Background: an optimization exercise with open tools, aiming at small area and a short achievable clock period. Do not read the settings as production practice. Where RTL was checked, it was by simulation tests only, not by an equivalence proof against the original. Some runs may be left out. An edit can pass the tests and still lose a function that they never use. For runs 1 and 4 to 6, only the layout was checked, not whether the RTL still works.

==> flow/design.v <==
module mul_sb4acc (input wire [32:0] a, input wire [18:0] b, input wire [45:0] c, input wire [45:0] d, input wire ci, output wire [63:0] r0, output wire [63:0] r1);
    wire one0 = b[1] ^ b[0];
    wire two0 = (b[2] & ~b[1] & ~b[0]) | (~b[2] & b[1] & b[0]);
    wire neg0 = b[2] & ~(b[1] & b[0]);
    wire pp0_0 = ((one0 & a[0]) | (two0 & 1'b0)) ^ neg0;
    wire pp0_1 = ((one0 & a[1]) | (two0 & a[0])) ^ neg0;
    wire pp0_2 = ((one0 & a[2]) | (two0 & a[1])) ^ neg0;
    wire pp0_3 = ((one0 & a[3]) | (two0 & a[2])) ^ neg0;
    wire pp0_4 = ((one0 & a[4]) | (two0 & a[3])) ^ neg0;
    wire pp0_5 = ((one0 & a[5]) | (two0 & a[4])) ^ neg0;
    wire pp0_6 = ((one0 & a[6]) | (two0 & a[5])) ^ neg0;
    wire pp0_7 = ((one0 & a[7]) | (two0 & a[6])) ^ neg0;
    wire pp0_8 = ((one0 & a[8]) | (two0 & a[7])) ^ neg0;
    wire pp0_9 = ((one0 & a[9]) | (two0 & a[8])) ^ neg0;
    wire pp0_10 = ((one0 & a[10]) | (two0 & a[9])) ^ neg0;
    wire pp0_11 = ((one0 & a[11]) | (two0 & a[10])) ^ neg0;
    wire pp0_12 = ((one0 & a[12]) | (two0 & a[11])) ^ neg0;
    wire pp0_13 = ((one0 & a[13]) | (two0 & a[12])) ^ neg0;
    wire pp0_14 = ((one0 & a[14]) | (two0 & a[13])) ^ neg0;
    wire pp0_15 = ((one0 & a[15]) | (two0 & a[14])) ^ neg0;
    wire pp0_16 = ((one0 & a[16]) | (two0 & a[15])) ^ neg0;
    wire pp0_17 = ((one0 & a[17]) | (two0 & a[16])) ^ neg0;
    wire pp0_18 = ((one0 & a[18]) | (two0 & a[17])) ^ neg0;
    wire pp0_19 = ((one0 & a[19]) | (two0 & a[18])) ^ neg0;
    wire pp0_20 = ((one0 & a[20]) | (two0 & a[19])) ^ neg0;
    wire pp0_21 = ((one0 & a[21]) | (two0 & a[20])) ^ neg0;
    wire pp0_22 = ((one0 & a[22]) | (two0 & a[21])) ^ neg0;
    wire pp0_23 = ((one0 & a[23]) | (two0 & a[22])) ^ neg0;
    wire pp0_24 = ((one0 & a[24]) | (two0 & a[23])) ^ neg0;
    wire pp0_25 = ((one0 & a[25]) | (two0 & a[24])) ^ neg0;
    wire pp0_26 = ((one0 & a[26]) | (two0 & a[25])) ^ neg0;
    wire pp0_27 = ((one0 & a[27]) | (two0 & a[26])) ^ neg0;
    wire pp0_28 = ((one0 & a[28]) | (two0 & a[27])) ^ neg0;
    wire pp0_29 = ((one0 & a[29]) | (two0 & a[28])) ^ neg0;
    wire pp0_30 = ((one0 & a[30]) | (two0 & a[29])) ^ neg0;
    wire pp0_31 = ((one0 & a[31]) | (two0 & a[30])) ^ neg0;
    wire pp0_32 = ((one0 & a[32]) | (two0 & a[31])) ^ neg0;
    wire pp0_33 = ~(((one0 & a[32]) | (two0 & a[32])) ^ neg0);
    wire one1 = b[3] ^ b[2];
    wire two1 = (b[4] & ~b[3] & ~b[2]) | (~b[4] & b[3] & b[2]);
    wire neg1 = b[4] & ~(b[3] & b[2]);
    wire pp1_0 = ((one1 & a[0]) | (two1 & 1'b0)) ^ neg1;
    wire pp1_1 = ((one1 & a[1]) | (two1 & a[0])) ^ neg1;
    wire pp1_2 = ((one1 & a[2]) | (two1 & a[1])) ^ neg1;
    wire pp1_3 = ((one1 & a[3]) | (two1 & a[2])) ^ neg1;
    wire pp1_4 = ((one1 & a[4]) | (two1 & a[3])) ^ neg1;
    wire pp1_5 = ((one1 & a[5]) | (two1 & a[4])) ^ neg1;
    wire pp1_6 = ((one1 & a[6]) | (two1 & a[5])) ^ neg1;
    wire pp1_7 = ((one1 & a[7]) | (two1 & a[6])) ^ neg1;
    wire pp1_8 = ((one1 & a[8]) | (two1 & a[7])) ^ neg1;
    wire pp1_9 = ((one1 & a[9]) | (two1 & a[8])) ^ neg1;
    wire pp1_10 = ((one1 & a[10]) | (two1 & a[9])) ^ neg1;
    wire pp1_11 = ((one1 & a[11]) | (two1 & a[10])) ^ neg1;
    wire pp1_12 = ((one1 & a[12]) | (two1 & a[11])) ^ neg1;
    wire pp1_13 = ((one1 & a[13]) | (two1 & a[12])) ^ neg1;
    wire pp1_14 = ((one1 & a[14]) | (two1 & a[13])) ^ neg1;
    wire pp1_15 = ((one1 & a[15]) | (two1 & a[14])) ^ neg1;
    wire pp1_16 = ((one1 & a[16]) | (two1 & a[15])) ^ neg1;
    wire pp1_17 = ((one1 & a[17]) | (two1 & a[16])) ^ neg1;
    wire pp1_18 = ((one1 & a[18]) | (two1 & a[17])) ^ neg1;
    wire pp1_19 = ((one1 & a[19]) | (two1 & a[18])) ^ neg1;
    wire pp1_20 = ((one1 & a[20]) | (two1 & a[19])) ^ neg1;
    wire pp1_21 = ((one1 & a[21]) | (two1 & a[20])) ^ neg1;
    wire pp1_22 = ((one1 & a[22]) | (two1 & a[21])) ^ neg1;
    wire pp1_23 = ((one1 & a[23]) | (two1 & a[22])) ^ neg1;
    wire pp1_24 = ((one1 & a[24]) | (two1 & a[23])) ^ neg1;
    wire pp1_25 = ((one1 & a[25]) | (two1 & a[24])) ^ neg1;
    wire pp1_26 = ((one1 & a[26]) | (two1 & a[25])) ^ neg1;
    wire pp1_27 = ((one1 & a[27]) | (two1 & a[26])) ^ neg1;
    wire pp1_28 = ((one1 & a[28]) | (two1 & a[27])) ^ neg1;
    wire pp1_29 = ((one1 & a[29]) | (two1 & a[28])) ^ neg1;
    wire pp1_30 = ((one1 & a[30]) | (two1 & a[29])) ^ neg1;
    wire pp1_31 = ((one1 & a[31]) | (two1 & a[30])) ^ neg1;
    wire pp1_32 = ((one1 & a[32]) | (two1 & a[31])) ^ neg1;
    wire pp1_33 = ~(((one1 & a[32]) | (two1 & a[32])) ^ neg1);
    wire one2 = b[5] ^ b[4];
    wire two2 = (b[6] & ~b[5] & ~b[4]) | (~b[6] & b[5] & b[4]);
    wire neg2 = b[6] & ~(b[5] & b[4]);
    wire pp2_0 = ((one2 & a[0]) | (two2 & 1'b0)) ^ neg2;
    wire pp2_1 = ((one2 & a[1]) | (two2 & a[0])) ^ neg2;
    wire pp2_2 = ((one2 & a[2]) | (two2 & a[1])) ^ neg2;
    wire pp2_3 = ((one2 & a[3]) | (two2 & a[2])) ^ neg2;
    wire pp2_4 = ((one2 & a[4]) | (two2 & a[3])) ^ neg2;
    wire pp2_5 = ((one2 & a[5]) | (two2 & a[4])) ^ neg2;
    wire pp2_6 = ((one2 & a[6]) | (two2 & a[5])) ^ neg2;
    wire pp2_7 = ((one2 & a[7]) | (two2 & a[6])) ^ neg2;
    wire pp2_8 = ((one2 & a[8]) | (two2 & a[7])) ^ neg2;
    wire pp2_9 = ((one2 & a[9]) | (two2 & a[8])) ^ neg2;
    wire pp2_10 = ((one2 & a[10]) | (two2 & a[9])) ^ neg2;
    wire pp2_11 = ((one2 & a[11]) | (two2 & a[10])) ^ neg2;
    wire pp2_12 = ((one2 & a[12]) | (two2 & a[11])) ^ neg2;
    wire pp2_13 = ((one2 & a[13]) | (two2 & a[12])) ^ neg2;
    wire pp2_14 = ((one2 & a[14]) | (two2 & a[13])) ^ neg2;
    wire pp2_15 = ((one2 & a[15]) | (two2 & a[14])) ^ neg2;
    wire pp2_16 = ((one2 & a[16]) | (two2 & a[15])) ^ neg2;
    wire pp2_17 = ((one2 & a[17]) | (two2 & a[16])) ^ neg2;
    wire pp2_18 = ((one2 & a[18]) | (two2 & a[17])) ^ neg2;
    wire pp2_19 = ((one2 & a[19]) | (two2 & a[18])) ^ neg2;
    wire pp2_20 = ((one2 & a[20]) | (two2 & a[19])) ^ neg2;
    wire pp2_21 = ((one2 & a[21]) | (two2 & a[20])) ^ neg2;
    wire pp2_22 = ((one2 & a[22]) | (two2 & a[21])) ^ neg2;
    wire pp2_23 = ((one2 & a[23]) | (two2 & a[22])) ^ neg2;
    wire pp2_24 = ((one2 & a[24]) | (two2 & a[23])) ^ neg2;
    wire pp2_25 = ((one2 & a[25]) | (two2 & a[24])) ^ neg2;
    wire pp2_26 = ((one2 & a[26]) | (two2 & a[25])) ^ neg2;
    wire pp2_27 = ((one2 & a[27]) | (two2 & a[26])) ^ neg2;
    wire pp2_28 = ((one2 & a[28]) | (two2 & a[27])) ^ neg2;
    wire pp2_29 = ((one2 & a[29]) | (two2 & a[28])) ^ neg2;
    wire pp2_30 = ((one2 & a[30]) | (two2 & a[29])) ^ neg2;
    wire pp2_31 = ((one2 & a[31]) | (two2 & a[30])) ^ neg2;
    wire pp2_32 = ((one2 & a[32]) | (two2 & a[31])) ^ neg2;
    wire pp2_33 = ~(((one2 & a[32]) | (two2 & a[32])) ^ neg2);
    wire one3 = b[7] ^ b[6];
    wire two3 = (b[8] & ~b[7] & ~b[6]) | (~b[8] & b[7] & b[6]);
    wire neg3 = b[8] & ~(b[7] & b[6]);
    wire pp3_0 = ((one3 & a[0]) | (two3 & 1'b0)) ^ neg3;
    wire pp3_1 = ((one3 & a[1]) | (two3 & a[0])) ^ neg3;
    wire pp3_2 = ((one3 & a[2]) | (two3 & a[1])) ^ neg3;
    wire pp3_3 = ((one3 & a[3]) | (two3 & a[2])) ^ neg3;
    wire pp3_4 = ((one3 & a[4]) | (two3 & a[3])) ^ neg3;
    wire pp3_5 = ((one3 & a[5]) | (two3 & a[4])) ^ neg3;
    wire pp3_6 = ((one3 & a[6]) | (two3 & a[5])) ^ neg3;
    wire pp3_7 = ((one3 & a[7]) | (two3 & a[6])) ^ neg3;
    wire pp3_8 = ((one3 & a[8]) | (two3 & a[7])) ^ neg3;
    wire pp3_9 = ((one3 & a[9]) | (two3 & a[8])) ^ neg3;
    wire pp3_10 = ((one3 & a[10]) | (two3 & a[9])) ^ neg3;
    wire pp3_11 = ((one3 & a[11]) | (two3 & a[10])) ^ neg3;
    wire pp3_12 = ((one3 & a[12]) | (two3 & a[11])) ^ neg3;
    wire pp3_13 = ((one3 & a[13]) | (two3 & a[12])) ^ neg3;
    wire pp3_14 = ((one3 & a[14]) | (two3 & a[13])) ^ neg3;
    wire pp3_15 = ((one3 & a[15]) | (two3 & a[14])) ^ neg3;
    wire pp3_16 = ((one3 & a[16]) | (two3 & a[15])) ^ neg3;
    wire pp3_17 = ((one3 & a[17]) | (two3 & a[16])) ^ neg3;
    wire pp3_18 = ((one3 & a[18]) | (two3 & a[17])) ^ neg3;
    wire pp3_19 = ((one3 & a[19]) | (two3 & a[18])) ^ neg3;
    wire pp3_20 = ((one3 & a[20]) | (two3 & a[19])) ^ neg3;
    wire pp3_21 = ((one3 & a[21]) | (two3 & a[20])) ^ neg3;
    wire pp3_22 = ((one3 & a[22]) | (two3 & a[21])) ^ neg3;
    wire pp3_23 = ((one3 & a[23]) | (two3 & a[22])) ^ neg3;
    wire pp3_24 = ((one3 & a[24]) | (two3 & a[23])) ^ neg3;
    wire pp3_25 = ((one3 & a[25]) | (two3 & a[24])) ^ neg3;
    wire pp3_26 = ((one3 & a[26]) | (two3 & a[25])) ^ neg3;
    wire pp3_27 = ((one3 & a[27]) | (two3 & a[26])) ^ neg3;
    wire pp3_28 = ((one3 & a[28]) | (two3 & a[27])) ^ neg3;
    wire pp3_29 = ((one3 & a[29]) | (two3 & a[28])) ^ neg3;
    wire pp3_30 = ((one3 & a[30]) | (two3 & a[29])) ^ neg3;
    wire pp3_31 = ((one3 & a[31]) | (two3 & a[30])) ^ neg3;
    wire pp3_32 = ((one3 & a[32]) | (two3 & a[31])) ^ neg3;
    wire pp3_33 = ~(((one3 & a[32]) | (two3 & a[32])) ^ neg3);
    wire one4 = b[9] ^ b[8];
    wire two4 = (b[10] & ~b[9] & ~b[8]) | (~b[10] & b[9] & b[8]);
    wire neg4 = b[10] & ~(b[9] & b[8]);
    wire pp4_0 = ((one4 & a[0]) | (two4 & 1'b0)) ^ neg4;
    wire pp4_1 = ((one4 & a[1]) | (two4 & a[0])) ^ neg4;
    wire pp4_2 = ((one4 & a[2]) | (two4 & a[1])) ^ neg4;
    wire pp4_3 = ((one4 & a[3]) | (two4 & a[2])) ^ neg4;
    wire pp4_4 = ((one4 & a[4]) | (two4 & a[3])) ^ neg4;
    wire pp4_5 = ((one4 & a[5]) | (two4 & a[4])) ^ neg4;
    wire pp4_6 = ((one4 & a[6]) | (two4 & a[5])) ^ neg4;
    wire pp4_7 = ((one4 & a[7]) | (two4 & a[6])) ^ neg4;
    wire pp4_8 = ((one4 & a[8]) | (two4 & a[7])) ^ neg4;
    wire pp4_9 = ((one4 & a[9]) | (two4 & a[8])) ^ neg4;
    wire pp4_10 = ((one4 & a[10]) | (two4 & a[9])) ^ neg4;
    wire pp4_11 = ((one4 & a[11]) | (two4 & a[10])) ^ neg4;
    wire pp4_12 = ((one4 & a[12]) | (two4 & a[11])) ^ neg4;
    wire pp4_13 = ((one4 & a[13]) | (two4 & a[12])) ^ neg4;
    wire pp4_14 = ((one4 & a[14]) | (two4 & a[13])) ^ neg4;
    wire pp4_15 = ((one4 & a[15]) | (two4 & a[14])) ^ neg4;
    wire pp4_16 = ((one4 & a[16]) | (two4 & a[15])) ^ neg4;
    wire pp4_17 = ((one4 & a[17]) | (two4 & a[16])) ^ neg4;
    wire pp4_18 = ((one4 & a[18]) | (two4 & a[17])) ^ neg4;
    wire pp4_19 = ((one4 & a[19]) | (two4 & a[18])) ^ neg4;
    wire pp4_20 = ((one4 & a[20]) | (two4 & a[19])) ^ neg4;
    wire pp4_21 = ((one4 & a[21]) | (two4 & a[20])) ^ neg4;
    wire pp4_22 = ((one4 & a[22]) | (two4 & a[21])) ^ neg4;
    wire pp4_23 = ((one4 & a[23]) | (two4 & a[22])) ^ neg4;
    wire pp4_24 = ((one4 & a[24]) | (two4 & a[23])) ^ neg4;
    wire pp4_25 = ((one4 & a[25]) | (two4 & a[24])) ^ neg4;
    wire pp4_26 = ((one4 & a[26]) | (two4 & a[25])) ^ neg4;
    wire pp4_27 = ((one4 & a[27]) | (two4 & a[26])) ^ neg4;
    wire pp4_28 = ((one4 & a[28]) | (two4 & a[27])) ^ neg4;
    wire pp4_29 = ((one4 & a[29]) | (two4 & a[28])) ^ neg4;
    wire pp4_30 = ((one4 & a[30]) | (two4 & a[29])) ^ neg4;
    wire pp4_31 = ((one4 & a[31]) | (two4 & a[30])) ^ neg4;
    wire pp4_32 = ((one4 & a[32]) | (two4 & a[31])) ^ neg4;
    wire pp4_33 = ~(((one4 & a[32]) | (two4 & a[32])) ^ neg4);
    wire one5 = b[11] ^ b[10];
    wire two5 = (b[12] & ~b[11] & ~b[10]) | (~b[12] & b[11] & b[10]);
    wire neg5 = b[12] & ~(b[11] & b[10]);
    wire pp5_0 = ((one5 & a[0]) | (two5 & 1'b0)) ^ neg5;
    wire pp5_1 = ((one5 & a[1]) | (two5 & a[0])) ^ neg5;
    wire pp5_2 = ((one5 & a[2]) | (two5 & a[1])) ^ neg5;
    wire pp5_3 = ((one5 & a[3]) | (two5 & a[2])) ^ neg5;
    wire pp5_4 = ((one5 & a[4]) | (two5 & a[3])) ^ neg5;
    wire pp5_5 = ((one5 & a[5]) | (two5 & a[4])) ^ neg5;
    wire pp5_6 = ((one5 & a[6]) | (two5 & a[5])) ^ neg5;
    wire pp5_7 = ((one5 & a[7]) | (two5 & a[6])) ^ neg5;
    wire pp5_8 = ((one5 & a[8]) | (two5 & a[7])) ^ neg5;
    wire pp5_9 = ((one5 & a[9]) | (two5 & a[8])) ^ neg5;
    wire pp5_10 = ((one5 & a[10]) | (two5 & a[9])) ^ neg5;
    wire pp5_11 = ((one5 & a[11]) | (two5 & a[10])) ^ neg5;
    wire pp5_12 = ((one5 & a[12]) | (two5 & a[11])) ^ neg5;
    wire pp5_13 = ((one5 & a[13]) | (two5 & a[12])) ^ neg5;
    wire pp5_14 = ((one5 & a[14]) | (two5 & a[13])) ^ neg5;
    wire pp5_15 = ((one5 & a[15]) | (two5 & a[14])) ^ neg5;
    wire pp5_16 = ((one5 & a[16]) | (two5 & a[15])) ^ neg5;
    wire pp5_17 = ((one5 & a[17]) | (two5 & a[16])) ^ neg5;
    wire pp5_18 = ((one5 & a[18]) | (two5 & a[17])) ^ neg5;
    wire pp5_19 = ((one5 & a[19]) | (two5 & a[18])) ^ neg5;
    wire pp5_20 = ((one5 & a[20]) | (two5 & a[19])) ^ neg5;
    wire pp5_21 = ((one5 & a[21]) | (two5 & a[20])) ^ neg5;
    wire pp5_22 = ((one5 & a[22]) | (two5 & a[21])) ^ neg5;
    wire pp5_23 = ((one5 & a[23]) | (two5 & a[22])) ^ neg5;
    wire pp5_24 = ((one5 & a[24]) | (two5 & a[23])) ^ neg5;
    wire pp5_25 = ((one5 & a[25]) | (two5 & a[24])) ^ neg5;
    wire pp5_26 = ((one5 & a[26]) | (two5 & a[25])) ^ neg5;
    wire pp5_27 = ((one5 & a[27]) | (two5 & a[26])) ^ neg5;
    wire pp5_28 = ((one5 & a[28]) | (two5 & a[27])) ^ neg5;
    wire pp5_29 = ((one5 & a[29]) | (two5 & a[28])) ^ neg5;
    wire pp5_30 = ((one5 & a[30]) | (two5 & a[29])) ^ neg5;
    wire pp5_31 = ((one5 & a[31]) | (two5 & a[30])) ^ neg5;
    wire pp5_32 = ((one5 & a[32]) | (two5 & a[31])) ^ neg5;
    wire pp5_33 = ~(((one5 & a[32]) | (two5 & a[32])) ^ neg5);
    wire one6 = b[13] ^ b[12];
    wire two6 = (b[14] & ~b[13] & ~b[12]) | (~b[14] & b[13] & b[12]);
    wire neg6 = b[14] & ~(b[13] & b[12]);
    wire pp6_0 = ((one6 & a[0]) | (two6 & 1'b0)) ^ neg6;
    wire pp6_1 = ((one6 & a[1]) | (two6 & a[0])) ^ neg6;
    wire pp6_2 = ((one6 & a[2]) | (two6 & a[1])) ^ neg6;
    wire pp6_3 = ((one6 & a[3]) | (two6 & a[2])) ^ neg6;
    wire pp6_4 = ((one6 & a[4]) | (two6 & a[3])) ^ neg6;
    wire pp6_5 = ((one6 & a[5]) | (two6 & a[4])) ^ neg6;
    wire pp6_6 = ((one6 & a[6]) | (two6 & a[5])) ^ neg6;
    wire pp6_7 = ((one6 & a[7]) | (two6 & a[6])) ^ neg6;
    wire pp6_8 = ((one6 & a[8]) | (two6 & a[7])) ^ neg6;
    wire pp6_9 = ((one6 & a[9]) | (two6 & a[8])) ^ neg6;
    wire pp6_10 = ((one6 & a[10]) | (two6 & a[9])) ^ neg6;
    wire pp6_11 = ((one6 & a[11]) | (two6 & a[10])) ^ neg6;
    wire pp6_12 = ((one6 & a[12]) | (two6 & a[11])) ^ neg6;
    wire pp6_13 = ((one6 & a[13]) | (two6 & a[12])) ^ neg6;
    wire pp6_14 = ((one6 & a[14]) | (two6 & a[13])) ^ neg6;
    wire pp6_15 = ((one6 & a[15]) | (two6 & a[14])) ^ neg6;
    wire pp6_16 = ((one6 & a[16]) | (two6 & a[15])) ^ neg6;
    wire pp6_17 = ((one6 & a[17]) | (two6 & a[16])) ^ neg6;
    wire pp6_18 = ((one6 & a[18]) | (two6 & a[17])) ^ neg6;
    wire pp6_19 = ((one6 & a[19]) | (two6 & a[18])) ^ neg6;
    wire pp6_20 = ((one6 & a[20]) | (two6 & a[19])) ^ neg6;
    wire pp6_21 = ((one6 & a[21]) | (two6 & a[20])) ^ neg6;
    wire pp6_22 = ((one6 & a[22]) | (two6 & a[21])) ^ neg6;
    wire pp6_23 = ((one6 & a[23]) | (two6 & a[22])) ^ neg6;
    wire pp6_24 = ((one6 & a[24]) | (two6 & a[23])) ^ neg6;
    wire pp6_25 = ((one6 & a[25]) | (two6 & a[24])) ^ neg6;
    wire pp6_26 = ((one6 & a[26]) | (two6 & a[25])) ^ neg6;
    wire pp6_27 = ((one6 & a[27]) | (two6 & a[26])) ^ neg6;
    wire pp6_28 = ((one6 & a[28]) | (two6 & a[27])) ^ neg6;
    wire pp6_29 = ((one6 & a[29]) | (two6 & a[28])) ^ neg6;
    wire pp6_30 = ((one6 & a[30]) | (two6 & a[29])) ^ neg6;
    wire pp6_31 = ((one6 & a[31]) | (two6 & a[30])) ^ neg6;
    wire pp6_32 = ((one6 & a[32]) | (two6 & a[31])) ^ neg6;
    wire pp6_33 = ~(((one6 & a[32]) | (two6 & a[32])) ^ neg6);
    wire one7 = b[15] ^ b[14];
    wire two7 = (b[16] & ~b[15] & ~b[14]) | (~b[16] & b[15] & b[14]);
    wire neg7 = b[16] & ~(b[15] & b[14]);
    wire pp7_0 = ((one7 & a[0]) | (two7 & 1'b0)) ^ neg7;
    wire pp7_1 = ((one7 & a[1]) | (two7 & a[0])) ^ neg7;
    wire pp7_2 = ((one7 & a[2]) | (two7 & a[1])) ^ neg7;
    wire pp7_3 = ((one7 & a[3]) | (two7 & a[2])) ^ neg7;
    wire pp7_4 = ((one7 & a[4]) | (two7 & a[3])) ^ neg7;
    wire pp7_5 = ((one7 & a[5]) | (two7 & a[4])) ^ neg7;
    wire pp7_6 = ((one7 & a[6]) | (two7 & a[5])) ^ neg7;
    wire pp7_7 = ((one7 & a[7]) | (two7 & a[6])) ^ neg7;
    wire pp7_8 = ((one7 & a[8]) | (two7 & a[7])) ^ neg7;
    wire pp7_9 = ((one7 & a[9]) | (two7 & a[8])) ^ neg7;
    wire pp7_10 = ((one7 & a[10]) | (two7 & a[9])) ^ neg7;
    wire pp7_11 = ((one7 & a[11]) | (two7 & a[10])) ^ neg7;
    wire pp7_12 = ((one7 & a[12]) | (two7 & a[11])) ^ neg7;
    wire pp7_13 = ((one7 & a[13]) | (two7 & a[12])) ^ neg7;
    wire pp7_14 = ((one7 & a[14]) | (two7 & a[13])) ^ neg7;
    wire pp7_15 = ((one7 & a[15]) | (two7 & a[14])) ^ neg7;
    wire pp7_16 = ((one7 & a[16]) | (two7 & a[15])) ^ neg7;
    wire pp7_17 = ((one7 & a[17]) | (two7 & a[16])) ^ neg7;
    wire pp7_18 = ((one7 & a[18]) | (two7 & a[17])) ^ neg7;
    wire pp7_19 = ((one7 & a[19]) | (two7 & a[18])) ^ neg7;
    wire pp7_20 = ((one7 & a[20]) | (two7 & a[19])) ^ neg7;
    wire pp7_21 = ((one7 & a[21]) | (two7 & a[20])) ^ neg7;
    wire pp7_22 = ((one7 & a[22]) | (two7 & a[21])) ^ neg7;
    wire pp7_23 = ((one7 & a[23]) | (two7 & a[22])) ^ neg7;
    wire pp7_24 = ((one7 & a[24]) | (two7 & a[23])) ^ neg7;
    wire pp7_25 = ((one7 & a[25]) | (two7 & a[24])) ^ neg7;
    wire pp7_26 = ((one7 & a[26]) | (two7 & a[25])) ^ neg7;
    wire pp7_27 = ((one7 & a[27]) | (two7 & a[26])) ^ neg7;
    wire pp7_28 = ((one7 & a[28]) | (two7 & a[27])) ^ neg7;
    wire pp7_29 = ((one7 & a[29]) | (two7 & a[28])) ^ neg7;
    wire pp7_30 = ((one7 & a[30]) | (two7 & a[29])) ^ neg7;
    wire pp7_31 = ((one7 & a[31]) | (two7 & a[30])) ^ neg7;
    wire pp7_32 = ((one7 & a[32]) | (two7 & a[31])) ^ neg7;
    wire pp7_33 = ~(((one7 & a[32]) | (two7 & a[32])) ^ neg7);
    wire one8 = b[17] ^ b[16];
    wire two8 = (b[18] & ~b[17] & ~b[16]) | (~b[18] & b[17] & b[16]);
    wire neg8 = b[18] & ~(b[17] & b[16]);
    wire pp8_0 = ((one8 & a[0]) | (two8 & 1'b0)) ^ neg8;
    wire pp8_1 = ((one8 & a[1]) | (two8 & a[0])) ^ neg8;
    wire pp8_2 = ((one8 & a[2]) | (two8 & a[1])) ^ neg8;
    wire pp8_3 = ((one8 & a[3]) | (two8 & a[2])) ^ neg8;
    wire pp8_4 = ((one8 & a[4]) | (two8 & a[3])) ^ neg8;
    wire pp8_5 = ((one8 & a[5]) | (two8 & a[4])) ^ neg8;
    wire pp8_6 = ((one8 & a[6]) | (two8 & a[5])) ^ neg8;
    wire pp8_7 = ((one8 & a[7]) | (two8 & a[6])) ^ neg8;
    wire pp8_8 = ((one8 & a[8]) | (two8 & a[7])) ^ neg8;
    wire pp8_9 = ((one8 & a[9]) | (two8 & a[8])) ^ neg8;
    wire pp8_10 = ((one8 & a[10]) | (two8 & a[9])) ^ neg8;
    wire pp8_11 = ((one8 & a[11]) | (two8 & a[10])) ^ neg8;
    wire pp8_12 = ((one8 & a[12]) | (two8 & a[11])) ^ neg8;
    wire pp8_13 = ((one8 & a[13]) | (two8 & a[12])) ^ neg8;
    wire pp8_14 = ((one8 & a[14]) | (two8 & a[13])) ^ neg8;
    wire pp8_15 = ((one8 & a[15]) | (two8 & a[14])) ^ neg8;
    wire pp8_16 = ((one8 & a[16]) | (two8 & a[15])) ^ neg8;
    wire pp8_17 = ((one8 & a[17]) | (two8 & a[16])) ^ neg8;
    wire pp8_18 = ((one8 & a[18]) | (two8 & a[17])) ^ neg8;
    wire pp8_19 = ((one8 & a[19]) | (two8 & a[18])) ^ neg8;
    wire pp8_20 = ((one8 & a[20]) | (two8 & a[19])) ^ neg8;
    wire pp8_21 = ((one8 & a[21]) | (two8 & a[20])) ^ neg8;
    wire pp8_22 = ((one8 & a[22]) | (two8 & a[21])) ^ neg8;
    wire pp8_23 = ((one8 & a[23]) | (two8 & a[22])) ^ neg8;
    wire pp8_24 = ((one8 & a[24]) | (two8 & a[23])) ^ neg8;
    wire pp8_25 = ((one8 & a[25]) | (two8 & a[24])) ^ neg8;
    wire pp8_26 = ((one8 & a[26]) | (two8 & a[25])) ^ neg8;
    wire pp8_27 = ((one8 & a[27]) | (two8 & a[26])) ^ neg8;
    wire pp8_28 = ((one8 & a[28]) | (two8 & a[27])) ^ neg8;
    wire pp8_29 = ((one8 & a[29]) | (two8 & a[28])) ^ neg8;
    wire pp8_30 = ((one8 & a[30]) | (two8 & a[29])) ^ neg8;
    wire pp8_31 = ((one8 & a[31]) | (two8 & a[30])) ^ neg8;
    wire pp8_32 = ((one8 & a[32]) | (two8 & a[31])) ^ neg8;
    wire pp8_33 = ~(((one8 & a[32]) | (two8 & a[32])) ^ neg8);
    wire t1 = pp0_12 ^ pp1_10;
    wire t2 = pp0_12 & pp1_10;
    wire t3 = pp0_13 ^ pp1_11;
    wire t4 = pp0_13 & pp1_11;
    wire t5 = pp0_14 ^ pp1_12 ^ pp2_10;
    wire t6 = (pp0_14 & pp1_12) | (pp0_14 & pp2_10) | (pp1_12 & pp2_10);
    wire t7 = pp3_8 ^ pp4_6;
    wire t8 = pp3_8 & pp4_6;
    wire t9 = pp0_15 ^ pp1_13 ^ pp2_11;
    wire t10 = (pp0_15 & pp1_13) | (pp0_15 & pp2_11) | (pp1_13 & pp2_11);
    wire t11 = pp3_9 ^ pp4_7;
    wire t12 = pp3_9 & pp4_7;
    wire t13 = pp0_16 ^ pp1_14 ^ pp2_12;
    wire t14 = (pp0_16 & pp1_14) | (pp0_16 & pp2_12) | (pp1_14 & pp2_12);
    wire t15 = pp3_10 ^ pp4_8 ^ pp5_6;
    wire t16 = (pp3_10 & pp4_8) | (pp3_10 & pp5_6) | (pp4_8 & pp5_6);
    wire t17 = pp6_4 ^ pp7_2;
    wire t18 = pp6_4 & pp7_2;
    wire t19 = pp0_17 ^ pp1_15 ^ pp2_13;
    wire t20 = (pp0_17 & pp1_15) | (pp0_17 & pp2_13) | (pp1_15 & pp2_13);
    wire t21 = pp3_11 ^ pp4_9 ^ pp5_7;
    wire t22 = (pp3_11 & pp4_9) | (pp3_11 & pp5_7) | (pp4_9 & pp5_7);
    wire t23 = pp6_5 ^ pp7_3;
    wire t24 = pp6_5 & pp7_3;
    wire t25 = pp0_18 ^ pp1_16 ^ pp2_14;
    wire t26 = (pp0_18 & pp1_16) | (pp0_18 & pp2_14) | (pp1_16 & pp2_14);
    wire t27 = pp3_12 ^ pp4_10 ^ pp5_8;
    wire t28 = (pp3_12 & pp4_10) | (pp3_12 & pp5_8) | (pp4_10 & pp5_8);
    wire t29 = pp6_6 ^ pp7_4;
    wire t30 = pp6_6 & pp7_4;
    wire t31 = pp0_19 ^ pp1_17 ^ pp2_15;
    wire t32 = (pp0_19 & pp1_17) | (pp0_19 & pp2_15) | (pp1_17 & pp2_15);
    wire t33 = pp3_13 ^ pp4_11 ^ pp5_9;
    wire t34 = (pp3_13 & pp4_11) | (pp3_13 & pp5_9) | (pp4_11 & pp5_9);
    wire t35 = pp6_7 ^ pp7_5;
    wire t36 = pp6_7 & pp7_5;
    wire t37 = pp0_20 ^ pp1_18 ^ pp2_16;
    wire t38 = (pp0_20 & pp1_18) | (pp0_20 & pp2_16) | (pp1_18 & pp2_16);
    wire t39 = pp3_14 ^ pp4_12 ^ pp5_10;
    wire t40 = (pp3_14 & pp4_12) | (pp3_14 & pp5_10) | (pp4_12 & pp5_10);
    wire t41 = pp6_8 ^ pp7_6;
    wire t42 = pp6_8 & pp7_6;
    wire t43 = pp0_21 ^ pp1_19 ^ pp2_17;
    wire t44 = (pp0_21 & pp1_19) | (pp0_21 & pp2_17) | (pp1_19 & pp2_17);
    wire t45 = pp3_15 ^ pp4_13 ^ pp5_11;
    wire t46 = (pp3_15 & pp4_13) | (pp3_15 & pp5_11) | (pp4_13 & pp5_11);
    wire t47 = pp6_9 ^ pp7_7;
    wire t48 = pp6_9 & pp7_7;
    wire t49 = pp0_22 ^ pp1_20 ^ pp2_18;
    wire t50 = (pp0_22 & pp1_20) | (pp0_22 & pp2_18) | (pp1_20 & pp2_18);
    wire t51 = pp3_16 ^ pp4_14 ^ pp5_12;
    wire t52 = (pp3_16 & pp4_14) | (pp3_16 & pp5_12) | (pp4_14 & pp5_12);
    wire t53 = pp6_10 ^ pp7_8;
    wire t54 = pp6_10 & pp7_8;
    wire t55 = pp0_23 ^ pp1_21 ^ pp2_19;
    wire t56 = (pp0_23 & pp1_21) | (pp0_23 & pp2_19) | (pp1_21 & pp2_19);
    wire t57 = pp3_17 ^ pp4_15 ^ pp5_13;
    wire t58 = (pp3_17 & pp4_15) | (pp3_17 & pp5_13) | (pp4_15 & pp5_13);
    wire t59 = pp6_11 ^ pp7_9;
    wire t60 = pp6_11 & pp7_9;
    wire t61 = pp0_24 ^ pp1_22 ^ pp2_20;
    wire t62 = (pp0_24 & pp1_22) | (pp0_24 & pp2_20) | (pp1_22 & pp2_20);
    wire t63 = pp3_18 ^ pp4_16 ^ pp5_14;
    wire t64 = (pp3_18 & pp4_16) | (pp3_18 & pp5_14) | (pp4_16 & pp5_14);
    wire t65 = pp6_12 ^ pp7_10;
    wire t66 = pp6_12 & pp7_10;
    wire t67 = pp0_25 ^ pp1_23 ^ pp2_21;
    wire t68 = (pp0_25 & pp1_23) | (pp0_25 & pp2_21) | (pp1_23 & pp2_21);
    wire t69 = pp3_19 ^ pp4_17 ^ pp5_15;
    wire t70 = (pp3_19 & pp4_17) | (pp3_19 & pp5_15) | (pp4_17 & pp5_15);
    wire t71 = pp6_13 ^ pp7_11;
    wire t72 = pp6_13 & pp7_11;
    wire t73 = pp0_26 ^ pp1_24 ^ pp2_22;
    wire t74 = (pp0_26 & pp1_24) | (pp0_26 & pp2_22) | (pp1_24 & pp2_22);
    wire t75 = pp3_20 ^ pp4_18 ^ pp5_16;
    wire t76 = (pp3_20 & pp4_18) | (pp3_20 & pp5_16) | (pp4_18 & pp5_16);
    wire t77 = pp6_14 ^ pp7_12;
    wire t78 = pp6_14 & pp7_12;
    wire t79 = pp0_27 ^ pp1_25 ^ pp2_23;
    wire t80 = (pp0_27 & pp1_25) | (pp0_27 & pp2_23) | (pp1_25 & pp2_23);
    wire t81 = pp3_21 ^ pp4_19 ^ pp5_17;
    wire t82 = (pp3_21 & pp4_19) | (pp3_21 & pp5_17) | (pp4_19 & pp5_17);
    wire t83 = pp6_15 ^ pp7_13;
    wire t84 = pp6_15 & pp7_13;
    wire t85 = pp0_28 ^ pp1_26 ^ pp2_24;
    wire t86 = (pp0_28 & pp1_26) | (pp0_28 & pp2_24) | (pp1_26 & pp2_24);
    wire t87 = pp3_22 ^ pp4_20 ^ pp5_18;
    wire t88 = (pp3_22 & pp4_20) | (pp3_22 & pp5_18) | (pp4_20 & pp5_18);
    wire t89 = pp6_16 ^ pp7_14;
    wire t90 = pp6_16 & pp7_14;
    wire t91 = pp0_29 ^ pp1_27 ^ pp2_25;
    wire t92 = (pp0_29 & pp1_27) | (pp0_29 & pp2_25) | (pp1_27 & pp2_25);
    wire t93 = pp3_23 ^ pp4_21 ^ pp5_19;
    wire t94 = (pp3_23 & pp4_21) | (pp3_23 & pp5_19) | (pp4_21 & pp5_19);
    wire t95 = pp6_17 ^ pp7_15;
    wire t96 = pp6_17 & pp7_15;
    wire t97 = pp0_30 ^ pp1_28 ^ pp2_26;
    wire t98 = (pp0_30 & pp1_28) | (pp0_30 & pp2_26) | (pp1_28 & pp2_26);
    wire t99 = pp3_24 ^ pp4_22 ^ pp5_20;
    wire t100 = (pp3_24 & pp4_22) | (pp3_24 & pp5_20) | (pp4_22 & pp5_20);
    wire t101 = pp6_18 ^ pp7_16;
    wire t102 = pp6_18 & pp7_16;
    wire t103 = pp0_31 ^ pp1_29 ^ pp2_27;
    wire t104 = (pp0_31 & pp1_29) | (pp0_31 & pp2_27) | (pp1_29 & pp2_27);
    wire t105 = pp3_25 ^ pp4_23 ^ pp5_21;
    wire t106 = (pp3_25 & pp4_23) | (pp3_25 & pp5_21) | (pp4_23 & pp5_21);
    wire t107 = pp6_19 ^ pp7_17;
    wire t108 = pp6_19 & pp7_17;
    wire t109 = pp0_32 ^ pp1_30 ^ pp2_28;
    wire t110 = (pp0_32 & pp1_30) | (pp0_32 & pp2_28) | (pp1_30 & pp2_28);
    wire t111 = pp3_26 ^ pp4_24 ^ pp5_22;
    wire t112 = (pp3_26 & pp4_24) | (pp3_26 & pp5_22) | (pp4_24 & pp5_22);
    wire t113 = pp6_20 ^ pp7_18;
    wire t114 = pp6_20 & pp7_18;
    wire t115 = pp0_33 ^ pp1_31 ^ pp2_29;
    wire t116 = (pp0_33 & pp1_31) | (pp0_33 & pp2_29) | (pp1_31 & pp2_29);
    wire t117 = pp3_27 ^ pp4_25 ^ pp5_23;
    wire t118 = (pp3_27 & pp4_25) | (pp3_27 & pp5_23) | (pp4_25 & pp5_23);
    wire t119 = pp6_21 ^ pp7_19 ^ pp8_17;
    wire t120 = (pp6_21 & pp7_19) | (pp6_21 & pp8_17) | (pp7_19 & pp8_17);
    wire t121 = pp1_32 ^ pp2_30 ^ pp3_28;
    wire t122 = (pp1_32 & pp2_30) | (pp1_32 & pp3_28) | (pp2_30 & pp3_28);
    wire t123 = pp4_26 ^ pp5_24 ^ pp6_22;
    wire t124 = (pp4_26 & pp5_24) | (pp4_26 & pp6_22) | (pp5_24 & pp6_22);
    wire t125 = pp7_20 ^ pp8_18;
    wire t126 = pp7_20 & pp8_18;
    wire t127 = pp1_33 ^ pp2_31 ^ pp3_29;
    wire t128 = (pp1_33 & pp2_31) | (pp1_33 & pp3_29) | (pp2_31 & pp3_29);
    wire t129 = pp4_27 ^ pp5_25 ^ pp6_23;
    wire t130 = (pp4_27 & pp5_25) | (pp4_27 & pp6_23) | (pp5_25 & pp6_23);
    wire t131 = pp2_32 ^ pp3_30 ^ pp4_28;
    wire t132 = (pp2_32 & pp3_30) | (pp2_32 & pp4_28) | (pp3_30 & pp4_28);
    wire t133 = pp5_26 ^ pp6_24;
    wire t134 = pp5_26 & pp6_24;
    wire t135 = pp2_33 ^ pp3_31 ^ pp4_29;
    wire t136 = (pp2_33 & pp3_31) | (pp2_33 & pp4_29) | (pp3_31 & pp4_29);
    wire t137 = pp3_32 ^ pp4_30;
    wire t138 = pp3_32 & pp4_30;
    wire t139 = pp0_6 ^ pp1_4;
    wire t140 = pp0_6 & pp1_4;
    wire t141 = pp0_7 ^ pp1_5;
    wire t142 = pp0_7 & pp1_5;
    wire t143 = pp0_8 ^ pp1_6 ^ pp2_4;
    wire t144 = (pp0_8 & pp1_6) | (pp0_8 & pp2_4) | (pp1_6 & pp2_4);
    wire t145 = pp3_2 ^ pp4_0;
    wire t146 = pp3_2 & pp4_0;
    wire t147 = pp0_9 ^ pp1_7 ^ pp2_5;
    wire t148 = (pp0_9 & pp1_7) | (pp0_9 & pp2_5) | (pp1_7 & pp2_5);
    wire t149 = pp3_3 ^ pp4_1;
    wire t150 = pp3_3 & pp4_1;
    wire t151 = pp0_10 ^ pp1_8 ^ pp2_6;
    wire t152 = (pp0_10 & pp1_8) | (pp0_10 & pp2_6) | (pp1_8 & pp2_6);
    wire t153 = pp3_4 ^ pp4_2 ^ pp5_0;
    wire t154 = (pp3_4 & pp4_2) | (pp3_4 & pp5_0) | (pp4_2 & pp5_0);
    wire t155 = neg5 ^ d[10];
    wire t156 = neg5 & d[10];
    wire t157 = pp0_11 ^ pp1_9 ^ pp2_7;
    wire t158 = (pp0_11 & pp1_9) | (pp0_11 & pp2_7) | (pp1_9 & pp2_7);
    wire t159 = pp3_5 ^ pp4_3 ^ pp5_1;
    wire t160 = (pp3_5 & pp4_3) | (pp3_5 & pp5_1) | (pp4_3 & pp5_1);
    wire t161 = d[11] ^ c[11];
    wire t162 = d[11] & c[11];
    wire t163 = pp2_8 ^ pp3_6 ^ pp4_4;
    wire t164 = (pp2_8 & pp3_6) | (pp2_8 & pp4_4) | (pp3_6 & pp4_4);
    wire t165 = pp5_2 ^ pp6_0 ^ neg6;
    wire t166 = (pp5_2 & pp6_0) | (pp5_2 & neg6) | (pp6_0 & neg6);
    wire t167 = d[12] ^ c[12] ^ t1;
    wire t168 = (d[12] & c[12]) | (d[12] & t1) | (c[12] & t1);
    wire t169 = pp2_9 ^ pp3_7 ^ pp4_5;
    wire t170 = (pp2_9 & pp3_7) | (pp2_9 & pp4_5) | (pp3_7 & pp4_5);
    wire t171 = pp5_3 ^ pp6_1 ^ d[13];
    wire t172 = (pp5_3 & pp6_1) | (pp5_3 & d[13]) | (pp6_1 & d[13]);
    wire t173 = c[13] ^ t3 ^ t2;
    wire t174 = (c[13] & t3) | (c[13] & t2) | (t3 & t2);
    wire t175 = pp5_4 ^ pp6_2 ^ pp7_0;
    wire t176 = (pp5_4 & pp6_2) | (pp5_4 & pp7_0) | (pp6_2 & pp7_0);
    wire t177 = neg7 ^ d[14] ^ c[14];
    wire t178 = (neg7 & d[14]) | (neg7 & c[14]) | (d[14] & c[14]);
    wire t179 = t5 ^ t7 ^ t4;
    wire t180 = (t5 & t7) | (t5 & t4) | (t7 & t4);
    wire t181 = pp5_5 ^ pp6_3 ^ pp7_1;
    wire t182 = (pp5_5 & pp6_3) | (pp5_5 & pp7_1) | (pp6_3 & pp7_1);
    wire t183 = d[15] ^ c[15] ^ t9;
    wire t184 = (d[15] & c[15]) | (d[15] & t9) | (c[15] & t9);
    wire t185 = t11 ^ t6 ^ t8;
    wire t186 = (t11 & t6) | (t11 & t8) | (t6 & t8);
    wire t187 = pp8_0 ^ neg8 ^ d[16];
    wire t188 = (pp8_0 & neg8) | (pp8_0 & d[16]) | (neg8 & d[16]);
    wire t189 = c[16] ^ t13 ^ t15;
    wire t190 = (c[16] & t13) | (c[16] & t15) | (t13 & t15);
    wire t191 = t17 ^ t10 ^ t12;
    wire t192 = (t17 & t10) | (t17 & t12) | (t10 & t12);
    wire t193 = pp8_1 ^ d[17] ^ c[17];
    wire t194 = (pp8_1 & d[17]) | (pp8_1 & c[17]) | (d[17] & c[17]);
    wire t195 = t19 ^ t21 ^ t23;
    wire t196 = (t19 & t21) | (t19 & t23) | (t21 & t23);
    wire t197 = t14 ^ t16 ^ t18;
    wire t198 = (t14 & t16) | (t14 & t18) | (t16 & t18);
    wire t199 = pp8_2 ^ d[18] ^ c[18];
    wire t200 = (pp8_2 & d[18]) | (pp8_2 & c[18]) | (d[18] & c[18]);
    wire t201 = t25 ^ t27 ^ t29;
    wire t202 = (t25 & t27) | (t25 & t29) | (t27 & t29);
    wire t203 = t20 ^ t22 ^ t24;
    wire t204 = (t20 & t22) | (t20 & t24) | (t22 & t24);
    wire t205 = pp8_3 ^ d[19] ^ c[19];
    wire t206 = (pp8_3 & d[19]) | (pp8_3 & c[19]) | (d[19] & c[19]);
    wire t207 = t31 ^ t33 ^ t35;
    wire t208 = (t31 & t33) | (t31 & t35) | (t33 & t35);
    wire t209 = t26 ^ t28 ^ t30;
    wire t210 = (t26 & t28) | (t26 & t30) | (t28 & t30);
    wire t211 = pp8_4 ^ d[20] ^ c[20];
    wire t212 = (pp8_4 & d[20]) | (pp8_4 & c[20]) | (d[20] & c[20]);
    wire t213 = t37 ^ t39 ^ t41;
    wire t214 = (t37 & t39) | (t37 & t41) | (t39 & t41);
    wire t215 = t32 ^ t34 ^ t36;
    wire t216 = (t32 & t34) | (t32 & t36) | (t34 & t36);
    wire t217 = pp8_5 ^ d[21] ^ c[21];
    wire t218 = (pp8_5 & d[21]) | (pp8_5 & c[21]) | (d[21] & c[21]);
    wire t219 = t43 ^ t45 ^ t47;
    wire t220 = (t43 & t45) | (t43 & t47) | (t45 & t47);
    wire t221 = t38 ^ t40 ^ t42;
    wire t222 = (t38 & t40) | (t38 & t42) | (t40 & t42);
    wire t223 = pp8_6 ^ d[22] ^ c[22];
    wire t224 = (pp8_6 & d[22]) | (pp8_6 & c[22]) | (d[22] & c[22]);
    wire t225 = t49 ^ t51 ^ t53;
    wire t226 = (t49 & t51) | (t49 & t53) | (t51 & t53);
    wire t227 = t44 ^ t46 ^ t48;
    wire t228 = (t44 & t46) | (t44 & t48) | (t46 & t48);
    wire t229 = pp8_7 ^ d[23] ^ c[23];
    wire t230 = (pp8_7 & d[23]) | (pp8_7 & c[23]) | (d[23] & c[23]);
    wire t231 = t55 ^ t57 ^ t59;
    wire t232 = (t55 & t57) | (t55 & t59) | (t57 & t59);
    wire t233 = t50 ^ t52 ^ t54;
    wire t234 = (t50 & t52) | (t50 & t54) | (t52 & t54);
    wire t235 = pp8_8 ^ d[24] ^ c[24];
    wire t236 = (pp8_8 & d[24]) | (pp8_8 & c[24]) | (d[24] & c[24]);
    wire t237 = t61 ^ t63 ^ t65;
    wire t238 = (t61 & t63) | (t61 & t65) | (t63 & t65);
    wire t239 = t56 ^ t58 ^ t60;
    wire t240 = (t56 & t58) | (t56 & t60) | (t58 & t60);
    wire t241 = pp8_9 ^ d[25] ^ c[25];
    wire t242 = (pp8_9 & d[25]) | (pp8_9 & c[25]) | (d[25] & c[25]);
    wire t243 = t67 ^ t69 ^ t71;
    wire t244 = (t67 & t69) | (t67 & t71) | (t69 & t71);
    wire t245 = t62 ^ t64 ^ t66;
    wire t246 = (t62 & t64) | (t62 & t66) | (t64 & t66);
    wire t247 = pp8_10 ^ d[26] ^ c[26];
    wire t248 = (pp8_10 & d[26]) | (pp8_10 & c[26]) | (d[26] & c[26]);
    wire t249 = t73 ^ t75 ^ t77;
    wire t250 = (t73 & t75) | (t73 & t77) | (t75 & t77);
    wire t251 = t68 ^ t70 ^ t72;
    wire t252 = (t68 & t70) | (t68 & t72) | (t70 & t72);
    wire t253 = pp8_11 ^ d[27] ^ c[27];
    wire t254 = (pp8_11 & d[27]) | (pp8_11 & c[27]) | (d[27] & c[27]);
    wire t255 = t79 ^ t81 ^ t83;
    wire t256 = (t79 & t81) | (t79 & t83) | (t81 & t83);
    wire t257 = t74 ^ t76 ^ t78;
    wire t258 = (t74 & t76) | (t74 & t78) | (t76 & t78);
    wire t259 = pp8_12 ^ d[28] ^ c[28];
    wire t260 = (pp8_12 & d[28]) | (pp8_12 & c[28]) | (d[28] & c[28]);
    wire t261 = t85 ^ t87 ^ t89;
    wire t262 = (t85 & t87) | (t85 & t89) | (t87 & t89);
    wire t263 = t80 ^ t82 ^ t84;
    wire t264 = (t80 & t82) | (t80 & t84) | (t82 & t84);
    wire t265 = pp8_13 ^ d[29] ^ c[29];
    wire t266 = (pp8_13 & d[29]) | (pp8_13 & c[29]) | (d[29] & c[29]);
    wire t267 = t91 ^ t93 ^ t95;
    wire t268 = (t91 & t93) | (t91 & t95) | (t93 & t95);
    wire t269 = t86 ^ t88 ^ t90;
    wire t270 = (t86 & t88) | (t86 & t90) | (t88 & t90);
    wire t271 = pp8_14 ^ d[30] ^ c[30];
    wire t272 = (pp8_14 & d[30]) | (pp8_14 & c[30]) | (d[30] & c[30]);
    wire t273 = t97 ^ t99 ^ t101;
    wire t274 = (t97 & t99) | (t97 & t101) | (t99 & t101);
    wire t275 = t92 ^ t94 ^ t96;
    wire t276 = (t92 & t94) | (t92 & t96) | (t94 & t96);
    wire t277 = pp8_15 ^ d[31] ^ c[31];
    wire t278 = (pp8_15 & d[31]) | (pp8_15 & c[31]) | (d[31] & c[31]);
    wire t279 = t103 ^ t105 ^ t107;
    wire t280 = (t103 & t105) | (t103 & t107) | (t105 & t107);
    wire t281 = t98 ^ t100 ^ t102;
    wire t282 = (t98 & t100) | (t98 & t102) | (t100 & t102);
    wire t283 = pp8_16 ^ d[32] ^ c[32];
    wire t284 = (pp8_16 & d[32]) | (pp8_16 & c[32]) | (d[32] & c[32]);
    wire t285 = t109 ^ t111 ^ t113;
    wire t286 = (t109 & t111) | (t109 & t113) | (t111 & t113);
    wire t287 = t104 ^ t106 ^ t108;
    wire t288 = (t104 & t106) | (t104 & t108) | (t106 & t108);
    wire t289 = d[33] ^ 1'b1 ^ c[33];
    wire t290 = (d[33] & 1'b1) | (d[33] & c[33]) | (1'b1 & c[33]);
    wire t291 = t115 ^ t117 ^ t119;
    wire t292 = (t115 & t117) | (t115 & t119) | (t117 & t119);
    wire t293 = t110 ^ t112 ^ t114;
    wire t294 = (t110 & t112) | (t110 & t114) | (t112 & t114);
    wire t295 = d[34] ^ 1'b1 ^ c[34];
    wire t296 = (d[34] & 1'b1) | (d[34] & c[34]) | (1'b1 & c[34]);
    wire t297 = t121 ^ t123 ^ t125;
    wire t298 = (t121 & t123) | (t121 & t125) | (t123 & t125);
    wire t299 = t116 ^ t118 ^ t120;
    wire t300 = (t116 & t118) | (t116 & t120) | (t118 & t120);
    wire t301 = pp7_21 ^ pp8_19 ^ d[35];
    wire t302 = (pp7_21 & pp8_19) | (pp7_21 & d[35]) | (pp8_19 & d[35]);
    wire t303 = c[35] ^ t127 ^ t129;
    wire t304 = (c[35] & t127) | (c[35] & t129) | (t127 & t129);
    wire t305 = t122 ^ t124 ^ t126;
    wire t306 = (t122 & t124) | (t122 & t126) | (t124 & t126);
    wire t307 = pp7_22 ^ pp8_20 ^ d[36];
    wire t308 = (pp7_22 & pp8_20) | (pp7_22 & d[36]) | (pp8_20 & d[36]);
    wire t309 = 1'b1 ^ c[36] ^ t131;
    wire t310 = (1'b1 & c[36]) | (1'b1 & t131) | (c[36] & t131);
    wire t311 = t133 ^ t128 ^ t130;
    wire t312 = (t133 & t128) | (t133 & t130) | (t128 & t130);
    wire t313 = pp5_27 ^ pp6_25 ^ pp7_23;
    wire t314 = (pp5_27 & pp6_25) | (pp5_27 & pp7_23) | (pp6_25 & pp7_23);
    wire t315 = pp8_21 ^ d[37] ^ c[37];
    wire t316 = (pp8_21 & d[37]) | (pp8_21 & c[37]) | (d[37] & c[37]);
    wire t317 = t135 ^ t132 ^ t134;
    wire t318 = (t135 & t132) | (t135 & t134) | (t132 & t134);
    wire t319 = pp5_28 ^ pp6_26 ^ pp7_24;
    wire t320 = (pp5_28 & pp6_26) | (pp5_28 & pp7_24) | (pp6_26 & pp7_24);
    wire t321 = pp8_22 ^ d[38] ^ 1'b1;
    wire t322 = (pp8_22 & d[38]) | (pp8_22 & 1'b1) | (d[38] & 1'b1);
    wire t323 = c[38] ^ t137 ^ t136;
    wire t324 = (c[38] & t137) | (c[38] & t136) | (t137 & t136);
    wire t325 = pp3_33 ^ pp4_31 ^ pp5_29;
    wire t326 = (pp3_33 & pp4_31) | (pp3_33 & pp5_29) | (pp4_31 & pp5_29);
    wire t327 = pp6_27 ^ pp7_25 ^ pp8_23;
    wire t328 = (pp6_27 & pp7_25) | (pp6_27 & pp8_23) | (pp7_25 & pp8_23);
    wire t329 = d[39] ^ c[39] ^ t138;
    wire t330 = (d[39] & c[39]) | (d[39] & t138) | (c[39] & t138);
    wire t331 = pp4_32 ^ pp5_30 ^ pp6_28;
    wire t332 = (pp4_32 & pp5_30) | (pp4_32 & pp6_28) | (pp5_30 & pp6_28);
    wire t333 = pp7_26 ^ pp8_24 ^ d[40];
    wire t334 = (pp7_26 & pp8_24) | (pp7_26 & d[40]) | (pp8_24 & d[40]);
    wire t335 = 1'b1 ^ c[40];
    wire t336 = 1'b1 & c[40];
    wire t337 = pp4_33 ^ pp5_31 ^ pp6_29;
    wire t338 = (pp4_33 & pp5_31) | (pp4_33 & pp6_29) | (pp5_31 & pp6_29);
    wire t339 = pp7_27 ^ pp8_25 ^ d[41];
    wire t340 = (pp7_27 & pp8_25) | (pp7_27 & d[41]) | (pp8_25 & d[41]);
    wire t341 = pp5_32 ^ pp6_30 ^ pp7_28;
    wire t342 = (pp5_32 & pp6_30) | (pp5_32 & pp7_28) | (pp6_30 & pp7_28);
    wire t343 = pp8_26 ^ d[42];
    wire t344 = pp8_26 & d[42];
    wire t345 = pp5_33 ^ pp6_31 ^ pp7_29;
    wire t346 = (pp5_33 & pp6_31) | (pp5_33 & pp7_29) | (pp6_31 & pp7_29);
    wire t347 = pp6_32 ^ pp7_30;
    wire t348 = pp6_32 & pp7_30;
    wire t349 = pp0_0 ^ neg0;
    wire t350 = pp0_0 & neg0;
    wire t351 = pp0_2 ^ pp1_0;
    wire t352 = pp0_2 & pp1_0;
    wire t353 = pp0_3 ^ pp1_1;
    wire t354 = pp0_3 & pp1_1;
    wire t355 = pp0_4 ^ pp1_2 ^ pp2_0;
    wire t356 = (pp0_4 & pp1_2) | (pp0_4 & pp2_0) | (pp1_2 & pp2_0);
    wire t357 = neg2 ^ d[4];
    wire t358 = neg2 & d[4];
    wire t359 = pp0_5 ^ pp1_3 ^ pp2_1;
    wire t360 = (pp0_5 & pp1_3) | (pp0_5 & pp2_1) | (pp1_3 & pp2_1);
    wire t361 = d[5] ^ c[5];
    wire t362 = d[5] & c[5];
    wire t363 = pp2_2 ^ pp3_0 ^ neg3;
    wire t364 = (pp2_2 & pp3_0) | (pp2_2 & neg3) | (pp3_0 & neg3);
    wire t365 = d[6] ^ c[6] ^ t139;
    wire t366 = (d[6] & c[6]) | (d[6] & t139) | (c[6] & t139);
    wire t367 = pp2_3 ^ pp3_1 ^ d[7];
    wire t368 = (pp2_3 & pp3_1) | (pp2_3 & d[7]) | (pp3_1 & d[7]);
    wire t369 = c[7] ^ t141 ^ t140;
    wire t370 = (c[7] & t141) | (c[7] & t140) | (t141 & t140);
    wire t371 = neg4 ^ d[8] ^ c[8];
    wire t372 = (neg4 & d[8]) | (neg4 & c[8]) | (d[8] & c[8]);
    wire t373 = t143 ^ t145 ^ t142;
    wire t374 = (t143 & t145) | (t143 & t142) | (t145 & t142);
    wire t375 = d[9] ^ c[9] ^ t147;
    wire t376 = (d[9] & c[9]) | (d[9] & t147) | (c[9] & t147);
    wire t377 = t149 ^ t144 ^ t146;
    wire t378 = (t149 & t144) | (t149 & t146) | (t144 & t146);
    wire t379 = c[10] ^ t151 ^ t153;
    wire t380 = (c[10] & t151) | (c[10] & t153) | (t151 & t153);
    wire t381 = t155 ^ t148 ^ t150;
    wire t382 = (t155 & t148) | (t155 & t150) | (t148 & t150);
    wire t383 = t157 ^ t159 ^ t161;
    wire t384 = (t157 & t159) | (t157 & t161) | (t159 & t161);
    wire t385 = t152 ^ t154 ^ t156;
    wire t386 = (t152 & t154) | (t152 & t156) | (t154 & t156);
    wire t387 = t163 ^ t165 ^ t167;
    wire t388 = (t163 & t165) | (t163 & t167) | (t165 & t167);
    wire t389 = t158 ^ t160 ^ t162;
    wire t390 = (t158 & t160) | (t158 & t162) | (t160 & t162);
    wire t391 = t169 ^ t171 ^ t173;
    wire t392 = (t169 & t171) | (t169 & t173) | (t171 & t173);
    wire t393 = t164 ^ t166 ^ t168;
    wire t394 = (t164 & t166) | (t164 & t168) | (t166 & t168);
    wire t395 = t175 ^ t177 ^ t179;
    wire t396 = (t175 & t177) | (t175 & t179) | (t177 & t179);
    wire t397 = t170 ^ t172 ^ t174;
    wire t398 = (t170 & t172) | (t170 & t174) | (t172 & t174);
    wire t399 = t181 ^ t183 ^ t185;
    wire t400 = (t181 & t183) | (t181 & t185) | (t183 & t185);
    wire t401 = t176 ^ t178 ^ t180;
    wire t402 = (t176 & t178) | (t176 & t180) | (t178 & t180);
    wire t403 = t187 ^ t189 ^ t191;
    wire t404 = (t187 & t189) | (t187 & t191) | (t189 & t191);
    wire t405 = t182 ^ t184 ^ t186;
    wire t406 = (t182 & t184) | (t182 & t186) | (t184 & t186);
    wire t407 = t193 ^ t195 ^ t197;
    wire t408 = (t193 & t195) | (t193 & t197) | (t195 & t197);
    wire t409 = t188 ^ t190 ^ t192;
    wire t410 = (t188 & t190) | (t188 & t192) | (t190 & t192);
    wire t411 = t199 ^ t201 ^ t203;
    wire t412 = (t199 & t201) | (t199 & t203) | (t201 & t203);
    wire t413 = t194 ^ t196 ^ t198;
    wire t414 = (t194 & t196) | (t194 & t198) | (t196 & t198);
    wire t415 = t205 ^ t207 ^ t209;
    wire t416 = (t205 & t207) | (t205 & t209) | (t207 & t209);
    wire t417 = t200 ^ t202 ^ t204;
    wire t418 = (t200 & t202) | (t200 & t204) | (t202 & t204);
    wire t419 = t211 ^ t213 ^ t215;
    wire t420 = (t211 & t213) | (t211 & t215) | (t213 & t215);
    wire t421 = t206 ^ t208 ^ t210;
    wire t422 = (t206 & t208) | (t206 & t210) | (t208 & t210);
    wire t423 = t217 ^ t219 ^ t221;
    wire t424 = (t217 & t219) | (t217 & t221) | (t219 & t221);
    wire t425 = t212 ^ t214 ^ t216;
    wire t426 = (t212 & t214) | (t212 & t216) | (t214 & t216);
    wire t427 = t223 ^ t225 ^ t227;
    wire t428 = (t223 & t225) | (t223 & t227) | (t225 & t227);
    wire t429 = t218 ^ t220 ^ t222;
    wire t430 = (t218 & t220) | (t218 & t222) | (t220 & t222);
    wire t431 = t229 ^ t231 ^ t233;
    wire t432 = (t229 & t231) | (t229 & t233) | (t231 & t233);
    wire t433 = t224 ^ t226 ^ t228;
    wire t434 = (t224 & t226) | (t224 & t228) | (t226 & t228);
    wire t435 = t235 ^ t237 ^ t239;
    wire t436 = (t235 & t237) | (t235 & t239) | (t237 & t239);
    wire t437 = t230 ^ t232 ^ t234;
    wire t438 = (t230 & t232) | (t230 & t234) | (t232 & t234);
    wire t439 = t241 ^ t243 ^ t245;
    wire t440 = (t241 & t243) | (t241 & t245) | (t243 & t245);
    wire t441 = t236 ^ t238 ^ t240;
    wire t442 = (t236 & t238) | (t236 & t240) | (t238 & t240);
    wire t443 = t247 ^ t249 ^ t251;
    wire t444 = (t247 & t249) | (t247 & t251) | (t249 & t251);
    wire t445 = t242 ^ t244 ^ t246;
    wire t446 = (t242 & t244) | (t242 & t246) | (t244 & t246);
    wire t447 = t253 ^ t255 ^ t257;
    wire t448 = (t253 & t255) | (t253 & t257) | (t255 & t257);
    wire t449 = t248 ^ t250 ^ t252;
    wire t450 = (t248 & t250) | (t248 & t252) | (t250 & t252);
    wire t451 = t259 ^ t261 ^ t263;
    wire t452 = (t259 & t261) | (t259 & t263) | (t261 & t263);
    wire t453 = t254 ^ t256 ^ t258;
    wire t454 = (t254 & t256) | (t254 & t258) | (t256 & t258);
    wire t455 = t265 ^ t267 ^ t269;
    wire t456 = (t265 & t267) | (t265 & t269) | (t267 & t269);
    wire t457 = t260 ^ t262 ^ t264;
    wire t458 = (t260 & t262) | (t260 & t264) | (t262 & t264);
    wire t459 = t271 ^ t273 ^ t275;
    wire t460 = (t271 & t273) | (t271 & t275) | (t273 & t275);
    wire t461 = t266 ^ t268 ^ t270;
    wire t462 = (t266 & t268) | (t266 & t270) | (t268 & t270);
    wire t463 = t277 ^ t279 ^ t281;
    wire t464 = (t277 & t279) | (t277 & t281) | (t279 & t281);
    wire t465 = t272 ^ t274 ^ t276;
    wire t466 = (t272 & t274) | (t272 & t276) | (t274 & t276);
    wire t467 = t283 ^ t285 ^ t287;
    wire t468 = (t283 & t285) | (t283 & t287) | (t285 & t287);
    wire t469 = t278 ^ t280 ^ t282;
    wire t470 = (t278 & t280) | (t278 & t282) | (t280 & t282);
    wire t471 = t289 ^ t291 ^ t293;
    wire t472 = (t289 & t291) | (t289 & t293) | (t291 & t293);
    wire t473 = t284 ^ t286 ^ t288;
    wire t474 = (t284 & t286) | (t284 & t288) | (t286 & t288);
    wire t475 = t295 ^ t297 ^ t299;
    wire t476 = (t295 & t297) | (t295 & t299) | (t297 & t299);
    wire t477 = t290 ^ t292 ^ t294;
    wire t478 = (t290 & t292) | (t290 & t294) | (t292 & t294);
    wire t479 = t301 ^ t303 ^ t305;
    wire t480 = (t301 & t303) | (t301 & t305) | (t303 & t305);
    wire t481 = t296 ^ t298 ^ t300;
    wire t482 = (t296 & t298) | (t296 & t300) | (t298 & t300);
    wire t483 = t307 ^ t309 ^ t311;
    wire t484 = (t307 & t309) | (t307 & t311) | (t309 & t311);
    wire t485 = t302 ^ t304 ^ t306;
    wire t486 = (t302 & t304) | (t302 & t306) | (t304 & t306);
    wire t487 = t313 ^ t315 ^ t317;
    wire t488 = (t313 & t315) | (t313 & t317) | (t315 & t317);
    wire t489 = t308 ^ t310 ^ t312;
    wire t490 = (t308 & t310) | (t308 & t312) | (t310 & t312);
    wire t491 = t319 ^ t321 ^ t323;
    wire t492 = (t319 & t321) | (t319 & t323) | (t321 & t323);
    wire t493 = t314 ^ t316 ^ t318;
    wire t494 = (t314 & t316) | (t314 & t318) | (t316 & t318);
    wire t495 = t325 ^ t327 ^ t329;
    wire t496 = (t325 & t327) | (t325 & t329) | (t327 & t329);
    wire t497 = t320 ^ t322 ^ t324;
    wire t498 = (t320 & t322) | (t320 & t324) | (t322 & t324);
    wire t499 = t331 ^ t333 ^ t335;
    wire t500 = (t331 & t333) | (t331 & t335) | (t333 & t335);
    wire t501 = t326 ^ t328 ^ t330;
    wire t502 = (t326 & t328) | (t326 & t330) | (t328 & t330);
    wire t503 = c[41] ^ t337 ^ t339;
    wire t504 = (c[41] & t337) | (c[41] & t339) | (t337 & t339);
    wire t505 = t332 ^ t334 ^ t336;
    wire t506 = (t332 & t334) | (t332 & t336) | (t334 & t336);
    wire t507 = 1'b1 ^ c[42] ^ t341;
    wire t508 = (1'b1 & c[42]) | (1'b1 & t341) | (c[42] & t341);
    wire t509 = t343 ^ t338 ^ t340;
    wire t510 = (t343 & t338) | (t343 & t340) | (t338 & t340);
    wire t511 = pp8_27 ^ d[43] ^ c[43];
    wire t512 = (pp8_27 & d[43]) | (pp8_27 & c[43]) | (d[43] & c[43]);
    wire t513 = t345 ^ t342 ^ t344;
    wire t514 = (t345 & t342) | (t345 & t344) | (t342 & t344);
    wire t515 = pp8_28 ^ d[44] ^ 1'b1;
    wire t516 = (pp8_28 & d[44]) | (pp8_28 & 1'b1) | (d[44] & 1'b1);
    wire t517 = c[44] ^ t347 ^ t346;
    wire t518 = (c[44] & t347) | (c[44] & t346) | (t347 & t346);
    wire t519 = pp6_33 ^ pp7_31 ^ pp8_29;
    wire t520 = (pp6_33 & pp7_31) | (pp6_33 & pp8_29) | (pp7_31 & pp8_29);
    wire t521 = d[45] ^ c[45] ^ t348;
    wire t522 = (d[45] & c[45]) | (d[45] & t348) | (c[45] & t348);
    wire t523 = pp7_32 ^ pp8_30;
    wire t524 = pp7_32 & pp8_30;
    wire t525 = d[0] ^ ci;
    wire t526 = d[0] & ci;
    wire t527 = pp0_1 ^ d[1] ^ c[1];
    wire t528 = (pp0_1 & d[1]) | (pp0_1 & c[1]) | (d[1] & c[1]);
    wire t529 = neg1 ^ d[2] ^ c[2];
    wire t530 = (neg1 & d[2]) | (neg1 & c[2]) | (d[2] & c[2]);
    wire t531 = d[3] ^ c[3] ^ t353;
    wire t532 = (d[3] & c[3]) | (d[3] & t353) | (c[3] & t353);
    wire t533 = c[4] ^ t355 ^ t357;
    wire t534 = (c[4] & t355) | (c[4] & t357) | (t355 & t357);
    wire t535 = t359 ^ t361 ^ t356;
    wire t536 = (t359 & t361) | (t359 & t356) | (t361 & t356);
    wire t537 = t363 ^ t365 ^ t360;
    wire t538 = (t363 & t365) | (t363 & t360) | (t365 & t360);
    wire t539 = t367 ^ t369 ^ t364;
    wire t540 = (t367 & t369) | (t367 & t364) | (t369 & t364);
    wire t541 = t371 ^ t373 ^ t368;
    wire t542 = (t371 & t373) | (t371 & t368) | (t373 & t368);
    wire t543 = t375 ^ t377 ^ t372;
    wire t544 = (t375 & t377) | (t375 & t372) | (t377 & t372);
    wire t545 = t379 ^ t381 ^ t376;
    wire t546 = (t379 & t381) | (t379 & t376) | (t381 & t376);
    wire t547 = t383 ^ t385 ^ t380;
    wire t548 = (t383 & t385) | (t383 & t380) | (t385 & t380);
    wire t549 = t387 ^ t389 ^ t384;
    wire t550 = (t387 & t389) | (t387 & t384) | (t389 & t384);
    wire t551 = t391 ^ t393 ^ t388;
    wire t552 = (t391 & t393) | (t391 & t388) | (t393 & t388);
    wire t553 = t395 ^ t397 ^ t392;
    wire t554 = (t395 & t397) | (t395 & t392) | (t397 & t392);
    wire t555 = t399 ^ t401 ^ t396;
    wire t556 = (t399 & t401) | (t399 & t396) | (t401 & t396);
    wire t557 = t403 ^ t405 ^ t400;
    wire t558 = (t403 & t405) | (t403 & t400) | (t405 & t400);
    wire t559 = t407 ^ t409 ^ t404;
    wire t560 = (t407 & t409) | (t407 & t404) | (t409 & t404);
    wire t561 = t411 ^ t413 ^ t408;
    wire t562 = (t411 & t413) | (t411 & t408) | (t413 & t408);
    wire t563 = t415 ^ t417 ^ t412;
    wire t564 = (t415 & t417) | (t415 & t412) | (t417 & t412);
    wire t565 = t419 ^ t421 ^ t416;
    wire t566 = (t419 & t421) | (t419 & t416) | (t421 & t416);
    wire t567 = t423 ^ t425 ^ t420;
    wire t568 = (t423 & t425) | (t423 & t420) | (t425 & t420);
    wire t569 = t427 ^ t429 ^ t424;
    wire t570 = (t427 & t429) | (t427 & t424) | (t429 & t424);
    wire t571 = t431 ^ t433 ^ t428;
    wire t572 = (t431 & t433) | (t431 & t428) | (t433 & t428);
    wire t573 = t435 ^ t437 ^ t432;
    wire t574 = (t435 & t437) | (t435 & t432) | (t437 & t432);
    wire t575 = t439 ^ t441 ^ t436;
    wire t576 = (t439 & t441) | (t439 & t436) | (t441 & t436);
    wire t577 = t443 ^ t445 ^ t440;
    wire t578 = (t443 & t445) | (t443 & t440) | (t445 & t440);
    wire t579 = t447 ^ t449 ^ t444;
    wire t580 = (t447 & t449) | (t447 & t444) | (t449 & t444);
    wire t581 = t451 ^ t453 ^ t448;
    wire t582 = (t451 & t453) | (t451 & t448) | (t453 & t448);
    wire t583 = t455 ^ t457 ^ t452;
    wire t584 = (t455 & t457) | (t455 & t452) | (t457 & t452);
    wire t585 = t459 ^ t461 ^ t456;
    wire t586 = (t459 & t461) | (t459 & t456) | (t461 & t456);
    wire t587 = t463 ^ t465 ^ t460;
    wire t588 = (t463 & t465) | (t463 & t460) | (t465 & t460);
    wire t589 = t467 ^ t469 ^ t464;
    wire t590 = (t467 & t469) | (t467 & t464) | (t469 & t464);
    wire t591 = t471 ^ t473 ^ t468;
    wire t592 = (t471 & t473) | (t471 & t468) | (t473 & t468);
    wire t593 = t475 ^ t477 ^ t472;
    wire t594 = (t475 & t477) | (t475 & t472) | (t477 & t472);
    wire t595 = t479 ^ t481 ^ t476;
    wire t596 = (t479 & t481) | (t479 & t476) | (t481 & t476);
    wire t597 = t483 ^ t485 ^ t480;
    wire t598 = (t483 & t485) | (t483 & t480) | (t485 & t480);
    wire t599 = t487 ^ t489 ^ t484;
    wire t600 = (t487 & t489) | (t487 & t484) | (t489 & t484);
    wire t601 = t491 ^ t493 ^ t488;
    wire t602 = (t491 & t493) | (t491 & t488) | (t493 & t488);
    wire t603 = t495 ^ t497 ^ t492;
    wire t604 = (t495 & t497) | (t495 & t492) | (t497 & t492);
    wire t605 = t499 ^ t501 ^ t496;
    wire t606 = (t499 & t501) | (t499 & t496) | (t501 & t496);
    wire t607 = t503 ^ t505 ^ t500;
    wire t608 = (t503 & t505) | (t503 & t500) | (t505 & t500);
    wire t609 = t507 ^ t509 ^ t504;
    wire t610 = (t507 & t509) | (t507 & t504) | (t509 & t504);
    wire t611 = t511 ^ t513 ^ t508;
    wire t612 = (t511 & t513) | (t511 & t508) | (t513 & t508);
    wire t613 = t515 ^ t517 ^ t512;
    wire t614 = (t515 & t517) | (t515 & t512) | (t517 & t512);
    wire t615 = t519 ^ t521 ^ t516;
    wire t616 = (t519 & t521) | (t519 & t516) | (t521 & t516);
    wire t617 = 1'b1 ^ t523 ^ t520;
    wire t618 = (1'b1 & t523) | (1'b1 & t520) | (t523 & t520);
    wire t619 = pp7_33 ^ pp8_31;
    wire t620 = pp7_33 & pp8_31;
    wire t621 = c[0] ^ t349;
    wire t622 = c[0] & t349;
    wire t623 = t350 ^ t527 ^ t526;
    wire t624 = (t350 & t527) | (t350 & t526) | (t527 & t526);
    wire t625 = t351 ^ t529 ^ t528;
    wire t626 = (t351 & t529) | (t351 & t528) | (t529 & t528);
    wire t627 = t352 ^ t531 ^ t530;
    wire t628 = (t352 & t531) | (t352 & t530) | (t531 & t530);
    wire t629 = t354 ^ t533 ^ t532;
    wire t630 = (t354 & t533) | (t354 & t532) | (t533 & t532);
    wire t631 = t358 ^ t535 ^ t534;
    wire t632 = (t358 & t535) | (t358 & t534) | (t535 & t534);
    wire t633 = t362 ^ t537 ^ t536;
    wire t634 = (t362 & t537) | (t362 & t536) | (t537 & t536);
    wire t635 = t366 ^ t539 ^ t538;
    wire t636 = (t366 & t539) | (t366 & t538) | (t539 & t538);
    wire t637 = t370 ^ t541 ^ t540;
    wire t638 = (t370 & t541) | (t370 & t540) | (t541 & t540);
    wire t639 = t374 ^ t543 ^ t542;
    wire t640 = (t374 & t543) | (t374 & t542) | (t543 & t542);
    wire t641 = t378 ^ t545 ^ t544;
    wire t642 = (t378 & t545) | (t378 & t544) | (t545 & t544);
    wire t643 = t382 ^ t547 ^ t546;
    wire t644 = (t382 & t547) | (t382 & t546) | (t547 & t546);
    wire t645 = t386 ^ t549 ^ t548;
    wire t646 = (t386 & t549) | (t386 & t548) | (t549 & t548);
    wire t647 = t390 ^ t551 ^ t550;
    wire t648 = (t390 & t551) | (t390 & t550) | (t551 & t550);
    wire t649 = t394 ^ t553 ^ t552;
    wire t650 = (t394 & t553) | (t394 & t552) | (t553 & t552);
    wire t651 = t398 ^ t555 ^ t554;
    wire t652 = (t398 & t555) | (t398 & t554) | (t555 & t554);
    wire t653 = t402 ^ t557 ^ t556;
    wire t654 = (t402 & t557) | (t402 & t556) | (t557 & t556);
    wire t655 = t406 ^ t559 ^ t558;
    wire t656 = (t406 & t559) | (t406 & t558) | (t559 & t558);
    wire t657 = t410 ^ t561 ^ t560;
    wire t658 = (t410 & t561) | (t410 & t560) | (t561 & t560);
    wire t659 = t414 ^ t563 ^ t562;
    wire t660 = (t414 & t563) | (t414 & t562) | (t563 & t562);
    wire t661 = t418 ^ t565 ^ t564;
    wire t662 = (t418 & t565) | (t418 & t564) | (t565 & t564);
    wire t663 = t422 ^ t567 ^ t566;
    wire t664 = (t422 & t567) | (t422 & t566) | (t567 & t566);
    wire t665 = t426 ^ t569 ^ t568;
    wire t666 = (t426 & t569) | (t426 & t568) | (t569 & t568);
    wire t667 = t430 ^ t571 ^ t570;
    wire t668 = (t430 & t571) | (t430 & t570) | (t571 & t570);
    wire t669 = t434 ^ t573 ^ t572;
    wire t670 = (t434 & t573) | (t434 & t572) | (t573 & t572);
    wire t671 = t438 ^ t575 ^ t574;
    wire t672 = (t438 & t575) | (t438 & t574) | (t575 & t574);
    wire t673 = t442 ^ t577 ^ t576;
    wire t674 = (t442 & t577) | (t442 & t576) | (t577 & t576);
    wire t675 = t446 ^ t579 ^ t578;
    wire t676 = (t446 & t579) | (t446 & t578) | (t579 & t578);
    wire t677 = t450 ^ t581 ^ t580;
    wire t678 = (t450 & t581) | (t450 & t580) | (t581 & t580);
    wire t679 = t454 ^ t583 ^ t582;
    wire t680 = (t454 & t583) | (t454 & t582) | (t583 & t582);
    wire t681 = t458 ^ t585 ^ t584;
    wire t682 = (t458 & t585) | (t458 & t584) | (t585 & t584);
    wire t683 = t462 ^ t587 ^ t586;
    wire t684 = (t462 & t587) | (t462 & t586) | (t587 & t586);
    wire t685 = t466 ^ t589 ^ t588;
    wire t686 = (t466 & t589) | (t466 & t588) | (t589 & t588);
    wire t687 = t470 ^ t591 ^ t590;
    wire t688 = (t470 & t591) | (t470 & t590) | (t591 & t590);
    wire t689 = t474 ^ t593 ^ t592;
    wire t690 = (t474 & t593) | (t474 & t592) | (t593 & t592);
    wire t691 = t478 ^ t595 ^ t594;
    wire t692 = (t478 & t595) | (t478 & t594) | (t595 & t594);
    wire t693 = t482 ^ t597 ^ t596;
    wire t694 = (t482 & t597) | (t482 & t596) | (t597 & t596);
    wire t695 = t486 ^ t599 ^ t598;
    wire t696 = (t486 & t599) | (t486 & t598) | (t599 & t598);
    wire t697 = t490 ^ t601 ^ t600;
    wire t698 = (t490 & t601) | (t490 & t600) | (t601 & t600);
    wire t699 = t494 ^ t603 ^ t602;
    wire t700 = (t494 & t603) | (t494 & t602) | (t603 & t602);
    wire t701 = t498 ^ t605 ^ t604;
    wire t702 = (t498 & t605) | (t498 & t604) | (t605 & t604);
    wire t703 = t502 ^ t607 ^ t606;
    wire t704 = (t502 & t607) | (t502 & t606) | (t607 & t606);
    wire t705 = t506 ^ t609 ^ t608;
    wire t706 = (t506 & t609) | (t506 & t608) | (t609 & t608);
    wire t707 = t510 ^ t611 ^ t610;
    wire t708 = (t510 & t611) | (t510 & t610) | (t611 & t610);
    wire t709 = t514 ^ t613 ^ t612;
    wire t710 = (t514 & t613) | (t514 & t612) | (t613 & t612);
    wire t711 = t518 ^ t615 ^ t614;
    wire t712 = (t518 & t615) | (t518 & t614) | (t615 & t614);
    wire t713 = t522 ^ t617 ^ t616;
    wire t714 = (t522 & t617) | (t522 & t616) | (t617 & t616);
    wire t715 = t524 ^ t619 ^ t618;
    wire t716 = (t524 & t619) | (t524 & t618) | (t619 & t618);
    wire t717 = pp8_32 ^ 1'b1 ^ t620;
    wire t718 = (pp8_32 & 1'b1) | (pp8_32 & t620) | (1'b1 & t620);
    assign r0 = {1'b1, 1'b1, 1'b1, 1'b1, 1'b1, 1'b1, 1'b1, 1'b1, 1'b1, 1'b1, 1'b1, 1'b1, 1'b1, 1'b1, pp8_33, t717, t715, t713, t711, t709, t707, t705, t703, t701, t699, t697, t695, t693, t691, t689, t687, t685, t683, t681, t679, t677, t675, t673, t671, t669, t667, t665, t663, t661, t659, t657, t655, t653, t651, t649, t647, t645, t643, t641, t639, t637, t635, t633, t631, t629, t627, t625, t623, t525};
    assign r1 = {1'b0, 1'b0, 1'b0, 1'b0, 1'b0, 1'b0, 1'b0, 1'b0, 1'b0, 1'b0, 1'b0, 1'b0, 1'b0, 1'b0, t718, t716, t714, t712, t710, t708, t706, t704, t702, t700, t698, t696, t694, t692, t690, t688, t686, t684, t682, t680, t678, t676, t674, t672, t670, t668, t666, t664, t662, t660, t658, t656, t654, t652, t650, t648, t646, t644, t642, t640, t638, t636, t634, t632, t630, t628, t626, t624, t622, t621};
endmodule
`default_nettype none
module long_slow_div_denom_reg
        #(parameter DATA_WIDTH = 32)(
        input  wire                                         clk,
        input  wire                                         reset_n,
        input  wire                                         enable_in,
        input  wire [DATA_WIDTH - 1 : 0]                    numerator,
        input  wire [DATA_WIDTH - 1 : 0]                    denominator,
        output wire                                         enable_out,
        output wire [DATA_WIDTH - 1 : 0]                    quotient,
        output wire [DATA_WIDTH - 1 : 0]                    remainder
);
    reg   [DATA_WIDTH * 2 : 0]                      L_num;
    wire  [DATA_WIDTH : 0]                          L_num_high;
    wire  [DATA_WIDTH : 0]                          difference;
    reg   [DATA_WIDTH - 1 : 0]                      denominator_reg;
    reg   [5 : 0]                                   iteration;
    localparam S_IDLE = 0, S_CHECK = 1, S_DIVISION = 2, S_OUTPUT = 3;
    reg [3 : 0] current_state;
    always @(posedge clk) begin
        if (enable_in)
            denominator_reg <= denominator;
    end
    assign L_num_high = L_num[DATA_WIDTH * 2 : DATA_WIDTH];
    wire  [DATA_WIDTH + 1 : 0]                      diff_full = {1'b0, L_num_high} - {2'b00, denominator_reg};
    assign difference = diff_full[DATA_WIDTH : 0];
    wire   q_bit      = ~diff_full[DATA_WIDTH + 1];
    wire division_init   = current_state[S_CHECK];
    wire division_step   = current_state[S_DIVISION] & ~iteration[5];
    always @(posedge clk) begin
        if (division_init) begin
            L_num <= {{(DATA_WIDTH){1'b0}}, numerator, 1'b0};
        end else if (division_step) begin
            if (q_bit)
                L_num <= {difference[DATA_WIDTH - 1 : 0], L_num[DATA_WIDTH - 1 : 0], 1'b1};
            else
                L_num <= {L_num[DATA_WIDTH * 2 - 1 : 0], 1'b0};
        end
    end
    always @(posedge clk) begin
        if (division_init)
            iteration <= 6'd0;
        else if (current_state[S_DIVISION])
            iteration <= iteration + 6'd1;
    end
    assign quotient   = L_num[DATA_WIDTH - 1 : 0];
    assign remainder  = L_num[DATA_WIDTH * 2 : DATA_WIDTH + 1];
    assign enable_out = current_state[S_OUTPUT];
    always @(posedge clk, negedge reset_n) begin
        if (!reset_n) begin
            current_state <= 4'b0;
        end else begin
            current_state <= 4'b0;
            if (current_state[S_IDLE]) begin
                if (enable_in) current_state[S_CHECK] <= 1'b1;
                else           current_state[S_IDLE]  <= 1'b1;
            end else if (current_state[S_CHECK]) begin
                current_state[S_DIVISION] <= 1'b1;
            end else if (current_state[S_DIVISION]) begin
                if (iteration == 6'd33) current_state[S_OUTPUT]   <= 1'b1;
                else                    current_state[S_DIVISION] <= 1'b1;
            end else begin
                current_state[S_IDLE] <= 1'b1;
            end
        end
    end
endmodule
`default_nettype wire
`default_nettype none
module mul_div_32(
        input  wire                              clk,
        input  wire                              reset_n,
        input  wire                              enable_in,
        input  wire [31 : 0]                     x,
        input  wire [31 : 0]                     y,
        input  wire                              mul0_div1,
        input  wire                              x_signed0_unsigned1,
        input  wire                              y_signed0_unsigned1,
        output wire                              enable_out,
        output wire [63 : 0]                     z
);
        reg  [31 : 0]               x_mul;
        reg  [31 : 0]               y_mul;
        reg                         enable_in_d1;
        reg                         enable_in_d2;
        reg                         enable_in_d3;
        reg                         mul0_div1_reg;
        reg                         z_pos0_neg1;
        reg                         x_pos0_neg1;
        reg                         ph1;
        reg                         ph2;
        reg  [63 : 0]               z_i;
        wire                        div_enable_out;
        wire [31 : 0]               q_i;
        wire [31 : 0]               r_i;
        wire x_neg = ~x_signed0_unsigned1 & x[31];
        wire y_neg = ~y_signed0_unsigned1 & y[31];
        always @(posedge clk or negedge reset_n) begin
            if (!reset_n) begin
                mul0_div1_reg <= 1'b0;
                enable_in_d1  <= 1'b0;
                enable_in_d2  <= 1'b0;
                enable_in_d3  <= 1'b0;
                ph1           <= 1'b0;
                ph2           <= 1'b0;
            end else begin
                enable_in_d1  <= enable_in;
                enable_in_d2  <= enable_in_d1;
                enable_in_d3  <= enable_in_d2;
                ph1           <= enable_in & ~enable_in_d1;
                ph2           <= ph1;
                if (enable_in)
                    mul0_div1_reg <= mul0_div1;
            end
        end
        always @(posedge clk) begin
            if (enable_in) begin
                x_mul       <= x;
                y_mul       <= y;
                z_pos0_neg1 <= x_neg ^ y_neg;
                x_pos0_neg1 <= x_neg;
            end
        end
        wire        y_mul_neg = x_pos0_neg1 ^ z_pos0_neg1;
        wire [31:0] x_abs = (x_mul ^ {32{x_pos0_neg1}}) + {31'b0, x_pos0_neg1};
        wire [31:0] y_abs = (y_mul ^ {32{y_mul_neg}}) + {31'b0, y_mul_neg};
        reg  [63:0] prod_s;
        reg  [63:0] prod_c;
        reg  [17:0] p_lo;
        reg         s_run;
        wire [18:0] lo_sum  = {1'b0, prod_s[17:0]} + {1'b0, prod_c[17:0]};
        wire [32:0] t_a     = ph1 ? {x_pos0_neg1, x_mul} : {x_neg, x};
        wire [18:0] t_b     = ph1 ? {{4{y_mul_neg}}, y_mul[31:18], y_mul[17]} : {y[17:0], 1'b0};
        wire [45:0] t_c     = prod_s[63:18] & {46{ph1}};
        wire [45:0] t_d     = prod_c[63:18] & {46{ph1}};
        wire [63:0] r0, r1;
        mul_sb4acc u_mul (.a(t_a), .b(t_b), .c(t_c), .d(t_d), .ci(lo_sum[18] & ph1), .r0(r0), .r1(r1));
        always @(posedge clk) begin
            prod_s <= r0;
            prod_c <= r1;
            if (ph1)
                p_lo <= lo_sum[17:0];
            if (ph2) begin
                z_i   <= {prod_s[45:0] + prod_c[45:0], p_lo};
                s_run <= z_pos0_neg1;
            end
        end
        assign enable_out = mul0_div1_reg ? div_enable_out : enable_in_d3;
        wire [63:0] v    = mul0_div1_reg ? {q_i, r_i} : z_i;
        wire        s_hi = mul0_div1_reg ? z_pos0_neg1 : (z_pos0_neg1 ^ s_run);
        wire        s_lo = mul0_div1_reg ? x_pos0_neg1 : (z_pos0_neg1 ^ s_run);
        wire        c_hi = s_hi & (mul0_div1_reg | (v[31:0] == 32'b0));
        assign z[31:0]   = (v[31:0]  ^ {32{s_lo}}) + {31'b0, s_lo};
        assign z[63:32]  = (v[63:32] ^ {32{s_hi}}) + {31'b0, c_hi};
        long_slow_div_denom_reg #(.DATA_WIDTH (32)) long_slow_div_denom_reg_i (
              .clk (clk),
              .reset_n (reset_n),
              .enable_in (enable_in_d1 & mul0_div1_reg),
              .numerator   (x_abs),
              .denominator (y_abs),
              .enable_out (div_enable_out),
              .quotient   (q_i),
              .remainder  (r_i)
            );
endmodule
`default_nettype wire
module cpu_ahb_if (
    input   wire            clk,
    input   wire            rst_n,
    input   wire [31:0]     cpu_addr_i,
    input   wire            cpu_ce_i,
    input   wire            cpu_we_i,
    input   wire [31:0]     cpu_writedata_i,
    input   wire [2:0]      cpu_sel_i,
    output  reg  [31:0]     cpu_readdata_o,
    input   wire            M_HGRANT,
    input   wire [31:0]     M_HRDATA,
    output  reg             M_HBUSREQ,
    output  reg  [31:0]     M_HADDR,
    output  reg  [ 1:0]     M_HTRANS,
    output  reg  [ 2:0]     M_HSIZE,
    output  reg  [ 2:0]     M_HBURST,
    output  reg             M_HWRITE,
    output  reg  [31:0]     M_HWDATA,
    output  reg             stallreq
);
    localparam  IDLE    = 3'b000, 
                WAIT    = 3'b001, 
                CONTROL = 3'b010, 
                ENDS    = 3'b100;
    reg [2:0] state;
    reg [2:0] nxt_state;
    always @(posedge clk or negedge rst_n) begin 
        if (rst_n == 1'b0)
            state <= IDLE ;
        else 
            state <= nxt_state;
    end
    always @(*) begin   
        case(state)
            IDLE:       nxt_state = cpu_ce_i ? WAIT : IDLE;
            WAIT:       nxt_state = cpu_ce_i ? (M_HGRANT ? CONTROL : WAIT) : IDLE;
            CONTROL:    nxt_state = cpu_ce_i ? ENDS : IDLE;
            ENDS:       nxt_state = cpu_ce_i ? ENDS : IDLE;
            default:    nxt_state = IDLE;
        endcase
    end
    always @(*) begin
        M_HADDR         = cpu_addr_i;      
        M_HSIZE         = cpu_sel_i;       
        M_HTRANS        = 2'b10;           
        M_HBURST        = 3'b000;          
        M_HWRITE        = cpu_we_i;        
        cpu_readdata_o  = 32'h00000000;       
        stallreq        = 1'b0;
        M_HBUSREQ       = 1'b0;
        M_HWDATA        = 32'h00000000;       
        case (state) 
            IDLE, WAIT, CONTROL: begin
                stallreq    = 1'b1;
                M_HBUSREQ   = cpu_ce_i ? 1'b1 : 1'b0;
            end 
            ENDS: begin
                if (cpu_ce_i) begin
                    stallreq    =   1'b0;
                    M_HBUSREQ   =   1'b1; 
                    if (cpu_we_i == 1'b1) begin      
                        M_HWDATA    =   cpu_writedata_i;    
                    end else begin                           
                        cpu_readdata_o  =  M_HRDATA;
                    end
                end else begin
                    stallreq    =   1'b1;
                    M_HBUSREQ   =   1'b0;
                end 
            end 
        endcase
    end
endmodule
module cpu_ahb_mem (
    input   wire            clk,
    input   wire            rst_n,
    input   wire [31:0]     cpu_addr_i,
    input   wire            cpu_ce_i,
    input   wire            cpu_we_i,
    input   wire [31:0]     cpu_writedata_i,
    input   wire [2:0]      cpu_sel_i,
    output  reg  [31:0]     cpu_readdata_o,
    input   wire            M_HGRANT,
    input   wire [31:0]     M_HRDATA,
    input   wire            M_HREADY,    
    output  reg             M_HBUSREQ,
    output  reg  [31:0]     M_HADDR,
    output  reg  [ 1:0]     M_HTRANS,
    output  reg  [ 2:0]     M_HSIZE,
    output  reg  [ 2:0]     M_HBURST,
    output  reg             M_HWRITE,
    output  reg  [31:0]     M_HWDATA,
    output  reg             stallreq
);
    localparam  IDLE    = 3'b000, 
                WAIT    = 3'b001, 
                CONTROL = 3'b010, 
                ENDS    = 3'b100;
    reg [2:0] state;
    reg [2:0] nxt_state;
    always @(posedge clk or negedge rst_n) begin 
        if (rst_n == 1'b0)
            state <= IDLE ;
        else 
            state <= nxt_state;
    end
    always @(*) begin   
        case(state)
            IDLE:       nxt_state = cpu_ce_i ? WAIT : IDLE;
            WAIT:       nxt_state = cpu_ce_i ? (M_HGRANT ? CONTROL : WAIT) : IDLE;
            CONTROL:    nxt_state = cpu_ce_i ? ENDS : IDLE;
            ENDS:       nxt_state = cpu_ce_i ? (M_HREADY ? ENDS : IDLE) : IDLE;
            default:    nxt_state = IDLE;
        endcase
    end
    always @(*) begin
        M_HADDR         = cpu_addr_i;      
        M_HSIZE         = cpu_sel_i;       
        M_HTRANS        = 2'b10;           
        M_HBURST        = 3'b000;          
        M_HWRITE        = cpu_we_i;        
        cpu_readdata_o  = 32'h00000000;       
        stallreq        = 1'b0;
        M_HBUSREQ       = 1'b0;
        M_HWDATA        = 32'h00000000;       
        case (state) 
            IDLE, WAIT, CONTROL: begin
                stallreq    = cpu_ce_i ? 1'b1 : 1'b0;
                M_HBUSREQ   = cpu_ce_i ? 1'b1 : 1'b0;
            end
            ENDS: begin
                if (cpu_ce_i) begin
                    stallreq    = M_HREADY ? 1'b0 : 1'b1;
                    M_HBUSREQ   =   1'b0;
                    if (cpu_we_i == 1'b1) begin      
                        M_HWDATA    =   cpu_writedata_i;    
                    end else begin                           
                        cpu_readdata_o  =  M_HRDATA;
                    end
                end else begin
                    stallreq    =   1'b0;
                    M_HBUSREQ   =   1'b0;                    
                end 
            end
        endcase
    end
endmodule
module csr_reg(
    input   wire                clk,
    input   wire                rst_n,
    input   wire                we_i,
    input   wire[31:0]  waddr_i,
    input   wire[31:0]       wdata_i,
    input   wire[31:0]  raddr_i,
    input   wire                interrupt_we_i,
    input   wire[31:0]  interrupt_waddr_i,
    input   wire[31:0]       interrupt_data_i,
    output  wire[31:0]       interrupt_csr_mtvec,
    output  wire[31:0]       interrupt_csr_mepc,
    output  wire[31:0]       interrupt_csr_mstatus,
    output  wire                global_int_en_o,
    output  wire[31:0]       rdata_o
);
    reg [31:0]       csr_mstatus;
    reg [31:0]       csr_mie;
    reg [31:0]       csr_mtvec;
    reg [31:0]       csr_mscratch;
    reg [31:0]       csr_mepc;
    reg [31:0]       csr_mcause;
    reg [31:0]       csr_mtval;
    reg [31:0]       csr_mip;
    reg [31:0]       csr_sscratch;
    reg [63:0]          csr_mcycle;
    reg [5:0]           valid;       
    assign global_int_en_o       = csr_mstatus[3];
    assign interrupt_csr_mtvec   = csr_mtvec;
    assign interrupt_csr_mepc    = csr_mepc;
    assign interrupt_csr_mstatus = csr_mstatus;
    wire [11:0] wa = waddr_i[11:0];
    wire [11:0] ia = interrupt_waddr_i[11:0];
    wire w_mstatus  = we_i & (wa == 12'h300);
    wire w_mie      = we_i & (wa == 12'h304);
    wire w_mtvec    = we_i & (wa == 12'h305);
    wire w_mscratch = we_i & (wa == 12'h340);
    wire w_mepc     = we_i & (wa == 12'h341);
    wire w_mcause   = we_i & (wa == 12'h342);
    wire w_mtval    = we_i & (wa == 12'h343);
    wire w_mip      = we_i & (wa == 12'h344);
    wire w_sscratch = we_i & (wa == 12'h140);
    wire w_mcycle   = we_i & (wa == 12'hc00);
    wire w_mcycleh  = we_i & (wa == 12'hc80);
    wire i_we       = ~we_i & interrupt_we_i;
    wire i_mstatus  = i_we & (ia == 12'h300);
    wire i_mepc     = i_we & (ia == 12'h341);
    wire i_mcause   = i_we & (ia == 12'h342);
    wire [31:0] sdata = we_i ? wdata_i : interrupt_data_i;
    always @(posedge clk or negedge rst_n) begin
        if (rst_n == 1'b0) begin
            csr_mcycle <= 64'b0;
        end else begin
            if (w_mcycle)
                csr_mcycle[31:0]  <= wdata_i;
            else if (!w_mcycleh)
                csr_mcycle[31:0]  <= csr_mcycle[31:0] + 32'd1;
            if (w_mcycleh)
                csr_mcycle[63:32] <= wdata_i;
            else if (!w_mcycle)
                csr_mcycle[63:32] <= csr_mcycle[63:32] + {31'b0, &csr_mcycle[31:0]};
        end
    end
    always @(posedge clk or negedge rst_n) begin
        if (rst_n == 1'b0) begin
            csr_mstatus <= 32'h00000000;
            csr_mtvec   <= 32'h00000000;
            csr_mepc    <= 32'h00000000;
            valid       <= 6'b0;
        end else begin
            if (w_mstatus | i_mstatus) csr_mstatus <= sdata;
            if (w_mtvec)               csr_mtvec   <= wdata_i;
            if (w_mepc | i_mepc)       csr_mepc    <= sdata;
            valid <= valid | {w_sscratch, w_mip, w_mtval, w_mcause | i_mcause, w_mscratch, w_mie};
        end
    end
    always @(posedge clk) begin
        if (w_mie)                 csr_mie      <= wdata_i;
        if (w_mscratch)            csr_mscratch <= wdata_i;
        if (w_mcause | i_mcause)   csr_mcause   <= sdata;
        if (w_mtval)               csr_mtval    <= wdata_i;
        if (w_mip)                 csr_mip      <= wdata_i;
        if (w_sscratch)            csr_sscratch <= wdata_i;
    end
    reg [31:0] rdata;
    always @(*) begin
        case (raddr_i[11:0])
            12'h300:  rdata = csr_mstatus;
            12'h340: rdata = csr_mscratch & {32{valid[1]}};
            12'h341:     rdata = csr_mepc;
            12'h305:    rdata = csr_mtvec;
            12'h343:    rdata = csr_mtval & {32{valid[3]}};
            12'h342:   rdata = csr_mcause & {32{valid[2]}};
            12'h344:      rdata = csr_mip & {32{valid[4]}};
            12'h304:      rdata = csr_mie & {32{valid[0]}};
            12'hc00:   rdata = csr_mcycle[31:0];
            12'hc80:  rdata = csr_mcycle[63:32];
            12'h140: rdata = csr_sscratch & {32{valid[5]}};
            default:       rdata = 32'h00000000;
        endcase
    end
    assign rdata_o = ((raddr_i[11:0] == wa) && we_i) ? wdata_i : rdata;
endmodule  
module ctrl(
    input   wire                stallreq_from_id_i,
    input   wire                stallreq_from_ex_i,
    input   wire                stallreq_from_if_i,
    input   wire                stallreq_from_mem_i,
    input   wire                stallreq_from_interrupt_i,
    input   wire                ex_branch_flag_i,
    output  reg[4:0]            stalled_o,
    output  reg[4:0]            flush_o
);
    always @(*) begin
        if(ex_branch_flag_i == 1'b1) begin
            stalled_o   =  5'b00001;
            flush_o     =  5'b00110;
        end else if (stallreq_from_mem_i == 1'b1) begin  
            stalled_o   =  5'b11111;
            flush_o     =  5'b00000;
        end else if (stallreq_from_ex_i == 1'b1) begin
            stalled_o   =  5'b00111;
            flush_o     =  5'b01000;
        end else if (stallreq_from_id_i == 1'b1 || stallreq_from_interrupt_i == 1'b1) begin    
            stalled_o   =  5'b00011;
            flush_o     =  5'b00100;
        end else if (stallreq_from_if_i == 1'b1) begin
            stalled_o   =  5'b00001;
            flush_o     =  5'b00010;
        end else begin
            stalled_o   =  5'b00000;
            flush_o     =  5'b00000;
        end
    end
endmodule  
module ex(
    input   wire                int_assert_i,
    input   wire[31:0]  int_addr_i,
    input   wire[31:0]  pc_i,
    input   wire[31:0]      inst_i,
    input   wire[5:0]     aluop_i,
    input   wire[8:0]           dec_i,           
    input   wire[3:0]    alusel_i,
    input   wire[31:0]       operand1_i,
    input   wire[31:0]       operand2_i,
    input   wire                wreg_i,
    input   wire[4:0]   wreg_addr_i,
    input   wire[31:0]       csr_data_i,
    input   wire                wcsr_i,
    input   wire[31:0]  wcsr_addr_i,
    input   wire[63:0] muldiv_result_i,
    input   wire                muldiv_done_i,
    output  wire                muldiv_start_o,
    output  wire[31:0]       muldiv_dividend_o,
    output  wire[31:0]       muldiv_divisor_o,
    output  wire                mul_or_div_o,
    output  wire                muldiv_reg1_sign_o,
    output  wire                muldiv_reg2_sign_o,
    output  wire                wreg_o,
    output  wire[4:0]   wreg_addr_o,
    output  reg [31:0]       wreg_data_o,
    output  wire[5:0]     aluop_o,
    output  wire[31:0]  memaddr_o,
    output  wire[31:0]       operand2_o,
    output  wire                wcsr_o,
    output  wire[31:0]  wcsr_addr_o,
    output  reg [31:0]       wcsr_data_o,
    output  wire                branch_flag_o,
    output  wire[31:0]       branch_addr_o
);
    wire [31:0] op1 = operand1_i;
    wire [31:0] op2 = operand2_i;
    assign wreg_o      = wreg_i;
    assign wreg_addr_o = wreg_addr_i;
    assign aluop_o     = aluop_i;
    assign operand2_o  = (aluop_i == 6'b011001) ? {24'h0, operand2_i[7:0]} :
                         (aluop_i == 6'b011010) ? {operand2_i[15:0], operand2_i[15:0]} : operand2_i;
    assign wcsr_o      = int_assert_i ? 1'b0 : wcsr_i;
    assign wcsr_addr_o = {20'h0, inst_i[31:20]};    
    wire op_add   = aluop_i == 6'b000001;
    wire op_sub   = aluop_i == 6'b000010;
    wire op_slt   = aluop_i == 6'b001001;
    wire op_sltu  = aluop_i == 6'b001010;
    wire op_sll   = aluop_i == 6'b000110;
    wire op_srl   = aluop_i == 6'b000111;
    wire op_sra   = aluop_i == 6'b001000;
    wire op_lui   = aluop_i == 6'b001011;
    wire op_jal   = aluop_i == 6'b010010;
    wire op_jalr  = aluop_i == 6'b010011;
    wire is_md    = dec_i[8];
    wire md_hi    = (aluop_i == 6'b100011) || (aluop_i == 6'b100100) || (aluop_i == 6'b100010) ||
                    (aluop_i == 6'b100000) || (aluop_i == 6'b100001);
    assign muldiv_start_o     = is_md & ~muldiv_done_i;
    assign muldiv_dividend_o  = op1;
    assign muldiv_divisor_o   = op2;
    assign mul_or_div_o       = (aluop_i == 6'b100011) || (aluop_i == 6'b100100) ||
                                (aluop_i == 6'b100101) || (aluop_i == 6'b100110);
    assign muldiv_reg1_sign_o = ~((aluop_i == 6'b100011) || (aluop_i == 6'b100101) ||
                                  (aluop_i == 6'b100000) || (aluop_i == 6'b100001));
    assign muldiv_reg2_sign_o = ~((aluop_i == 6'b100011) || (aluop_i == 6'b100101) ||
                                  (aluop_i == 6'b100000));
    wire        sub   = dec_i[0];
    wire [32:0] sum   = {1'b0, op1} + {1'b0, op2 ^ {32{sub}}} + {32'b0, sub};
    wire        ltu   = ~sum[32];
    wire        lts   = (op1[31] != op2[31]) ? op1[31] : ltu;
    wire        eq    = (op1 == op2);
    reg [31:0] arithresult;
    always @(*) begin
        if (op_add | op_sub)
            arithresult = sum[31:0];
        else if (is_md & muldiv_done_i)
            arithresult = md_hi ? muldiv_result_i[63:32] : muldiv_result_i[31:0];
        else
            arithresult = 32'h00000000;
    end
    reg [31:0] logicout;
    always @(*) begin
        case (aluop_i)
            6'b000011:   logicout = op1 & op2;
            6'b000100:    logicout = op1 | op2;
            6'b000101:   logicout = op1 ^ op2;
            default:    logicout = 32'h00000000;
        endcase
    end
    wire [31:0] compare = {31'b0, (op_slt & lts) | (op_sltu & ltu)};
    function [31:0] rev32(input [31:0] a);
        integer k;
        for (k = 0; k < 32; k = k + 1) rev32[k] = a[31 - k];
    endfunction
    wire [31:0] sh_in  = op_sll ? rev32(op1) : op1;
    wire [31:0] sh_fill = {32{op_sra & op1[31]}} & ~(32'hffffffff >> op2[4:0]);
    wire [31:0] sh_out  = (sh_in >> op2[4:0]) | sh_fill;
    reg  [31:0] shiftres;
    always @(*) begin
        if (op_sll)              shiftres = rev32(sh_out[31:0]);
        else if (op_srl | op_sra) shiftres = sh_out[31:0];
        else if (op_lui)         shiftres = op2;
        else                     shiftres = 32'h00000000;
    end
    wire [31:0] imm_i = {{20{inst_i[31]}}, inst_i[31:20]};
    wire [31:0] imm_s = {{20{inst_i[31]}}, inst_i[31:25], inst_i[11:7]};
    wire [31:0] imm_b = {{20{inst_i[31]}}, inst_i[7], inst_i[30:25], inst_i[11:8], 1'b0};
    wire [31:0] imm_j = {{12{inst_i[31]}}, inst_i[19:12], inst_i[20], inst_i[30:21], 1'b0};
    wire        is_store = alusel_i == 4'b0110;
    wire [31:0] agu      = op1 + (is_store ? imm_s : imm_i);
    assign memaddr_o     = (is_store || alusel_i == 4'b0101) ? agu : 32'h00000000;
    wire [31:0] pc_target = pc_i + (op_jal ? imm_j : imm_b);
    wire [31:0] pc_plus4  = pc_i + 32'd4;
    wire take = (dec_i[1] & eq) | (dec_i[2] & ~eq) | (dec_i[3] & lts) | (dec_i[4] & ~lts) |
                (dec_i[5] & ltu) | (dec_i[6] & ~ltu) | dec_i[7];
    wire [31:0] branch_addr = op_jalr ? {agu[31:1], 1'b0} : pc_target;
    assign branch_flag_o = take | int_assert_i;
    assign branch_addr_o = int_assert_i ? int_addr_i : branch_addr;
    always @(*) begin
        case (aluop_i)
            6'b011100: wcsr_data_o = op1;
            6'b011101: wcsr_data_o = csr_data_i | op1;
            6'b011110: wcsr_data_o = csr_data_i & (~op1);
            default:    wcsr_data_o = 32'h00000000;
        endcase
    end
    always @(*) begin
        case (alusel_i)
            4'b0001:     wreg_data_o = logicout;
            4'b0100:   wreg_data_o = compare;
            4'b0010:     wreg_data_o = shiftres;
            4'b0011:     wreg_data_o = arithresult;
            4'b0111:    wreg_data_o = (op_jal | op_jalr) ? pc_plus4 : 32'h00000000;
            4'b1000:       wreg_data_o = csr_data_i;
            default:            wreg_data_o = 32'h00000000;
        endcase
    end
endmodule  
module ex_mem(
    input   wire        clk,
    input   wire        rst_n,
    input   wire                ex_wreg_i,
    input   wire[4:0]   ex_wreg_addr_i,
    input   wire[31:0]       ex_wreg_data_i,
    input   wire[5:0]     ex_aluop_i,
    input   wire[31:0]  ex_memaddr_i,
    input   wire[31:0]       ex_operand2_i,
    input   wire                stalled_i,
    input   wire                flush_i,
    input   wire                data_load_i,     
    output  reg                 mem_wreg_o,
    output  reg[4:0]    mem_wreg_addr_o,
    output  reg[31:0]        mem_wreg_data_o,
    output  reg[5:0]      mem_aluop_o,
    output  reg                 mem_ce_o,        
    output  reg                 mem_we_o,        
    output  reg[2:0]            mem_sel_o,       
    output  reg[31:0]   mem_memaddr_o,
    output  reg[31:0]        mem_operand2_o
);
    wire ld = (ex_aluop_i == 6'b010100) || (ex_aluop_i == 6'b010101) || (ex_aluop_i == 6'b010110) ||
              (ex_aluop_i == 6'b010111) || (ex_aluop_i == 6'b011000);
    wire st = (ex_aluop_i == 6'b011001) || (ex_aluop_i == 6'b011010) || (ex_aluop_i == 6'b011011);
    wire [2:0] sel = ((ex_aluop_i == 6'b010110) || (ex_aluop_i == 6'b011011)) ? 3'b010 :
                     ((ex_aluop_i == 6'b010101) || (ex_aluop_i == 6'b011000) || (ex_aluop_i == 6'b011010)) ? 3'b001 : 3'b000;
    always @(posedge clk or negedge rst_n) begin
        if (rst_n == 1'b0) begin
            mem_ce_o            <= 1'b0;
            mem_we_o            <= 1'b0;
            mem_sel_o           <= 3'b000;
            mem_wreg_o          <= 1'b0;
            mem_aluop_o         <= 6'b000000;
            mem_memaddr_o       <= 32'h00000000;
        end else if (flush_i == 1) begin
            mem_ce_o            <= 1'b0;
            mem_we_o            <= 1'b0;
            mem_sel_o           <= 3'b000;
            mem_wreg_o          <= 1'b0;
            mem_aluop_o         <= 6'b000000;
            mem_memaddr_o       <= 32'h00000000;
        end else if (stalled_i == 1'b0) begin
            mem_ce_o            <= ld | st;
            mem_we_o            <= st;
            mem_sel_o           <= sel;
            mem_wreg_o          <= ex_wreg_i;
            mem_aluop_o         <= ex_aluop_i;
            mem_memaddr_o       <= ex_memaddr_i;
        end
    end
    always @(posedge clk) begin
        if (data_load_i) begin
            mem_wreg_addr_o     <= ex_wreg_addr_i;
            mem_wreg_data_o     <= ex_wreg_data_i;
            mem_operand2_o      <= ex_operand2_i;
        end
    end
endmodule  
module id(
    input   wire[31:0]   pc_i,
    input   wire[31:0]       inst_i,
    input   wire[31:0]        reg1_data_i,
    input   wire[31:0]        reg2_data_i,
    input   wire                 ex_wreg_i,
    input   wire[31:0]        ex_wreg_data_i,
    input   wire[4:0]    ex_wreg_addr_i,
    input   wire[5:0]      ex_aluop_i,  
    input   wire                 mem_wreg_i,
    input   wire[31:0]        mem_wreg_data_i,
    input   wire[4:0]    mem_wreg_addr_i,
    input   wire[31:0]        csr_data_i,
    output  reg[31:0]    rcsr_addr_o,
    output  reg                  reg1_read_o,
    output  reg                  reg2_read_o,
    output  reg[4:0]     reg1_addr_o,
    output  reg[4:0]     reg2_addr_o,
    output  wire                 stallreq_o,
    output  wire[31:0]   pc_o,
    output  reg[31:0]        inst_o,
    output  reg[5:0]       aluop_o,
    output  reg[3:0]      alusel_o,
    output  reg[31:0]         operand1_o,
    output  reg[31:0]         operand2_o,
    output  reg                  wreg_o,
    output  reg[4:0]     wreg_addr_o,
    output  reg[31:0]         csr_data_o,
    output  reg                  wcsr_o,
    output  reg[31:0]    wcsr_addr_o
);
    wire[6:0] opcode  = inst_i[6:0];
    wire[4:0] rd      = inst_i[11:7];
    wire[2:0] funct3  = inst_i[14:12];
    wire[4:0] rs1     = inst_i[19:15];
    wire[4:0] rs2     = inst_i[24:20];
    reg[31:0] imm_1;
    reg[31:0] imm_2;
    reg     instvalid;
    reg     reg1_stallreq;
    reg     reg2_stallreq;
    wire    pre_inst_is_load;
    assign  stallreq_o = reg1_stallreq | reg2_stallreq;
    assign  pre_inst_is_load = (ex_aluop_i == 6'b010100) ||
                               (ex_aluop_i == 6'b010101) ||
                               (ex_aluop_i == 6'b010110) ||
                               (ex_aluop_i == 6'b010111)||
                               (ex_aluop_i == 6'b011000);
    assign pc_o = pc_i; 
    wire r1_zero = (reg1_addr_o == 5'b00000);
    wire r1_ld   = pre_inst_is_load & (ex_wreg_addr_i == reg1_addr_o);
    wire r1_ex   = ex_wreg_i & (ex_wreg_addr_i == reg1_addr_o);
    wire r1_mem  = mem_wreg_i & (mem_wreg_addr_i == reg1_addr_o);
    wire s1_imm  = ~reg1_read_o;
    wire s1_ex   = reg1_read_o & ~r1_zero & ~r1_ld & r1_ex;
    wire s1_mem  = reg1_read_o & ~r1_zero & ~r1_ld & ~r1_ex & r1_mem;
    wire s1_rf   = reg1_read_o & ~r1_zero & ~r1_ld & ~r1_ex & ~r1_mem;
    wire r2_zero = (reg2_addr_o == 5'b00000);
    wire r2_ld   = pre_inst_is_load & (ex_wreg_addr_i == reg2_addr_o);
    wire r2_ex   = ex_wreg_i & (ex_wreg_addr_i == reg2_addr_o);
    wire r2_mem  = mem_wreg_i & (mem_wreg_addr_i == reg2_addr_o);
    wire s2_imm  = ~reg2_read_o;
    wire s2_ex   = reg2_read_o & ~r2_zero & ~r2_ld & r2_ex;
    wire s2_mem  = reg2_read_o & ~r2_zero & ~r2_ld & ~r2_ex & r2_mem;
    wire s2_rf   = reg2_read_o & ~r2_zero & ~r2_ld & ~r2_ex & ~r2_mem;
    always @(*) begin
        reg1_stallreq = reg1_read_o & ~r1_zero & r1_ld;
        reg2_stallreq = reg2_read_o & ~r2_zero & r2_ld;
        operand1_o = ({32{s1_imm}} & imm_1) | ({32{s1_ex}} & ex_wreg_data_i) |
                     ({32{s1_mem}} & mem_wreg_data_i) | ({32{s1_rf}} & reg1_data_i);
        operand2_o = ({32{s2_imm}} & imm_2) | ({32{s2_ex}} & ex_wreg_data_i) |
                     ({32{s2_mem}} & mem_wreg_data_i) | ({32{s2_rf}} & reg2_data_i);
    end
    always @(*) begin
        instvalid       = 1'b0;
        aluop_o         = 6'b000000;
        alusel_o        = 4'b0000;
        wreg_o          = 1'b0;
        wreg_addr_o     =  rd;
        reg1_read_o     = 1'b0;
        reg2_read_o     = 1'b0;
        reg1_addr_o     = rs1;
        reg2_addr_o     = rs2;
        imm_1           = 32'h00000000;
        imm_2           = 32'h00000000;
        inst_o          = inst_i;
        rcsr_addr_o     = 32'h00000000;
        csr_data_o      = csr_data_i;
        wcsr_addr_o     = 32'h00000000;
        wcsr_o          = 1'b0;
        case (opcode)
            7'b0000000  : begin
                aluop_o         = 6'b000000;
                alusel_o        = 4'b0000;
                wreg_o          = 1'b0;
                wreg_addr_o     = 5'b00000;
                instvalid       = 1'b1;
                reg1_read_o     = 1'b0;
                reg2_read_o     = 1'b0;
                reg1_addr_o     = 5'b00000;
                reg2_addr_o     = 5'b00000;
                imm_1           = 32'h00000000;
                imm_2           = 32'h00000000;
            end
            7'b0110111   : begin      
                wreg_o          = 1'b1;
                aluop_o         = 6'b001011;
                alusel_o        = 4'b0010;
                imm_2           = {inst_i[31:12], 12'b0};
                wreg_addr_o     = rd;
                instvalid       = 1'b1;
            end
            7'b0010111 : begin      
                wreg_o          = 1'b1;
                aluop_o         = 6'b000001;
                alusel_o        = 4'b0011;
                imm_1           = pc_i;
                imm_2           = {inst_i[31:12], 12'b0};
                wreg_addr_o     = rd;
                instvalid       = 1'b1;
            end
            7'b1100011: begin
                case (funct3)
                    3'b000: begin         
                        aluop_o         = 6'b001100;
                        reg1_read_o     = 1'b1;
                        reg2_read_o     = 1'b1;
                        instvalid       = 1'b1;
                    end
                    3'b001: begin         
                        aluop_o         = 6'b001101;
                        reg1_read_o     = 1'b1;
                        reg2_read_o     = 1'b1;
                        instvalid       = 1'b1;
                    end
                    3'b100: begin        
                        aluop_o         = 6'b001110;
                        reg1_read_o     = 1'b1;
                        reg2_read_o     = 1'b1;
                        instvalid       = 1'b1;
                    end
                    3'b101: begin         
                        aluop_o         = 6'b001111;
                        reg1_read_o     = 1'b1;
                        reg2_read_o     = 1'b1;
                        instvalid       = 1'b1;
                    end
                    3'b110: begin       
                        aluop_o         = 6'b010000;
                        reg1_read_o     = 1'b1;
                        reg2_read_o     = 1'b1;
                        instvalid       = 1'b1;
                    end
                    3'b111: begin       
                        aluop_o         = 6'b010001;
                        reg1_read_o     = 1'b1;
                        reg2_read_o     = 1'b1;
                        instvalid       = 1'b1;
                    end
                    default: begin
                        instvalid       = 1'b0;
                    end 
                endcase
            end
            7'b1101111:  begin        
                wreg_o          = 1'b1;
                aluop_o         = 6'b010010;
                alusel_o        = 4'b0111;
                wreg_addr_o     = rd;
                instvalid       = 1'b1;
            end
            7'b1100111: begin       
                wreg_o          = 1'b1;
                aluop_o         = 6'b010011;
                alusel_o        = 4'b0111;
                reg1_read_o     = 1'b1;
                reg2_read_o     = 1'b0;
                wreg_addr_o     = rd;
                instvalid       = 1'b1;
            end
            7'b0000011:   begin
                case (funct3)
                    3'b000: begin          
                        wreg_o          = 1'b1; 
                        aluop_o         = 6'b010100;   
                        alusel_o        = 4'b0101; 
                        reg1_read_o     = 1'b1;  
                        reg2_read_o     = 1'b0;  
                        wreg_addr_o     = rd; 
                        instvalid       = 1'b1;
                    end 
                    3'b001: begin         
                        wreg_o          = 1'b1; 
                        aluop_o         = 6'b010101;   
                        alusel_o        = 4'b0101; 
                        reg1_read_o     = 1'b1;  
                        reg2_read_o     = 1'b0;  
                        wreg_addr_o     = rd; 
                        instvalid       = 1'b1;
                    end
                    3'b010: begin         
                        wreg_o          = 1'b1; 
                        aluop_o         = 6'b010110;   
                        alusel_o        = 4'b0101; 
                        reg1_read_o     = 1'b1;  
                        reg2_read_o     = 1'b0;  
                        wreg_addr_o     = rd; 
                        instvalid       = 1'b1;
                    end
                    3'b100: begin        
                        wreg_o          = 1'b1; 
                        aluop_o         = 6'b010111;   
                        alusel_o        = 4'b0101; 
                        reg1_read_o     = 1'b1;  
                        reg2_read_o     = 1'b0;  
                        wreg_addr_o     = rd; 
                        instvalid       = 1'b1;
                    end
                    3'b101: begin        
                        wreg_o          = 1'b1; 
                        aluop_o         = 6'b011000;   
                        alusel_o        = 4'b0101; 
                        reg1_read_o     = 1'b1;  
                        reg2_read_o     = 1'b0;  
                        wreg_addr_o     = rd; 
                        instvalid       = 1'b1;
                    end
                    default: begin
                        instvalid       = 1'b0;
                    end 
                endcase
            end
            7'b0100011: begin
                case (funct3)
                    3'b000: begin          
                        wreg_o          = 1'b0; 
                        aluop_o         = 6'b011001;   
                        alusel_o        = 4'b0110; 
                        reg1_read_o     = 1'b1;  
                        reg2_read_o     = 1'b1;  
                        instvalid       = 1'b1;
                    end
                    3'b001: begin         
                        wreg_o          = 1'b0; 
                        aluop_o         = 6'b011010;   
                        alusel_o        = 4'b0110; 
                        reg1_read_o     = 1'b1;  
                        reg2_read_o     = 1'b1;  
                        instvalid       = 1'b1;
                    end
                    3'b010: begin         
                        wreg_o          = 1'b0; 
                        aluop_o         = 6'b011011;   
                        alusel_o        = 4'b0110; 
                        reg1_read_o     = 1'b1;  
                        reg2_read_o     = 1'b1;  
                        instvalid       = 1'b1;
                    end
                    default: begin
                        instvalid       =  1'b0;
                    end
                endcase
            end
            7'b0010011:   begin
                case (funct3)
                    3'b000: begin        
                        wreg_o          = 1'b1;                      
                        aluop_o         = 6'b000001;                           
                        alusel_o        = 4'b0011;                    
                        reg1_read_o     = 1'b1;                         
                        reg2_read_o     = 1'b0;                       
                        imm_2           = {{20{inst_i[31]}}, inst_i[31:20]}; 
                        wreg_addr_o     = rd;                                  
                        instvalid       = 1'b1;  
                    end
                    3'b010: begin       
                        wreg_o          = 1'b1;                      
                        aluop_o         = 6'b001001;                           
                        alusel_o        = 4'b0100;                    
                        reg1_read_o     = 1'b1;                         
                        reg2_read_o     = 1'b0;                       
                        imm_2           = {{20{inst_i[31]}}, inst_i[31:20]}; 
                        wreg_addr_o     = rd;                                  
                        instvalid       = 1'b1; 
                    end
                    3'b011: begin      
                        wreg_o          = 1'b1;                      
                        aluop_o         = 6'b001010;                           
                        alusel_o        = 4'b0100;                    
                        reg1_read_o     = 1'b1;                         
                        reg2_read_o     = 1'b0;                       
                        imm_2           = {{20{inst_i[31]}}, inst_i[31:20]}; 
                        wreg_addr_o     = rd;                                  
                        instvalid       = 1'b1;
                    end
                    3'b100: begin       
                        wreg_o          = 1'b1;                      
                        aluop_o         = 6'b000101;                           
                        alusel_o        = 4'b0001;                    
                        reg1_read_o     = 1'b1;                         
                        reg2_read_o     = 1'b0;                       
                        imm_2           = {{20{inst_i[31]}}, inst_i[31:20]}; 
                        wreg_addr_o     = rd;                                  
                        instvalid       = 1'b1;
                    end
                    3'b110:  begin       
                        wreg_o          = 1'b1;                         
                        aluop_o         = 6'b000100;                             
                        alusel_o        = 4'b0001;                      
                        reg1_read_o     = 1'b1;                          
                        reg2_read_o     = 1'b0;                        
                        imm_2           = {{20{inst_i[31]}}, inst_i[31:20]};    
                        wreg_addr_o     = rd;                                  
                        instvalid       = 1'b1;                           
                    end 
                    3'b111: begin       
                        wreg_o          = 1'b1;                      
                        aluop_o         = 6'b000011;                           
                        alusel_o        = 4'b0001;                    
                        reg1_read_o     = 1'b1;                         
                        reg2_read_o     = 1'b0;                       
                        imm_2           = {{20{inst_i[31]}}, inst_i[31:20]}; 
                        wreg_addr_o     = rd;                                  
                        instvalid       = 1'b1;
                    end
                    3'b001: begin       
                        wreg_o          = 1'b1; 
                        aluop_o         = 6'b000110;   
                        alusel_o        = 4'b0010; 
                        reg1_read_o     = 1'b1;  
                        reg2_read_o     = 1'b0;    
                        imm_2           = {27'b0, inst_i[24:20]}; 
                        wreg_addr_o     = rd;                 
                        instvalid       = 1'b1;
                    end
                    3'b101: begin        
                        wreg_o          = 1'b1;
                        if (inst_i[30] == 1'b0) begin
                            aluop_o     = 6'b000111; 
                        end else begin
                            aluop_o     = 6'b001000;
                        end                      
                        alusel_o        = 4'b0010;                    
                        reg1_read_o     = 1'b1;                         
                        reg2_read_o     = 1'b0;                       
                        imm_2           = {27'b0, inst_i[24:20]}; 
                        wreg_addr_o     = rd;                                  
                        instvalid       = 1'b1;
                    end
                    default:  begin
                        instvalid       = 1'b0;
                    end
                endcase 
            end 
            7'b0110011: begin
                if(inst_i[25] == 1'b0) begin
                    case (funct3)
                        3'b000: begin         
                            wreg_o          = 1'b1;
                            if (inst_i[30] == 1'b0) begin
                                aluop_o     = 6'b000001; 
                            end else begin
                                aluop_o     = 6'b000010;
                            end                      
                            alusel_o        = 4'b0011; 
                            reg1_read_o     = 1'b1; 
                            reg2_read_o     = 1'b1;
                            wreg_addr_o     = rd; 
                            instvalid       = 1'b1;
                        end 
                        3'b001: begin        
                            wreg_o          = 1'b1; 
                            aluop_o         = 6'b000110;   
                            alusel_o        = 4'b0010; 
                            reg1_read_o     = 1'b1;  
                            reg2_read_o     = 1'b1;
                            wreg_addr_o     = rd;  
                            instvalid       = 1'b1;
                        end
                        3'b010: begin        
                            wreg_o          = 1'b1; 
                            aluop_o         = 6'b001001;   
                            alusel_o        = 4'b0100; 
                            reg1_read_o     = 1'b1;  
                            reg2_read_o     = 1'b1;
                            wreg_addr_o     = rd;                    
                            instvalid       = 1'b1;
                        end
                        3'b011: begin       
                            wreg_o          = 1'b1; 
                            aluop_o         = 6'b001010;   
                            alusel_o        = 4'b0100; 
                            reg1_read_o     = 1'b1;  
                            reg2_read_o     = 1'b1;
                            wreg_addr_o     = rd;  
                            instvalid       = 1'b1;
                        end
                        3'b100 : begin       
                            wreg_o          = 1'b1; 
                            aluop_o         = 6'b000101;   
                            alusel_o        = 4'b0001; 
                            reg1_read_o     = 1'b1;  
                            reg2_read_o     = 1'b1;
                            wreg_addr_o     = rd;  
                            instvalid       = 1'b1;
                        end
                        3'b101 : begin        
                            if (inst_i[30] == 1'b0) begin
                                aluop_o     = 6'b000111; 
                            end else begin
                                aluop_o     = 6'b001000;
                            end                      
                            wreg_o          = 1'b1;
                            alusel_o        = 4'b0010; 
                            reg1_read_o     = 1'b1; 
                            reg2_read_o     = 1'b1;
                            wreg_addr_o     = rd; 
                            instvalid       = 1'b1;
                        end
                        3'b110 : begin         
                            wreg_o          = 1'b1; 
                            aluop_o         = 6'b000100;   
                            alusel_o        = 4'b0001; 
                            reg1_read_o     = 1'b1;  
                            reg2_read_o     = 1'b1;
                            wreg_addr_o     = rd;  
                            instvalid       = 1'b1;
                        end
                        3'b111: begin         
                            wreg_o          = 1'b1; 
                            aluop_o         = 6'b000011;   
                            alusel_o        = 4'b0001; 
                            reg1_read_o     = 1'b1;  
                            reg2_read_o     = 1'b1;
                            wreg_addr_o     = rd;  
                            instvalid       = 1'b1;
                        end
                        default: begin
                            instvalid       = 1'b0;
                        end
                    endcase
                end else if(inst_i[25] == 1'b1) begin
                    case (funct3)
                        3'b000: begin
                            aluop_o         = 6'b011111; 
                            alusel_o        = 4'b0011;
                            wreg_o          = 1'b1;
                            wreg_addr_o     =  rd; 
                            reg1_read_o     = 1'b1;  
                            reg2_read_o     = 1'b1;
                            instvalid       = 1'b1;
                        end
                        3'b011: begin
                            aluop_o         = 6'b100010; 
                            alusel_o        = 4'b0011;
                            wreg_o          = 1'b1;
                            wreg_addr_o     =  rd; 
                            reg1_read_o     = 1'b1;  
                            reg2_read_o     = 1'b1;
                            instvalid       = 1'b1;
                        end
                        3'b001: begin
                            aluop_o         = 6'b100000; 
                            alusel_o        = 4'b0011;
                            wreg_o          = 1'b1;
                            wreg_addr_o     =  rd; 
                            reg1_read_o     = 1'b1;  
                            reg2_read_o     = 1'b1;
                            instvalid       = 1'b1;
                        end
                        3'b010: begin
                            aluop_o         = 6'b100001; 
                            alusel_o        = 4'b0011;
                            wreg_o          = 1'b1;
                            wreg_addr_o     =  rd; 
                            reg1_read_o     = 1'b1;  
                            reg2_read_o     = 1'b1;
                            instvalid       = 1'b1;
                        end
                        3'b100: begin
                            aluop_o         = 6'b100011; 
                            alusel_o        = 4'b0011;
                            wreg_o          = 1'b1;
                            wreg_addr_o     =  rd; 
                            reg1_read_o     = 1'b1;  
                            reg2_read_o     = 1'b1;
                            instvalid       = 1'b1;
                        end
                        3'b101: begin
                            aluop_o         = 6'b100100; 
                            alusel_o        = 4'b0011;
                            wreg_o          = 1'b1;
                            wreg_addr_o     =  rd; 
                            reg1_read_o     = 1'b1;  
                            reg2_read_o     = 1'b1;
                            instvalid       = 1'b1;
                        end
                        3'b110: begin
                            aluop_o         = 6'b100101; 
                            alusel_o        = 4'b0011;
                            wreg_o          = 1'b1;
                            wreg_addr_o     =  rd; 
                            reg1_read_o     = 1'b1;  
                            reg2_read_o     = 1'b1;
                            instvalid       = 1'b1;
                        end
                        3'b111: begin
                            aluop_o         = 6'b100110; 
                            alusel_o        = 4'b0011;
                            wreg_o          = 1'b1;
                            wreg_addr_o     =  rd; 
                            reg1_read_o     = 1'b1;  
                            reg2_read_o     = 1'b1;
                            instvalid       = 1'b1;
                        end
                        default: begin
                            instvalid       = 1'b0;
                        end
                    endcase
                end else begin
                    instvalid       = 1'b0;
                end
            end
            7'b0001111: begin
                wreg_o          = 1'b0;
                wreg_addr_o     = 5'b00000;
                reg1_addr_o     = 5'b00000;
                reg2_addr_o     = 5'b00000;
            end
            7'b1110011: begin
                case (funct3) 
                    3'b001: begin
                        aluop_o         = 6'b011100;
                        alusel_o        = 4'b1000;
                        wreg_o          = 1'b1;
                        wreg_addr_o     = rd;
                        reg1_read_o     = 1'b1;
                        reg2_read_o     = 1'b0;
                        wcsr_o          = 1'b1;
                        rcsr_addr_o     = {20'h0, inst_i[31:20]};
                        wcsr_addr_o     = {20'h0, inst_i[31:20]};
                        instvalid       = 1'b1;
                    end
                    3'b010: begin
                        aluop_o         = 6'b011101;
                        alusel_o        = 4'b1000;
                        wreg_o          = 1'b1;
                        wreg_addr_o     = rd;
                        reg1_read_o     = 1'b1;
                        reg2_read_o     = 1'b0;
                        wcsr_o          = 1'b1;
                        rcsr_addr_o     = {20'h0, inst_i[31:20]};
                        wcsr_addr_o     = {20'h0, inst_i[31:20]};
                        instvalid       = 1'b1;
                    end
                    3'b011: begin
                        aluop_o         = 6'b011110;
                        alusel_o        = 4'b1000;
                        wreg_o          = 1'b1;
                        wreg_addr_o     = rd;
                        reg1_read_o     = 1'b1;
                        reg2_read_o     = 1'b0;
                        wcsr_o          = 1'b1;
                        rcsr_addr_o     = {20'h0, inst_i[31:20]};
                        wcsr_addr_o     = {20'h0, inst_i[31:20]};
                        instvalid       = 1'b1;
                    end
                    3'b101: begin
                        aluop_o         = 6'b011100;
                        alusel_o        = 4'b1000;
                        wreg_o          = 1'b1;
                        wreg_addr_o     = rd;
                        reg1_read_o     = 1'b0;
                        reg2_read_o     = 1'b0;
                        wcsr_o          = 1'b1;
                        rcsr_addr_o     = {20'h0, inst_i[31:20]};
                        wcsr_addr_o     = {20'h0, inst_i[31:20]};
                        imm_1           = {27'h0, inst_i[19:15]};
                        instvalid       = 1'b1;
                    end
                    3'b110: begin
                        aluop_o         = 6'b011101;
                        alusel_o        = 4'b1000;
                        wreg_o          = 1'b1;
                        wreg_addr_o     = rd;
                        reg1_read_o     = 1'b0;
                        reg2_read_o     = 1'b0;
                        wcsr_o          = 1'b1;
                        rcsr_addr_o     = {20'h0, inst_i[31:20]};
                        wcsr_addr_o     = {20'h0, inst_i[31:20]};
                        imm_1           = {27'h0, inst_i[19:15]};
                        instvalid       = 1'b1;
                    end
                    3'b111: begin
                        aluop_o         = 6'b011110;
                        alusel_o        = 4'b1000;
                        wreg_o          = 1'b1;
                        wreg_addr_o     = rd;
                        reg1_read_o     = 1'b0;
                        reg2_read_o     = 1'b0;
                        wcsr_o          = 1'b1;
                        rcsr_addr_o     = {20'h0, inst_i[31:20]};
                        wcsr_addr_o     = {20'h0, inst_i[31:20]};
                        imm_1           = {27'h0, inst_i[19:15]};
                        instvalid       = 1'b1;
                    end
                    default: begin
                        instvalid       = 1'b0;
                    end
                endcase      
            end
            default: begin
                instvalid       = 1'b0;
            end
        endcase      
    end  
endmodule  
module id_ex(
    input   wire        clk,
    input   wire        rst_n,
    input   wire[31:0]  id_pc_i,
    input   wire[31:0]      id_inst_i,
    input   wire[5:0]     id_aluop_i,
    input   wire[3:0]    id_alusel_i,
    input   wire[31:0]       id_operand1_i,
    input   wire[31:0]       id_operand2_i,
    input   wire[4:0]   id_wreg_addr_i,
    input   wire                id_wreg_i,
    input   wire[31:0]       id_csr_data_i,
    input   wire                id_wcsr_i,
    input   wire[31:0]  id_wcsr_addr_i,
    input   wire                stalled_i,
    input   wire                flush_i,
    input   wire                data_hold_i,     
    output  reg[31:0]   ex_pc_o,
    output  reg[31:0]       ex_inst_o,
    output  reg[5:0]      ex_aluop_o,
    output  reg[8:0]            ex_dec_o,        
    output  reg[3:0]     ex_alusel_o,
    output  reg[31:0]        ex_operand1_o,
    output  reg[31:0]        ex_operand2_o,
    output  reg                 ex_wreg_o,
    output  reg[4:0]    ex_wreg_addr_o,
    output  reg[31:0]        ex_csr_data_o,
    output  reg                 ex_wcsr_o,
    output  reg[31:0]   ex_wcsr_addr_o
);
    function [8:0] dec(input [5:0] op);
        begin
            dec[0] = (op != 6'b000001);
            dec[1] = (op == 6'b001100);
            dec[2] = (op == 6'b001101);
            dec[3] = (op == 6'b001110);
            dec[4] = (op == 6'b001111);
            dec[5] = (op == 6'b010000);
            dec[6] = (op == 6'b010001);
            dec[7] = (op == 6'b010010) || (op == 6'b010011);
            dec[8] = (op >= 6'b011111) && (op <= 6'b100110);
        end
    endfunction
    always @(posedge clk or negedge rst_n) begin
        if (rst_n == 1'b0) begin
            ex_aluop_o      <= 6'b000000;
            ex_dec_o        <= dec(6'b000000);
            ex_alusel_o     <= 4'b0000;
            ex_wreg_o       <= 1'b0;
            ex_wcsr_o       <= 1'b0;
        end else if (flush_i == 1) begin
            ex_dec_o        <= dec(6'b000000);
            ex_aluop_o      <= 6'b000000;
            ex_alusel_o     <= 4'b0000;
            ex_wreg_o       <= 1'b0;
            ex_wcsr_o       <= 1'b0;
        end else if (stalled_i == 1'b0) begin
            ex_aluop_o      <= id_aluop_i;
            ex_dec_o        <= dec(id_aluop_i);
            ex_alusel_o     <= id_alusel_i;
            ex_wreg_o       <= id_wreg_i;
            ex_wcsr_o       <= id_wcsr_i;
        end
    end
    always @(posedge clk) begin
        if (!data_hold_i) begin
            ex_pc_o         <= id_pc_i;
            ex_inst_o       <= id_inst_i;
            ex_operand1_o   <= id_operand1_i;
            ex_operand2_o   <= id_operand2_i;
            ex_wreg_addr_o  <= id_wreg_addr_i;
            ex_csr_data_o   <= id_csr_data_i;
            ex_wcsr_addr_o  <= id_wcsr_addr_i;
        end
    end
endmodule  
module if_id(
    input   wire        clk,  
    input   wire        rst_n,
    input   wire[31:0]      pc_i,    
    input   wire[31:0]          inst_i,  
    input   wire                stalled_i,
    input   wire                flush_i,
    output  reg[31:0]       pc_o,
    output  reg[31:0]           inst_o
);
    always @(posedge clk or negedge rst_n) begin
        if (rst_n == 1'b0) begin
            pc_o    <= 32'h00000000;
            inst_o  <= 32'h00000000;
        end else begin
            if (flush_i == 1) begin
                pc_o    <= 32'h00000000;
                inst_o  <= 32'h00000000;
            end else if (stalled_i == 1'b0) begin
                pc_o    <= pc_i;
                inst_o  <= inst_i;
            end  
        end
    end
endmodule
module interrupt_ctrl(
    input   wire                    clk,
    input   wire                    rst_n,
    input   wire    [7:0]      int_flag_i,
    input   wire    [31:0]      inst_i,
    input   wire    [31:0]  inst_addr_i,
    input   wire                    branch_flag_i,
    input   wire    [31:0]       branch_addr_i,
    input   wire                    muldiv_start_i,
    input   wire    [31:0]  pc_i,
    input   wire                    global_int_en_i,
    input   wire    [31:0]       csr_mtvec,
    input   wire    [31:0]       csr_mepc,
    input   wire    [31:0]       csr_mstatus,
    output  reg                     we_o,
    output  reg     [31:0]  waddr_o,
    output  reg     [31:0]       data_o,
    output  reg     [31:0]  int_addr_o,
    output  reg                     int_assert_o,
    output  wire                    stallreq_interrupt_o
);
    localparam CSR_IDLE         = 4'b0000;
    localparam CSR_MEPC         = 4'b0001;
    localparam CSR_MCAUSE       = 4'b0010;
    localparam CSR_MSTATUS      = 4'b0100;
    localparam CSR_MSTATUS_MRET = 4'b1000;
    reg [3:0]           csr_state;
    reg                 state_flag;
    reg                 branch_flag_ff1;
    reg                 cause_async;
    reg [7:0]           cause_flags;
    reg                 cause_ecall;
    reg [31:0]  inst_addr;
    wire is_ecall = (inst_i == 32'h73);
    wire is_ebr   = (inst_i == 32'h00100073);
    wire is_mret  = (inst_i == 32'h30200073);
    wire m_sync  = (is_ecall | is_ebr) & ~muldiv_start_i & ~branch_flag_i & ~state_flag;
    wire m_async = ~m_sync & (|int_flag_i) & global_int_en_i & ~state_flag;
    wire m_mret  = ~m_sync & ~m_async & is_mret;
    wire m_trap  = m_sync | m_async;
    assign stallreq_interrupt_o = ((is_ecall | is_ebr) & ~muldiv_start_i & ~state_flag) |
                                  ((|int_flag_i) & global_int_en_i & ~state_flag) |
                                  is_mret | (csr_state != CSR_IDLE);
    always @(posedge clk or negedge rst_n) begin
        if (rst_n == 1'b0) begin
            branch_flag_ff1 <= 1'b0;
            state_flag      <= 1'b0;
            csr_state       <= CSR_IDLE;
            we_o            <= 1'b0;
            int_assert_o    <= 1'b0;
        end else begin
            branch_flag_ff1 <= branch_flag_i;
            if (m_trap)
                state_flag  <= 1'b1;
            else if (m_mret)
                state_flag  <= 1'b0;
            case (csr_state)
                CSR_IDLE:    csr_state <= m_mret ? CSR_MSTATUS_MRET : m_trap ? CSR_MEPC : CSR_IDLE;
                CSR_MEPC:    csr_state <= CSR_MCAUSE;
                CSR_MCAUSE:  csr_state <= CSR_MSTATUS;
                default:     csr_state <= CSR_IDLE;
            endcase
            we_o         <= csr_state != CSR_IDLE;
            int_assert_o <= (csr_state == CSR_MCAUSE) | (csr_state == CSR_MSTATUS_MRET);
        end
    end
    always @(posedge clk) begin
        if (m_trap) begin
            cause_async <= m_async;
            cause_flags <= m_async ? int_flag_i : 8'b0;
            cause_ecall <= m_sync & is_ecall;
            if (m_sync | branch_flag_i)
                inst_addr <= m_sync ? inst_addr_i : branch_addr_i;
            else if (branch_flag_ff1)
                inst_addr <= pc_i;
            else
                inst_addr <= muldiv_start_i ? inst_addr_i - 32'd4 : inst_addr_i;
        end
        case (csr_state)
            CSR_MEPC:    data_o <= inst_addr;
            CSR_MCAUSE:  data_o <= {cause_async, 19'b0, cause_flags, cause_ecall, 1'b0, ~cause_async, ~cause_async};
            CSR_MSTATUS: data_o <= {csr_mstatus[31:4], 1'b0, csr_mstatus[2:0]};
            default:     data_o <= {csr_mstatus[31:4], csr_mstatus[7], csr_mstatus[2:0]};
        endcase
        case (csr_state)
            CSR_MEPC:    waddr_o <= {20'h0, 12'h341};
            CSR_MCAUSE:  waddr_o <= {20'h0, 12'h342};
            default:     waddr_o <= {20'h0, 12'h300};
        endcase
        int_addr_o <= (csr_state == CSR_MCAUSE) ? csr_mtvec : csr_mepc;
    end
endmodule
module mem(
    input   wire[4:0]   wreg_addr_i,
    input   wire                wreg_i,
    input   wire[31:0]       wreg_data_i,
    input   wire[5:0]     aluop_i,
    input   wire[31:0]  memaddr_i,
    input   wire[31:0]       operand2_i,      
    input   wire                ce_i,
    input   wire                we_i,
    input   wire[2:0]           sel_i,
    input   wire[31:0]      ram_data_i,
    output  wire[31:0]  ram_addr_o,
    output  wire                ram_we_o,
    output  wire[2:0]           ram_sel_o,
    output  wire[31:0]      ram_data_o,
    output  wire                ram_ce_o,
    output  wire                wreg_o,
    output  wire[4:0]   wreg_addr_o,
    output  reg [31:0]       wreg_data_o
);
    assign ram_addr_o  = memaddr_i;
    assign ram_we_o    = we_i;
    assign ram_sel_o   = sel_i;
    assign ram_ce_o    = ce_i;
    assign ram_data_o  = operand2_i;     
    assign wreg_o      = wreg_i;
    assign wreg_addr_o = wreg_addr_i;
    wire [7:0]  byte_v = (memaddr_i[1:0] == 2'b00) ? ram_data_i[7:0] :
                         (memaddr_i[1:0] == 2'b01) ? ram_data_i[15:8] :
                         (memaddr_i[1:0] == 2'b10) ? ram_data_i[23:16] : ram_data_i[31:24];
    wire [15:0] half_v = memaddr_i[1] ? ram_data_i[31:16] : ram_data_i[15:0];
    wire        half_ok = ~memaddr_i[0];
    always @(*) begin
        case (aluop_i)
            6'b010100:  wreg_data_o = {{24{byte_v[7]}}, byte_v};
            6'b010111: wreg_data_o = {24'h0, byte_v};
            6'b010101:  wreg_data_o = half_ok ? {{16{half_v[15]}}, half_v} : 32'h00000000;
            6'b011000: wreg_data_o = half_ok ? {16'h0, half_v} : 32'h00000000;
            6'b010110:  wreg_data_o = ram_data_i;
            default:  wreg_data_o = wreg_data_i;
        endcase
    end
endmodule  
module mem_wb(
    input   wire            clk,
    input   wire            rst_n,
    input   wire                mem_wreg_i,
    input   wire[4:0]   mem_wreg_addr_i,
    input   wire[31:0]       mem_wreg_data_i,
    input   wire                stalled_i,
    input   wire                flush_i,
    output  reg                 wb_wreg_o,
    output  reg[4:0]    wb_wreg_addr_o,
    output  reg[31:0]        wb_wreg_data_o
);
    always @(posedge clk or negedge rst_n) begin
        if (rst_n == 1'b0)
            wb_wreg_o       <= 1'b0;
        else if (stalled_i == 1'b0)
            wb_wreg_o       <= mem_wreg_i;
    end
    always @(posedge clk) begin
        if (stalled_i == 1'b0) begin
            wb_wreg_addr_o  <= mem_wreg_addr_i;
            wb_wreg_data_o  <= mem_wreg_data_i;
        end
    end
endmodule  
module pc_reg(
    input   wire             clk,
    input   wire             rst_n,
    input   wire             PCchange_enable_i,
    input   wire             ex_branch_flag_i,
    input   wire[31:0]    ex_branch_addr_i,
    input   wire                stalled_i,
    input   wire                flush_i,
    output  reg[31:0]pc_o,
    output  wire             ce_o
);
    assign  ce_o = PCchange_enable_i;
    always @(posedge clk or negedge rst_n) begin
        if(rst_n == 1'b0) begin
            pc_o <= 32'h00000000;
        end else begin
            if(ex_branch_flag_i == 1'b1) begin
                pc_o <= ex_branch_addr_i;
            end else if(stalled_i == 1'b0) begin
                if(pc_o < 32'h00018000) begin
                    pc_o <= pc_o + 4'h4;
                end else begin
                    pc_o <= 32'h00000000;
                end
            end else begin
                pc_o  <=  pc_o;
            end
        end
    end
endmodule  
module regsfile
(
    input   wire        clk,
    input   wire        rst_n,
    input   wire                we_i,
    input   wire[4:0]   waddr_i,
    input   wire[31:0]       wdata_i,
    input   wire[4:0]   raddr1_i,
    output  wire[31:0]       rdata1_o,
    input   wire[4:0]   raddr2_i,
    output  wire[31:0]       rdata2_o
);
    reg [31:0]   reg_Q [1:32-1];
    reg [32-1:1] valid;
    genvar i;
    generate
        for (i = 1; i < 32; i = i + 1) begin : g_reg
            always @(posedge clk) begin
                if (we_i && waddr_i == i)
                    reg_Q[i] <= wdata_i;
            end
            always @(posedge clk or negedge rst_n) begin
                if (rst_n == 1'b0)
                    valid[i] <= 1'b0;
                else if (we_i && waddr_i == i)
                    valid[i] <= 1'b1;
            end
        end
    endgenerate
    wire [31:0] word1 = reg_Q[raddr1_i];
    wire [31:0] word2 = reg_Q[raddr2_i];
    wire [32-1:0] valid0 = {valid, 1'b0};
    assign rdata1_o = (raddr1_i == waddr_i && we_i) ? wdata_i :
                      (word1 & {32{valid0[raddr1_i]}});
    assign rdata2_o = (raddr2_i == waddr_i && we_i) ? wdata_i :
                      (word2 & {32{valid0[raddr2_i]}});
endmodule  
module yadan_riscv(
    input  wire             clk,
    input  wire             rst_n,
    input  wire [7:0]  int_flag_i,
    output wire             M0_HBUSREQ,      
    input  wire             M0_HGRANT,       
    output wire  [31:0]     M0_HADDR,        
    output wire  [ 1:0]     M0_HTRANS,       
    output wire  [ 2:0]     M0_HSIZE,        
    output wire  [ 2:0]     M0_HBURST,       
    output wire  [ 3:0]     M0_HPROT,       
    output wire             M0_HLOCK,       
    output wire             M0_HWRITE,       
    output wire  [31:0]     M0_HWDATA,      
    output wire             M1_HBUSREQ,
    input  wire             M1_HGRANT,
    output wire  [31:0]     M1_HADDR,
    output wire  [ 1:0]     M1_HTRANS,
    output wire  [ 2:0]     M1_HSIZE,
    output wire  [ 2:0]     M1_HBURST,
    output wire  [ 3:0]     M1_HPROT,
    output wire             M1_HLOCK,
    output wire             M1_HWRITE,
    output wire  [31:0]     M1_HWDATA,
    input  wire  [31:0]     M_HRDATA,       
    input  wire  [ 1:0]     M_HRESP,         
    input  wire             M_HREADY         
);
    assign  M0_HPROT = 4'h0;            
    assign  M1_HPROT = 4'h0;
    assign  M0_HLOCK = 1'b0;            
    assign  M1_HLOCK = 1'b0;
    wire[31:0]           rom_addr;    
    wire                    rom_ce;      
    wire[31:0]           rom_data;    
    wire[31:0]           ram_addr;    
    wire                    ram_ce;
    wire                    ram_we;
    wire[2:0]               ram_sel;
    wire[31:0]           ram_wdata;
    wire[31:0]           ram_rdata;   
    wire[31:0]      if_pc;
    wire[31:0]      if_id_pc;
    wire[31:0]          if_id_inst;
    wire                    id_reg1_read;
    wire                    id_reg2_read;
    wire[4:0]       id_reg1_addr;
    wire[4:0]       id_reg2_addr;
    wire[31:0]           reg1_data;
    wire[31:0]           reg2_data;
    wire[31:0]      id_pc;
    wire[31:0]          id_inst;
    wire[5:0]         id_aluop;
    wire[3:0]        id_alusel;
    wire[31:0]           id_operand1;
    wire[31:0]           id_operand2;
    wire                    id_wreg;
    wire[4:0]       id_wreg_addr;
    wire                    id_wcsr;
    wire[31:0]           id_csr_data;
    wire[31:0]      id_wcsr_addr;
    wire[31:0]      id_ex_pc;
    wire[31:0]          id_ex_inst;
    wire[5:0]         id_ex_aluop;
    wire[8:0]               id_ex_dec;
    wire[3:0]        id_ex_alusel;
    wire[31:0]           id_ex_operand1;
    wire[31:0]           id_ex_operand2;
    wire                    id_ex_wreg;
    wire[4:0]       id_ex_wreg_addr;
    wire                    id_ex_wcsr;
    wire[31:0]           id_ex_csr_data;
    wire[31:0]      id_ex_wcsr_addr;
    wire                    muldiv_start;
    wire[31:0]           dividend;        
    wire[31:0]           divisor;        
    wire                    mul0_div1;
    wire                    x_signed0_unsigned1;
    wire                    y_signed0_unsigned1;
    wire[63:0]     muldiv_result;
    wire                    muldiv_done;
    wire                    ex_branch_flag;
    wire[31:0]           ex_branch_addr;
    wire                    ex_wreg;
    wire[4:0]       ex_wreg_addr;
    wire[31:0]           ex_wreg_data;
    wire[5:0]         ex_aluop;
    wire[31:0]      ex_memaddr;
    wire[31:0]           ex_operand2;
    wire                    ex_mem_wreg;
    wire[4:0]       ex_mem_wreg_addr;
    wire[31:0]           ex_mem_wreg_data;
    wire[5:0]         ex_mem_aluop;
    wire[31:0]      ex_mem_memaddr;
    wire[31:0]           ex_mem_operand2;
    wire                    ex_mem_ce;
    wire                    ex_mem_we;
    wire[2:0]               ex_mem_sel;
    wire                    mem_wreg;
    wire[4:0]       mem_wreg_addr;
    wire[31:0]           mem_wreg_data;
    wire                    wb_wreg;
    wire[4:0]       wb_wreg_addr;
    wire[31:0]           wb_wreg_data;
    wire[4:0]               stall;  
    wire[4:0]               flush;
    wire                    stallreq_from_id;
    wire                    stallreq_from_mem;
    wire                    stallreq_from_if;
    wire                    stallreq_from_interrupt;
    wire[31:0]           csr_data;
    wire[31:0]           csr_interrupt_data;
    wire[31:0]           csr_mtvec;    
    wire[31:0]           csr_mepc;     
    wire[31:0]           csr_mstatus; 
    wire global_int_en;
    wire[31:0]      id_rcsr_addr;
    wire                    ex_wcsr;
    wire[31:0]      ex_wcsr_addr;
    wire[31:0]           ex_wcsr_data;
    wire interrupt_we_o;
    wire[31:0] interrupt_waddr_o;
    wire[31:0] interrupt_data_o;
    wire[31:0] interrupt_int_addr_o;
    wire interrupt_int_assert_o;
    pc_reg u_pc_reg(
        .clk                (clk),
        .rst_n              (rst_n),
        .PCchange_enable_i  (~ram_ce),
        .ex_branch_flag_i   (ex_branch_flag),
        .ex_branch_addr_i   (ex_branch_addr),
        .stalled_i          (stall[0]),
        .flush_i            (flush[0]),
        .pc_o               (if_pc),
        .ce_o               (rom_ce)
    );
    assign  rom_addr  =  if_pc;   
    if_id u_if_id(
        .clk                (clk),
        .rst_n              (rst_n),
        .pc_i               (if_pc),
        .inst_i             (rom_data),
        .stalled_i          (stall[1]),
        .flush_i            (flush[1]),
        .pc_o               (if_id_pc),
        .inst_o             (if_id_inst)
    );
    id u_id(
        .pc_i               (if_id_pc),
        .inst_i             (if_id_inst),
        .reg1_data_i        (reg1_data),
        .reg2_data_i        (reg2_data),
        .ex_wreg_i          (ex_wreg),
        .ex_wreg_addr_i     (ex_wreg_addr),
        .ex_wreg_data_i     (ex_wreg_data),
        .ex_aluop_i         (ex_aluop),
        .mem_wreg_i         (mem_wreg),
        .mem_wreg_addr_i    (mem_wreg_addr),
        .mem_wreg_data_i    (mem_wreg_data),
        .csr_data_i         (csr_data),
        .rcsr_addr_o        (id_rcsr_addr),
        .reg1_read_o        (id_reg1_read),
        .reg2_read_o        (id_reg2_read),
        .reg1_addr_o        (id_reg1_addr),
        .reg2_addr_o        (id_reg2_addr),
        .stallreq_o         (stallreq_from_id),
        .pc_o               (id_pc),
        .inst_o             (id_inst),
        .aluop_o            (id_aluop),
        .alusel_o           (id_alusel),
        .operand1_o         (id_operand1),
        .operand2_o         (id_operand2),
        .wreg_o             (id_wreg),
        .wreg_addr_o        (id_wreg_addr),
        .csr_data_o         (id_csr_data),
        .wcsr_o             (id_wcsr),
        .wcsr_addr_o        (id_wcsr_addr)
    );
    regsfile u_regsfile(
        .clk                (clk),
        .rst_n              (rst_n),
        .we_i               (wb_wreg),
        .waddr_i            (wb_wreg_addr),
        .wdata_i            (wb_wreg_data),
        .raddr1_i           (id_reg1_addr),
        .rdata1_o           (reg1_data),
        .raddr2_i           (id_reg2_addr),
        .rdata2_o           (reg2_data)
    );
    id_ex u_id_ex(
        .clk                (clk),
        .rst_n              (rst_n),
        .id_pc_i            (id_pc),
        .id_inst_i          (id_inst),
        .id_aluop_i         (id_aluop),
        .id_alusel_i        (id_alusel),
        .id_operand1_i      (id_operand1),
        .id_operand2_i      (id_operand2),
        .id_wreg_i          (id_wreg),
        .id_wreg_addr_i     (id_wreg_addr),
        .id_csr_data_i      (id_csr_data),
        .id_wcsr_i          (id_wcsr),
        .id_wcsr_addr_i     (id_wcsr_addr),
        .stalled_i          (stall[2]),
        .flush_i            (flush[2]),
        .data_hold_i        (stallreq_from_mem | muldiv_start),
        .ex_pc_o            (id_ex_pc),
        .ex_inst_o          (id_ex_inst),
        .ex_aluop_o         (id_ex_aluop),
        .ex_dec_o           (id_ex_dec),
        .ex_alusel_o        (id_ex_alusel),
        .ex_operand1_o      (id_ex_operand1),
        .ex_operand2_o      (id_ex_operand2),
        .ex_wreg_o          (id_ex_wreg),
        .ex_wreg_addr_o     (id_ex_wreg_addr),
        .ex_csr_data_o      (id_ex_csr_data),
        .ex_wcsr_o          (id_ex_wcsr),
        .ex_wcsr_addr_o     (id_ex_wcsr_addr)
    );
    ex u_ex(
        .int_assert_i(interrupt_int_assert_o),
        .int_addr_i(interrupt_int_addr_o),
        .pc_i               (id_ex_pc),
        .inst_i             (id_ex_inst),
        .aluop_i            (id_ex_aluop),
        .dec_i              (id_ex_dec),
        .alusel_i           (id_ex_alusel),
        .operand1_i         (id_ex_operand1),
        .operand2_i         (id_ex_operand2),
        .wreg_i             (id_ex_wreg),
        .wreg_addr_i        (id_ex_wreg_addr),
        .csr_data_i         (id_ex_csr_data),
        .wcsr_i             (id_ex_wcsr),
        .wcsr_addr_i        (id_ex_wcsr_addr),
        .muldiv_result_i    (muldiv_result),
        .muldiv_done_i      (muldiv_done),
        .muldiv_start_o     (muldiv_start),
        .muldiv_dividend_o  (dividend),
        .muldiv_divisor_o   (divisor),
        .mul_or_div_o       (mul0_div1),
        .muldiv_reg1_sign_o (x_signed0_unsigned1),
        .muldiv_reg2_sign_o (y_signed0_unsigned1),
        .wreg_o             (ex_wreg),
        .wreg_addr_o        (ex_wreg_addr),
        .wreg_data_o        (ex_wreg_data),
        .aluop_o            (ex_aluop),
        .memaddr_o          (ex_memaddr),
        .operand2_o         (ex_operand2),
        .wcsr_o             (ex_wcsr),
        .wcsr_addr_o        (ex_wcsr_addr),
        .wcsr_data_o        (ex_wcsr_data),
        .branch_flag_o      (ex_branch_flag),
        .branch_addr_o      (ex_branch_addr)
    );
    mul_div_32 u_mul_div_32(
        .clk                (clk),
        .reset_n            (rst_n),
        .enable_in          (muldiv_start),
        .x                  (dividend),
        .y                  (divisor),
        .mul0_div1          (mul0_div1),
        .x_signed0_unsigned1(x_signed0_unsigned1),
        .y_signed0_unsigned1(y_signed0_unsigned1),
        .enable_out         (muldiv_done),
        .z                  (muldiv_result)
    );
    ex_mem u_ex_mem(
        .clk                (clk),
        .rst_n              (rst_n),
        .ex_wreg_i          (ex_wreg),
        .ex_wreg_addr_i     (ex_wreg_addr),
        .ex_wreg_data_i     (ex_wreg_data),
        .ex_aluop_i         (ex_aluop),
        .ex_memaddr_i       (ex_memaddr),
        .ex_operand2_i      (ex_operand2),
        .stalled_i          (stall[3]),
        .flush_i            (flush[3]),
        .data_load_i        (~stallreq_from_mem | id_ex_dec[7] | interrupt_int_assert_o),
        .mem_wreg_o         (ex_mem_wreg),
        .mem_wreg_addr_o    (ex_mem_wreg_addr),
        .mem_wreg_data_o    (ex_mem_wreg_data),
        .mem_aluop_o        (ex_mem_aluop),
        .mem_ce_o           (ex_mem_ce),
        .mem_we_o           (ex_mem_we),
        .mem_sel_o          (ex_mem_sel),
        .mem_memaddr_o      (ex_mem_memaddr),
        .mem_operand2_o     (ex_mem_operand2)
    );
    mem u_mem(
        .wreg_i             (ex_mem_wreg),
        .wreg_addr_i        (ex_mem_wreg_addr),
        .wreg_data_i        (ex_mem_wreg_data),
        .aluop_i            (ex_mem_aluop),
        .memaddr_i          (ex_mem_memaddr),
        .operand2_i         (ex_mem_operand2),
        .ce_i               (ex_mem_ce),
        .we_i               (ex_mem_we),
        .sel_i              (ex_mem_sel),
        .ram_data_i         (ram_rdata),
        .ram_addr_o         (ram_addr),
        .ram_we_o           (ram_we),
        .ram_data_o         (ram_wdata),
        .ram_sel_o          (ram_sel),
        .ram_ce_o           (ram_ce),
        .wreg_o             (mem_wreg),
        .wreg_addr_o        (mem_wreg_addr),
        .wreg_data_o        (mem_wreg_data)
    );
    mem_wb u_mem_wb(
        .clk                (clk),
        .rst_n              (rst_n),
        .mem_wreg_i         (mem_wreg),
        .mem_wreg_addr_i    (mem_wreg_addr),
        .mem_wreg_data_i    (mem_wreg_data),
        .stalled_i          (stall[4]),
        .flush_i            (flush[4]),
        .wb_wreg_o          (wb_wreg),
        .wb_wreg_addr_o     (wb_wreg_addr),
        .wb_wreg_data_o     (wb_wreg_data)
    );
    ctrl u_ctrl(
        .stallreq_from_id_i         (stallreq_from_id),
        .stallreq_from_ex_i         (muldiv_start),
        .stallreq_from_mem_i        (stallreq_from_mem),
        .stallreq_from_if_i         (stallreq_from_if),
        .stallreq_from_interrupt_i  (stallreq_from_interrupt),
        .ex_branch_flag_i           (ex_branch_flag),    
        .stalled_o                  (stall),
        .flush_o                    (flush)
    );
    csr_reg u_csr_reg(
        .clk                (clk),
        .rst_n              (rst_n),
        .we_i               (ex_wcsr),
        .waddr_i            (ex_wcsr_addr), 
        .wdata_i            (ex_wcsr_data),
        .raddr_i            (id_rcsr_addr),
        .rdata_o            (csr_data),
        .global_int_en_o        (global_int_en),
        .interrupt_csr_mtvec    (csr_mtvec),
        .interrupt_csr_mepc     (csr_mepc),
        .interrupt_csr_mstatus  (csr_mstatus),
        .interrupt_we_i(interrupt_we_o),
        .interrupt_waddr_i(interrupt_waddr_o),
        .interrupt_data_i(interrupt_data_o)
    );
   interrupt_ctrl u_interrupt_ctrl(
        .clk                (clk),
        .rst_n              (rst_n),
        .int_flag_i         (int_flag_i),
        .inst_i             (id_inst),
        .inst_addr_i        (id_pc),
        .branch_flag_i      (ex_branch_flag),
        .branch_addr_i      (ex_branch_addr),
        .muldiv_start_i     (muldiv_start),
        .pc_i               (if_pc),
        .global_int_en_i    (global_int_en),
        .csr_mtvec          (csr_mtvec),
        .csr_mepc           (csr_mepc),
        .csr_mstatus        (csr_mstatus),
        .we_o               (interrupt_we_o),
        .waddr_o            (interrupt_waddr_o),
        .data_o             (interrupt_data_o),
        .int_addr_o         (interrupt_int_addr_o),
        .int_assert_o       (interrupt_int_assert_o),
        .stallreq_interrupt_o(stallreq_from_interrupt)
   );
    cpu_ahb_if u_cpu_ahb_if(
        .clk                (clk),
        .rst_n              (rst_n),
        .cpu_addr_i         (rom_addr),
        .cpu_ce_i           (rom_ce),
        .cpu_we_i           (1'b0),
        .cpu_writedata_i    (32'h00000000),
        .cpu_sel_i          (3'b010),
        .M_HGRANT           (M1_HGRANT),
        .M_HRDATA           (M_HRDATA),
        .cpu_readdata_o     (rom_data),
        .M_HBUSREQ          (M1_HBUSREQ),
        .M_HADDR            (M1_HADDR),
        .M_HTRANS           (M1_HTRANS),
        .M_HSIZE            (M1_HSIZE),
        .M_HBURST           (M1_HBURST),
        .M_HWRITE           (M1_HWRITE),
        .M_HWDATA           (M1_HWDATA),
        .stallreq           (stallreq_from_if)
    );
    cpu_ahb_mem u_cpu_ahb_mem(
        .clk                (clk),
        .rst_n              (rst_n),
        .cpu_addr_i         (ram_addr),
        .cpu_ce_i           (ram_ce),
        .cpu_we_i           (ram_we),
        .cpu_writedata_i    (ram_wdata),
        .cpu_sel_i          (ram_sel),
        .M_HGRANT           (M0_HGRANT),
        .M_HRDATA           (M_HRDATA),
        .M_HREADY           (M_HREADY),
        .cpu_readdata_o     (ram_rdata),
        .M_HBUSREQ          (M0_HBUSREQ),
        .M_HADDR            (M0_HADDR),
        .M_HTRANS           (M0_HTRANS),
        .M_HSIZE            (M0_HSIZE),
        .M_HBURST           (M0_HBURST),
        .M_HWRITE           (M0_HWRITE),
        .M_HWDATA           (M0_HWDATA),
        .stallreq           (stallreq_from_mem)
    );
endmodule  
==> flow/flow/run.sh <==
#!/bin/bash
set -euo pipefail
bash standard.sh SETUP_SLACK_MARGIN=6 finish > flow_make.log 2>&1
==> flow/standard.sh <==
#!/bin/bash
# synth_recipe.tcl (not shown) runs the flow's synth.tcl, then flattens the netlist and writes it again
# the make line also repeats each setting of config.mk as NAME=value (left out here)
make -C /OpenROAD-flow-scripts/flow DESIGN_CONFIG=/design/flow/config.mk WORK_HOME=/design/flow/orfs CLKGATE_MAP_FILE= SYNTH_SCRIPT=/design/flow/synth_recipe.tcl "${@:-finish}"
==> flow/config.mk <==
export PLATFORM = sky130hd
export DESIGN_NAME = yadan_riscv
export DESIGN_NICKNAME = yadan_riscv
export VERILOG_FILES = /design/flow/design.v
export SDC_FILE = /design/flow/constraint.sdc
export NUM_CORES = 8
export LEC_CHECK = 0
export CAP_MARGIN = 20
export CORE_MARGIN = 2
export CORE_UTILIZATION = 40
export SLEW_MARGIN = 20
==> flow/constraint.sdc <==
create_clock -name core_clock -period 11.0 [get_ports {clk}]
set_input_delay 2.2000 -clock core_clock [delete_from_list [all_inputs] [get_ports {clk}]]
set_output_delay 2.2000 -clock core_clock [all_outputs]
set_load 0.01 [all_outputs]
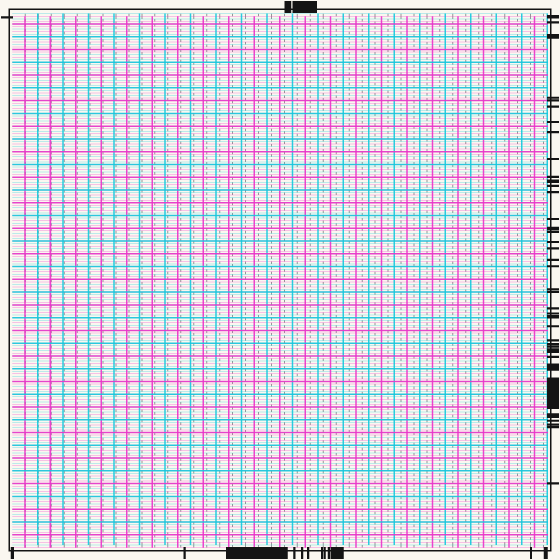
Run 1: supply network
Pins as bars on the die edge. Tap cells in grey.
| net | colour |
|---|---|
| VSS | magenta |
| VDD | cyan |
met5 straps: 41
rows: 209
tap cells: 4,325

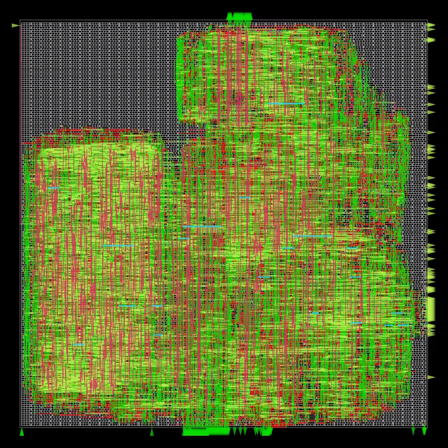
Run 1: routing view
WL/cell: 38.8 um
final WL: 649 mm
uppermost routed layer: met5
met3 routed WL: 90.7 mm
Vias: 116,000

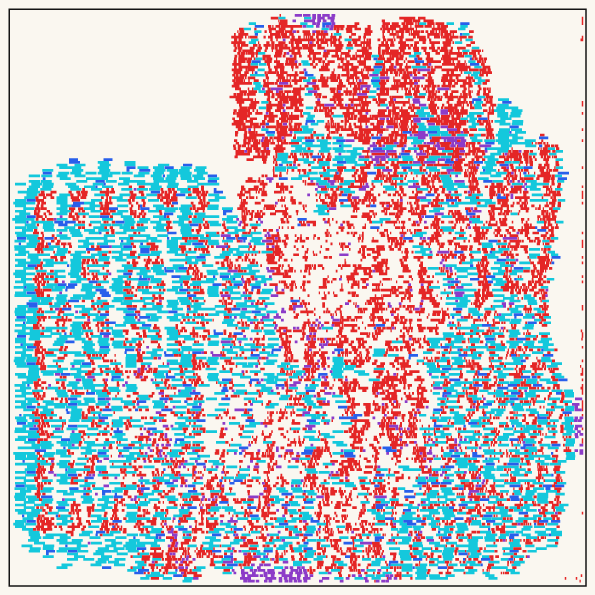
Run 1: placed cells, one colour a class
Drawn at 1 px/um.
| class | colour | cells | share of their area |
|---|---|---|---|
| combinational and other logic | red | 8,786 | 44% |
| remaining buffers and delay cells | purple | 801 | 5.5% |
| sequential cells | cyan | 2,291 | 44% |
| clock drivers and dummy loads | blue | 486 | 6.1% |
Core Rows: 209
register share of the cell area: 0.424
core area: 325,000 um^2
Layout Utilization: 0.471

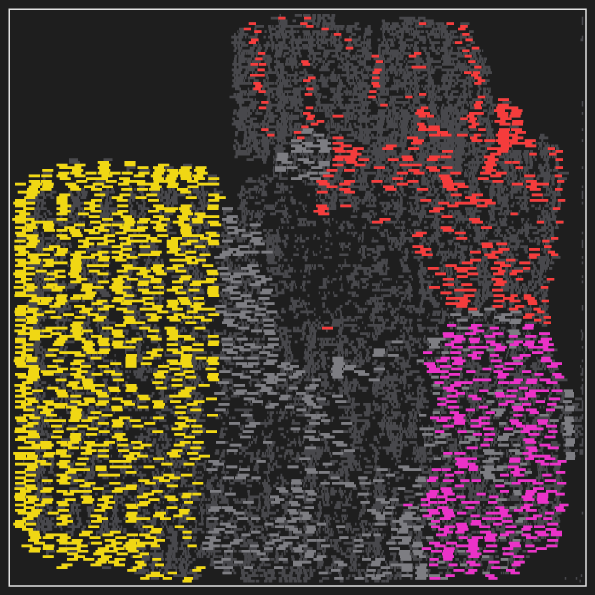
Run 1: sequential cells coloured by instance or generate block
Drawn at 1 px/um.
| scope | colour | flops |
|---|---|---|
| u_regsfile | yellow | 1,023 |
| u_csr_reg | magenta | 358 |
| u_mul_div_32 | red | 362 |
final non-filler cell total: 16,700
area of the die: 331,000 um^2

==> flow_metrics.tcl, run 1 <==
set metrics [dict create \
    die_w_um 575 \
    final_common_cell "edfxtp_1" \
    track_usage 0.376 \
    fin_crit_sh 0.468 \
    cp-endpoint "M0_HWDATA[16]" \
    synth_seq_cells 2291 \
    io_pins 205 \
    syn2layout_area_growth_pct 17.2 \
    die_h_um 575 \
    status "no timing/DRC/antenna violations" \
    grt_use_met3 0.118 \
    ys_async_sr_fraction 0.167 \
    io_buffers 145 \
    cts_buffers 269 \
    setup_violations 0 \
    start_util 0.402 \
    grt_pass1_wl_mm 877 \
    cp_slowest_stage_delay_ns 0.64 \
    syn-instance-count 11900 \
    overflow 0 \
    dp_slack_ns 4.42 \
    yosysWarnings 49 \
    synth_top_flop_cell "edfxtp_1" \
    drive_gt1_frac 0.147 \
    top_regs "u_regsfile.reg_Q (992), u_mul_div_32.long_slow_div_denom_reg_i.L_num (65)" \
    critPathSlowestCell "dfrtp_1" \
    fin_crit_ns 5.15 \
    fmax_mhz 194 \
    critPathTopFamily "buffers and inverters" \
    min_path_cells 0 \
    clkTransAtPathRegs_ns 0.06 \
    fin_ws_ns 5.85 \
    mostFrequentLayoutCells "edfxtp_1 (1,703), nand2_1 (943), a22oi_1 (730)" \
    avgSynthCellArea_um2 11.0 \
    ys_types 118 \
    drt_iter0_markers 23000 \
    min_from "u_mul_div_32.enable_in_d2$_DFF_PN0_" \
    netlist_area_um2 131000 \
    design_area_um2 153000 \
    first_pass_iters 13 \
    cp_num_cells 3 \
    cts_buffer_depth 4 \
    drt.antenna.violating_nets 0 \
    n_fill_cell 29000 \
    critPathKind "flop to output pin" \
    gr-max-usage-layer "met2" \
    path_max_fanout 32 \
    worstHoldEndpoint "u_mul_div_32.enable_in_d3$_DFF_PN0_" \
    path_buf_inv 2 \
    cts.sinks 2291 \
    synth_edf_count 1703 \
    r2r_start "u_if_id.inst_o[5]$_DFFE_PN0P_" \
    antenna_found_initial 50 \
    arrival_ns 2.95 \
    dp_cells 15900 \
    cts_max_level 5 \
    drc 0 \
    worstMarginPinSlew_ns 1.28 \
    layout.nets 12800 \
    largest_register_ffs 992 \
    min_path_type "flop to flop" \
    slew_viol_final 0 \
    tns_ns 0 \
    rsz0062_at_grt "true" \
    cp-startpoint "u_ex_mem.mem_we_o$_DFFE_PN0P_" \
    gp_congestion 1.03 \
    met2_usage 0.555 \
    final-hold-violation-count 0 \
    vias_per_cell 6.93 \
    regToRegEndpoint "u_id_ex.ex_operand1_o[20]$_DFFE_PN_" \
    cp-end-kind "output pin" \
    fin_hold_ws_ns 0.349 \
    yosysSeqAreaShare 0.497 \
    root_buffer "clkbuf_16" \
    grt_max_degree 164 \
    place_area_um2 138000 \
    regMostFlops "u_regsfile.reg_Q" \
    clock_skew_ns 0.0735 \
    crit_chain "buf_4 -> and3_2 -> clkdlybuf4s50_1" \
    slew_headroom 0.144 \
    maxCapViolCount 0 \
    clk_latency_ns 0.94 \
    cts_tree "built" \
    dp_hpwl_mm 407 \
    required_ns 8.80 \
    r2r_slack_ns 5.93 \
    grt_pass1_vias 109000 \
    met1_usage 0.465 \
    reg2reg_depth 13 \
    worst_setup_path_start_kind "flop" \
]
## run 1: final cells by class
type,instances,area (um^2),share of cell area
antenna,28,70.1,0.000458
clock buffer,348,7420,0.0485
clock inverter,138,1580,0.0103
inverter,599,2290,0.0150
multi-input combinational,8186,63200,0.413
sequential,2291,64900,0.424
tap,4325,5410,0.0354
timing repair buffer,801,8180,0.0535
timing repair inverter,1,5.00,0.0000327
## run 1: timing repair
item	CTS	global route
setup endpoints to repair	567	382
hold buffers	0	0
gates cloned	19	12
pin swaps	69	120
hold endpoints to repair	0	0
gates resized for setup	322	217
setup buffers	106	109
## run 1: synth_stat cells (54+ instances only)
library cell,count,area [um^2]
o211ai_1,85,638
a22o_1,368,3220
dfxtp_1,206,4120
nand2b_1,71,444
o22ai_1,65,407
buf_1,70,263
and2_1,109,682
nor2_1,634,2380
and3_1,166,1040
edfxtp_1,1703,51100
buf_4,68,510
a21o_1,123,923
nor2b_1,57,357
a221oi_1,290,2540
a211oi_1,55,413
o21ai_0,611,3060
clkbuf_1,670,2510
nand2_1,959,3600
mux2i_1,153,1530
ha_1,311,3890
mux2_2,95,1070
xnor2_1,422,3700
xor2_1,339,2970
a21oi_1,469,2350
o21ai_1,54,270
dfrtp_1,381,9530
nor4_1,56,350
inv_1,588,2210
nand3_1,286,1430
a221o_1,58,581
a22oi_1,766,5750
nor3_1,188,941
a31oi_1,68,425
fa_1,301,6030
nand4_1,156,976
a222oi_1,198,1980
or2_2,57,357
## run 1: cells by family (layout without fill, tap and decap cells)
logic type / after synthesis / in the layout / share of synthesized area
xor+xnor: 767 / 767 / 0.0519
fa+ha+maj: 613 / 613 / 0.0761
flops: 2291 / 2291 / 0.497
buf+inv: 1452 / 1887 / 0.0448
simple gates: 2885 / 2890 / 0.105
mux: 305 / 305 / 0.0296
other cells: 2 / 85 / 0.0000575
compound gates: 3554 / 3554 / 0.196
## run 1: routing by layer
| metal | vias to the layer above | part of all wire |
|---|---|---|
| li1 | 45600 | - |
| met4 | 40 | 0.090 |
| met5 | - | 0.00063 |
| met2 | 10300 | 0.42 |
| met1 | 57200 | 0.35 |
| met3 | 2712 | 0.14 |
--- run 2: outline of the changes from run 1 ---
flow/design.v: 3054 -> 2997 lines; modules unchanged: 8
  mul_sb4acc: edited, 1055 -> 1055 lines
  mul_div_32: edited, 96 -> 98 lines
  cpu_ahb_if: edited, 73 -> 41 lines
  cpu_ahb_mem: edited, 74 -> 47 lines
  csr_reg: edited, 103 -> 105 lines
  ex_mem: edited, 59 -> 61 lines
  id: edited, 617 -> 613 lines
  interrupt_ctrl: edited, 92 -> 91 lines
  mem: edited, 43 -> 44 lines
  yadan_riscv: edited, 409 -> 409 lines
==> module yadan_riscv as of run 2 <==
module yadan_riscv(
    input  wire             clk,
    input  wire             rst_n,
    input  wire [7:0]  int_flag_i,
    output wire             M0_HBUSREQ,      
    input  wire             M0_HGRANT,       
    output wire  [31:0]     M0_HADDR,        
    output wire  [ 1:0]     M0_HTRANS,       
    output wire  [ 2:0]     M0_HSIZE,        
    output wire  [ 2:0]     M0_HBURST,       
    output wire  [ 3:0]     M0_HPROT,       
    output wire             M0_HLOCK,       
    output wire             M0_HWRITE,       
    output wire  [31:0]     M0_HWDATA,      
    output wire             M1_HBUSREQ,
    input  wire             M1_HGRANT,
    output wire  [31:0]     M1_HADDR,
    output wire  [ 1:0]     M1_HTRANS,
    output wire  [ 2:0]     M1_HSIZE,
    output wire  [ 2:0]     M1_HBURST,
    output wire  [ 3:0]     M1_HPROT,
    output wire             M1_HLOCK,
    output wire             M1_HWRITE,
    output wire  [31:0]     M1_HWDATA,
    input  wire  [31:0]     M_HRDATA,       
    input  wire  [ 1:0]     M_HRESP,         
    input  wire             M_HREADY         
);
    assign  M0_HPROT = 4'h0;            
    assign  M1_HPROT = 4'h0;
    assign  M0_HLOCK = 1'b0;            
    assign  M1_HLOCK = 1'b0;
    wire[31:0]           rom_addr;    
    wire                    rom_ce;      
    wire[31:0]           rom_data;    
    wire[31:0]           ram_addr;    
    wire                    ram_ce;
    wire                    ram_we;
    wire[2:0]               ram_sel;
    wire[31:0]           ram_wdata;
    wire[31:0]           ram_rdata;   
    wire[31:0]      if_pc;
    wire[31:0]      if_id_pc;
    wire[31:0]          if_id_inst;
    wire                    id_reg1_read;
    wire                    id_reg2_read;
    wire[4:0]       id_reg1_addr;
    wire[4:0]       id_reg2_addr;
    wire[31:0]           reg1_data;
    wire[31:0]           reg2_data;
    wire[31:0]      id_pc;
    wire[31:0]          id_inst;
    wire[5:0]         id_aluop;
    wire[3:0]        id_alusel;
    wire[31:0]           id_operand1;
    wire[31:0]           id_operand2;
    wire                    id_wreg;
    wire[4:0]       id_wreg_addr;
    wire                    id_wcsr;
    wire[31:0]           id_csr_data;
    wire[31:0]      id_wcsr_addr;
    wire[31:0]      id_ex_pc;
    wire[31:0]          id_ex_inst;
    wire[5:0]         id_ex_aluop;
    wire[8:0]               id_ex_dec;
    wire[3:0]        id_ex_alusel;
    wire[31:0]           id_ex_operand1;
    wire[31:0]           id_ex_operand2;
    wire                    id_ex_wreg;
    wire[4:0]       id_ex_wreg_addr;
    wire                    id_ex_wcsr;
    wire[31:0]           id_ex_csr_data;
    wire[31:0]      id_ex_wcsr_addr;
    wire                    muldiv_start;
    wire[31:0]           dividend;        
    wire[31:0]           divisor;        
    wire                    mul0_div1;
    wire                    x_signed0_unsigned1;
    wire                    y_signed0_unsigned1;
    wire[63:0]     muldiv_result;
    wire                    muldiv_done;
    wire                    ex_branch_flag;
    wire[31:0]           ex_branch_addr;
    wire                    ex_wreg;
    wire[4:0]       ex_wreg_addr;
    wire[31:0]           ex_wreg_data;
    wire[5:0]         ex_aluop;
    wire[31:0]      ex_memaddr;
    wire[31:0]           ex_operand2;
    wire                    ex_mem_wreg;
    wire[4:0]       ex_mem_wreg_addr;
    wire[31:0]           ex_mem_wreg_data;
    wire[5:0]         ex_mem_aluop;
    wire[31:0]      ex_mem_memaddr;
    wire[31:0]           ex_mem_operand2;
    wire                    ex_mem_ce;
    wire[1:0]               ex_mem_align;
    wire                    ex_mem_we;
    wire[2:0]               ex_mem_sel;
    wire                    mem_wreg;
    wire[4:0]       mem_wreg_addr;
    wire[31:0]           mem_wreg_data;
    wire                    wb_wreg;
    wire[4:0]       wb_wreg_addr;
    wire[31:0]           wb_wreg_data;
    wire[4:0]               stall;  
    wire[4:0]               flush;
    wire                    stallreq_from_id;
    wire                    stallreq_from_mem;
    wire                    stallreq_from_if;
    wire                    stallreq_from_interrupt;
    wire[31:0]           csr_data;
    wire[31:0]           csr_interrupt_data;
    wire[31:0]           csr_mtvec;    
    wire[31:0]           csr_mepc;     
    wire[31:0]           csr_mstatus; 
    wire global_int_en;
    wire[31:0]      id_rcsr_addr;
    wire                    ex_wcsr;
    wire[31:0]      ex_wcsr_addr;
    wire[31:0]           ex_wcsr_data;
    wire interrupt_we_o;
    wire[31:0] interrupt_waddr_o;
    wire[31:0] interrupt_data_o;
    wire[31:0] interrupt_int_addr_o;
    wire interrupt_int_assert_o;
    pc_reg u_pc_reg(
        .clk                (clk),
        .rst_n              (rst_n),
        .PCchange_enable_i  (~ram_ce),
        .ex_branch_flag_i   (ex_branch_flag),
        .ex_branch_addr_i   (ex_branch_addr),
        .stalled_i          (stall[0]),
        .flush_i            (flush[0]),
        .pc_o               (if_pc),
        .ce_o               (rom_ce)
    );
    assign  rom_addr  =  if_pc;   
    if_id u_if_id(
        .clk                (clk),
        .rst_n              (rst_n),
        .pc_i               (if_pc),
        .inst_i             (rom_data),
        .stalled_i          (stall[1]),
        .flush_i            (flush[1]),
        .pc_o               (if_id_pc),
        .inst_o             (if_id_inst)
    );
    id u_id(
        .pc_i               (if_id_pc),
        .inst_i             (if_id_inst),
        .reg1_data_i        (reg1_data),
        .reg2_data_i        (reg2_data),
        .ex_wreg_i          (ex_wreg),
        .ex_wreg_addr_i     (ex_wreg_addr),
        .ex_wreg_data_i     (ex_wreg_data),
        .ex_aluop_i         (ex_aluop),
        .mem_wreg_i         (mem_wreg),
        .mem_wreg_addr_i    (mem_wreg_addr),
        .mem_wreg_data_i    (mem_wreg_data),
        .csr_data_i         (csr_data),
        .rcsr_addr_o        (id_rcsr_addr),
        .reg1_read_o        (id_reg1_read),
        .reg2_read_o        (id_reg2_read),
        .reg1_addr_o        (id_reg1_addr),
        .reg2_addr_o        (id_reg2_addr),
        .stallreq_o         (stallreq_from_id),
        .pc_o               (id_pc),
        .inst_o             (id_inst),
        .aluop_o            (id_aluop),
        .alusel_o           (id_alusel),
        .operand1_o         (id_operand1),
        .operand2_o         (id_operand2),
        .wreg_o             (id_wreg),
        .wreg_addr_o        (id_wreg_addr),
        .csr_data_o         (id_csr_data),
        .wcsr_o             (id_wcsr),
        .wcsr_addr_o        (id_wcsr_addr)
    );
    regsfile u_regsfile(
        .clk                (clk),
        .rst_n              (rst_n),
        .we_i               (wb_wreg),
        .waddr_i            (wb_wreg_addr),
        .wdata_i            (wb_wreg_data),
        .raddr1_i           (id_reg1_addr),
        .rdata1_o           (reg1_data),
        .raddr2_i           (id_reg2_addr),
        .rdata2_o           (reg2_data)
    );
    id_ex u_id_ex(
        .clk                (clk),
        .rst_n              (rst_n),
        .id_pc_i            (id_pc),
        .id_inst_i          (id_inst),
        .id_aluop_i         (id_aluop),
        .id_alusel_i        (id_alusel),
        .id_operand1_i      (id_operand1),
        .id_operand2_i      (id_operand2),
        .id_wreg_i          (id_wreg),
        .id_wreg_addr_i     (id_wreg_addr),
        .id_csr_data_i      (id_csr_data),
        .id_wcsr_i          (id_wcsr),
        .id_wcsr_addr_i     (id_wcsr_addr),
        .stalled_i          (stall[2]),
        .flush_i            (flush[2]),
        .data_hold_i        (stallreq_from_mem | muldiv_start),
        .ex_pc_o            (id_ex_pc),
        .ex_inst_o          (id_ex_inst),
        .ex_aluop_o         (id_ex_aluop),
        .ex_dec_o           (id_ex_dec),
        .ex_alusel_o        (id_ex_alusel),
        .ex_operand1_o      (id_ex_operand1),
        .ex_operand2_o      (id_ex_operand2),
        .ex_wreg_o          (id_ex_wreg),
        .ex_wreg_addr_o     (id_ex_wreg_addr),
        .ex_csr_data_o      (id_ex_csr_data),
        .ex_wcsr_o          (id_ex_wcsr),
        .ex_wcsr_addr_o     (id_ex_wcsr_addr)
    );
    ex u_ex(
        .int_assert_i(interrupt_int_assert_o),
        .int_addr_i(interrupt_int_addr_o),
        .pc_i               (id_ex_pc),
        .inst_i             (id_ex_inst),
        .aluop_i            (id_ex_aluop),
        .dec_i              (id_ex_dec),
        .alusel_i           (id_ex_alusel),
        .operand1_i         (id_ex_operand1),
        .operand2_i         (id_ex_operand2),
        .wreg_i             (id_ex_wreg),
        .wreg_addr_i        (id_ex_wreg_addr),
        .csr_data_i         (id_ex_csr_data),
        .wcsr_i             (id_ex_wcsr),
        .wcsr_addr_i        (id_ex_wcsr_addr),
        .muldiv_result_i    (muldiv_result),
        .muldiv_done_i      (muldiv_done),
        .muldiv_start_o     (muldiv_start),
        .muldiv_dividend_o  (dividend),
        .muldiv_divisor_o   (divisor),
        .mul_or_div_o       (mul0_div1),
        .muldiv_reg1_sign_o (x_signed0_unsigned1),
        .muldiv_reg2_sign_o (y_signed0_unsigned1),
        .wreg_o             (ex_wreg),
        .wreg_addr_o        (ex_wreg_addr),
        .wreg_data_o        (ex_wreg_data),
        .aluop_o            (ex_aluop),
        .memaddr_o          (ex_memaddr),
        .operand2_o         (ex_operand2),
        .wcsr_o             (ex_wcsr),
        .wcsr_addr_o        (ex_wcsr_addr),
        .wcsr_data_o        (ex_wcsr_data),
        .branch_flag_o      (ex_branch_flag),
        .branch_addr_o      (ex_branch_addr)
    );
    mul_div_32 u_mul_div_32(
        .clk                (clk),
        .reset_n            (rst_n),
        .enable_in          (muldiv_start),
        .x                  (dividend),
        .y                  (divisor),
        .mul0_div1          (mul0_div1),
        .x_signed0_unsigned1(x_signed0_unsigned1),
        .y_signed0_unsigned1(y_signed0_unsigned1),
        .enable_out         (muldiv_done),
        .z                  (muldiv_result)
    );
    ex_mem u_ex_mem(
        .clk                (clk),
        .rst_n              (rst_n),
        .ex_wreg_i          (ex_wreg),
        .ex_wreg_addr_i     (ex_wreg_addr),
        .ex_wreg_data_i     (ex_wreg_data),
        .ex_aluop_i         (ex_aluop),
        .ex_memaddr_i       (ex_memaddr),
        .ex_operand2_i      (ex_operand2),
        .stalled_i          (stall[3]),
        .flush_i            (flush[3]),
        .data_load_i        (~stallreq_from_mem | id_ex_dec[7] | interrupt_int_assert_o),
        .mem_wreg_o         (ex_mem_wreg),
        .mem_wreg_addr_o    (ex_mem_wreg_addr),
        .mem_wreg_data_o    (ex_mem_wreg_data),
        .mem_aluop_o        (ex_mem_aluop),
        .mem_ce_o           (ex_mem_ce),
        .mem_align_o        (ex_mem_align),
        .mem_we_o           (ex_mem_we),
        .mem_sel_o          (ex_mem_sel),
        .mem_memaddr_o      (ex_mem_memaddr),
        .mem_operand2_o     (ex_mem_operand2)
    );
    mem u_mem(
        .wreg_i             (ex_mem_wreg),
        .wreg_addr_i        (ex_mem_wreg_addr),
        .wreg_data_i        (ex_mem_wreg_data),
        .aluop_i            (ex_mem_aluop),
        .memaddr_i          (ex_mem_memaddr),
        .operand2_i         (ex_mem_operand2),
        .align_i            (ex_mem_align),
        .ce_i               (ex_mem_ce),
        .we_i               (ex_mem_we),
        .sel_i              (ex_mem_sel),
        .ram_data_i         (ram_rdata),
        .ram_addr_o         (ram_addr),
        .ram_we_o           (ram_we),
        .ram_data_o         (ram_wdata),
        .ram_sel_o          (ram_sel),
        .ram_ce_o           (ram_ce),
        .wreg_o             (mem_wreg),
        .wreg_addr_o        (mem_wreg_addr),
        .wreg_data_o        (mem_wreg_data)
    );
    mem_wb u_mem_wb(
        .clk                (clk),
        .rst_n              (rst_n),
        .mem_wreg_i         (mem_wreg),
        .mem_wreg_addr_i    (mem_wreg_addr),
        .mem_wreg_data_i    (mem_wreg_data),
        .stalled_i          (stall[4]),
        .flush_i            (flush[4]),
        .wb_wreg_o          (wb_wreg),
        .wb_wreg_addr_o     (wb_wreg_addr),
        .wb_wreg_data_o     (wb_wreg_data)
    );
    ctrl u_ctrl(
        .stallreq_from_id_i         (stallreq_from_id),
        .stallreq_from_ex_i         (muldiv_start),
        .stallreq_from_mem_i        (stallreq_from_mem),
        .stallreq_from_if_i         (stallreq_from_if),
        .stallreq_from_interrupt_i  (stallreq_from_interrupt),
        .ex_branch_flag_i           (ex_branch_flag),    
        .stalled_o                  (stall),
        .flush_o                    (flush)
    );
    csr_reg u_csr_reg(
        .clk                (clk),
        .rst_n              (rst_n),
        .we_i               (ex_wcsr),
        .waddr_i            (ex_wcsr_addr), 
        .wdata_i            (ex_wcsr_data),
        .raddr_i            (id_rcsr_addr),
        .rdata_o            (csr_data),
        .global_int_en_o        (global_int_en),
        .interrupt_csr_mtvec    (csr_mtvec),
        .interrupt_csr_mepc     (csr_mepc),
        .interrupt_csr_mstatus  (csr_mstatus),
        .interrupt_we_i(interrupt_we_o),
        .interrupt_waddr_i(interrupt_waddr_o),
        .interrupt_data_i(interrupt_data_o)
    );
   interrupt_ctrl u_interrupt_ctrl(
        .clk                (clk),
        .rst_n              (rst_n),
        .int_flag_i         (int_flag_i),
        .inst_i             (id_inst),
        .inst_addr_i        (id_pc),
        .branch_flag_i      (ex_branch_flag),
        .branch_addr_i      (ex_branch_addr),
        .muldiv_start_i     (muldiv_start),
        .pc_i               (if_pc),
        .global_int_en_i    (global_int_en),
        .csr_mtvec          (csr_mtvec),
        .csr_mepc           (csr_mepc),
        .csr_mstatus        (csr_mstatus),
        .we_o               (interrupt_we_o),
        .waddr_o            (interrupt_waddr_o),
        .data_o             (interrupt_data_o),
        .int_addr_o         (interrupt_int_addr_o),
        .int_assert_o       (interrupt_int_assert_o),
        .stallreq_interrupt_o(stallreq_from_interrupt)
   );
    cpu_ahb_if u_cpu_ahb_if(
        .clk                (clk),
        .rst_n              (rst_n),
        .cpu_addr_i         (rom_addr),
        .cpu_ce_i           (rom_ce),
        .M_HGRANT           (M1_HGRANT),
        .M_HRDATA           (M_HRDATA),
        .cpu_readdata_o     (rom_data),
        .M_HBUSREQ          (M1_HBUSREQ),
        .M_HADDR            (M1_HADDR),
        .M_HTRANS           (M1_HTRANS),
        .M_HSIZE            (M1_HSIZE),
        .M_HBURST           (M1_HBURST),
        .M_HWRITE           (M1_HWRITE),
        .M_HWDATA           (M1_HWDATA),
        .stallreq           (stallreq_from_if)
    );
    cpu_ahb_mem u_cpu_ahb_mem(
        .clk                (clk),
        .rst_n              (rst_n),
        .cpu_addr_i         (ram_addr),
        .cpu_ce_i           (ram_ce),
        .cpu_we_i           (ram_we),
        .cpu_writedata_i    (ram_wdata),
        .cpu_sel_i          (ram_sel),
        .M_HGRANT           (M0_HGRANT),
        .M_HRDATA           (M_HRDATA),
        .M_HREADY           (M_HREADY),
        .cpu_readdata_o     (ram_rdata),
        .M_HBUSREQ          (M0_HBUSREQ),
        .M_HADDR            (M0_HADDR),
        .M_HTRANS           (M0_HTRANS),
        .M_HSIZE            (M0_HSIZE),
        .M_HBURST           (M0_HBURST),
        .M_HWRITE           (M0_HWRITE),
        .M_HWDATA           (M0_HWDATA),
        .stallreq           (stallreq_from_mem)
    );
endmodule  
==> module mem as of run 2 <==
module mem(
    input   wire[4:0]   wreg_addr_i,
    input   wire                wreg_i,
    input   wire[31:0]       wreg_data_i,
    input   wire[5:0]     aluop_i,
    input   wire[31:0]  memaddr_i,
    input   wire[31:0]       operand2_i,      
    input   wire[1:0]           align_i,         
    input   wire                ce_i,
    input   wire                we_i,
    input   wire[2:0]           sel_i,
    input   wire[31:0]      ram_data_i,
    output  wire[31:0]  ram_addr_o,
    output  wire                ram_we_o,
    output  wire[2:0]           ram_sel_o,
    output  wire[31:0]      ram_data_o,
    output  wire                ram_ce_o,
    output  wire                wreg_o,
    output  wire[4:0]   wreg_addr_o,
    output  reg [31:0]       wreg_data_o
);
    assign ram_addr_o  = memaddr_i;
    assign ram_we_o    = we_i;
    assign ram_sel_o   = sel_i;
    assign ram_ce_o    = ce_i;
    assign ram_data_o  = operand2_i;     
    assign wreg_o      = wreg_i;
    assign wreg_addr_o = wreg_addr_i;
    wire [7:0]  byte_v = (align_i == 2'b00) ? ram_data_i[7:0] :
                         (align_i == 2'b01) ? ram_data_i[15:8] :
                         (align_i == 2'b10) ? ram_data_i[23:16] : ram_data_i[31:24];
    wire [15:0] half_v = align_i[1] ? ram_data_i[31:16] : ram_data_i[15:0];
    wire        half_ok = ~align_i[0];
    always @(*) begin
        case (aluop_i)
            6'b010100:  wreg_data_o = {{24{byte_v[7]}}, byte_v};
            6'b010111: wreg_data_o = {24'h0, byte_v};
            6'b010101:  wreg_data_o = half_ok ? {{16{half_v[15]}}, half_v} : 32'h00000000;
            6'b011000: wreg_data_o = half_ok ? {16'h0, half_v} : 32'h00000000;
            6'b010110:  wreg_data_o = ram_data_i;
            default:  wreg_data_o = wreg_data_i;
        endcase
    end
endmodule  
==> module cpu_ahb_if as of run 2 <==
module cpu_ahb_if (
    input   wire            clk,
    input   wire            rst_n,
    input   wire [31:0]     cpu_addr_i,
    input   wire            cpu_ce_i,
    output  wire [31:0]     cpu_readdata_o,
    input   wire            M_HGRANT,
    input   wire [31:0]     M_HRDATA,
    output  wire            M_HBUSREQ,
    output  wire [31:0]     M_HADDR,
    output  wire [ 1:0]     M_HTRANS,
    output  wire [ 2:0]     M_HSIZE,
    output  wire [ 2:0]     M_HBURST,
    output  wire            M_HWRITE,
    output  wire [31:0]     M_HWDATA,
    output  wire            stallreq
);
    reg [2:0] state;
    wire ends = state[2];
    always @(posedge clk or negedge rst_n) begin
        if (rst_n == 1'b0)
            state <= 3'b000;
        else if (!cpu_ce_i)
            state <= 3'b000;
        else if (state[0])
            state <= M_HGRANT ? 3'b010 : 3'b001;
        else if (state[1] | state[2])
            state <= 3'b100;
        else
            state <= 3'b001;
    end
    assign M_HADDR        = cpu_addr_i;
    assign M_HSIZE        = 3'b010;
    assign M_HTRANS       = 2'b10;
    assign M_HBURST       = 3'b000;
    assign M_HWRITE       = 1'b0;
    assign M_HWDATA       = 32'b0;
    assign M_HBUSREQ      = cpu_ce_i;
    assign cpu_readdata_o = M_HRDATA & {32{ends & cpu_ce_i}};
    assign stallreq       = ~ends | ~cpu_ce_i;
endmodule
==> flow/flow/run.sh (replaced) <==
#!/bin/bash
set -euo pipefail
bash standard.sh SETUP_SLACK_MARGIN=6 "BUFFER_PORTS_ARGS=-buffer_cell sky130_fd_sc_hd__buf_4" finish > flow_make.log 2>&1
--- a/flow/config.mk
+++ b/flow/config.mk
@@ -9,3 +9,5 @@
 export CORE_MARGIN = 2
 export CORE_UTILIZATION = 40
+export CTS_BUF_LIST = sky130_fd_sc_hd__clkbuf_8
+export CTS_CLUSTER_SIZE = 30
 export SLEW_MARGIN = 20
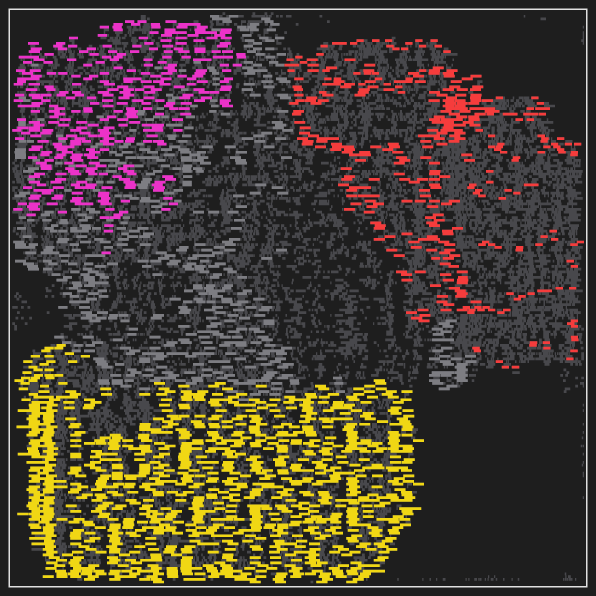
Run 2: sequential cells coloured by instance or generate block
Drawn at 1 px/um.
| scope | colour | flops |
|---|---|---|
| u_regsfile | yellow | 1,023 |
| u_mul_div_32 | red | 363 |
| u_csr_reg | magenta | 359 |
not coloured: 551
Layout Utilization: 0.459
area of the die: 332,000 um^2
final non-filler cell total: 17,000

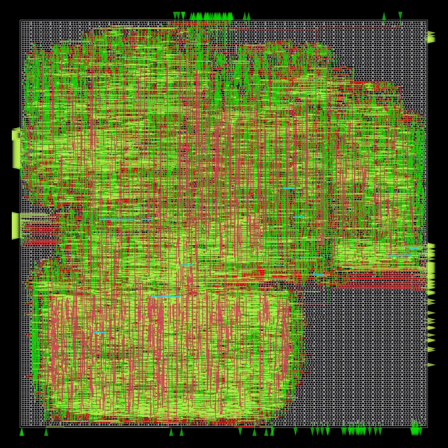
Run 2: routing view
M1 wire length: 233 mm
final WL: 638 mm
met3 routed WL: 99.9 mm
WL/cell: 37.5 um
wire length on met2: 254 mm

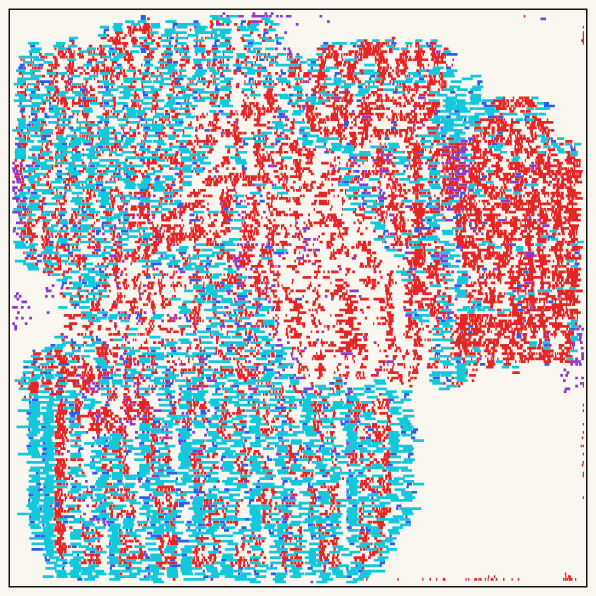
Run 2: placed cells, one colour a class
Drawn at 1 px/um.
| class | colour | cells | share of their area |
|---|---|---|---|
| clock drivers and dummy loads | blue | 735 | 5.5% |
| sequential cells | cyan | 2,296 | 45% |
| remaining buffers and delay cells | purple | 717 | 4.5% |
| combinational and other logic | red | 8,879 | 45% |

==> flow_metrics.tcl, run 2 <==
set metrics [dict create \
    status "no timing/DRC/antenna violations" \
    cp_slowest_stage_delay_ns 1.17 \
    yosysMostFrequentCell "edfxtp_1" \
    yosys.area_share.simple 0.109 \
    clk_latency_ns 1.19 \
    fin_ws_ns 5.63 \
    slew_headroom 0.119 \
    avgSynthCellArea_um2 10.9 \
    worstMarginPinSlew_ns 1.32 \
    cts_buffer_depth 4 \
    vias_per_cell 6.85 \
    path_buf_inv 3 \
    r2r_start "u_if_id.inst_o[22]$_DFFE_PN0P_" \
    coreArea_um2 327000 \
    critPathTopFamily "compound AO/OA/AOI/OAI gates" \
    track_usage 0.368 \
    grt_pass1_wl_mm 866 \
    drive_gt1_frac 0.146 \
    final-hold-violation-count 0 \
    regMostFlops "u_regsfile.reg_Q" \
    fin_crit_sh 0.489 \
    cp-end-kind "flop" \
    fin_crit_ns 5.37 \
    cts_max_level 5 \
    mostFrequentLayoutCells "edfxtp_1 (1,706), a22oi_1 (1,258), nand2_1 (895)" \
    synth_top_area_share 0.391 \
    cp-endpoint "u_id_ex.ex_operand2_o[0]$_DFFE_PN_" \
    critPathKind "flop to flop" \
    die_w_um 576 \
    syn-instance-count 12000 \
    io_pins 205 \
    first_pass_iters 17 \
    drc 0 \
    synth_top_family_by_area "compound AO/OA/AOI/OAI gates" \
    grt_pass1_vias 110000 \
    clkTransAtPathRegs_ns 0.06 \
    dp_hpwl_mm 409 \
    min_path_type "flop to flop" \
    cts.sinks 2296 \
    grt_max_degree 152 \
    ys_types 122 \
    core.rowCount 210 \
    syn2layout_area_growth_pct 14.5 \
    drt.antenna.violating_nets 0 \
    path_max_fanout 27 \
    synth_area_leaders "edfxtp_1 (39%), dfrtp_1 (7.3%), a22oi_1 (7.2%)" \
    layout.nets 12900 \
    synth_seq_cells 2296 \
    drt_iter0_markers 22500 \
    synthAdderAreaFrac 0.0750 \
    reg2reg_depth 11 \
    critPathSlowestCell "a222oi_1" \
    gp_congestion 1.02 \
    cts_buffers 396 \
    postCtsHoldBufs 0 \
    yosysSeqAreaShare 0.496 \
    rsz0062_at_grt "true" \
    ys_async_sr_fraction 0.167 \
    yosysTopAreaCell "edfxtp_1" \
    synth-compound-area-share 0.188 \
    yosysWarnings 49 \
    setup_violations 0 \
    cts_tree "built" \
    slew_viol_final 0 \
    place_area_um2 139000 \
    netlist_area_um2 131000 \
    synthTopCellsByCount "edfxtp_1 (1,706), a22oi_1 (1,259), nand2_1 (904), nor2_1 (720), clkbuf_1 (642)" \
]
## run 2: layout make-up
class / count / area (um^2) / share of cell area
diodes: 26 / 65.1 / 0.000434
clock buffers: 432 / 5950 / 0.0397
clock inverters: 303 / 2070 / 0.0138
inverters: 637 / 2450 / 0.0163
multi-input cells: 8241 / 62400 / 0.417
flip-flops and latches: 2296 / 65000 / 0.434
well taps: 4346 / 5440 / 0.0363
repair buffers: 717 / 6480 / 0.0433
repair inverters: 1 / 7.51 / 0.0000501
## run 2: worst min-delay path by stage
stage / startpoint / endpoint / cells past startpoint
6_report: u_mul_div_32.enable_in_d2$_DFF_PN0_ / u_mul_div_32.enable_in_d3$_DFF_PN0_ / 0
5_1_grt: u_mul_div_32.enable_in_d2$_DFF_PN0_ / u_mul_div_32.enable_in_d3$_DFF_PN0_ / 0
3_3_place_gp: u_mul_div_32.enable_in_d2$_DFF_PN0_ / u_mul_div_32.enable_in_d3$_DFF_PN0_ / 0
2_1_floorplan: u_mul_div_32.enable_in_d2$_DFF_PN0_ / u_mul_div_32.enable_in_d3$_DFF_PN0_ / 0
4_1_cts: u_mul_div_32.enable_in_d2$_DFF_PN0_ / u_mul_div_32.enable_in_d3$_DFF_PN0_ / 0
3_5_place_dp: u_mul_div_32.enable_in_d2$_DFF_PN0_ / u_mul_div_32.enable_in_d3$_DFF_PN0_ / 0
## run 2: per-layer routing
layer,vias to the layer above,global-route usage,routed length (um)
met5,-,0.00100,209
met4,22,0.222,50500
met3,2605,0.145,99900
met2,10800,0.514,254000
met1,57200,0.478,233000
li1,45900,-,-
## run 2: timing repair
action                                  CTS  global route
gates cloned                              3            15
pin swaps                                19            42
endpoints found under the setup margin  420           256
buffers inserted                         49            60
gates resized for setup                 176           123
## run 2: cell families (layout without fill, tap and decap cells)
group                      Yosys count  in the layout
buffers and inverters             1484           2090
and+or+nand+nor                   2950           2951
other                                2             83
xor gates and xnor gates           828            828
muxes                              304            304
adders and majority gates          606            606
DFF                               2296           2296
AOI/OAI and AO/OA                 3495           3495
## run 2: metrics by stage
step,hold WS (ns),std cells
floorplan,0.331,12000
finish,0.323,17000
detailed placement,0.343,16100
CTS,0.334,16900
global placement,0.340,16100
global route,0.353,17000
--- run 3 (diff from run 2) ---
--- a/flow/config.mk
+++ b/flow/config.mk
@@ -9,5 +9,3 @@
 export CORE_MARGIN = 2
 export CORE_UTILIZATION = 40
-export CTS_BUF_LIST = sky130_fd_sc_hd__clkbuf_8
-export CTS_CLUSTER_SIZE = 30
 export SLEW_MARGIN = 20
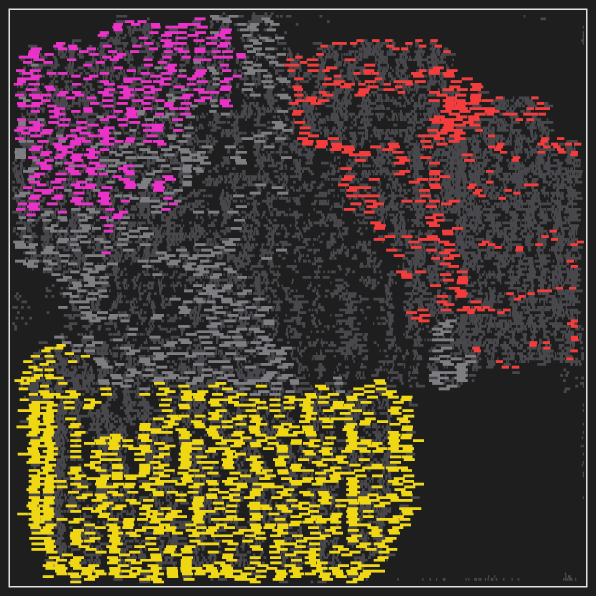
Run 3: sequential cells coloured by instance or generate block
Drawn at 1 px/um.
| scope | colour | flops |
|---|---|---|
| u_regsfile | yellow | 1,023 |
| u_csr_reg | magenta | 359 |
| u_mul_div_32 | red | 363 |
not coloured: 551

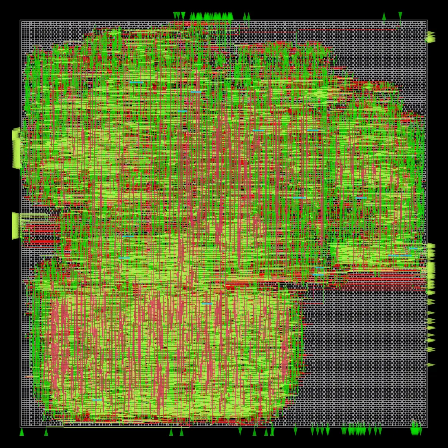
Run 3: routing view
WL/cell: 38.0 um
Tot GR Track Use: 0.367
Vias: 116,000

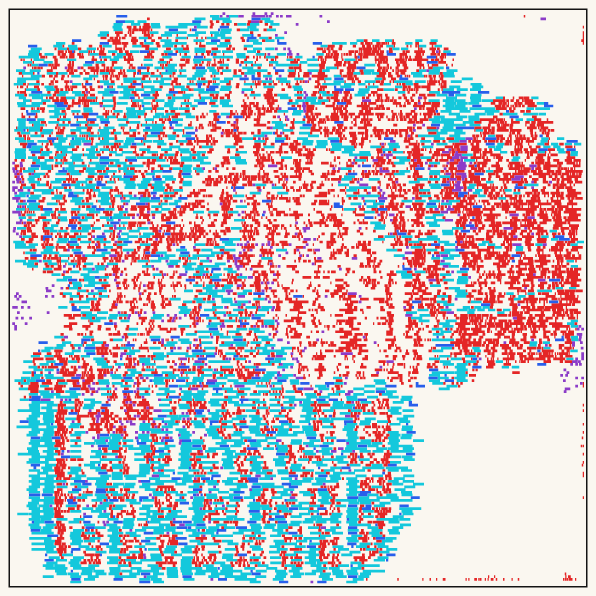
Run 3: placed cells, one colour a class
Drawn at 1 px/um.
| class | colour | cells | share of their area |
|---|---|---|---|
| clock drivers and dummy loads | blue | 491 | 6.3% |
| remaining buffers and delay cells | purple | 711 | 4.4% |
| sequential cells | cyan | 2,296 | 45% |
| combinational and other logic | red | 8,879 | 45% |

==> flow_metrics.tcl, run 3 <==
set metrics [dict create \
    status "no timing/DRC/antenna violations" \
    r2r_start "u_if_id.inst_o[23]$_DFFE_PN0P_" \
    cts_buffer_depth 4 \
    clk_latency_ns 0.95 \
    slew_viol_final 0 \
    core.rowCount 210 \
    ys_async_sr_fraction 0.167 \
    antenna_found_initial 44 \
    dp_hpwl_mm 409 \
    die_h_um 576 \
    required_ns 11.66 \
    clock_skew_ns 0.108 \
    synth-compound-area-share 0.188 \
    yosysMostFrequentCell "edfxtp_1" \
    critPathKind "flop to flop" \
    final-hold-violation-count 0 \
    drive_gt1_frac 0.138 \
    ys_types 122 \
    yosys-mux-area-fraction 0.0298 \
    mostFrequentLayoutCells "edfxtp_1 (1,706), a22oi_1 (1,258), nand2_1 (896)" \
    finalWirelength_mm 636 \
    r2r_slack_ns 5.71 \
    grt_pass1_vias 109000 \
    synth_top_flop_cell "edfxtp_1" \
    rsz0062_at_grt "true" \
    final_common_cell "edfxtp_1" \
    maxCapViolCount 0 \
    cts_max_level 5 \
    synthTopCellsByCount "edfxtp_1 (1,706), a22oi_1 (1,259), nand2_1 (904), nor2_1 (720), clkbuf_1 (642)" \
    regMostFlops "u_regsfile.reg_Q" \
    postCtsHoldBufs 0 \
    largest_register_ffs 992 \
    path_max_fanout 26 \
    drt.antenna.violating_nets 0 \
    synth_seq_cells 2296 \
    cts_tree "built" \
    gp_congestion 1.02 \
    cts.sinks 2296 \
    fin_crit_sh 0.481 \
    clkTransAtPathRegs_ns 0.07 \
    netlist_area_um2 131000 \
    syn2layout_area_growth_pct 15.3 \
    slew_headroom 0.0644 \
    grt_pass1_wl_mm 863 \
    synthAdderAreaFrac 0.0750 \
    cp-end-kind "flop" \
    synth_edf_count 1706 \
]
run 3: cell type report:
| cell class | count | area, um^2 |
|---|---|---|
| inverters | 637 | 2450 |
| fillers | 29600 | 176000 |
| clock inverters | 149 | 1750 |
| repair inverters | 1 | 7.51 |
| flip-flops and latches | 2296 | 65000 |
| well taps | 4346 | 5440 |
| multi-input cells | 8241 | 62400 |
| diodes | 22 | 55.1 |
| clock buffers | 342 | 7400 |
| repair buffers | 711 | 6390 |
run 3: through the flow:
| stage | instance area (um^2) | setup WS [ns] | instances | hold WS (ns) |
|---|---|---|---|---|
| finish | 151000 | 5.71 | 16700 | 0.374 |
| global route | 151000 | 5.97 | 16700 | 0.379 |
| CTS | 149000 | 6.00 | 16600 | 0.370 |
| detailed placement | 139000 | 4.25 | 16100 | 0.343 |
| global placement | 139000 | 4.35 | 16100 | 0.340 |
| floorplan | 131000 | 4.35 | 12000 | 0.331 |
run 3: worst paths after layout:
kind,cells past startpoint,end
min reg2reg,0,u_mul_div_32.enable_in_d3$_DFF_PN0_
max,10,u_id_ex.ex_operand2_o[0]$_DFFE_PN_
min,0,u_mul_div_32.enable_in_d3$_DFF_PN0_
max in group asynchronous,3,u_if_id.pc_o[5]$_DFFE_PN0P_
max reg2reg,10,u_id_ex.ex_operand2_o[0]$_DFFE_PN_
min in group asynchronous,1,u_mul_div_32.ph1$_DFF_PN0_
run 3: critical path: stages (launching register included):
cell      delay (ns)
dfrtp_1         0.49
buf_4           0.47
or3b_2          0.63
nor2_4          0.76
buf_4           0.70
a222oi_1        0.24
nand3_1         0.15
o32ai_1         0.12
o31ai_2         0.64
a222oi_1        0.43
o21ai_1         0.32
run 3: what timing repair did:
action | 4_1_cts | 5_1_grt
pin swaps | 19 | 37
setup buffers | 39 | 64
gates resized for setup | 176 | 123
endpoints found under the setup margin | 390 | 255
cloned | 3 | 13
run 3: per-layer routing:
layer	track usage	routed length, um	up-vias
li1	-	-	45500
met1	0.481	232000	57100
met2	0.513	254000	10700
met3	0.141	100000	2592
met4	0.216	49800	32
met5	0	207	-
--- run 4 (diff from run 3) ---
--- a/flow/design.v
+++ b/flow/design.v
@@ -1453,5 +1453,5 @@
     input   wire[31:0]      inst_i,
     input   wire[5:0]     aluop_i,
-    input   wire[8:0]           dec_i,           
+    input   wire[36:0]          dec_i,           
     input   wire[3:0]    alusel_i,
     input   wire[31:0]       operand1_i,
@@ -1487,31 +1487,42 @@
     assign wreg_addr_o = wreg_addr_i;
     assign aluop_o     = aluop_i;
-    assign operand2_o  = (aluop_i == 6'b011001) ? {24'h0, operand2_i[7:0]} :
-                         (aluop_i == 6'b011010) ? {operand2_i[15:0], operand2_i[15:0]} : operand2_i;
+    assign operand2_o  = op_sb ? {24'h0, operand2_i[7:0]} :
+                         op_sh ? {operand2_i[15:0], operand2_i[15:0]} : operand2_i;
     assign wcsr_o      = int_assert_i ? 1'b0 : wcsr_i;
     assign wcsr_addr_o = {20'h0, inst_i[31:20]};    
-    wire op_add   = aluop_i == 6'b000001;
-    wire op_sub   = aluop_i == 6'b000010;
-    wire op_slt   = aluop_i == 6'b001001;
-    wire op_sltu  = aluop_i == 6'b001010;
-    wire op_sll   = aluop_i == 6'b000110;
-    wire op_srl   = aluop_i == 6'b000111;
-    wire op_sra   = aluop_i == 6'b001000;
-    wire op_lui   = aluop_i == 6'b001011;
-    wire op_jal   = aluop_i == 6'b010010;
-    wire op_jalr  = aluop_i == 6'b010011;
+    wire sub      = dec_i[0];
     wire is_md    = dec_i[8];
-    wire md_hi    = (aluop_i == 6'b100011) || (aluop_i == 6'b100100) || (aluop_i == 6'b100010) ||
-                    (aluop_i == 6'b100000) || (aluop_i == 6'b100001);
+    wire op_sll   = dec_i[9];
+    wire op_sr    = dec_i[10];
+    wire op_sra   = dec_i[11];
+    wire op_lui   = dec_i[12];
+    wire op_addsub= dec_i[13];
+    wire op_slt   = dec_i[14];
+    wire op_sltu  = dec_i[15];
+    wire op_and   = dec_i[16];
+    wire op_or    = dec_i[17];
+    wire op_xor   = dec_i[18];
+    wire md_hi    = dec_i[19];
+    wire res_logic= dec_i[20];
+    wire res_cmp  = dec_i[21];
+    wire res_shift= dec_i[22];
+    wire res_arith= dec_i[23];
+    wire res_br   = dec_i[24];
+    wire res_csr  = dec_i[25];
+    wire is_ldst  = dec_i[26];
+    wire is_store = dec_i[27];
+    wire op_csrrw = dec_i[28];
+    wire op_csrrs = dec_i[29];
+    wire op_csrrc = dec_i[30];
+    wire op_sb    = dec_i[31];
+    wire op_sh    = dec_i[32];
+    wire op_jal   = dec_i[33];
+    wire op_jump  = dec_i[7];
     assign muldiv_start_o     = is_md & ~muldiv_done_i;
     assign muldiv_dividend_o  = op1;
     assign muldiv_divisor_o   = op2;
-    assign mul_or_div_o       = (aluop_i == 6'b100011) || (aluop_i == 6'b100100) ||
-                                (aluop_i == 6'b100101) || (aluop_i == 6'b100110);
-    assign muldiv_reg1_sign_o = ~((aluop_i == 6'b100011) || (aluop_i == 6'b100101) ||
-                                  (aluop_i == 6'b100000) || (aluop_i == 6'b100001));
-    assign muldiv_reg2_sign_o = ~((aluop_i == 6'b100011) || (aluop_i == 6'b100101) ||
-                                  (aluop_i == 6'b100000));
-    wire        sub   = dec_i[0];
+    assign mul_or_div_o       = dec_i[36];
+    assign muldiv_reg1_sign_o = ~dec_i[34];
+    assign muldiv_reg2_sign_o = ~dec_i[35];
     wire [32:0] sum   = {1'b0, op1} + {1'b0, op2 ^ {32{sub}}} + {32'b0, sub};
     wire        ltu   = ~sum[32];
@@ -1520,5 +1531,5 @@
     reg [31:0] arithresult;
     always @(*) begin
-        if (op_add | op_sub)
+        if (op_addsub)
             arithresult = sum[31:0];
         else if (is_md & muldiv_done_i)
@@ -1527,13 +1538,6 @@
             arithresult = 32'h00000000;
     end
-    reg [31:0] logicout;
-    always @(*) begin
-        case (aluop_i)
-            6'b000011:   logicout = op1 & op2;
-            6'b000100:    logicout = op1 | op2;
-            6'b000101:   logicout = op1 ^ op2;
-            default:    logicout = 32'h00000000;
-        endcase
-    end
+    wire [31:0] logicout = ({32{op_and}} & (op1 & op2)) | ({32{op_or}} & (op1 | op2)) |
+                           ({32{op_xor}} & (op1 ^ op2));
     wire [31:0] compare = {31'b0, (op_slt & lts) | (op_sltu & ltu)};
     function [31:0] rev32(input [31:0] a);
@@ -1547,5 +1551,5 @@
     always @(*) begin
         if (op_sll)              shiftres = rev32(sh_out[31:0]);
-        else if (op_srl | op_sra) shiftres = sh_out[31:0];
+        else if (op_sr)          shiftres = sh_out[31:0];
         else if (op_lui)         shiftres = op2;
         else                     shiftres = 32'h00000000;
@@ -1555,32 +1559,21 @@
     wire [31:0] imm_b = {{20{inst_i[31]}}, inst_i[7], inst_i[30:25], inst_i[11:8], 1'b0};
     wire [31:0] imm_j = {{12{inst_i[31]}}, inst_i[19:12], inst_i[20], inst_i[30:21], 1'b0};
-    wire        is_store = alusel_i == 4'b0110;
     wire [31:0] agu      = op1 + (is_store ? imm_s : imm_i);
-    assign memaddr_o     = (is_store || alusel_i == 4'b0101) ? agu : 32'h00000000;
+    assign memaddr_o     = is_ldst ? agu : 32'h00000000;
     wire [31:0] pc_target = pc_i + (op_jal ? imm_j : imm_b);
     wire [31:0] pc_plus4  = pc_i + 32'd4;
     wire take = (dec_i[1] & eq) | (dec_i[2] & ~eq) | (dec_i[3] & lts) | (dec_i[4] & ~lts) |
                 (dec_i[5] & ltu) | (dec_i[6] & ~ltu) | dec_i[7];
-    wire [31:0] branch_addr = op_jalr ? {agu[31:1], 1'b0} : pc_target;
+    wire [31:0] branch_addr = (op_jump & ~op_jal) ? {agu[31:1], 1'b0} : pc_target;
     assign branch_flag_o = take | int_assert_i;
     assign branch_addr_o = int_assert_i ? int_addr_i : branch_addr;
     always @(*) begin
-        case (aluop_i)
-            6'b011100: wcsr_data_o = op1;
-            6'b011101: wcsr_data_o = csr_data_i | op1;
-            6'b011110: wcsr_data_o = csr_data_i & (~op1);
-            default:    wcsr_data_o = 32'h00000000;
-        endcase
+        wcsr_data_o = ({32{op_csrrw}} & op1) | ({32{op_csrrs}} & (csr_data_i | op1)) |
+                      ({32{op_csrrc}} & (csr_data_i & ~op1));
     end
     always @(*) begin
-        case (alusel_i)
-            4'b0001:     wreg_data_o = logicout;
-            4'b0100:   wreg_data_o = compare;
-            4'b0010:     wreg_data_o = shiftres;
-            4'b0011:     wreg_data_o = arithresult;
-            4'b0111:    wreg_data_o = (op_jal | op_jalr) ? pc_plus4 : 32'h00000000;
-            4'b1000:       wreg_data_o = csr_data_i;
-            default:            wreg_data_o = 32'h00000000;
-        endcase
+        wreg_data_o = ({32{res_logic}} & logicout) | ({32{res_cmp}} & compare) |
+                      ({32{res_shift}} & shiftres) | ({32{res_arith}} & arithresult) |
+                      ({32{res_br & op_jump}} & pc_plus4) | ({32{res_csr}} & csr_data_i);
     end
 endmodule  
@@ -1604,4 +1597,5 @@
     output  reg                 mem_we_o,        
     output  reg[2:0]            mem_sel_o,       
+    output  reg[4:0]            mem_ld_o,        
     output  reg[31:0]   mem_memaddr_o,
     output  reg[1:0]            mem_align_o,     
@@ -1618,4 +1612,5 @@
             mem_we_o            <= 1'b0;
             mem_sel_o           <= 3'b000;
+            mem_ld_o            <= 5'b0;
             mem_wreg_o          <= 1'b0;
             mem_aluop_o         <= 6'b000000;
@@ -1625,4 +1620,5 @@
             mem_we_o            <= 1'b0;
             mem_sel_o           <= 3'b000;
+            mem_ld_o            <= 5'b0;
             mem_wreg_o          <= 1'b0;
             mem_aluop_o         <= 6'b000000;
@@ -1632,4 +1628,6 @@
             mem_we_o            <= st;
             mem_sel_o           <= sel;
+            mem_ld_o            <= {ex_aluop_i == 6'b010110, ex_aluop_i == 6'b011000, ex_aluop_i == 6'b010101,
+                                    ex_aluop_i == 6'b010111, ex_aluop_i == 6'b010100};
             mem_wreg_o          <= ex_wreg_i;
             mem_aluop_o         <= ex_aluop_i;
@@ -2279,5 +2277,5 @@
     output  reg[31:0]       ex_inst_o,
     output  reg[5:0]      ex_aluop_o,
-    output  reg[8:0]            ex_dec_o,        
+    output  reg[36:0]           ex_dec_o,        
     output  reg[3:0]     ex_alusel_o,
     output  reg[31:0]        ex_operand1_o,
@@ -2289,15 +2287,44 @@
     output  reg[31:0]   ex_wcsr_addr_o
 );
-    function [8:0] dec(input [5:0] op);
+    function [36:0] dec(input [5:0] op, input [3:0] sel);
         begin
-            dec[0] = (op != 6'b000001);
-            dec[1] = (op == 6'b001100);
-            dec[2] = (op == 6'b001101);
-            dec[3] = (op == 6'b001110);
-            dec[4] = (op == 6'b001111);
-            dec[5] = (op == 6'b010000);
-            dec[6] = (op == 6'b010001);
-            dec[7] = (op == 6'b010010) || (op == 6'b010011);
-            dec[8] = (op >= 6'b011111) && (op <= 6'b100110);
+            dec[0]  = (op != 6'b000001);                               
+            dec[1]  = (op == 6'b001100);
+            dec[2]  = (op == 6'b001101);
+            dec[3]  = (op == 6'b001110);
+            dec[4]  = (op == 6'b001111);
+            dec[5]  = (op == 6'b010000);
+            dec[6]  = (op == 6'b010001);
+            dec[7]  = (op == 6'b010010) || (op == 6'b010011);          
+            dec[8]  = (op >= 6'b011111) && (op <= 6'b100110);          
+            dec[9]  = (op == 6'b000110);
+            dec[10] = (op == 6'b000111) || (op == 6'b001000);
+            dec[11] = (op == 6'b001000);
+            dec[12] = (op == 6'b001011);
+            dec[13] = (op == 6'b000001) || (op == 6'b000010);
+            dec[14] = (op == 6'b001001);
+            dec[15] = (op == 6'b001010);
+            dec[16] = (op == 6'b000011);
+            dec[17] = (op == 6'b000100);
+            dec[18] = (op == 6'b000101);
+            dec[19] = (op == 6'b100011) || (op == 6'b100100) || (op == 6'b100010) ||
+                      (op == 6'b100000) || (op == 6'b100001);       
+            dec[20] = (sel == 4'b0001);
+            dec[21] = (sel == 4'b0100);
+            dec[22] = (sel == 4'b0010);
+            dec[23] = (sel == 4'b0011);
+            dec[24] = (sel == 4'b0111);
+            dec[25] = (sel == 4'b1000);
+            dec[26] = (sel == 4'b0101) || (sel == 4'b0110);
+            dec[27] = (sel == 4'b0110);
+            dec[28] = (op == 6'b011100);
+            dec[29] = (op == 6'b011101);
+            dec[30] = (op == 6'b011110);
+            dec[31] = (op == 6'b011001);
+            dec[32] = (op == 6'b011010);
+            dec[33] = (op == 6'b010010);
+            dec[34] = (op == 6'b100011) || (op == 6'b100101) || (op == 6'b100000) || (op == 6'b100001);  
+            dec[35] = (op == 6'b100011) || (op == 6'b100101) || (op == 6'b100000);                        
+            dec[36] = (op == 6'b100011) || (op == 6'b100100) || (op == 6'b100101) || (op == 6'b100110);   
         end
     endfunction
@@ -2305,10 +2332,10 @@
         if (rst_n == 1'b0) begin
             ex_aluop_o      <= 6'b000000;
-            ex_dec_o        <= dec(6'b000000);
+            ex_dec_o        <= dec(6'b000000, 4'b0000);
             ex_alusel_o     <= 4'b0000;
             ex_wreg_o       <= 1'b0;
             ex_wcsr_o       <= 1'b0;
         end else if (flush_i == 1) begin
-            ex_dec_o        <= dec(6'b000000);
+            ex_dec_o        <= dec(6'b000000, 4'b0000);
             ex_aluop_o      <= 6'b000000;
             ex_alusel_o     <= 4'b0000;
@@ -2317,5 +2344,5 @@
         end else if (stalled_i == 1'b0) begin
             ex_aluop_o      <= id_aluop_i;
-            ex_dec_o        <= dec(id_aluop_i);
+            ex_dec_o        <= dec(id_aluop_i, id_alusel_i);
             ex_alusel_o     <= id_alusel_i;
             ex_wreg_o       <= id_wreg_i;
@@ -2462,4 +2489,5 @@
     input   wire                we_i,
     input   wire[2:0]           sel_i,
+    input   wire[4:0]           ld_i,            
     input   wire[31:0]      ram_data_i,
     output  wire[31:0]  ram_addr_o,
@@ -2485,12 +2513,10 @@
     wire        half_ok = ~align_i[0];
     always @(*) begin
-        case (aluop_i)
-            6'b010100:  wreg_data_o = {{24{byte_v[7]}}, byte_v};
-            6'b010111: wreg_data_o = {24'h0, byte_v};
-            6'b010101:  wreg_data_o = half_ok ? {{16{half_v[15]}}, half_v} : 32'h00000000;
-            6'b011000: wreg_data_o = half_ok ? {16'h0, half_v} : 32'h00000000;
-            6'b010110:  wreg_data_o = ram_data_i;
-            default:  wreg_data_o = wreg_data_i;
-        endcase
+        wreg_data_o = ({32{ld_i[0]}} & {{24{byte_v[7]}}, byte_v}) |
+                      ({32{ld_i[1]}} & {24'h0, byte_v}) |
+                      ({32{ld_i[2] & half_ok}} & {{16{half_v[15]}}, half_v}) |
+                      ({32{ld_i[3] & half_ok}} & {16'h0, half_v}) |
+                      ({32{ld_i[4]}} & ram_data_i) |
+                      ({32{~|ld_i}} & wreg_data_i);
     end
 endmodule  
@@ -2651,5 +2677,5 @@
     wire[31:0]          id_ex_inst;
     wire[5:0]         id_ex_aluop;
-    wire[8:0]               id_ex_dec;
+    wire[36:0]              id_ex_dec;
     wire[3:0]        id_ex_alusel;
     wire[31:0]           id_ex_operand1;
@@ -2684,4 +2710,5 @@
     wire                    ex_mem_ce;
     wire[1:0]               ex_mem_align;
+    wire[4:0]               ex_mem_ld;
     wire                    ex_mem_we;
     wire[2:0]               ex_mem_sel;
@@ -2874,4 +2901,5 @@
         .mem_we_o           (ex_mem_we),
         .mem_sel_o          (ex_mem_sel),
+        .mem_ld_o           (ex_mem_ld),
         .mem_memaddr_o      (ex_mem_memaddr),
         .mem_operand2_o     (ex_mem_operand2)
@@ -2888,4 +2916,5 @@
         .we_i               (ex_mem_we),
         .sel_i              (ex_mem_sel),
+        .ld_i               (ex_mem_ld),
         .ram_data_i         (ram_rdata),
         .ram_addr_o         (ram_addr),
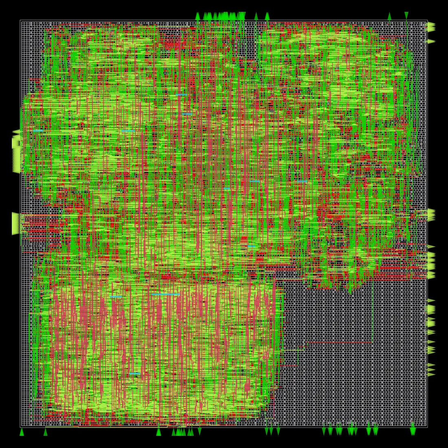
Run 4: routing view
met3 routed WL: 91.0 mm
wire length on met2: 254 mm
WL/cell: 37.4 um
Vias: 114,000
Tot GR Track Use: 0.361

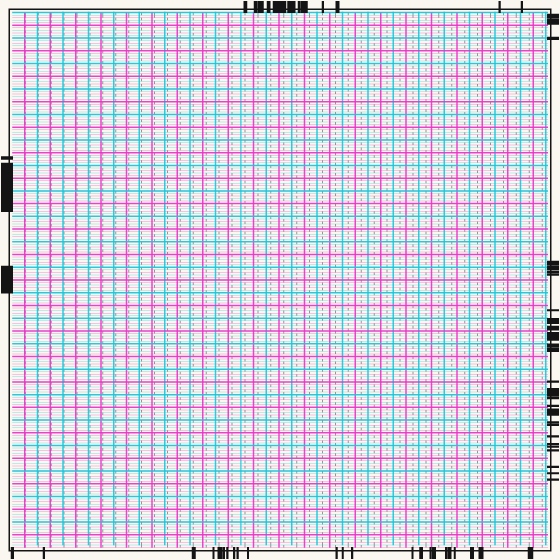
Run 4: supply network
Pins as bars on the die edge. Tap cells in grey.
| net | colour |
|---|---|
| VDD | cyan |
| VSS | magenta |
rows: 210
tap cells: 4,346
met4 straps: 42

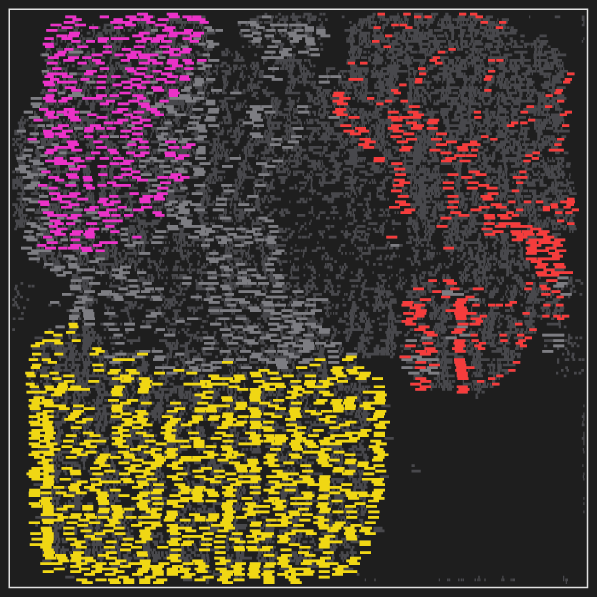
Run 4: sequential cells coloured by instance or generate block
Drawn at 1 px/um.
| scope | colour | flops |
|---|---|---|
| u_regsfile | yellow | 1,023 |
| u_mul_div_32 | red | 363 |
| u_csr_reg | magenta | 359 |
not coloured: 574
Layout Utilization: 0.461
final non-filler cell total: 16,700

==> flow_metrics.tcl, run 4 <==
set metrics [dict create \
    status "no timing/DRC/antenna violations" \
    slew_headroom 0.101 \
    gp_congestion 1.03 \
    final_common_cell "edfxtp_1" \
    regMostFlops "u_regsfile.reg_Q" \
    dr.max_layer_used "met5" \
    io_buffers 145 \
    synth_seq_cells 2319 \
    wl_met1_mm 233 \
    worstMarginPinSlew_ns 1.35 \
    yosysTopAreaCell "edfxtp_1" \
    met1_usage 0.483 \
    first_pass_iters 11 \
    yosysSeqAreaShare 0.500 \
    critPathTopFamily "simple AND/OR/NAND/NOR gates" \
    grt_max_degree 138 \
    met2_usage 0.510 \
    root_buffer "clkbuf_16" \
    cts_buffer_depth 4 \
    io_pins 205 \
    fmax_mhz 192 \
    postCtsHoldBufs 0 \
    cp_common_cell "buf_4" \
    start_util 0.401 \
    cts.sinks 2319 \
    ys_async_sr_fraction 0.175 \
    netlist_area_um2 131000 \
    syn-instance-count 11900 \
    ys_types 100 \
    cts_max_level 5 \
    path_buf_inv 2 \
    setup_violations 0 \
    coreArea_um2 327000 \
    fin_ws_ns 5.79 \
    place_area_um2 139000 \
    min_path_type "flop to flop" \
    die_w_um 577 \
    yosysWarnings 49 \
    maxCapViolCount 0 \
    die-area_um2 333000 \
    path_max_fanout 20 \
]
run 4: cell families after synthesis:
logic type                 count (synthesis)  share of synthesized area
adders and majority gates                606                     0.0748
and+or+nand+nor                         2910                      0.107
buffers and inverters                   1473                     0.0444
xor gates and xnor gates                 825                     0.0555
AOI/OAI and AO/OA                       3400                      0.184
other                                      2                  0.0000572
muxes                                    354                     0.0342
DFF                                     2319                      0.500
run 4: final cells by class:
| cell class | count | area (um^2) | area share |
|---|---|---|---|
| clock buffers | 354 | 7450 | 0.0494 |
| flip-flops and latches | 2319 | 65600 | 0.435 |
| diodes | 36 | 90.1 | 0.000597 |
| multi-input cells | 8154 | 62000 | 0.411 |
| well taps | 4346 | 5440 | 0.0361 |
| repair inverters | 3 | 25.0 | 0.000166 |
| inverters | 621 | 2410 | 0.0160 |
| clock inverters | 139 | 1520 | 0.0101 |
| repair buffers | 687 | 6330 | 0.0420 |
run 4: final timing paths:
kind,start,endpoint,slack (ns),cells past startpoint
setup / recovery,u_if_id.inst_o[22]$_DFFE_PN0P_,u_id_ex.ex_operand2_o[1]$_DFFE_PN_,5.79,11
hold / removal,u_mul_div_32.enable_in_d2$_DFF_PN0_,u_mul_div_32.enable_in_d3$_DFF_PN0_,0.36,0
hold reg to reg,u_mul_div_32.enable_in_d2$_DFF_PN0_,u_mul_div_32.enable_in_d3$_DFF_PN0_,0.36,0
setup reg to reg,u_if_id.inst_o[22]$_DFFE_PN0P_,u_id_ex.ex_operand2_o[1]$_DFFE_PN_,5.79,11
max in group asynchronous,rst_n,u_csr_reg.csr_mcycle[17]$_DFF_PN0_,7.31,3
min in group asynchronous,rst_n,u_mul_div_32.ph2$_DFF_PN0_,1.32,1
run 4: repair_timing:
item,in CTS,in global routing
gates resized for setup,148,92
setup buffers,52,49
endpoints found under the setup margin,411,279
pin swaps,22,31
gates cloned,12,10
run 4: stage by stage:
stage	instances	hold WS [ns]
finish	16700	0.356
global route	16600	0.389
CTS	16500	0.360
detailed placement	16000	0.335
global placement	16000	0.333
floorplan	11900	0.331
--- run 5 (diff from run 4) ---
--- a/flow/config.mk
+++ b/flow/config.mk
@@ -9,3 +9,4 @@
 export CORE_MARGIN = 2
 export CORE_UTILIZATION = 40
+export PLACE_DENSITY = 0.75
 export SLEW_MARGIN = 20
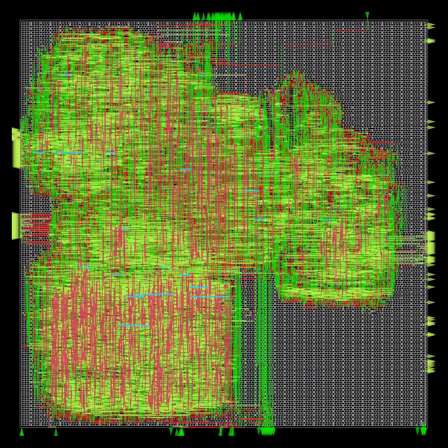
Run 5: routing view
Tot GR Track Use: 0.342
final WL: 593 mm
met3 routed WL: 104 mm
M1 wire length: 201 mm
WL/cell: 35.8 um

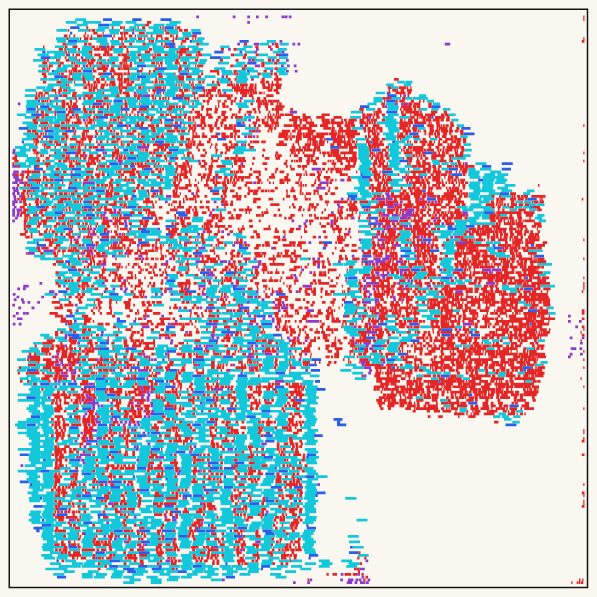
Run 5: placed cells, one colour a class
Drawn at 1 px/um.
| class | colour | cells | share of their area |
|---|---|---|---|
| sequential cells | cyan | 2,319 | 45% |
| remaining buffers and delay cells | purple | 657 | 4.1% |
| clock drivers and dummy loads | blue | 458 | 5.9% |
| combinational and other logic | red | 8,776 | 45% |
fin area: 150,000 um^2
Layout Utilization: 0.458
register share of the cell area: 0.438
Core Rows: 210
core area: 327,000 um^2

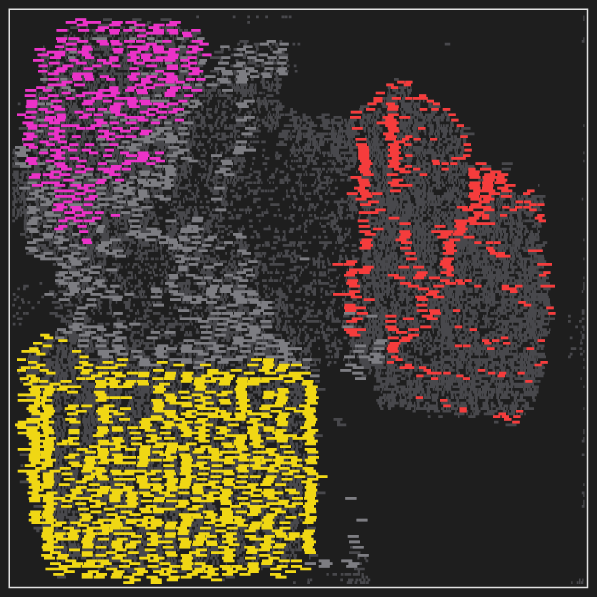
Run 5: sequential cells coloured by instance or generate block
Drawn at 1 px/um.
| scope | colour | flops |
|---|---|---|
| u_csr_reg | magenta | 359 |
| u_mul_div_32 | red | 363 |
| u_regsfile | yellow | 1,023 |
not coloured: 574
final non-filler cell total: 16,600
area of the die: 333,000 um^2

==> flow_metrics.tcl, run 5 <==
set metrics [dict create \
    synth_top_flop_cell "edfxtp_1" \
    r2r_start "u_if_id.inst_o[24]$_DFFE_PN0P_" \
    grt_pass1_wl_mm 813 \
    ys_types 100 \
    die_h_um 577 \
    drc 0 \
    ys_async_sr_fraction 0.175 \
    slew_viol_final 0 \
    cp_num_cells 11 \
    cts_tree "built" \
    crit_chain "buf_4 -> or3b_2 -> nor2_4 -> buf_4 -> a22oi_1 -> and3_1 -> nand4_1 -> nor3_1 -> o41ai_1 -> a221oi_1 -> o21ai_0" \
    antenna_found_initial 39 \
    critPathSlowestCell "a221oi_1" \
    start_util 0.401 \
    r2r_slack_ns 5.70 \
    cts.sinks 2319 \
    path_buf_inv 2 \
    status "no timing/DRC/antenna violations" \
    clkTransAtPathRegs_ns 0.06 \
    vias_per_cell 6.95 \
    dp_hpwl_mm 374 \
    drt_iter0_markers 24900 \
    critPathKind "flop to flop" \
    top_regs "u_regsfile.reg_Q (992), u_mul_div_32.long_slow_div_denom_reg_i.L_num (65)" \
    cp_common_cell "buf_4" \
    postCtsHoldBufs 0 \
    cts_buffers 245 \
    gp_congestion 1.03 \
    synth_top_area_share 0.391 \
    cp-end-kind "flop" \
    final-hold-violation-count 0 \
    synth_edf_count 1706 \
    drive_gt1_frac 0.133 \
    synth_area_leaders "edfxtp_1 (39%), dfrtp_1 (7.7%), a22oi_1 (6.7%)" \
    reg2reg_depth 11 \
    cp-startpoint "u_if_id.inst_o[24]$_DFFE_PN0P_" \
    yosysTopAreaCell "edfxtp_1" \
    layout.nets 12700 \
    regToRegEndpoint "u_id_ex.ex_operand2_o[11]$_DFFE_PN_" \
    clk_latency_ns 1.06 \
    critPathTopFamily "compound AO/OA/AOI/OAI gates" \
    overflow 0 \
]
==> run 5: final cells by class <==
class	instances	area (um^2)	area share
well taps	4346	5440	0.0363
diodes	26	65.1	0.000434
repair buffers	657	5900	0.0394
flip-flops and latches	2319	65600	0.438
multi-input cells	8154	61900	0.413
clock inverters	155	1850	0.0123
clock buffers	303	6630	0.0442
inverters	621	2410	0.0161
repair inverters	1	7.51	0.0000501
==> run 5: worst min-delay path by stage <==
stage	start	endpoint	cells after the start
final	u_mul_div_32.enable_in_d2$_DFF_PN0_	u_mul_div_32.enable_in_d3$_DFF_PN0_	0
after global routing	u_mul_div_32.enable_in_d2$_DFF_PN0_	u_mul_div_32.enable_in_d3$_DFF_PN0_	0
after CTS	u_mul_div_32.enable_in_d2$_DFF_PN0_	u_mul_div_32.enable_in_d3$_DFF_PN0_	0
after detailed placement	u_mul_div_32.enable_in_d2$_DFF_PN0_	u_mul_div_32.enable_in_d3$_DFF_PN0_	0
after global placement	u_mul_div_32.enable_in_d2$_DFF_PN0_	u_mul_div_32.enable_in_d3$_DFF_PN0_	0
after floorplan	u_mul_div_32.enable_in_d2$_DFF_PN0_	u_mul_div_32.enable_in_d3$_DFF_PN0_	0
==> run 5: kinds of logic after synthesis <==
logic type	synth area share
xor+xnor	0.0555
other cells	0.0000572
compound gates	0.184
mux	0.0342
simple gates	0.107
fa+ha+maj	0.0748
flops	0.500
buf+inv	0.0444
==> run 5: per-stage QoR <==
step                      hold WS, ns   util  cells  setup slack (ns)
after detailed placement        0.338  0.424  16000              4.25
after CTS                       0.351  0.453  16500              6.00
after floorplan                 0.331      -  11900              5.87
after global routing            0.379  0.458  16600              5.95
after global placement          0.334  0.424  16000              4.21
final                           0.349  0.458  16600              5.70
==> run 5: what timing repair did <==
item                                   CTS  global route
buffers inserted                        35            52
endpoints found under the hold margin    0             0
cloned                                   6            10
gates resized for setup                133           105
pin swaps                               18            37
setup endpoints to repair              409           248
==> run 5: routing by layer <==
metal,wire length (um),track usage,share of wire
met1,201000,0.428,0.34
met2,239000,0.482,0.40
met3,104000,0.153,0.18
met4,49400,0.205,0.083
met5,393,0.00258,0.00066
--- run 6 (diff from run 5) ---
--- a/flow/design.v
+++ b/flow/design.v
@@ -2363,5 +2363,5 @@
 endmodule  
 module if_id(
-    input   wire        clk,  
+    input   wire        clk,
     input   wire        rst_n,
     input   wire[31:0]      pc_i,    
@@ -2370,18 +2370,31 @@
     input   wire                flush_i,
     output  reg[31:0]       pc_o,
-    output  reg[31:0]           inst_o
+    output  reg[31:0]           inst_o,
+    output  reg[32-1:1]        rs1_sel_o,
+    output  reg[32-1:1]        rs2_sel_o
 );
+    function [32-1:1] onehot(input [4:0] a);
+        integer k;
+        for (k = 1; k < 32; k = k + 1)
+            onehot[k] = (a == k);
+    endfunction
     always @(posedge clk or negedge rst_n) begin
         if (rst_n == 1'b0) begin
-            pc_o    <= 32'h00000000;
-            inst_o  <= 32'h00000000;
+            pc_o      <= 32'h00000000;
+            inst_o    <= 32'h00000000;
+            rs1_sel_o <= 31'b0;
+            rs2_sel_o <= 31'b0;
         end else begin
             if (flush_i == 1) begin
-                pc_o    <= 32'h00000000;
-                inst_o  <= 32'h00000000;
+                pc_o      <= 32'h00000000;
+                inst_o    <= 32'h00000000;
+                rs1_sel_o <= 31'b0;
+                rs2_sel_o <= 31'b0;
             end else if (stalled_i == 1'b0) begin
-                pc_o    <= pc_i;
-                inst_o  <= inst_i;
-            end  
+                pc_o      <= pc_i;
+                inst_o    <= inst_i;
+                rs1_sel_o <= onehot(inst_i[19:15]);
+                rs2_sel_o <= onehot(inst_i[24:20]);
+            end
         end
     end
@@ -2583,16 +2596,18 @@
     input   wire[4:0]   waddr_i,
     input   wire[31:0]       wdata_i,
-    input   wire[4:0]   raddr1_i,
+    input   wire[32-1:1]   rsel1_i,
     output  wire[31:0]       rdata1_o,
-    input   wire[4:0]   raddr2_i,
+    input   wire[32-1:1]   rsel2_i,
     output  wire[31:0]       rdata2_o
 );
-    reg [31:0]   reg_Q [1:32-1];
+    reg [31:0]     reg_Q [1:32-1];
     reg [32-1:1] valid;
+    wire [32-1:1] wen;
     genvar i;
     generate
         for (i = 1; i < 32; i = i + 1) begin : g_reg
+            assign wen[i] = we_i && (waddr_i == i);
             always @(posedge clk) begin
-                if (we_i && waddr_i == i)
+                if (wen[i])
                     reg_Q[i] <= wdata_i;
             end
@@ -2600,16 +2615,23 @@
                 if (rst_n == 1'b0)
                     valid[i] <= 1'b0;
-                else if (we_i && waddr_i == i)
+                else if (wen[i])
                     valid[i] <= 1'b1;
             end
         end
     endgenerate
-    wire [31:0] word1 = reg_Q[raddr1_i];
-    wire [31:0] word2 = reg_Q[raddr2_i];
-    wire [32-1:0] valid0 = {valid, 1'b0};
-    assign rdata1_o = (raddr1_i == waddr_i && we_i) ? wdata_i :
-                      (word1 & {32{valid0[raddr1_i]}});
-    assign rdata2_o = (raddr2_i == waddr_i && we_i) ? wdata_i :
-                      (word2 & {32{valid0[raddr2_i]}});
+    wire [32-1:1] s1 = rsel1_i & valid;
+    wire [32-1:1] s2 = rsel2_i & valid;
+    reg  [31:0] word1, word2;
+    integer k;
+    always @(*) begin
+        word1 = 32'b0;
+        word2 = 32'b0;
+        for (k = 1; k < 32; k = k + 1) begin
+            word1 = word1 | (reg_Q[k] & {32{s1[k]}});
+            word2 = word2 | (reg_Q[k] & {32{s2[k]}});
+        end
+    end
+    assign rdata1_o = (|(rsel1_i & wen)) ? wdata_i : word1;
+    assign rdata2_o = (|(rsel2_i & wen)) ? wdata_i : word2;
 endmodule  
 module yadan_riscv(
@@ -2657,4 +2679,6 @@
     wire[31:0]      if_id_pc;
     wire[31:0]          if_id_inst;
+    wire[32-1:1]       if_id_rs1_sel;
+    wire[32-1:1]       if_id_rs2_sel;
     wire                    id_reg1_read;
     wire                    id_reg2_read;
@@ -2760,5 +2784,7 @@
         .flush_i            (flush[1]),
         .pc_o               (if_id_pc),
-        .inst_o             (if_id_inst)
+        .inst_o             (if_id_inst),
+        .rs1_sel_o          (if_id_rs1_sel),
+        .rs2_sel_o          (if_id_rs2_sel)
     );
     id u_id(
@@ -2799,7 +2825,7 @@
         .waddr_i            (wb_wreg_addr),
         .wdata_i            (wb_wreg_data),
-        .raddr1_i           (id_reg1_addr),
+        .rsel1_i            (if_id_rs1_sel),
         .rdata1_o           (reg1_data),
-        .raddr2_i           (id_reg2_addr),
+        .rsel2_i            (if_id_rs2_sel),
         .rdata2_o           (reg2_data)
     );
--- a/flow/config.mk
+++ b/flow/config.mk
@@ -9,4 +9,3 @@
 export CORE_MARGIN = 2
 export CORE_UTILIZATION = 40
-export PLACE_DENSITY = 0.75
 export SLEW_MARGIN = 20
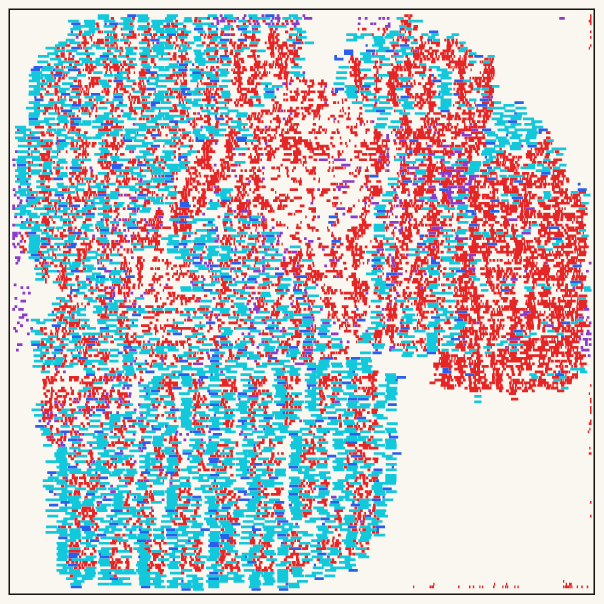
Run 6: placed cells, one colour a class
Drawn at 1 px/um.
| class | colour | cells | share of their area |
|---|---|---|---|
| clock drivers and dummy loads | blue | 493 | 6.2% |
| remaining buffers and delay cells | purple | 675 | 4.2% |
| sequential cells | cyan | 2,381 | 45% |
| combinational and other logic | red | 8,701 | 44% |

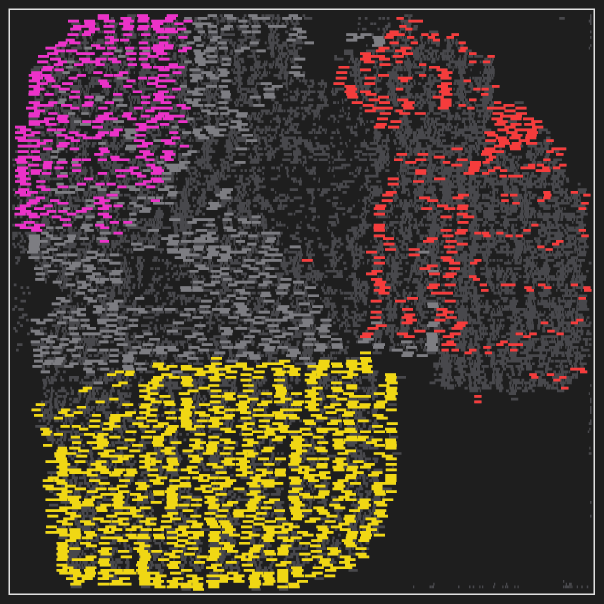
Run 6: sequential cells coloured by instance or generate block
Drawn at 1 px/um.
| scope | colour | flops |
|---|---|---|
| u_mul_div_32 | red | 363 |
| u_regsfile | yellow | 1,023 |
| u_csr_reg | magenta | 359 |
not coloured: 636

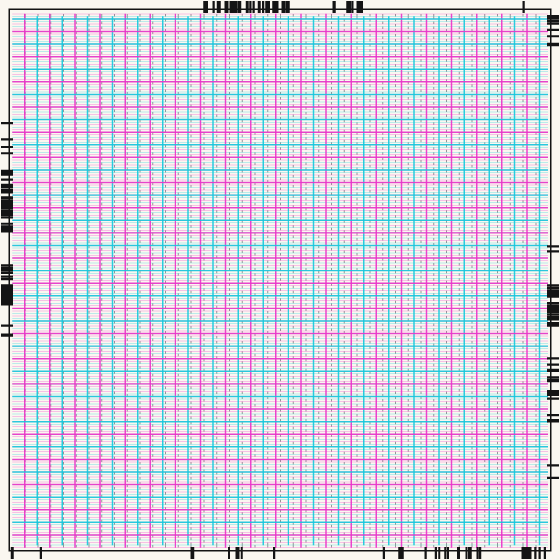
Run 6: supply network
Pins as bars on the die edge. Tap cells in grey.
| net | colour |
|---|---|
| VDD | cyan |
| VSS | magenta |
met1 rails: 213
rows: 212
tap cells: 4,387
met5 straps: 42

==> flow_metrics.tcl, run 6 <==
set metrics [dict create \
    fmax_mhz 197 \
    synth_top_flop_cell "edfxtp_1" \
    dp_slack_ns 4.18 \
    maxCapViolCount 0 \
    arrival_ns 5.88 \
    path_buf_inv 5 \
    ys_types 116 \
    synth_seq_cells 2381 \
    required_ns 11.80 \
    final-hold-violation-count 0 \
    largest_register_ffs 992 \
    clock_skew_ns 0.0748 \
    drc 0 \
    drt.antenna.violating_nets 0 \
    drive_gt1_frac 0.136 \
    die-area_um2 341000 \
    tns_ns 0 \
    syn2layout_area_growth_pct 14.0 \
    design_area_um2 153000 \
    final_common_cell "edfxtp_1" \
    status "no timing/DRC/antenna violations" \
    yosysMostFrequentCell "edfxtp_1" \
    gr-max-usage-layer "met2" \
    synth_area_leaders "edfxtp_1 (38%), dfrtp_1 (8.7%), fa_1 (4.4%)" \
    netlist_area_um2 134000 \
    critPathKind "flop to flop" \
    worst_setup_path_start_kind "flop" \
    min_path_type "flop to flop" \
    setup_violations 0 \
    postCtsResizedCells 134 \
    path_max_fanout 33 \
    yosysWarnings 17 \
    n_fill_cell 30200 \
    regMostFlops "u_regsfile.reg_Q" \
    die_h_um 584 \
    wl_met2_mm 254 \
    cts_max_level 5 \
    postCtsHoldBufs 0 \
    critPathSlowestCell "nor3_1" \
    ys_async_sr_fraction 0.197 \
    stdcell_count 16700 \
    grt_max_degree 162 \
    fin_crit_ns 5.07 \
    die_w_um 584 \
    syn-instance-count 12000 \
    cts_tree "built" \
    layout.nets 12700 \
    place_area_um2 141000 \
    finalWirelength_mm 629 \
    yosysTopAreaCell "edfxtp_1" \
    synth-compound-area-share 0.193 \
    worstMarginPinSlew_ns 1.24 \
    yosys.area_share.simple 0.103 \
    synth_top_family_by_area "compound AO/OA/AOI/OAI gates" \
    wl_per_cell_um 37.8 \
    root_buffer "clkbuf_16" \
    drt_iter0_markers 22100 \
    synth_top_area_share 0.381 \
    clkTransAtPathRegs_ns 0.06 \
    wl_met1_mm 230 \
    yosys-mux-area-fraction 0.0320 \
    yosysSeqAreaShare 0.499 \
    coreArea_um2 334000 \
    fin_crit_sh 0.461 \
    track_usage 0.355 \
    met2_usage 0.496 \
    top_regs "u_regsfile.reg_Q (992), u_mul_div_32.long_slow_div_denom_reg_i.L_num (65)" \
    cts_buffer_depth 4 \
    gp_congestion 1.04 \
    io_buffers 145 \
    met1_usage 0.466 \
    dr_wl_met3_mm 96.4 \
    cp_slowest_stage_delay_ns 0.65 \
    antenna_found_initial 34 \
    cts_buffers 273 \
    synthTopCellsByCount "edfxtp_1 (1,706), nand2_1 (823), a22oi_1 (790), clkbuf_1 (718), inv_1 (612)" \
    clk_latency_ns 0.95 \
]
==> run 6: cell types whose count changed in the layout (fill, tap and decap cells not counted), sizes merged, moves of 62 or more <==
cell,previous run,this run
nor2,561,457
nand3,270,339
a22o,168,452
a221oi,110,349
a21oi,477,394
a22oi,1165,790
nand2,1019,825
nor4,121,54
dfrtp,405,467
==> run 6: worst reg2reg max path, cell delays in order (launching register included) <==
cell and delay [ns]:
edfxtp_1 0.35, buf_4 0.32, inv_1 0.21, nor3_1 0.65
a21oi_1 0.14, nor2_2 0.11, buf_4 0.50, a22oi_1 0.28
xnor2_1 0.19, fa_1 0.49, inv_1 0.06, fa_1 0.53
fa_1 0.60, inv_1 0.07, fa_1 0.45
==> run 6: layout make-up <==
class / instances / area, um^2 / area share
diodes: 27 / 67.6 / 0.000441
inverters: 616 / 2360 / 0.0154
well taps: 4387 / 5490 / 0.0358
repair inverters: 1 / 7.51 / 0.0000490
clock inverters: 145 / 1660 / 0.0108
clock buffers: 348 / 7500 / 0.0489
flip-flops and latches: 2381 / 67100 / 0.438
repair buffers: 675 / 6150 / 0.0401
multi-input cells: 8084 / 62800 / 0.410
==> run 6: path summary, 6_finish.rpt <==
kind | from | end | slack (ns) | cells after the start
max reg2reg | u_id_ex.ex_operand2_o[16]$_DFFE_PN_ | u_mul_div_32.prod_s[27]$_DFF_P_ | 5.93 | 14
max in group asynchronous | rst_n | u_id_ex.ex_dec_o[9]$_DFFE_PN0P_ | 7.30 | 3
max | u_id_ex.ex_operand2_o[16]$_DFFE_PN_ | u_mul_div_32.prod_s[27]$_DFF_P_ | 5.93 | 14
min in group asynchronous | rst_n | u_mul_div_32.ph2$_DFF_PN0_ | 1.19 | 1
min reg2reg | u_mul_div_32.enable_in_d2$_DFF_PN0_ | u_mul_div_32.enable_in_d3$_DFF_PN0_ | 0.37 | 0
min | u_mul_div_32.enable_in_d2$_DFF_PN0_ | u_mul_div_32.enable_in_d3$_DFF_PN0_ | 0.37 | 0
==> run 6: logic make-up (layout without fill, tap and decap cells) <==
kind of cell,after synthesis,after routing
multiplexers,356,358
adder cells (fa/ha/maj),606,606
flip-flops,2381,2381
other,2,84
buffers and inverters,1558,1785
AND/OR/NAND/NOR,2733,2736
XOR/XNOR,813,813
AO/OA/AOI/OAI,3514,3514
--- run 7 (diff from run 6) ---
--- a/flow/design.v
+++ b/flow/design.v
@@ -2371,11 +2371,13 @@
     output  reg[31:0]       pc_o,
     output  reg[31:0]           inst_o,
-    output  reg[32-1:1]        rs1_sel_o,
-    output  reg[32-1:1]        rs2_sel_o
+    output  reg[11:0]               rs1_sel_o,
+    output  reg[11:0]               rs2_sel_o
 );
-    function [32-1:1] onehot(input [4:0] a);
+    function [11:0] predec(input [4:0] a);
         integer k;
-        for (k = 1; k < 32; k = k + 1)
-            onehot[k] = (a == k);
+        begin
+            for (k = 0; k < 8; k = k + 1) predec[4 + k] = (a[4:2] == k);
+            for (k = 0; k < 4; k = k + 1) predec[k] = (a[1:0] == k);
+        end
     endfunction
     always @(posedge clk or negedge rst_n) begin
@@ -2383,17 +2385,17 @@
             pc_o      <= 32'h00000000;
             inst_o    <= 32'h00000000;
-            rs1_sel_o <= 31'b0;
-            rs2_sel_o <= 31'b0;
+            rs1_sel_o <= 12'b0;
+            rs2_sel_o <= 12'b0;
         end else begin
             if (flush_i == 1) begin
                 pc_o      <= 32'h00000000;
                 inst_o    <= 32'h00000000;
-                rs1_sel_o <= 31'b0;
-                rs2_sel_o <= 31'b0;
+                rs1_sel_o <= 12'b0;
+                rs2_sel_o <= 12'b0;
             end else if (stalled_i == 1'b0) begin
                 pc_o      <= pc_i;
                 inst_o    <= inst_i;
-                rs1_sel_o <= onehot(inst_i[19:15]);
-                rs2_sel_o <= onehot(inst_i[24:20]);
+                rs1_sel_o <= predec(inst_i[19:15]);
+                rs2_sel_o <= predec(inst_i[24:20]);
             end
         end
@@ -2596,7 +2598,7 @@
     input   wire[4:0]   waddr_i,
     input   wire[31:0]       wdata_i,
-    input   wire[32-1:1]   rsel1_i,
+    input   wire[11:0]          rsel1_i,
     output  wire[31:0]       rdata1_o,
-    input   wire[32-1:1]   rsel2_i,
+    input   wire[11:0]          rsel2_i,
     output  wire[31:0]       rdata2_o
 );
@@ -2620,6 +2622,13 @@
         end
     endgenerate
-    wire [32-1:1] s1 = rsel1_i & valid;
-    wire [32-1:1] s2 = rsel2_i & valid;
+    wire [32-1:1] sel1, sel2;
+    generate
+        for (i = 1; i < 32; i = i + 1) begin : g_sel
+            assign sel1[i] = rsel1_i[4 + i / 4] & rsel1_i[i % 4];
+            assign sel2[i] = rsel2_i[4 + i / 4] & rsel2_i[i % 4];
+        end
+    endgenerate
+    wire [32-1:1] s1 = sel1 & valid;
+    wire [32-1:1] s2 = sel2 & valid;
     reg  [31:0] word1, word2;
     integer k;
@@ -2632,6 +2641,6 @@
         end
     end
-    assign rdata1_o = (|(rsel1_i & wen)) ? wdata_i : word1;
-    assign rdata2_o = (|(rsel2_i & wen)) ? wdata_i : word2;
+    assign rdata1_o = (|(sel1 & wen)) ? wdata_i : word1;
+    assign rdata2_o = (|(sel2 & wen)) ? wdata_i : word2;
 endmodule  
 module yadan_riscv(
@@ -2679,6 +2688,6 @@
     wire[31:0]      if_id_pc;
     wire[31:0]          if_id_inst;
-    wire[32-1:1]       if_id_rs1_sel;
-    wire[32-1:1]       if_id_rs2_sel;
+    wire[11:0]              if_id_rs1_sel;
+    wire[11:0]              if_id_rs2_sel;
     wire                    id_reg1_read;
     wire                    id_reg2_read;
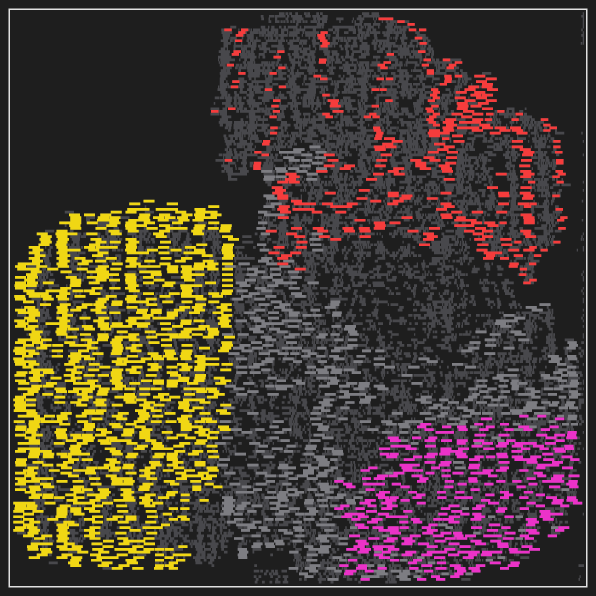
Run 7: sequential cells coloured by instance or generate block
Drawn at 1 px/um.
| scope | colour | flops |
|---|---|---|
| u_mul_div_32 | red | 363 |
| u_csr_reg | magenta | 359 |
| u_regsfile | yellow | 1,023 |
not coloured: 598
final non-filler cell total: 16,300
Layout Utilization: 0.455

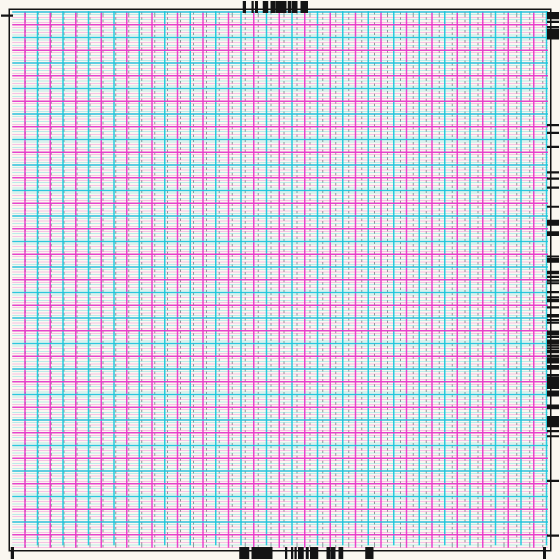
Run 7: supply network
Pins as bars on the die edge. Tap cells in grey.
| net | colour |
|---|---|
| VDD | cyan |
| VSS | magenta |
met5 straps: 42
tap cells: 4,346
met4 straps: 42
met1 rails: 211
rows: 210

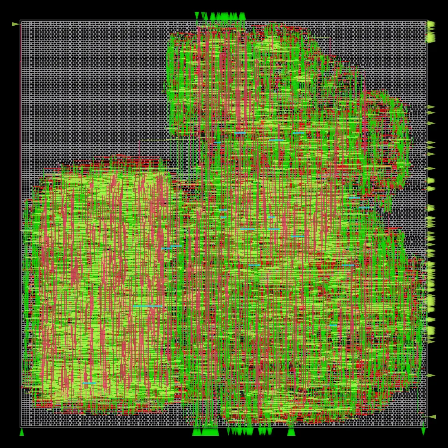
Run 7: routing view
met3 routed WL: 84.3 mm
Tot GR Track Use: 0.345
final WL: 594 mm
wire length on met2: 247 mm
WL/cell: 36.3 um

==> flow_metrics.tcl, run 7 <==
set metrics [dict create \
    synth_area_leaders "edfxtp_1 (39%), dfrtp_1 (8.2%), a22oi_1 (4.6%)" \
    gr-max-usage-layer "met2" \
    largest_register_ffs 992 \
    clkTransAtPathRegs_ns 0.06 \
    cts_buffer_depth 4 \
    antenna_found_initial 51 \
    layout.nets 12400 \
    critPathSlowestCell "nor4_1" \
    overflow 0 \
    path_max_fanout 35 \
    coreArea_um2 327000 \
    synth_seq_cells 2343 \
    final-hold-violation-count 0 \
    dr.max_layer_used "met5" \
    die_h_um 576 \
    drive_gt1_frac 0.123 \
    met1_usage 0.429 \
    slew_viol_final 0 \
    final_common_cell "edfxtp_1" \
    clk_latency_ns 0.96 \
    start_util 0.401 \
    cp-end-kind "flop" \
    path_buf_inv 6 \
    slew_headroom 0.141 \
    core.rowCount 210 \
    wl_met1_mm 210 \
    postCtsHoldBufs 0 \
    cts_max_level 5 \
    setup_violations 0 \
    design_area_um2 149000 \
    clock_skew_ns 0.0799 \
    fmax_mhz 198 \
    worstMarginPinSlew_ns 1.29 \
    n_fill_cell 29600 \
    fin_crit_ns 5.06 \
    critPathKind "flop to flop" \
    grt_pass1_wl_mm 819 \
    cts.sinks 2343 \
    critPathTopFamily "buffers and inverters" \
    cp-startpoint "u_mem_wb.wb_wreg_addr_o[3]$_DFFE_PN_" \
    cts_buffers 269 \
    min_from "u_mul_div_32.enable_in_d2$_DFF_PN0_" \
    avgSynthCellArea_um2 11.1 \
    arrival_ns 5.71 \
    vias_per_cell 6.86 \
    worst_setup_path_start_kind "flop" \
    synth_top_flop_cell "edfxtp_1" \
    synth_top_area_share 0.391 \
    postCtsResizedCells 133 \
    required_ns 11.66 \
    grt_use_met3 0.118 \
    yosysSeqAreaShare 0.505 \
    netlist_area_um2 131000 \
    cp_slowest_stage_delay_ns 0.75 \
    status "no timing/DRC/antenna violations" \
    cts_tree "built" \
    fin_crit_sh 0.460 \
    crit_chain "buf_4 -> nand2_4 -> nor2_4 -> buf_4 -> a222oi_1 -> o22ai_1 -> a21oi_2 -> buf_6 -> nand3_4 -> buf_4 -> buf_4 -> nor4_1 -> o31ai_1 -> a222oi_1 -> inv_1" \
    r2r_start "u_mem_wb.wb_wreg_addr_o[3]$_DFFE_PN_" \
    maxCapViolCount 0 \
    drc 0 \
    met2_usage 0.503 \
    dp_hpwl_mm 374 \
    tns_ns 0 \
    root_buffer "clkbuf_16" \
    mostFrequentLayoutCells "edfxtp_1 (1,706), nand2_1 (921), a22oi_1 (784)" \
    min_path_type "flop to flop" \
    vias 112000 \
    syn2layout_area_growth_pct 13.6 \
    yosysWarnings 17 \
    grt_max_degree 151 \
]
[run 7: cell count changes in the layout (fill, tap and decap cells not counted), moves of 55 or more]
| cell | before | now |
|---|---|---|
| buf_4 | 580 | 498 |
| nand2_1 | 812 | 921 |
| nand3_1 | 323 | 206 |
| nand4_1 | 158 | 218 |
| nor2_1 | 407 | 469 |
| o21ai_0 | 445 | 500 |
[run 7: layout make-up]
type	count	area, um^2	share of cell area
Sequential cell	2343	66200	0.445
Timing Repair inverter	1	5.00	0.0000337
Clock buffer	370	7490	0.0504
Antenna cell	32	80.1	0.000539
Inverter	640	2430	0.0164
Tap cell	4346	5440	0.0366
Timing Repair Buffer	579	5300	0.0356
Clock inverter	114	1110	0.00748
Multi-Input combinational cell	7919	60600	0.408
[run 7: stage by stage]
stage	hold WS (ns)	std cells	utilization	setup slack, ns
floorplan	0.331	11800	-	4.61
global placement	0.331	15700	0.421	4.58
detailed placement	0.335	15700	0.421	4.43
CTS	0.332	16200	0.451	5.94
global route	0.350	16300	0.455	5.96
finish	0.336	16300	0.455	5.94
[run 7: cell families (layout without fill, tap and decap cells)]
| group | Yosys count | after routing | synth area share |
|---|---|---|---|
| fa+ha+maj | 606 | 606 | 0.0750 |
| flops | 2343 | 2343 | 0.505 |
| buf+inv | 1549 | 1704 | 0.0468 |
| xor+xnor | 799 | 799 | 0.0537 |
| compound gates | 3454 | 3455 | 0.193 |
| other cells | 2 | 89 | 0.0000574 |
| mux | 287 | 287 | 0.0259 |
| simple gates | 2712 | 2715 | 0.101 |
[run 7: worst paths after layout]
check	depth (start not counted)	slack, ns	to
min in group asynchronous	1	1.26	u_csr_reg.csr_mtvec[24]$_DFFE_PN0P_
hold / removal	0	0.34	u_mul_div_32.enable_in_d3$_DFF_PN0_
setup / recovery	15	5.94	u_id_ex.ex_operand1_o[6]$_DFFE_PN_
max in group asynchronous	3	7.16	u_mul_div_32.mul0_div1_reg$_DFFE_PN0P_
hold reg to reg	0	0.34	u_mul_div_32.enable_in_d3$_DFF_PN0_
setup reg to reg	15	5.94	u_id_ex.ex_operand1_o[6]$_DFFE_PN_
--- run 8 (diff from run 7) ---
--- a/flow/design.v
+++ b/flow/design.v
@@ -1656,4 +1656,7 @@
     input   wire[31:0]        mem_wreg_data_i,
     input   wire[4:0]    mem_wreg_addr_i,
+    input   wire                 wb_wreg_i,
+    input   wire[31:0]        wb_wreg_data_i,
+    input   wire[4:0]    wb_wreg_addr_i,
     input   wire[31:0]        csr_data_i,
     output  reg[31:0]    rcsr_addr_o,
@@ -1699,6 +1702,8 @@
     wire s1_imm  = ~reg1_read_o;
     wire s1_ex   = reg1_read_o & ~r1_zero & ~r1_ld & r1_ex;
+    wire r1_wb   = wb_wreg_i & (wb_wreg_addr_i == reg1_addr_o);
     wire s1_mem  = reg1_read_o & ~r1_zero & ~r1_ld & ~r1_ex & r1_mem;
-    wire s1_rf   = reg1_read_o & ~r1_zero & ~r1_ld & ~r1_ex & ~r1_mem;
+    wire s1_wb   = reg1_read_o & ~r1_zero & ~r1_ld & ~r1_ex & ~r1_mem & r1_wb;
+    wire s1_rf   = reg1_read_o & ~r1_zero & ~r1_ld & ~r1_ex & ~r1_mem & ~r1_wb;
     wire r2_zero = (reg2_addr_o == 5'b00000);
     wire r2_ld   = pre_inst_is_load & (ex_wreg_addr_i == reg2_addr_o);
@@ -1707,13 +1712,17 @@
     wire s2_imm  = ~reg2_read_o;
     wire s2_ex   = reg2_read_o & ~r2_zero & ~r2_ld & r2_ex;
+    wire r2_wb   = wb_wreg_i & (wb_wreg_addr_i == reg2_addr_o);
     wire s2_mem  = reg2_read_o & ~r2_zero & ~r2_ld & ~r2_ex & r2_mem;
-    wire s2_rf   = reg2_read_o & ~r2_zero & ~r2_ld & ~r2_ex & ~r2_mem;
+    wire s2_wb   = reg2_read_o & ~r2_zero & ~r2_ld & ~r2_ex & ~r2_mem & r2_wb;
+    wire s2_rf   = reg2_read_o & ~r2_zero & ~r2_ld & ~r2_ex & ~r2_mem & ~r2_wb;
     always @(*) begin
         reg1_stallreq = reg1_read_o & ~r1_zero & r1_ld;
         reg2_stallreq = reg2_read_o & ~r2_zero & r2_ld;
         operand1_o = ({32{s1_imm}} & imm_1) | ({32{s1_ex}} & ex_wreg_data_i) |
-                     ({32{s1_mem}} & mem_wreg_data_i) | ({32{s1_rf}} & reg1_data_i);
+                     ({32{s1_mem}} & mem_wreg_data_i) | ({32{s1_wb}} & wb_wreg_data_i) |
+                     ({32{s1_rf}} & reg1_data_i);
         operand2_o = ({32{s2_imm}} & imm_2) | ({32{s2_ex}} & ex_wreg_data_i) |
-                     ({32{s2_mem}} & mem_wreg_data_i) | ({32{s2_rf}} & reg2_data_i);
+                     ({32{s2_mem}} & mem_wreg_data_i) | ({32{s2_wb}} & wb_wreg_data_i) |
+                     ({32{s2_rf}} & reg2_data_i);
     end
     always @(*) begin
@@ -2641,6 +2650,6 @@
         end
     end
-    assign rdata1_o = (|(sel1 & wen)) ? wdata_i : word1;
-    assign rdata2_o = (|(sel2 & wen)) ? wdata_i : word2;
+    assign rdata1_o = word1;
+    assign rdata2_o = word2;
 endmodule  
 module yadan_riscv(
@@ -2809,4 +2818,7 @@
         .mem_wreg_addr_i    (mem_wreg_addr),
         .mem_wreg_data_i    (mem_wreg_data),
+        .wb_wreg_i          (wb_wreg),
+        .wb_wreg_data_i     (wb_wreg_data),
+        .wb_wreg_addr_i     (wb_wreg_addr),
         .csr_data_i         (csr_data),
         .rcsr_addr_o        (id_rcsr_addr),
--- a/flow/config.mk
+++ b/flow/config.mk
@@ -6,6 +6,8 @@
 export NUM_CORES = 8
 export LEC_CHECK = 0
-export CAP_MARGIN = 20
+export CAP_MARGIN = 35
 export CORE_MARGIN = 2
 export CORE_UTILIZATION = 40
-export SLEW_MARGIN = 20
+export CTS_CLUSTER_DIAMETER = 110
+export CTS_CLUSTER_SIZE = 22
+export SLEW_MARGIN = 35
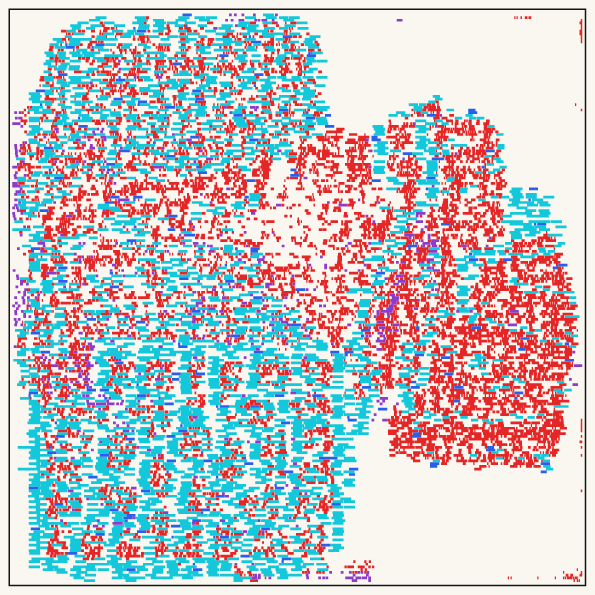
Run 8: placed cells, one colour a class
Drawn at 1 px/um.
| class | colour | cells | share of their area |
|---|---|---|---|
| sequential cells | cyan | 2,343 | 48% |
| combinational and other logic | red | 8,275 | 45% |
| clock drivers and dummy loads | blue | 232 | 3.0% |
| remaining buffers and delay cells | purple | 601 | 3.9% |

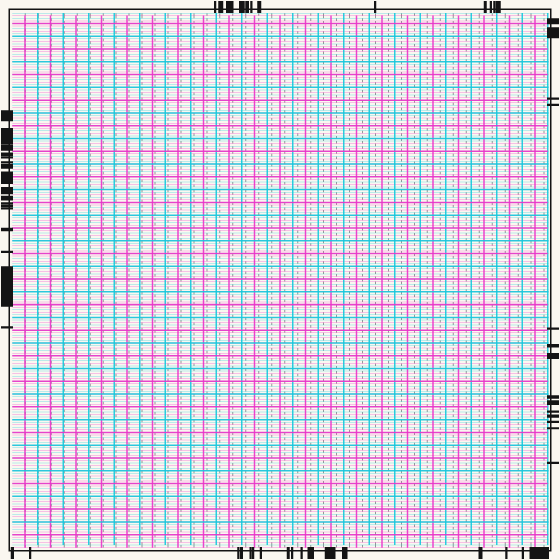
Run 8: supply network
Pins as bars on the die edge. Tap cells in grey.
| net | colour |
|---|---|
| VSS | magenta |
| VDD | cyan |
signal pins: 205
tap cells: 4,325
Die H: 575 um
die width: 575 um

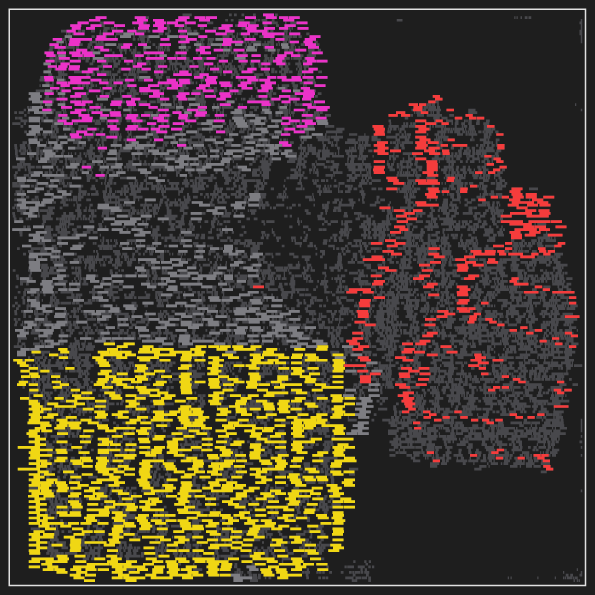
Run 8: sequential cells coloured by instance or generate block
Drawn at 1 px/um.
| scope | colour | flops |
|---|---|---|
| u_regsfile | yellow | 1,023 |
| u_mul_div_32 | red | 363 |
| u_csr_reg | magenta | 359 |
not coloured: 598
Layout Utilization: 0.443
final non-filler cell total: 15,800
area of the die: 330,000 um^2

==> flow_metrics.tcl, run 8 <==
set metrics [dict create \
    postCtsHoldBufs 0 \
    dp_hpwl_mm 379 \
    dp_slack_ns 4.75 \
    place_area_um2 138000 \
    cp-endpoint "M0_HWDATA[9]" \
    yosysMostFrequentCell "edfxtp_1" \
    cp_slowest_stage_delay_ns 0.73 \
    drive_gt1_frac 0.115 \
    cts_setup_buffers 19 \
    fin_crit_ns 5.05 \
    cts_tree "built" \
    status "no timing/DRC/antenna violations" \
    arrival_ns 2.85 \
    multi_input_area_share 0.417 \
    cts_buffers 139 \
    drt_iter0_markers 20700 \
    cts.sinks 2343 \
    buffer_area_frac 0.0379 \
    ys_async_sr_fraction 0.184 \
    ys_types 108 \
    dr.max_layer_used "met5" \
    gp_congestion 1.05 \
    cts_max_level 4 \
    io_buffers 145 \
    critPathSlowestCell "dfrtp_1" \
    wl_per_cell_um 37.7 \
    multi_input_gates 7664 \
    r2r_slack_ns 5.97 \
    cts_buffer_depth 4 \
    core.rowCount 209 \
    cp-end-kind "output pin" \
    crit_chain "buf_4 -> and3_1 -> buf_4" \
    syn2layout_area_growth_pct 10.1 \
]
run 8: worst max-delay path: cells and delay by family, from the launching register on:
family	cells	cell delay, ns
AND/OR/NAND/NOR	1	0.49
buffers and inverters	2	0.64
flip-flops	1	0.73
run 8: how the worst min path moves through the flow:
stage                                              startpoint                                  end  slack [ns]  depth (start not counted)
final                     u_mul_div_32.enable_in_d2$_DFF_PN0_  u_mul_div_32.enable_in_d3$_DFF_PN0_        0.34                          0
after global placement    u_mul_div_32.enable_in_d2$_DFF_PN0_  u_mul_div_32.enable_in_d3$_DFF_PN0_        0.33                          0
after detailed placement  u_mul_div_32.enable_in_d2$_DFF_PN0_  u_mul_div_32.enable_in_d3$_DFF_PN0_        0.34                          0
after CTS                 u_mul_div_32.enable_in_d2$_DFF_PN0_  u_mul_div_32.enable_in_d3$_DFF_PN0_        0.34                          0
after floorplan           u_mul_div_32.enable_in_d2$_DFF_PN0_  u_mul_div_32.enable_in_d3$_DFF_PN0_        0.33                          0
after global routing      u_mul_div_32.enable_in_d2$_DFF_PN0_  u_mul_div_32.enable_in_d3$_DFF_PN0_        0.36                          0
run 8: cell families after synthesis:
logic type | count (synthesis) | synth area share
mux | 341 | 0.0311
compound gates | 3361 | 0.191
buf+inv | 1489 | 0.0455
fa+ha+maj | 606 | 0.0754
xor+xnor | 834 | 0.0562
other cells | 2 | 0.0000577
simple gates | 2464 | 0.0926
flops | 2343 | 0.508

==> static timing again, ports no longer ideal <==
In the flow no input, the clock included, has a driving cell. The finished layouts below were timed again as built, in two steps.
Step 1 sets driving cells, clkbuf_16 on the clock port and buf_2 on the other inputs (assumed; they add their load-dependent delay and slew).
Step 2 times the ports against the registers' clock, not the clock port: input delays grow and output delays shrink by t, the midpoint of the rising clock arrivals with the driver on.
Slacks: ideal ports / drivers / drivers and shift; pairs: ideal ports / drivers.
run	shift t [ns]	setup WS [ns]	latest minus earliest clock arrival (ns)	worst register clock-pin slew, ns	pins driven straight from the clock port
run 1	1.021	5.848 / 5.740 / 5.049	0.085 / 0.086	0.07 / 0.07	1
run 2	1.247	5.625 / 5.625 / 5.330	0.131 / 0.131	0.08 / 0.08	1
run 3	1.014	5.714 / 5.714 / 5.143	0.136 / 0.137	0.07 / 0.07	1
run 4	1.042	5.786 / 5.786 / 5.088	0.152 / 0.151	0.08 / 0.08	1
run 5	1.087	5.702 / 5.702 / 4.976	0.189 / 0.189	0.08 / 0.08	1
run 6	1.038	5.927 / 5.917 / 5.226	0.102 / 0.102	0.07 / 0.07	1
run 7	1.040	5.945 / 5.945 / 5.302	0.095 / 0.095	0.07 / 0.07	1
run 8	0.986	5.948 / 5.847 / 5.363	0.150 / 0.149	0.11 / 0.11	1
After both steps setup and hold are still met in every run listed. For run 1, which loses most, drivers alone change the setup slack by -0.108 ns; drivers and shift together by -0.799 ns.
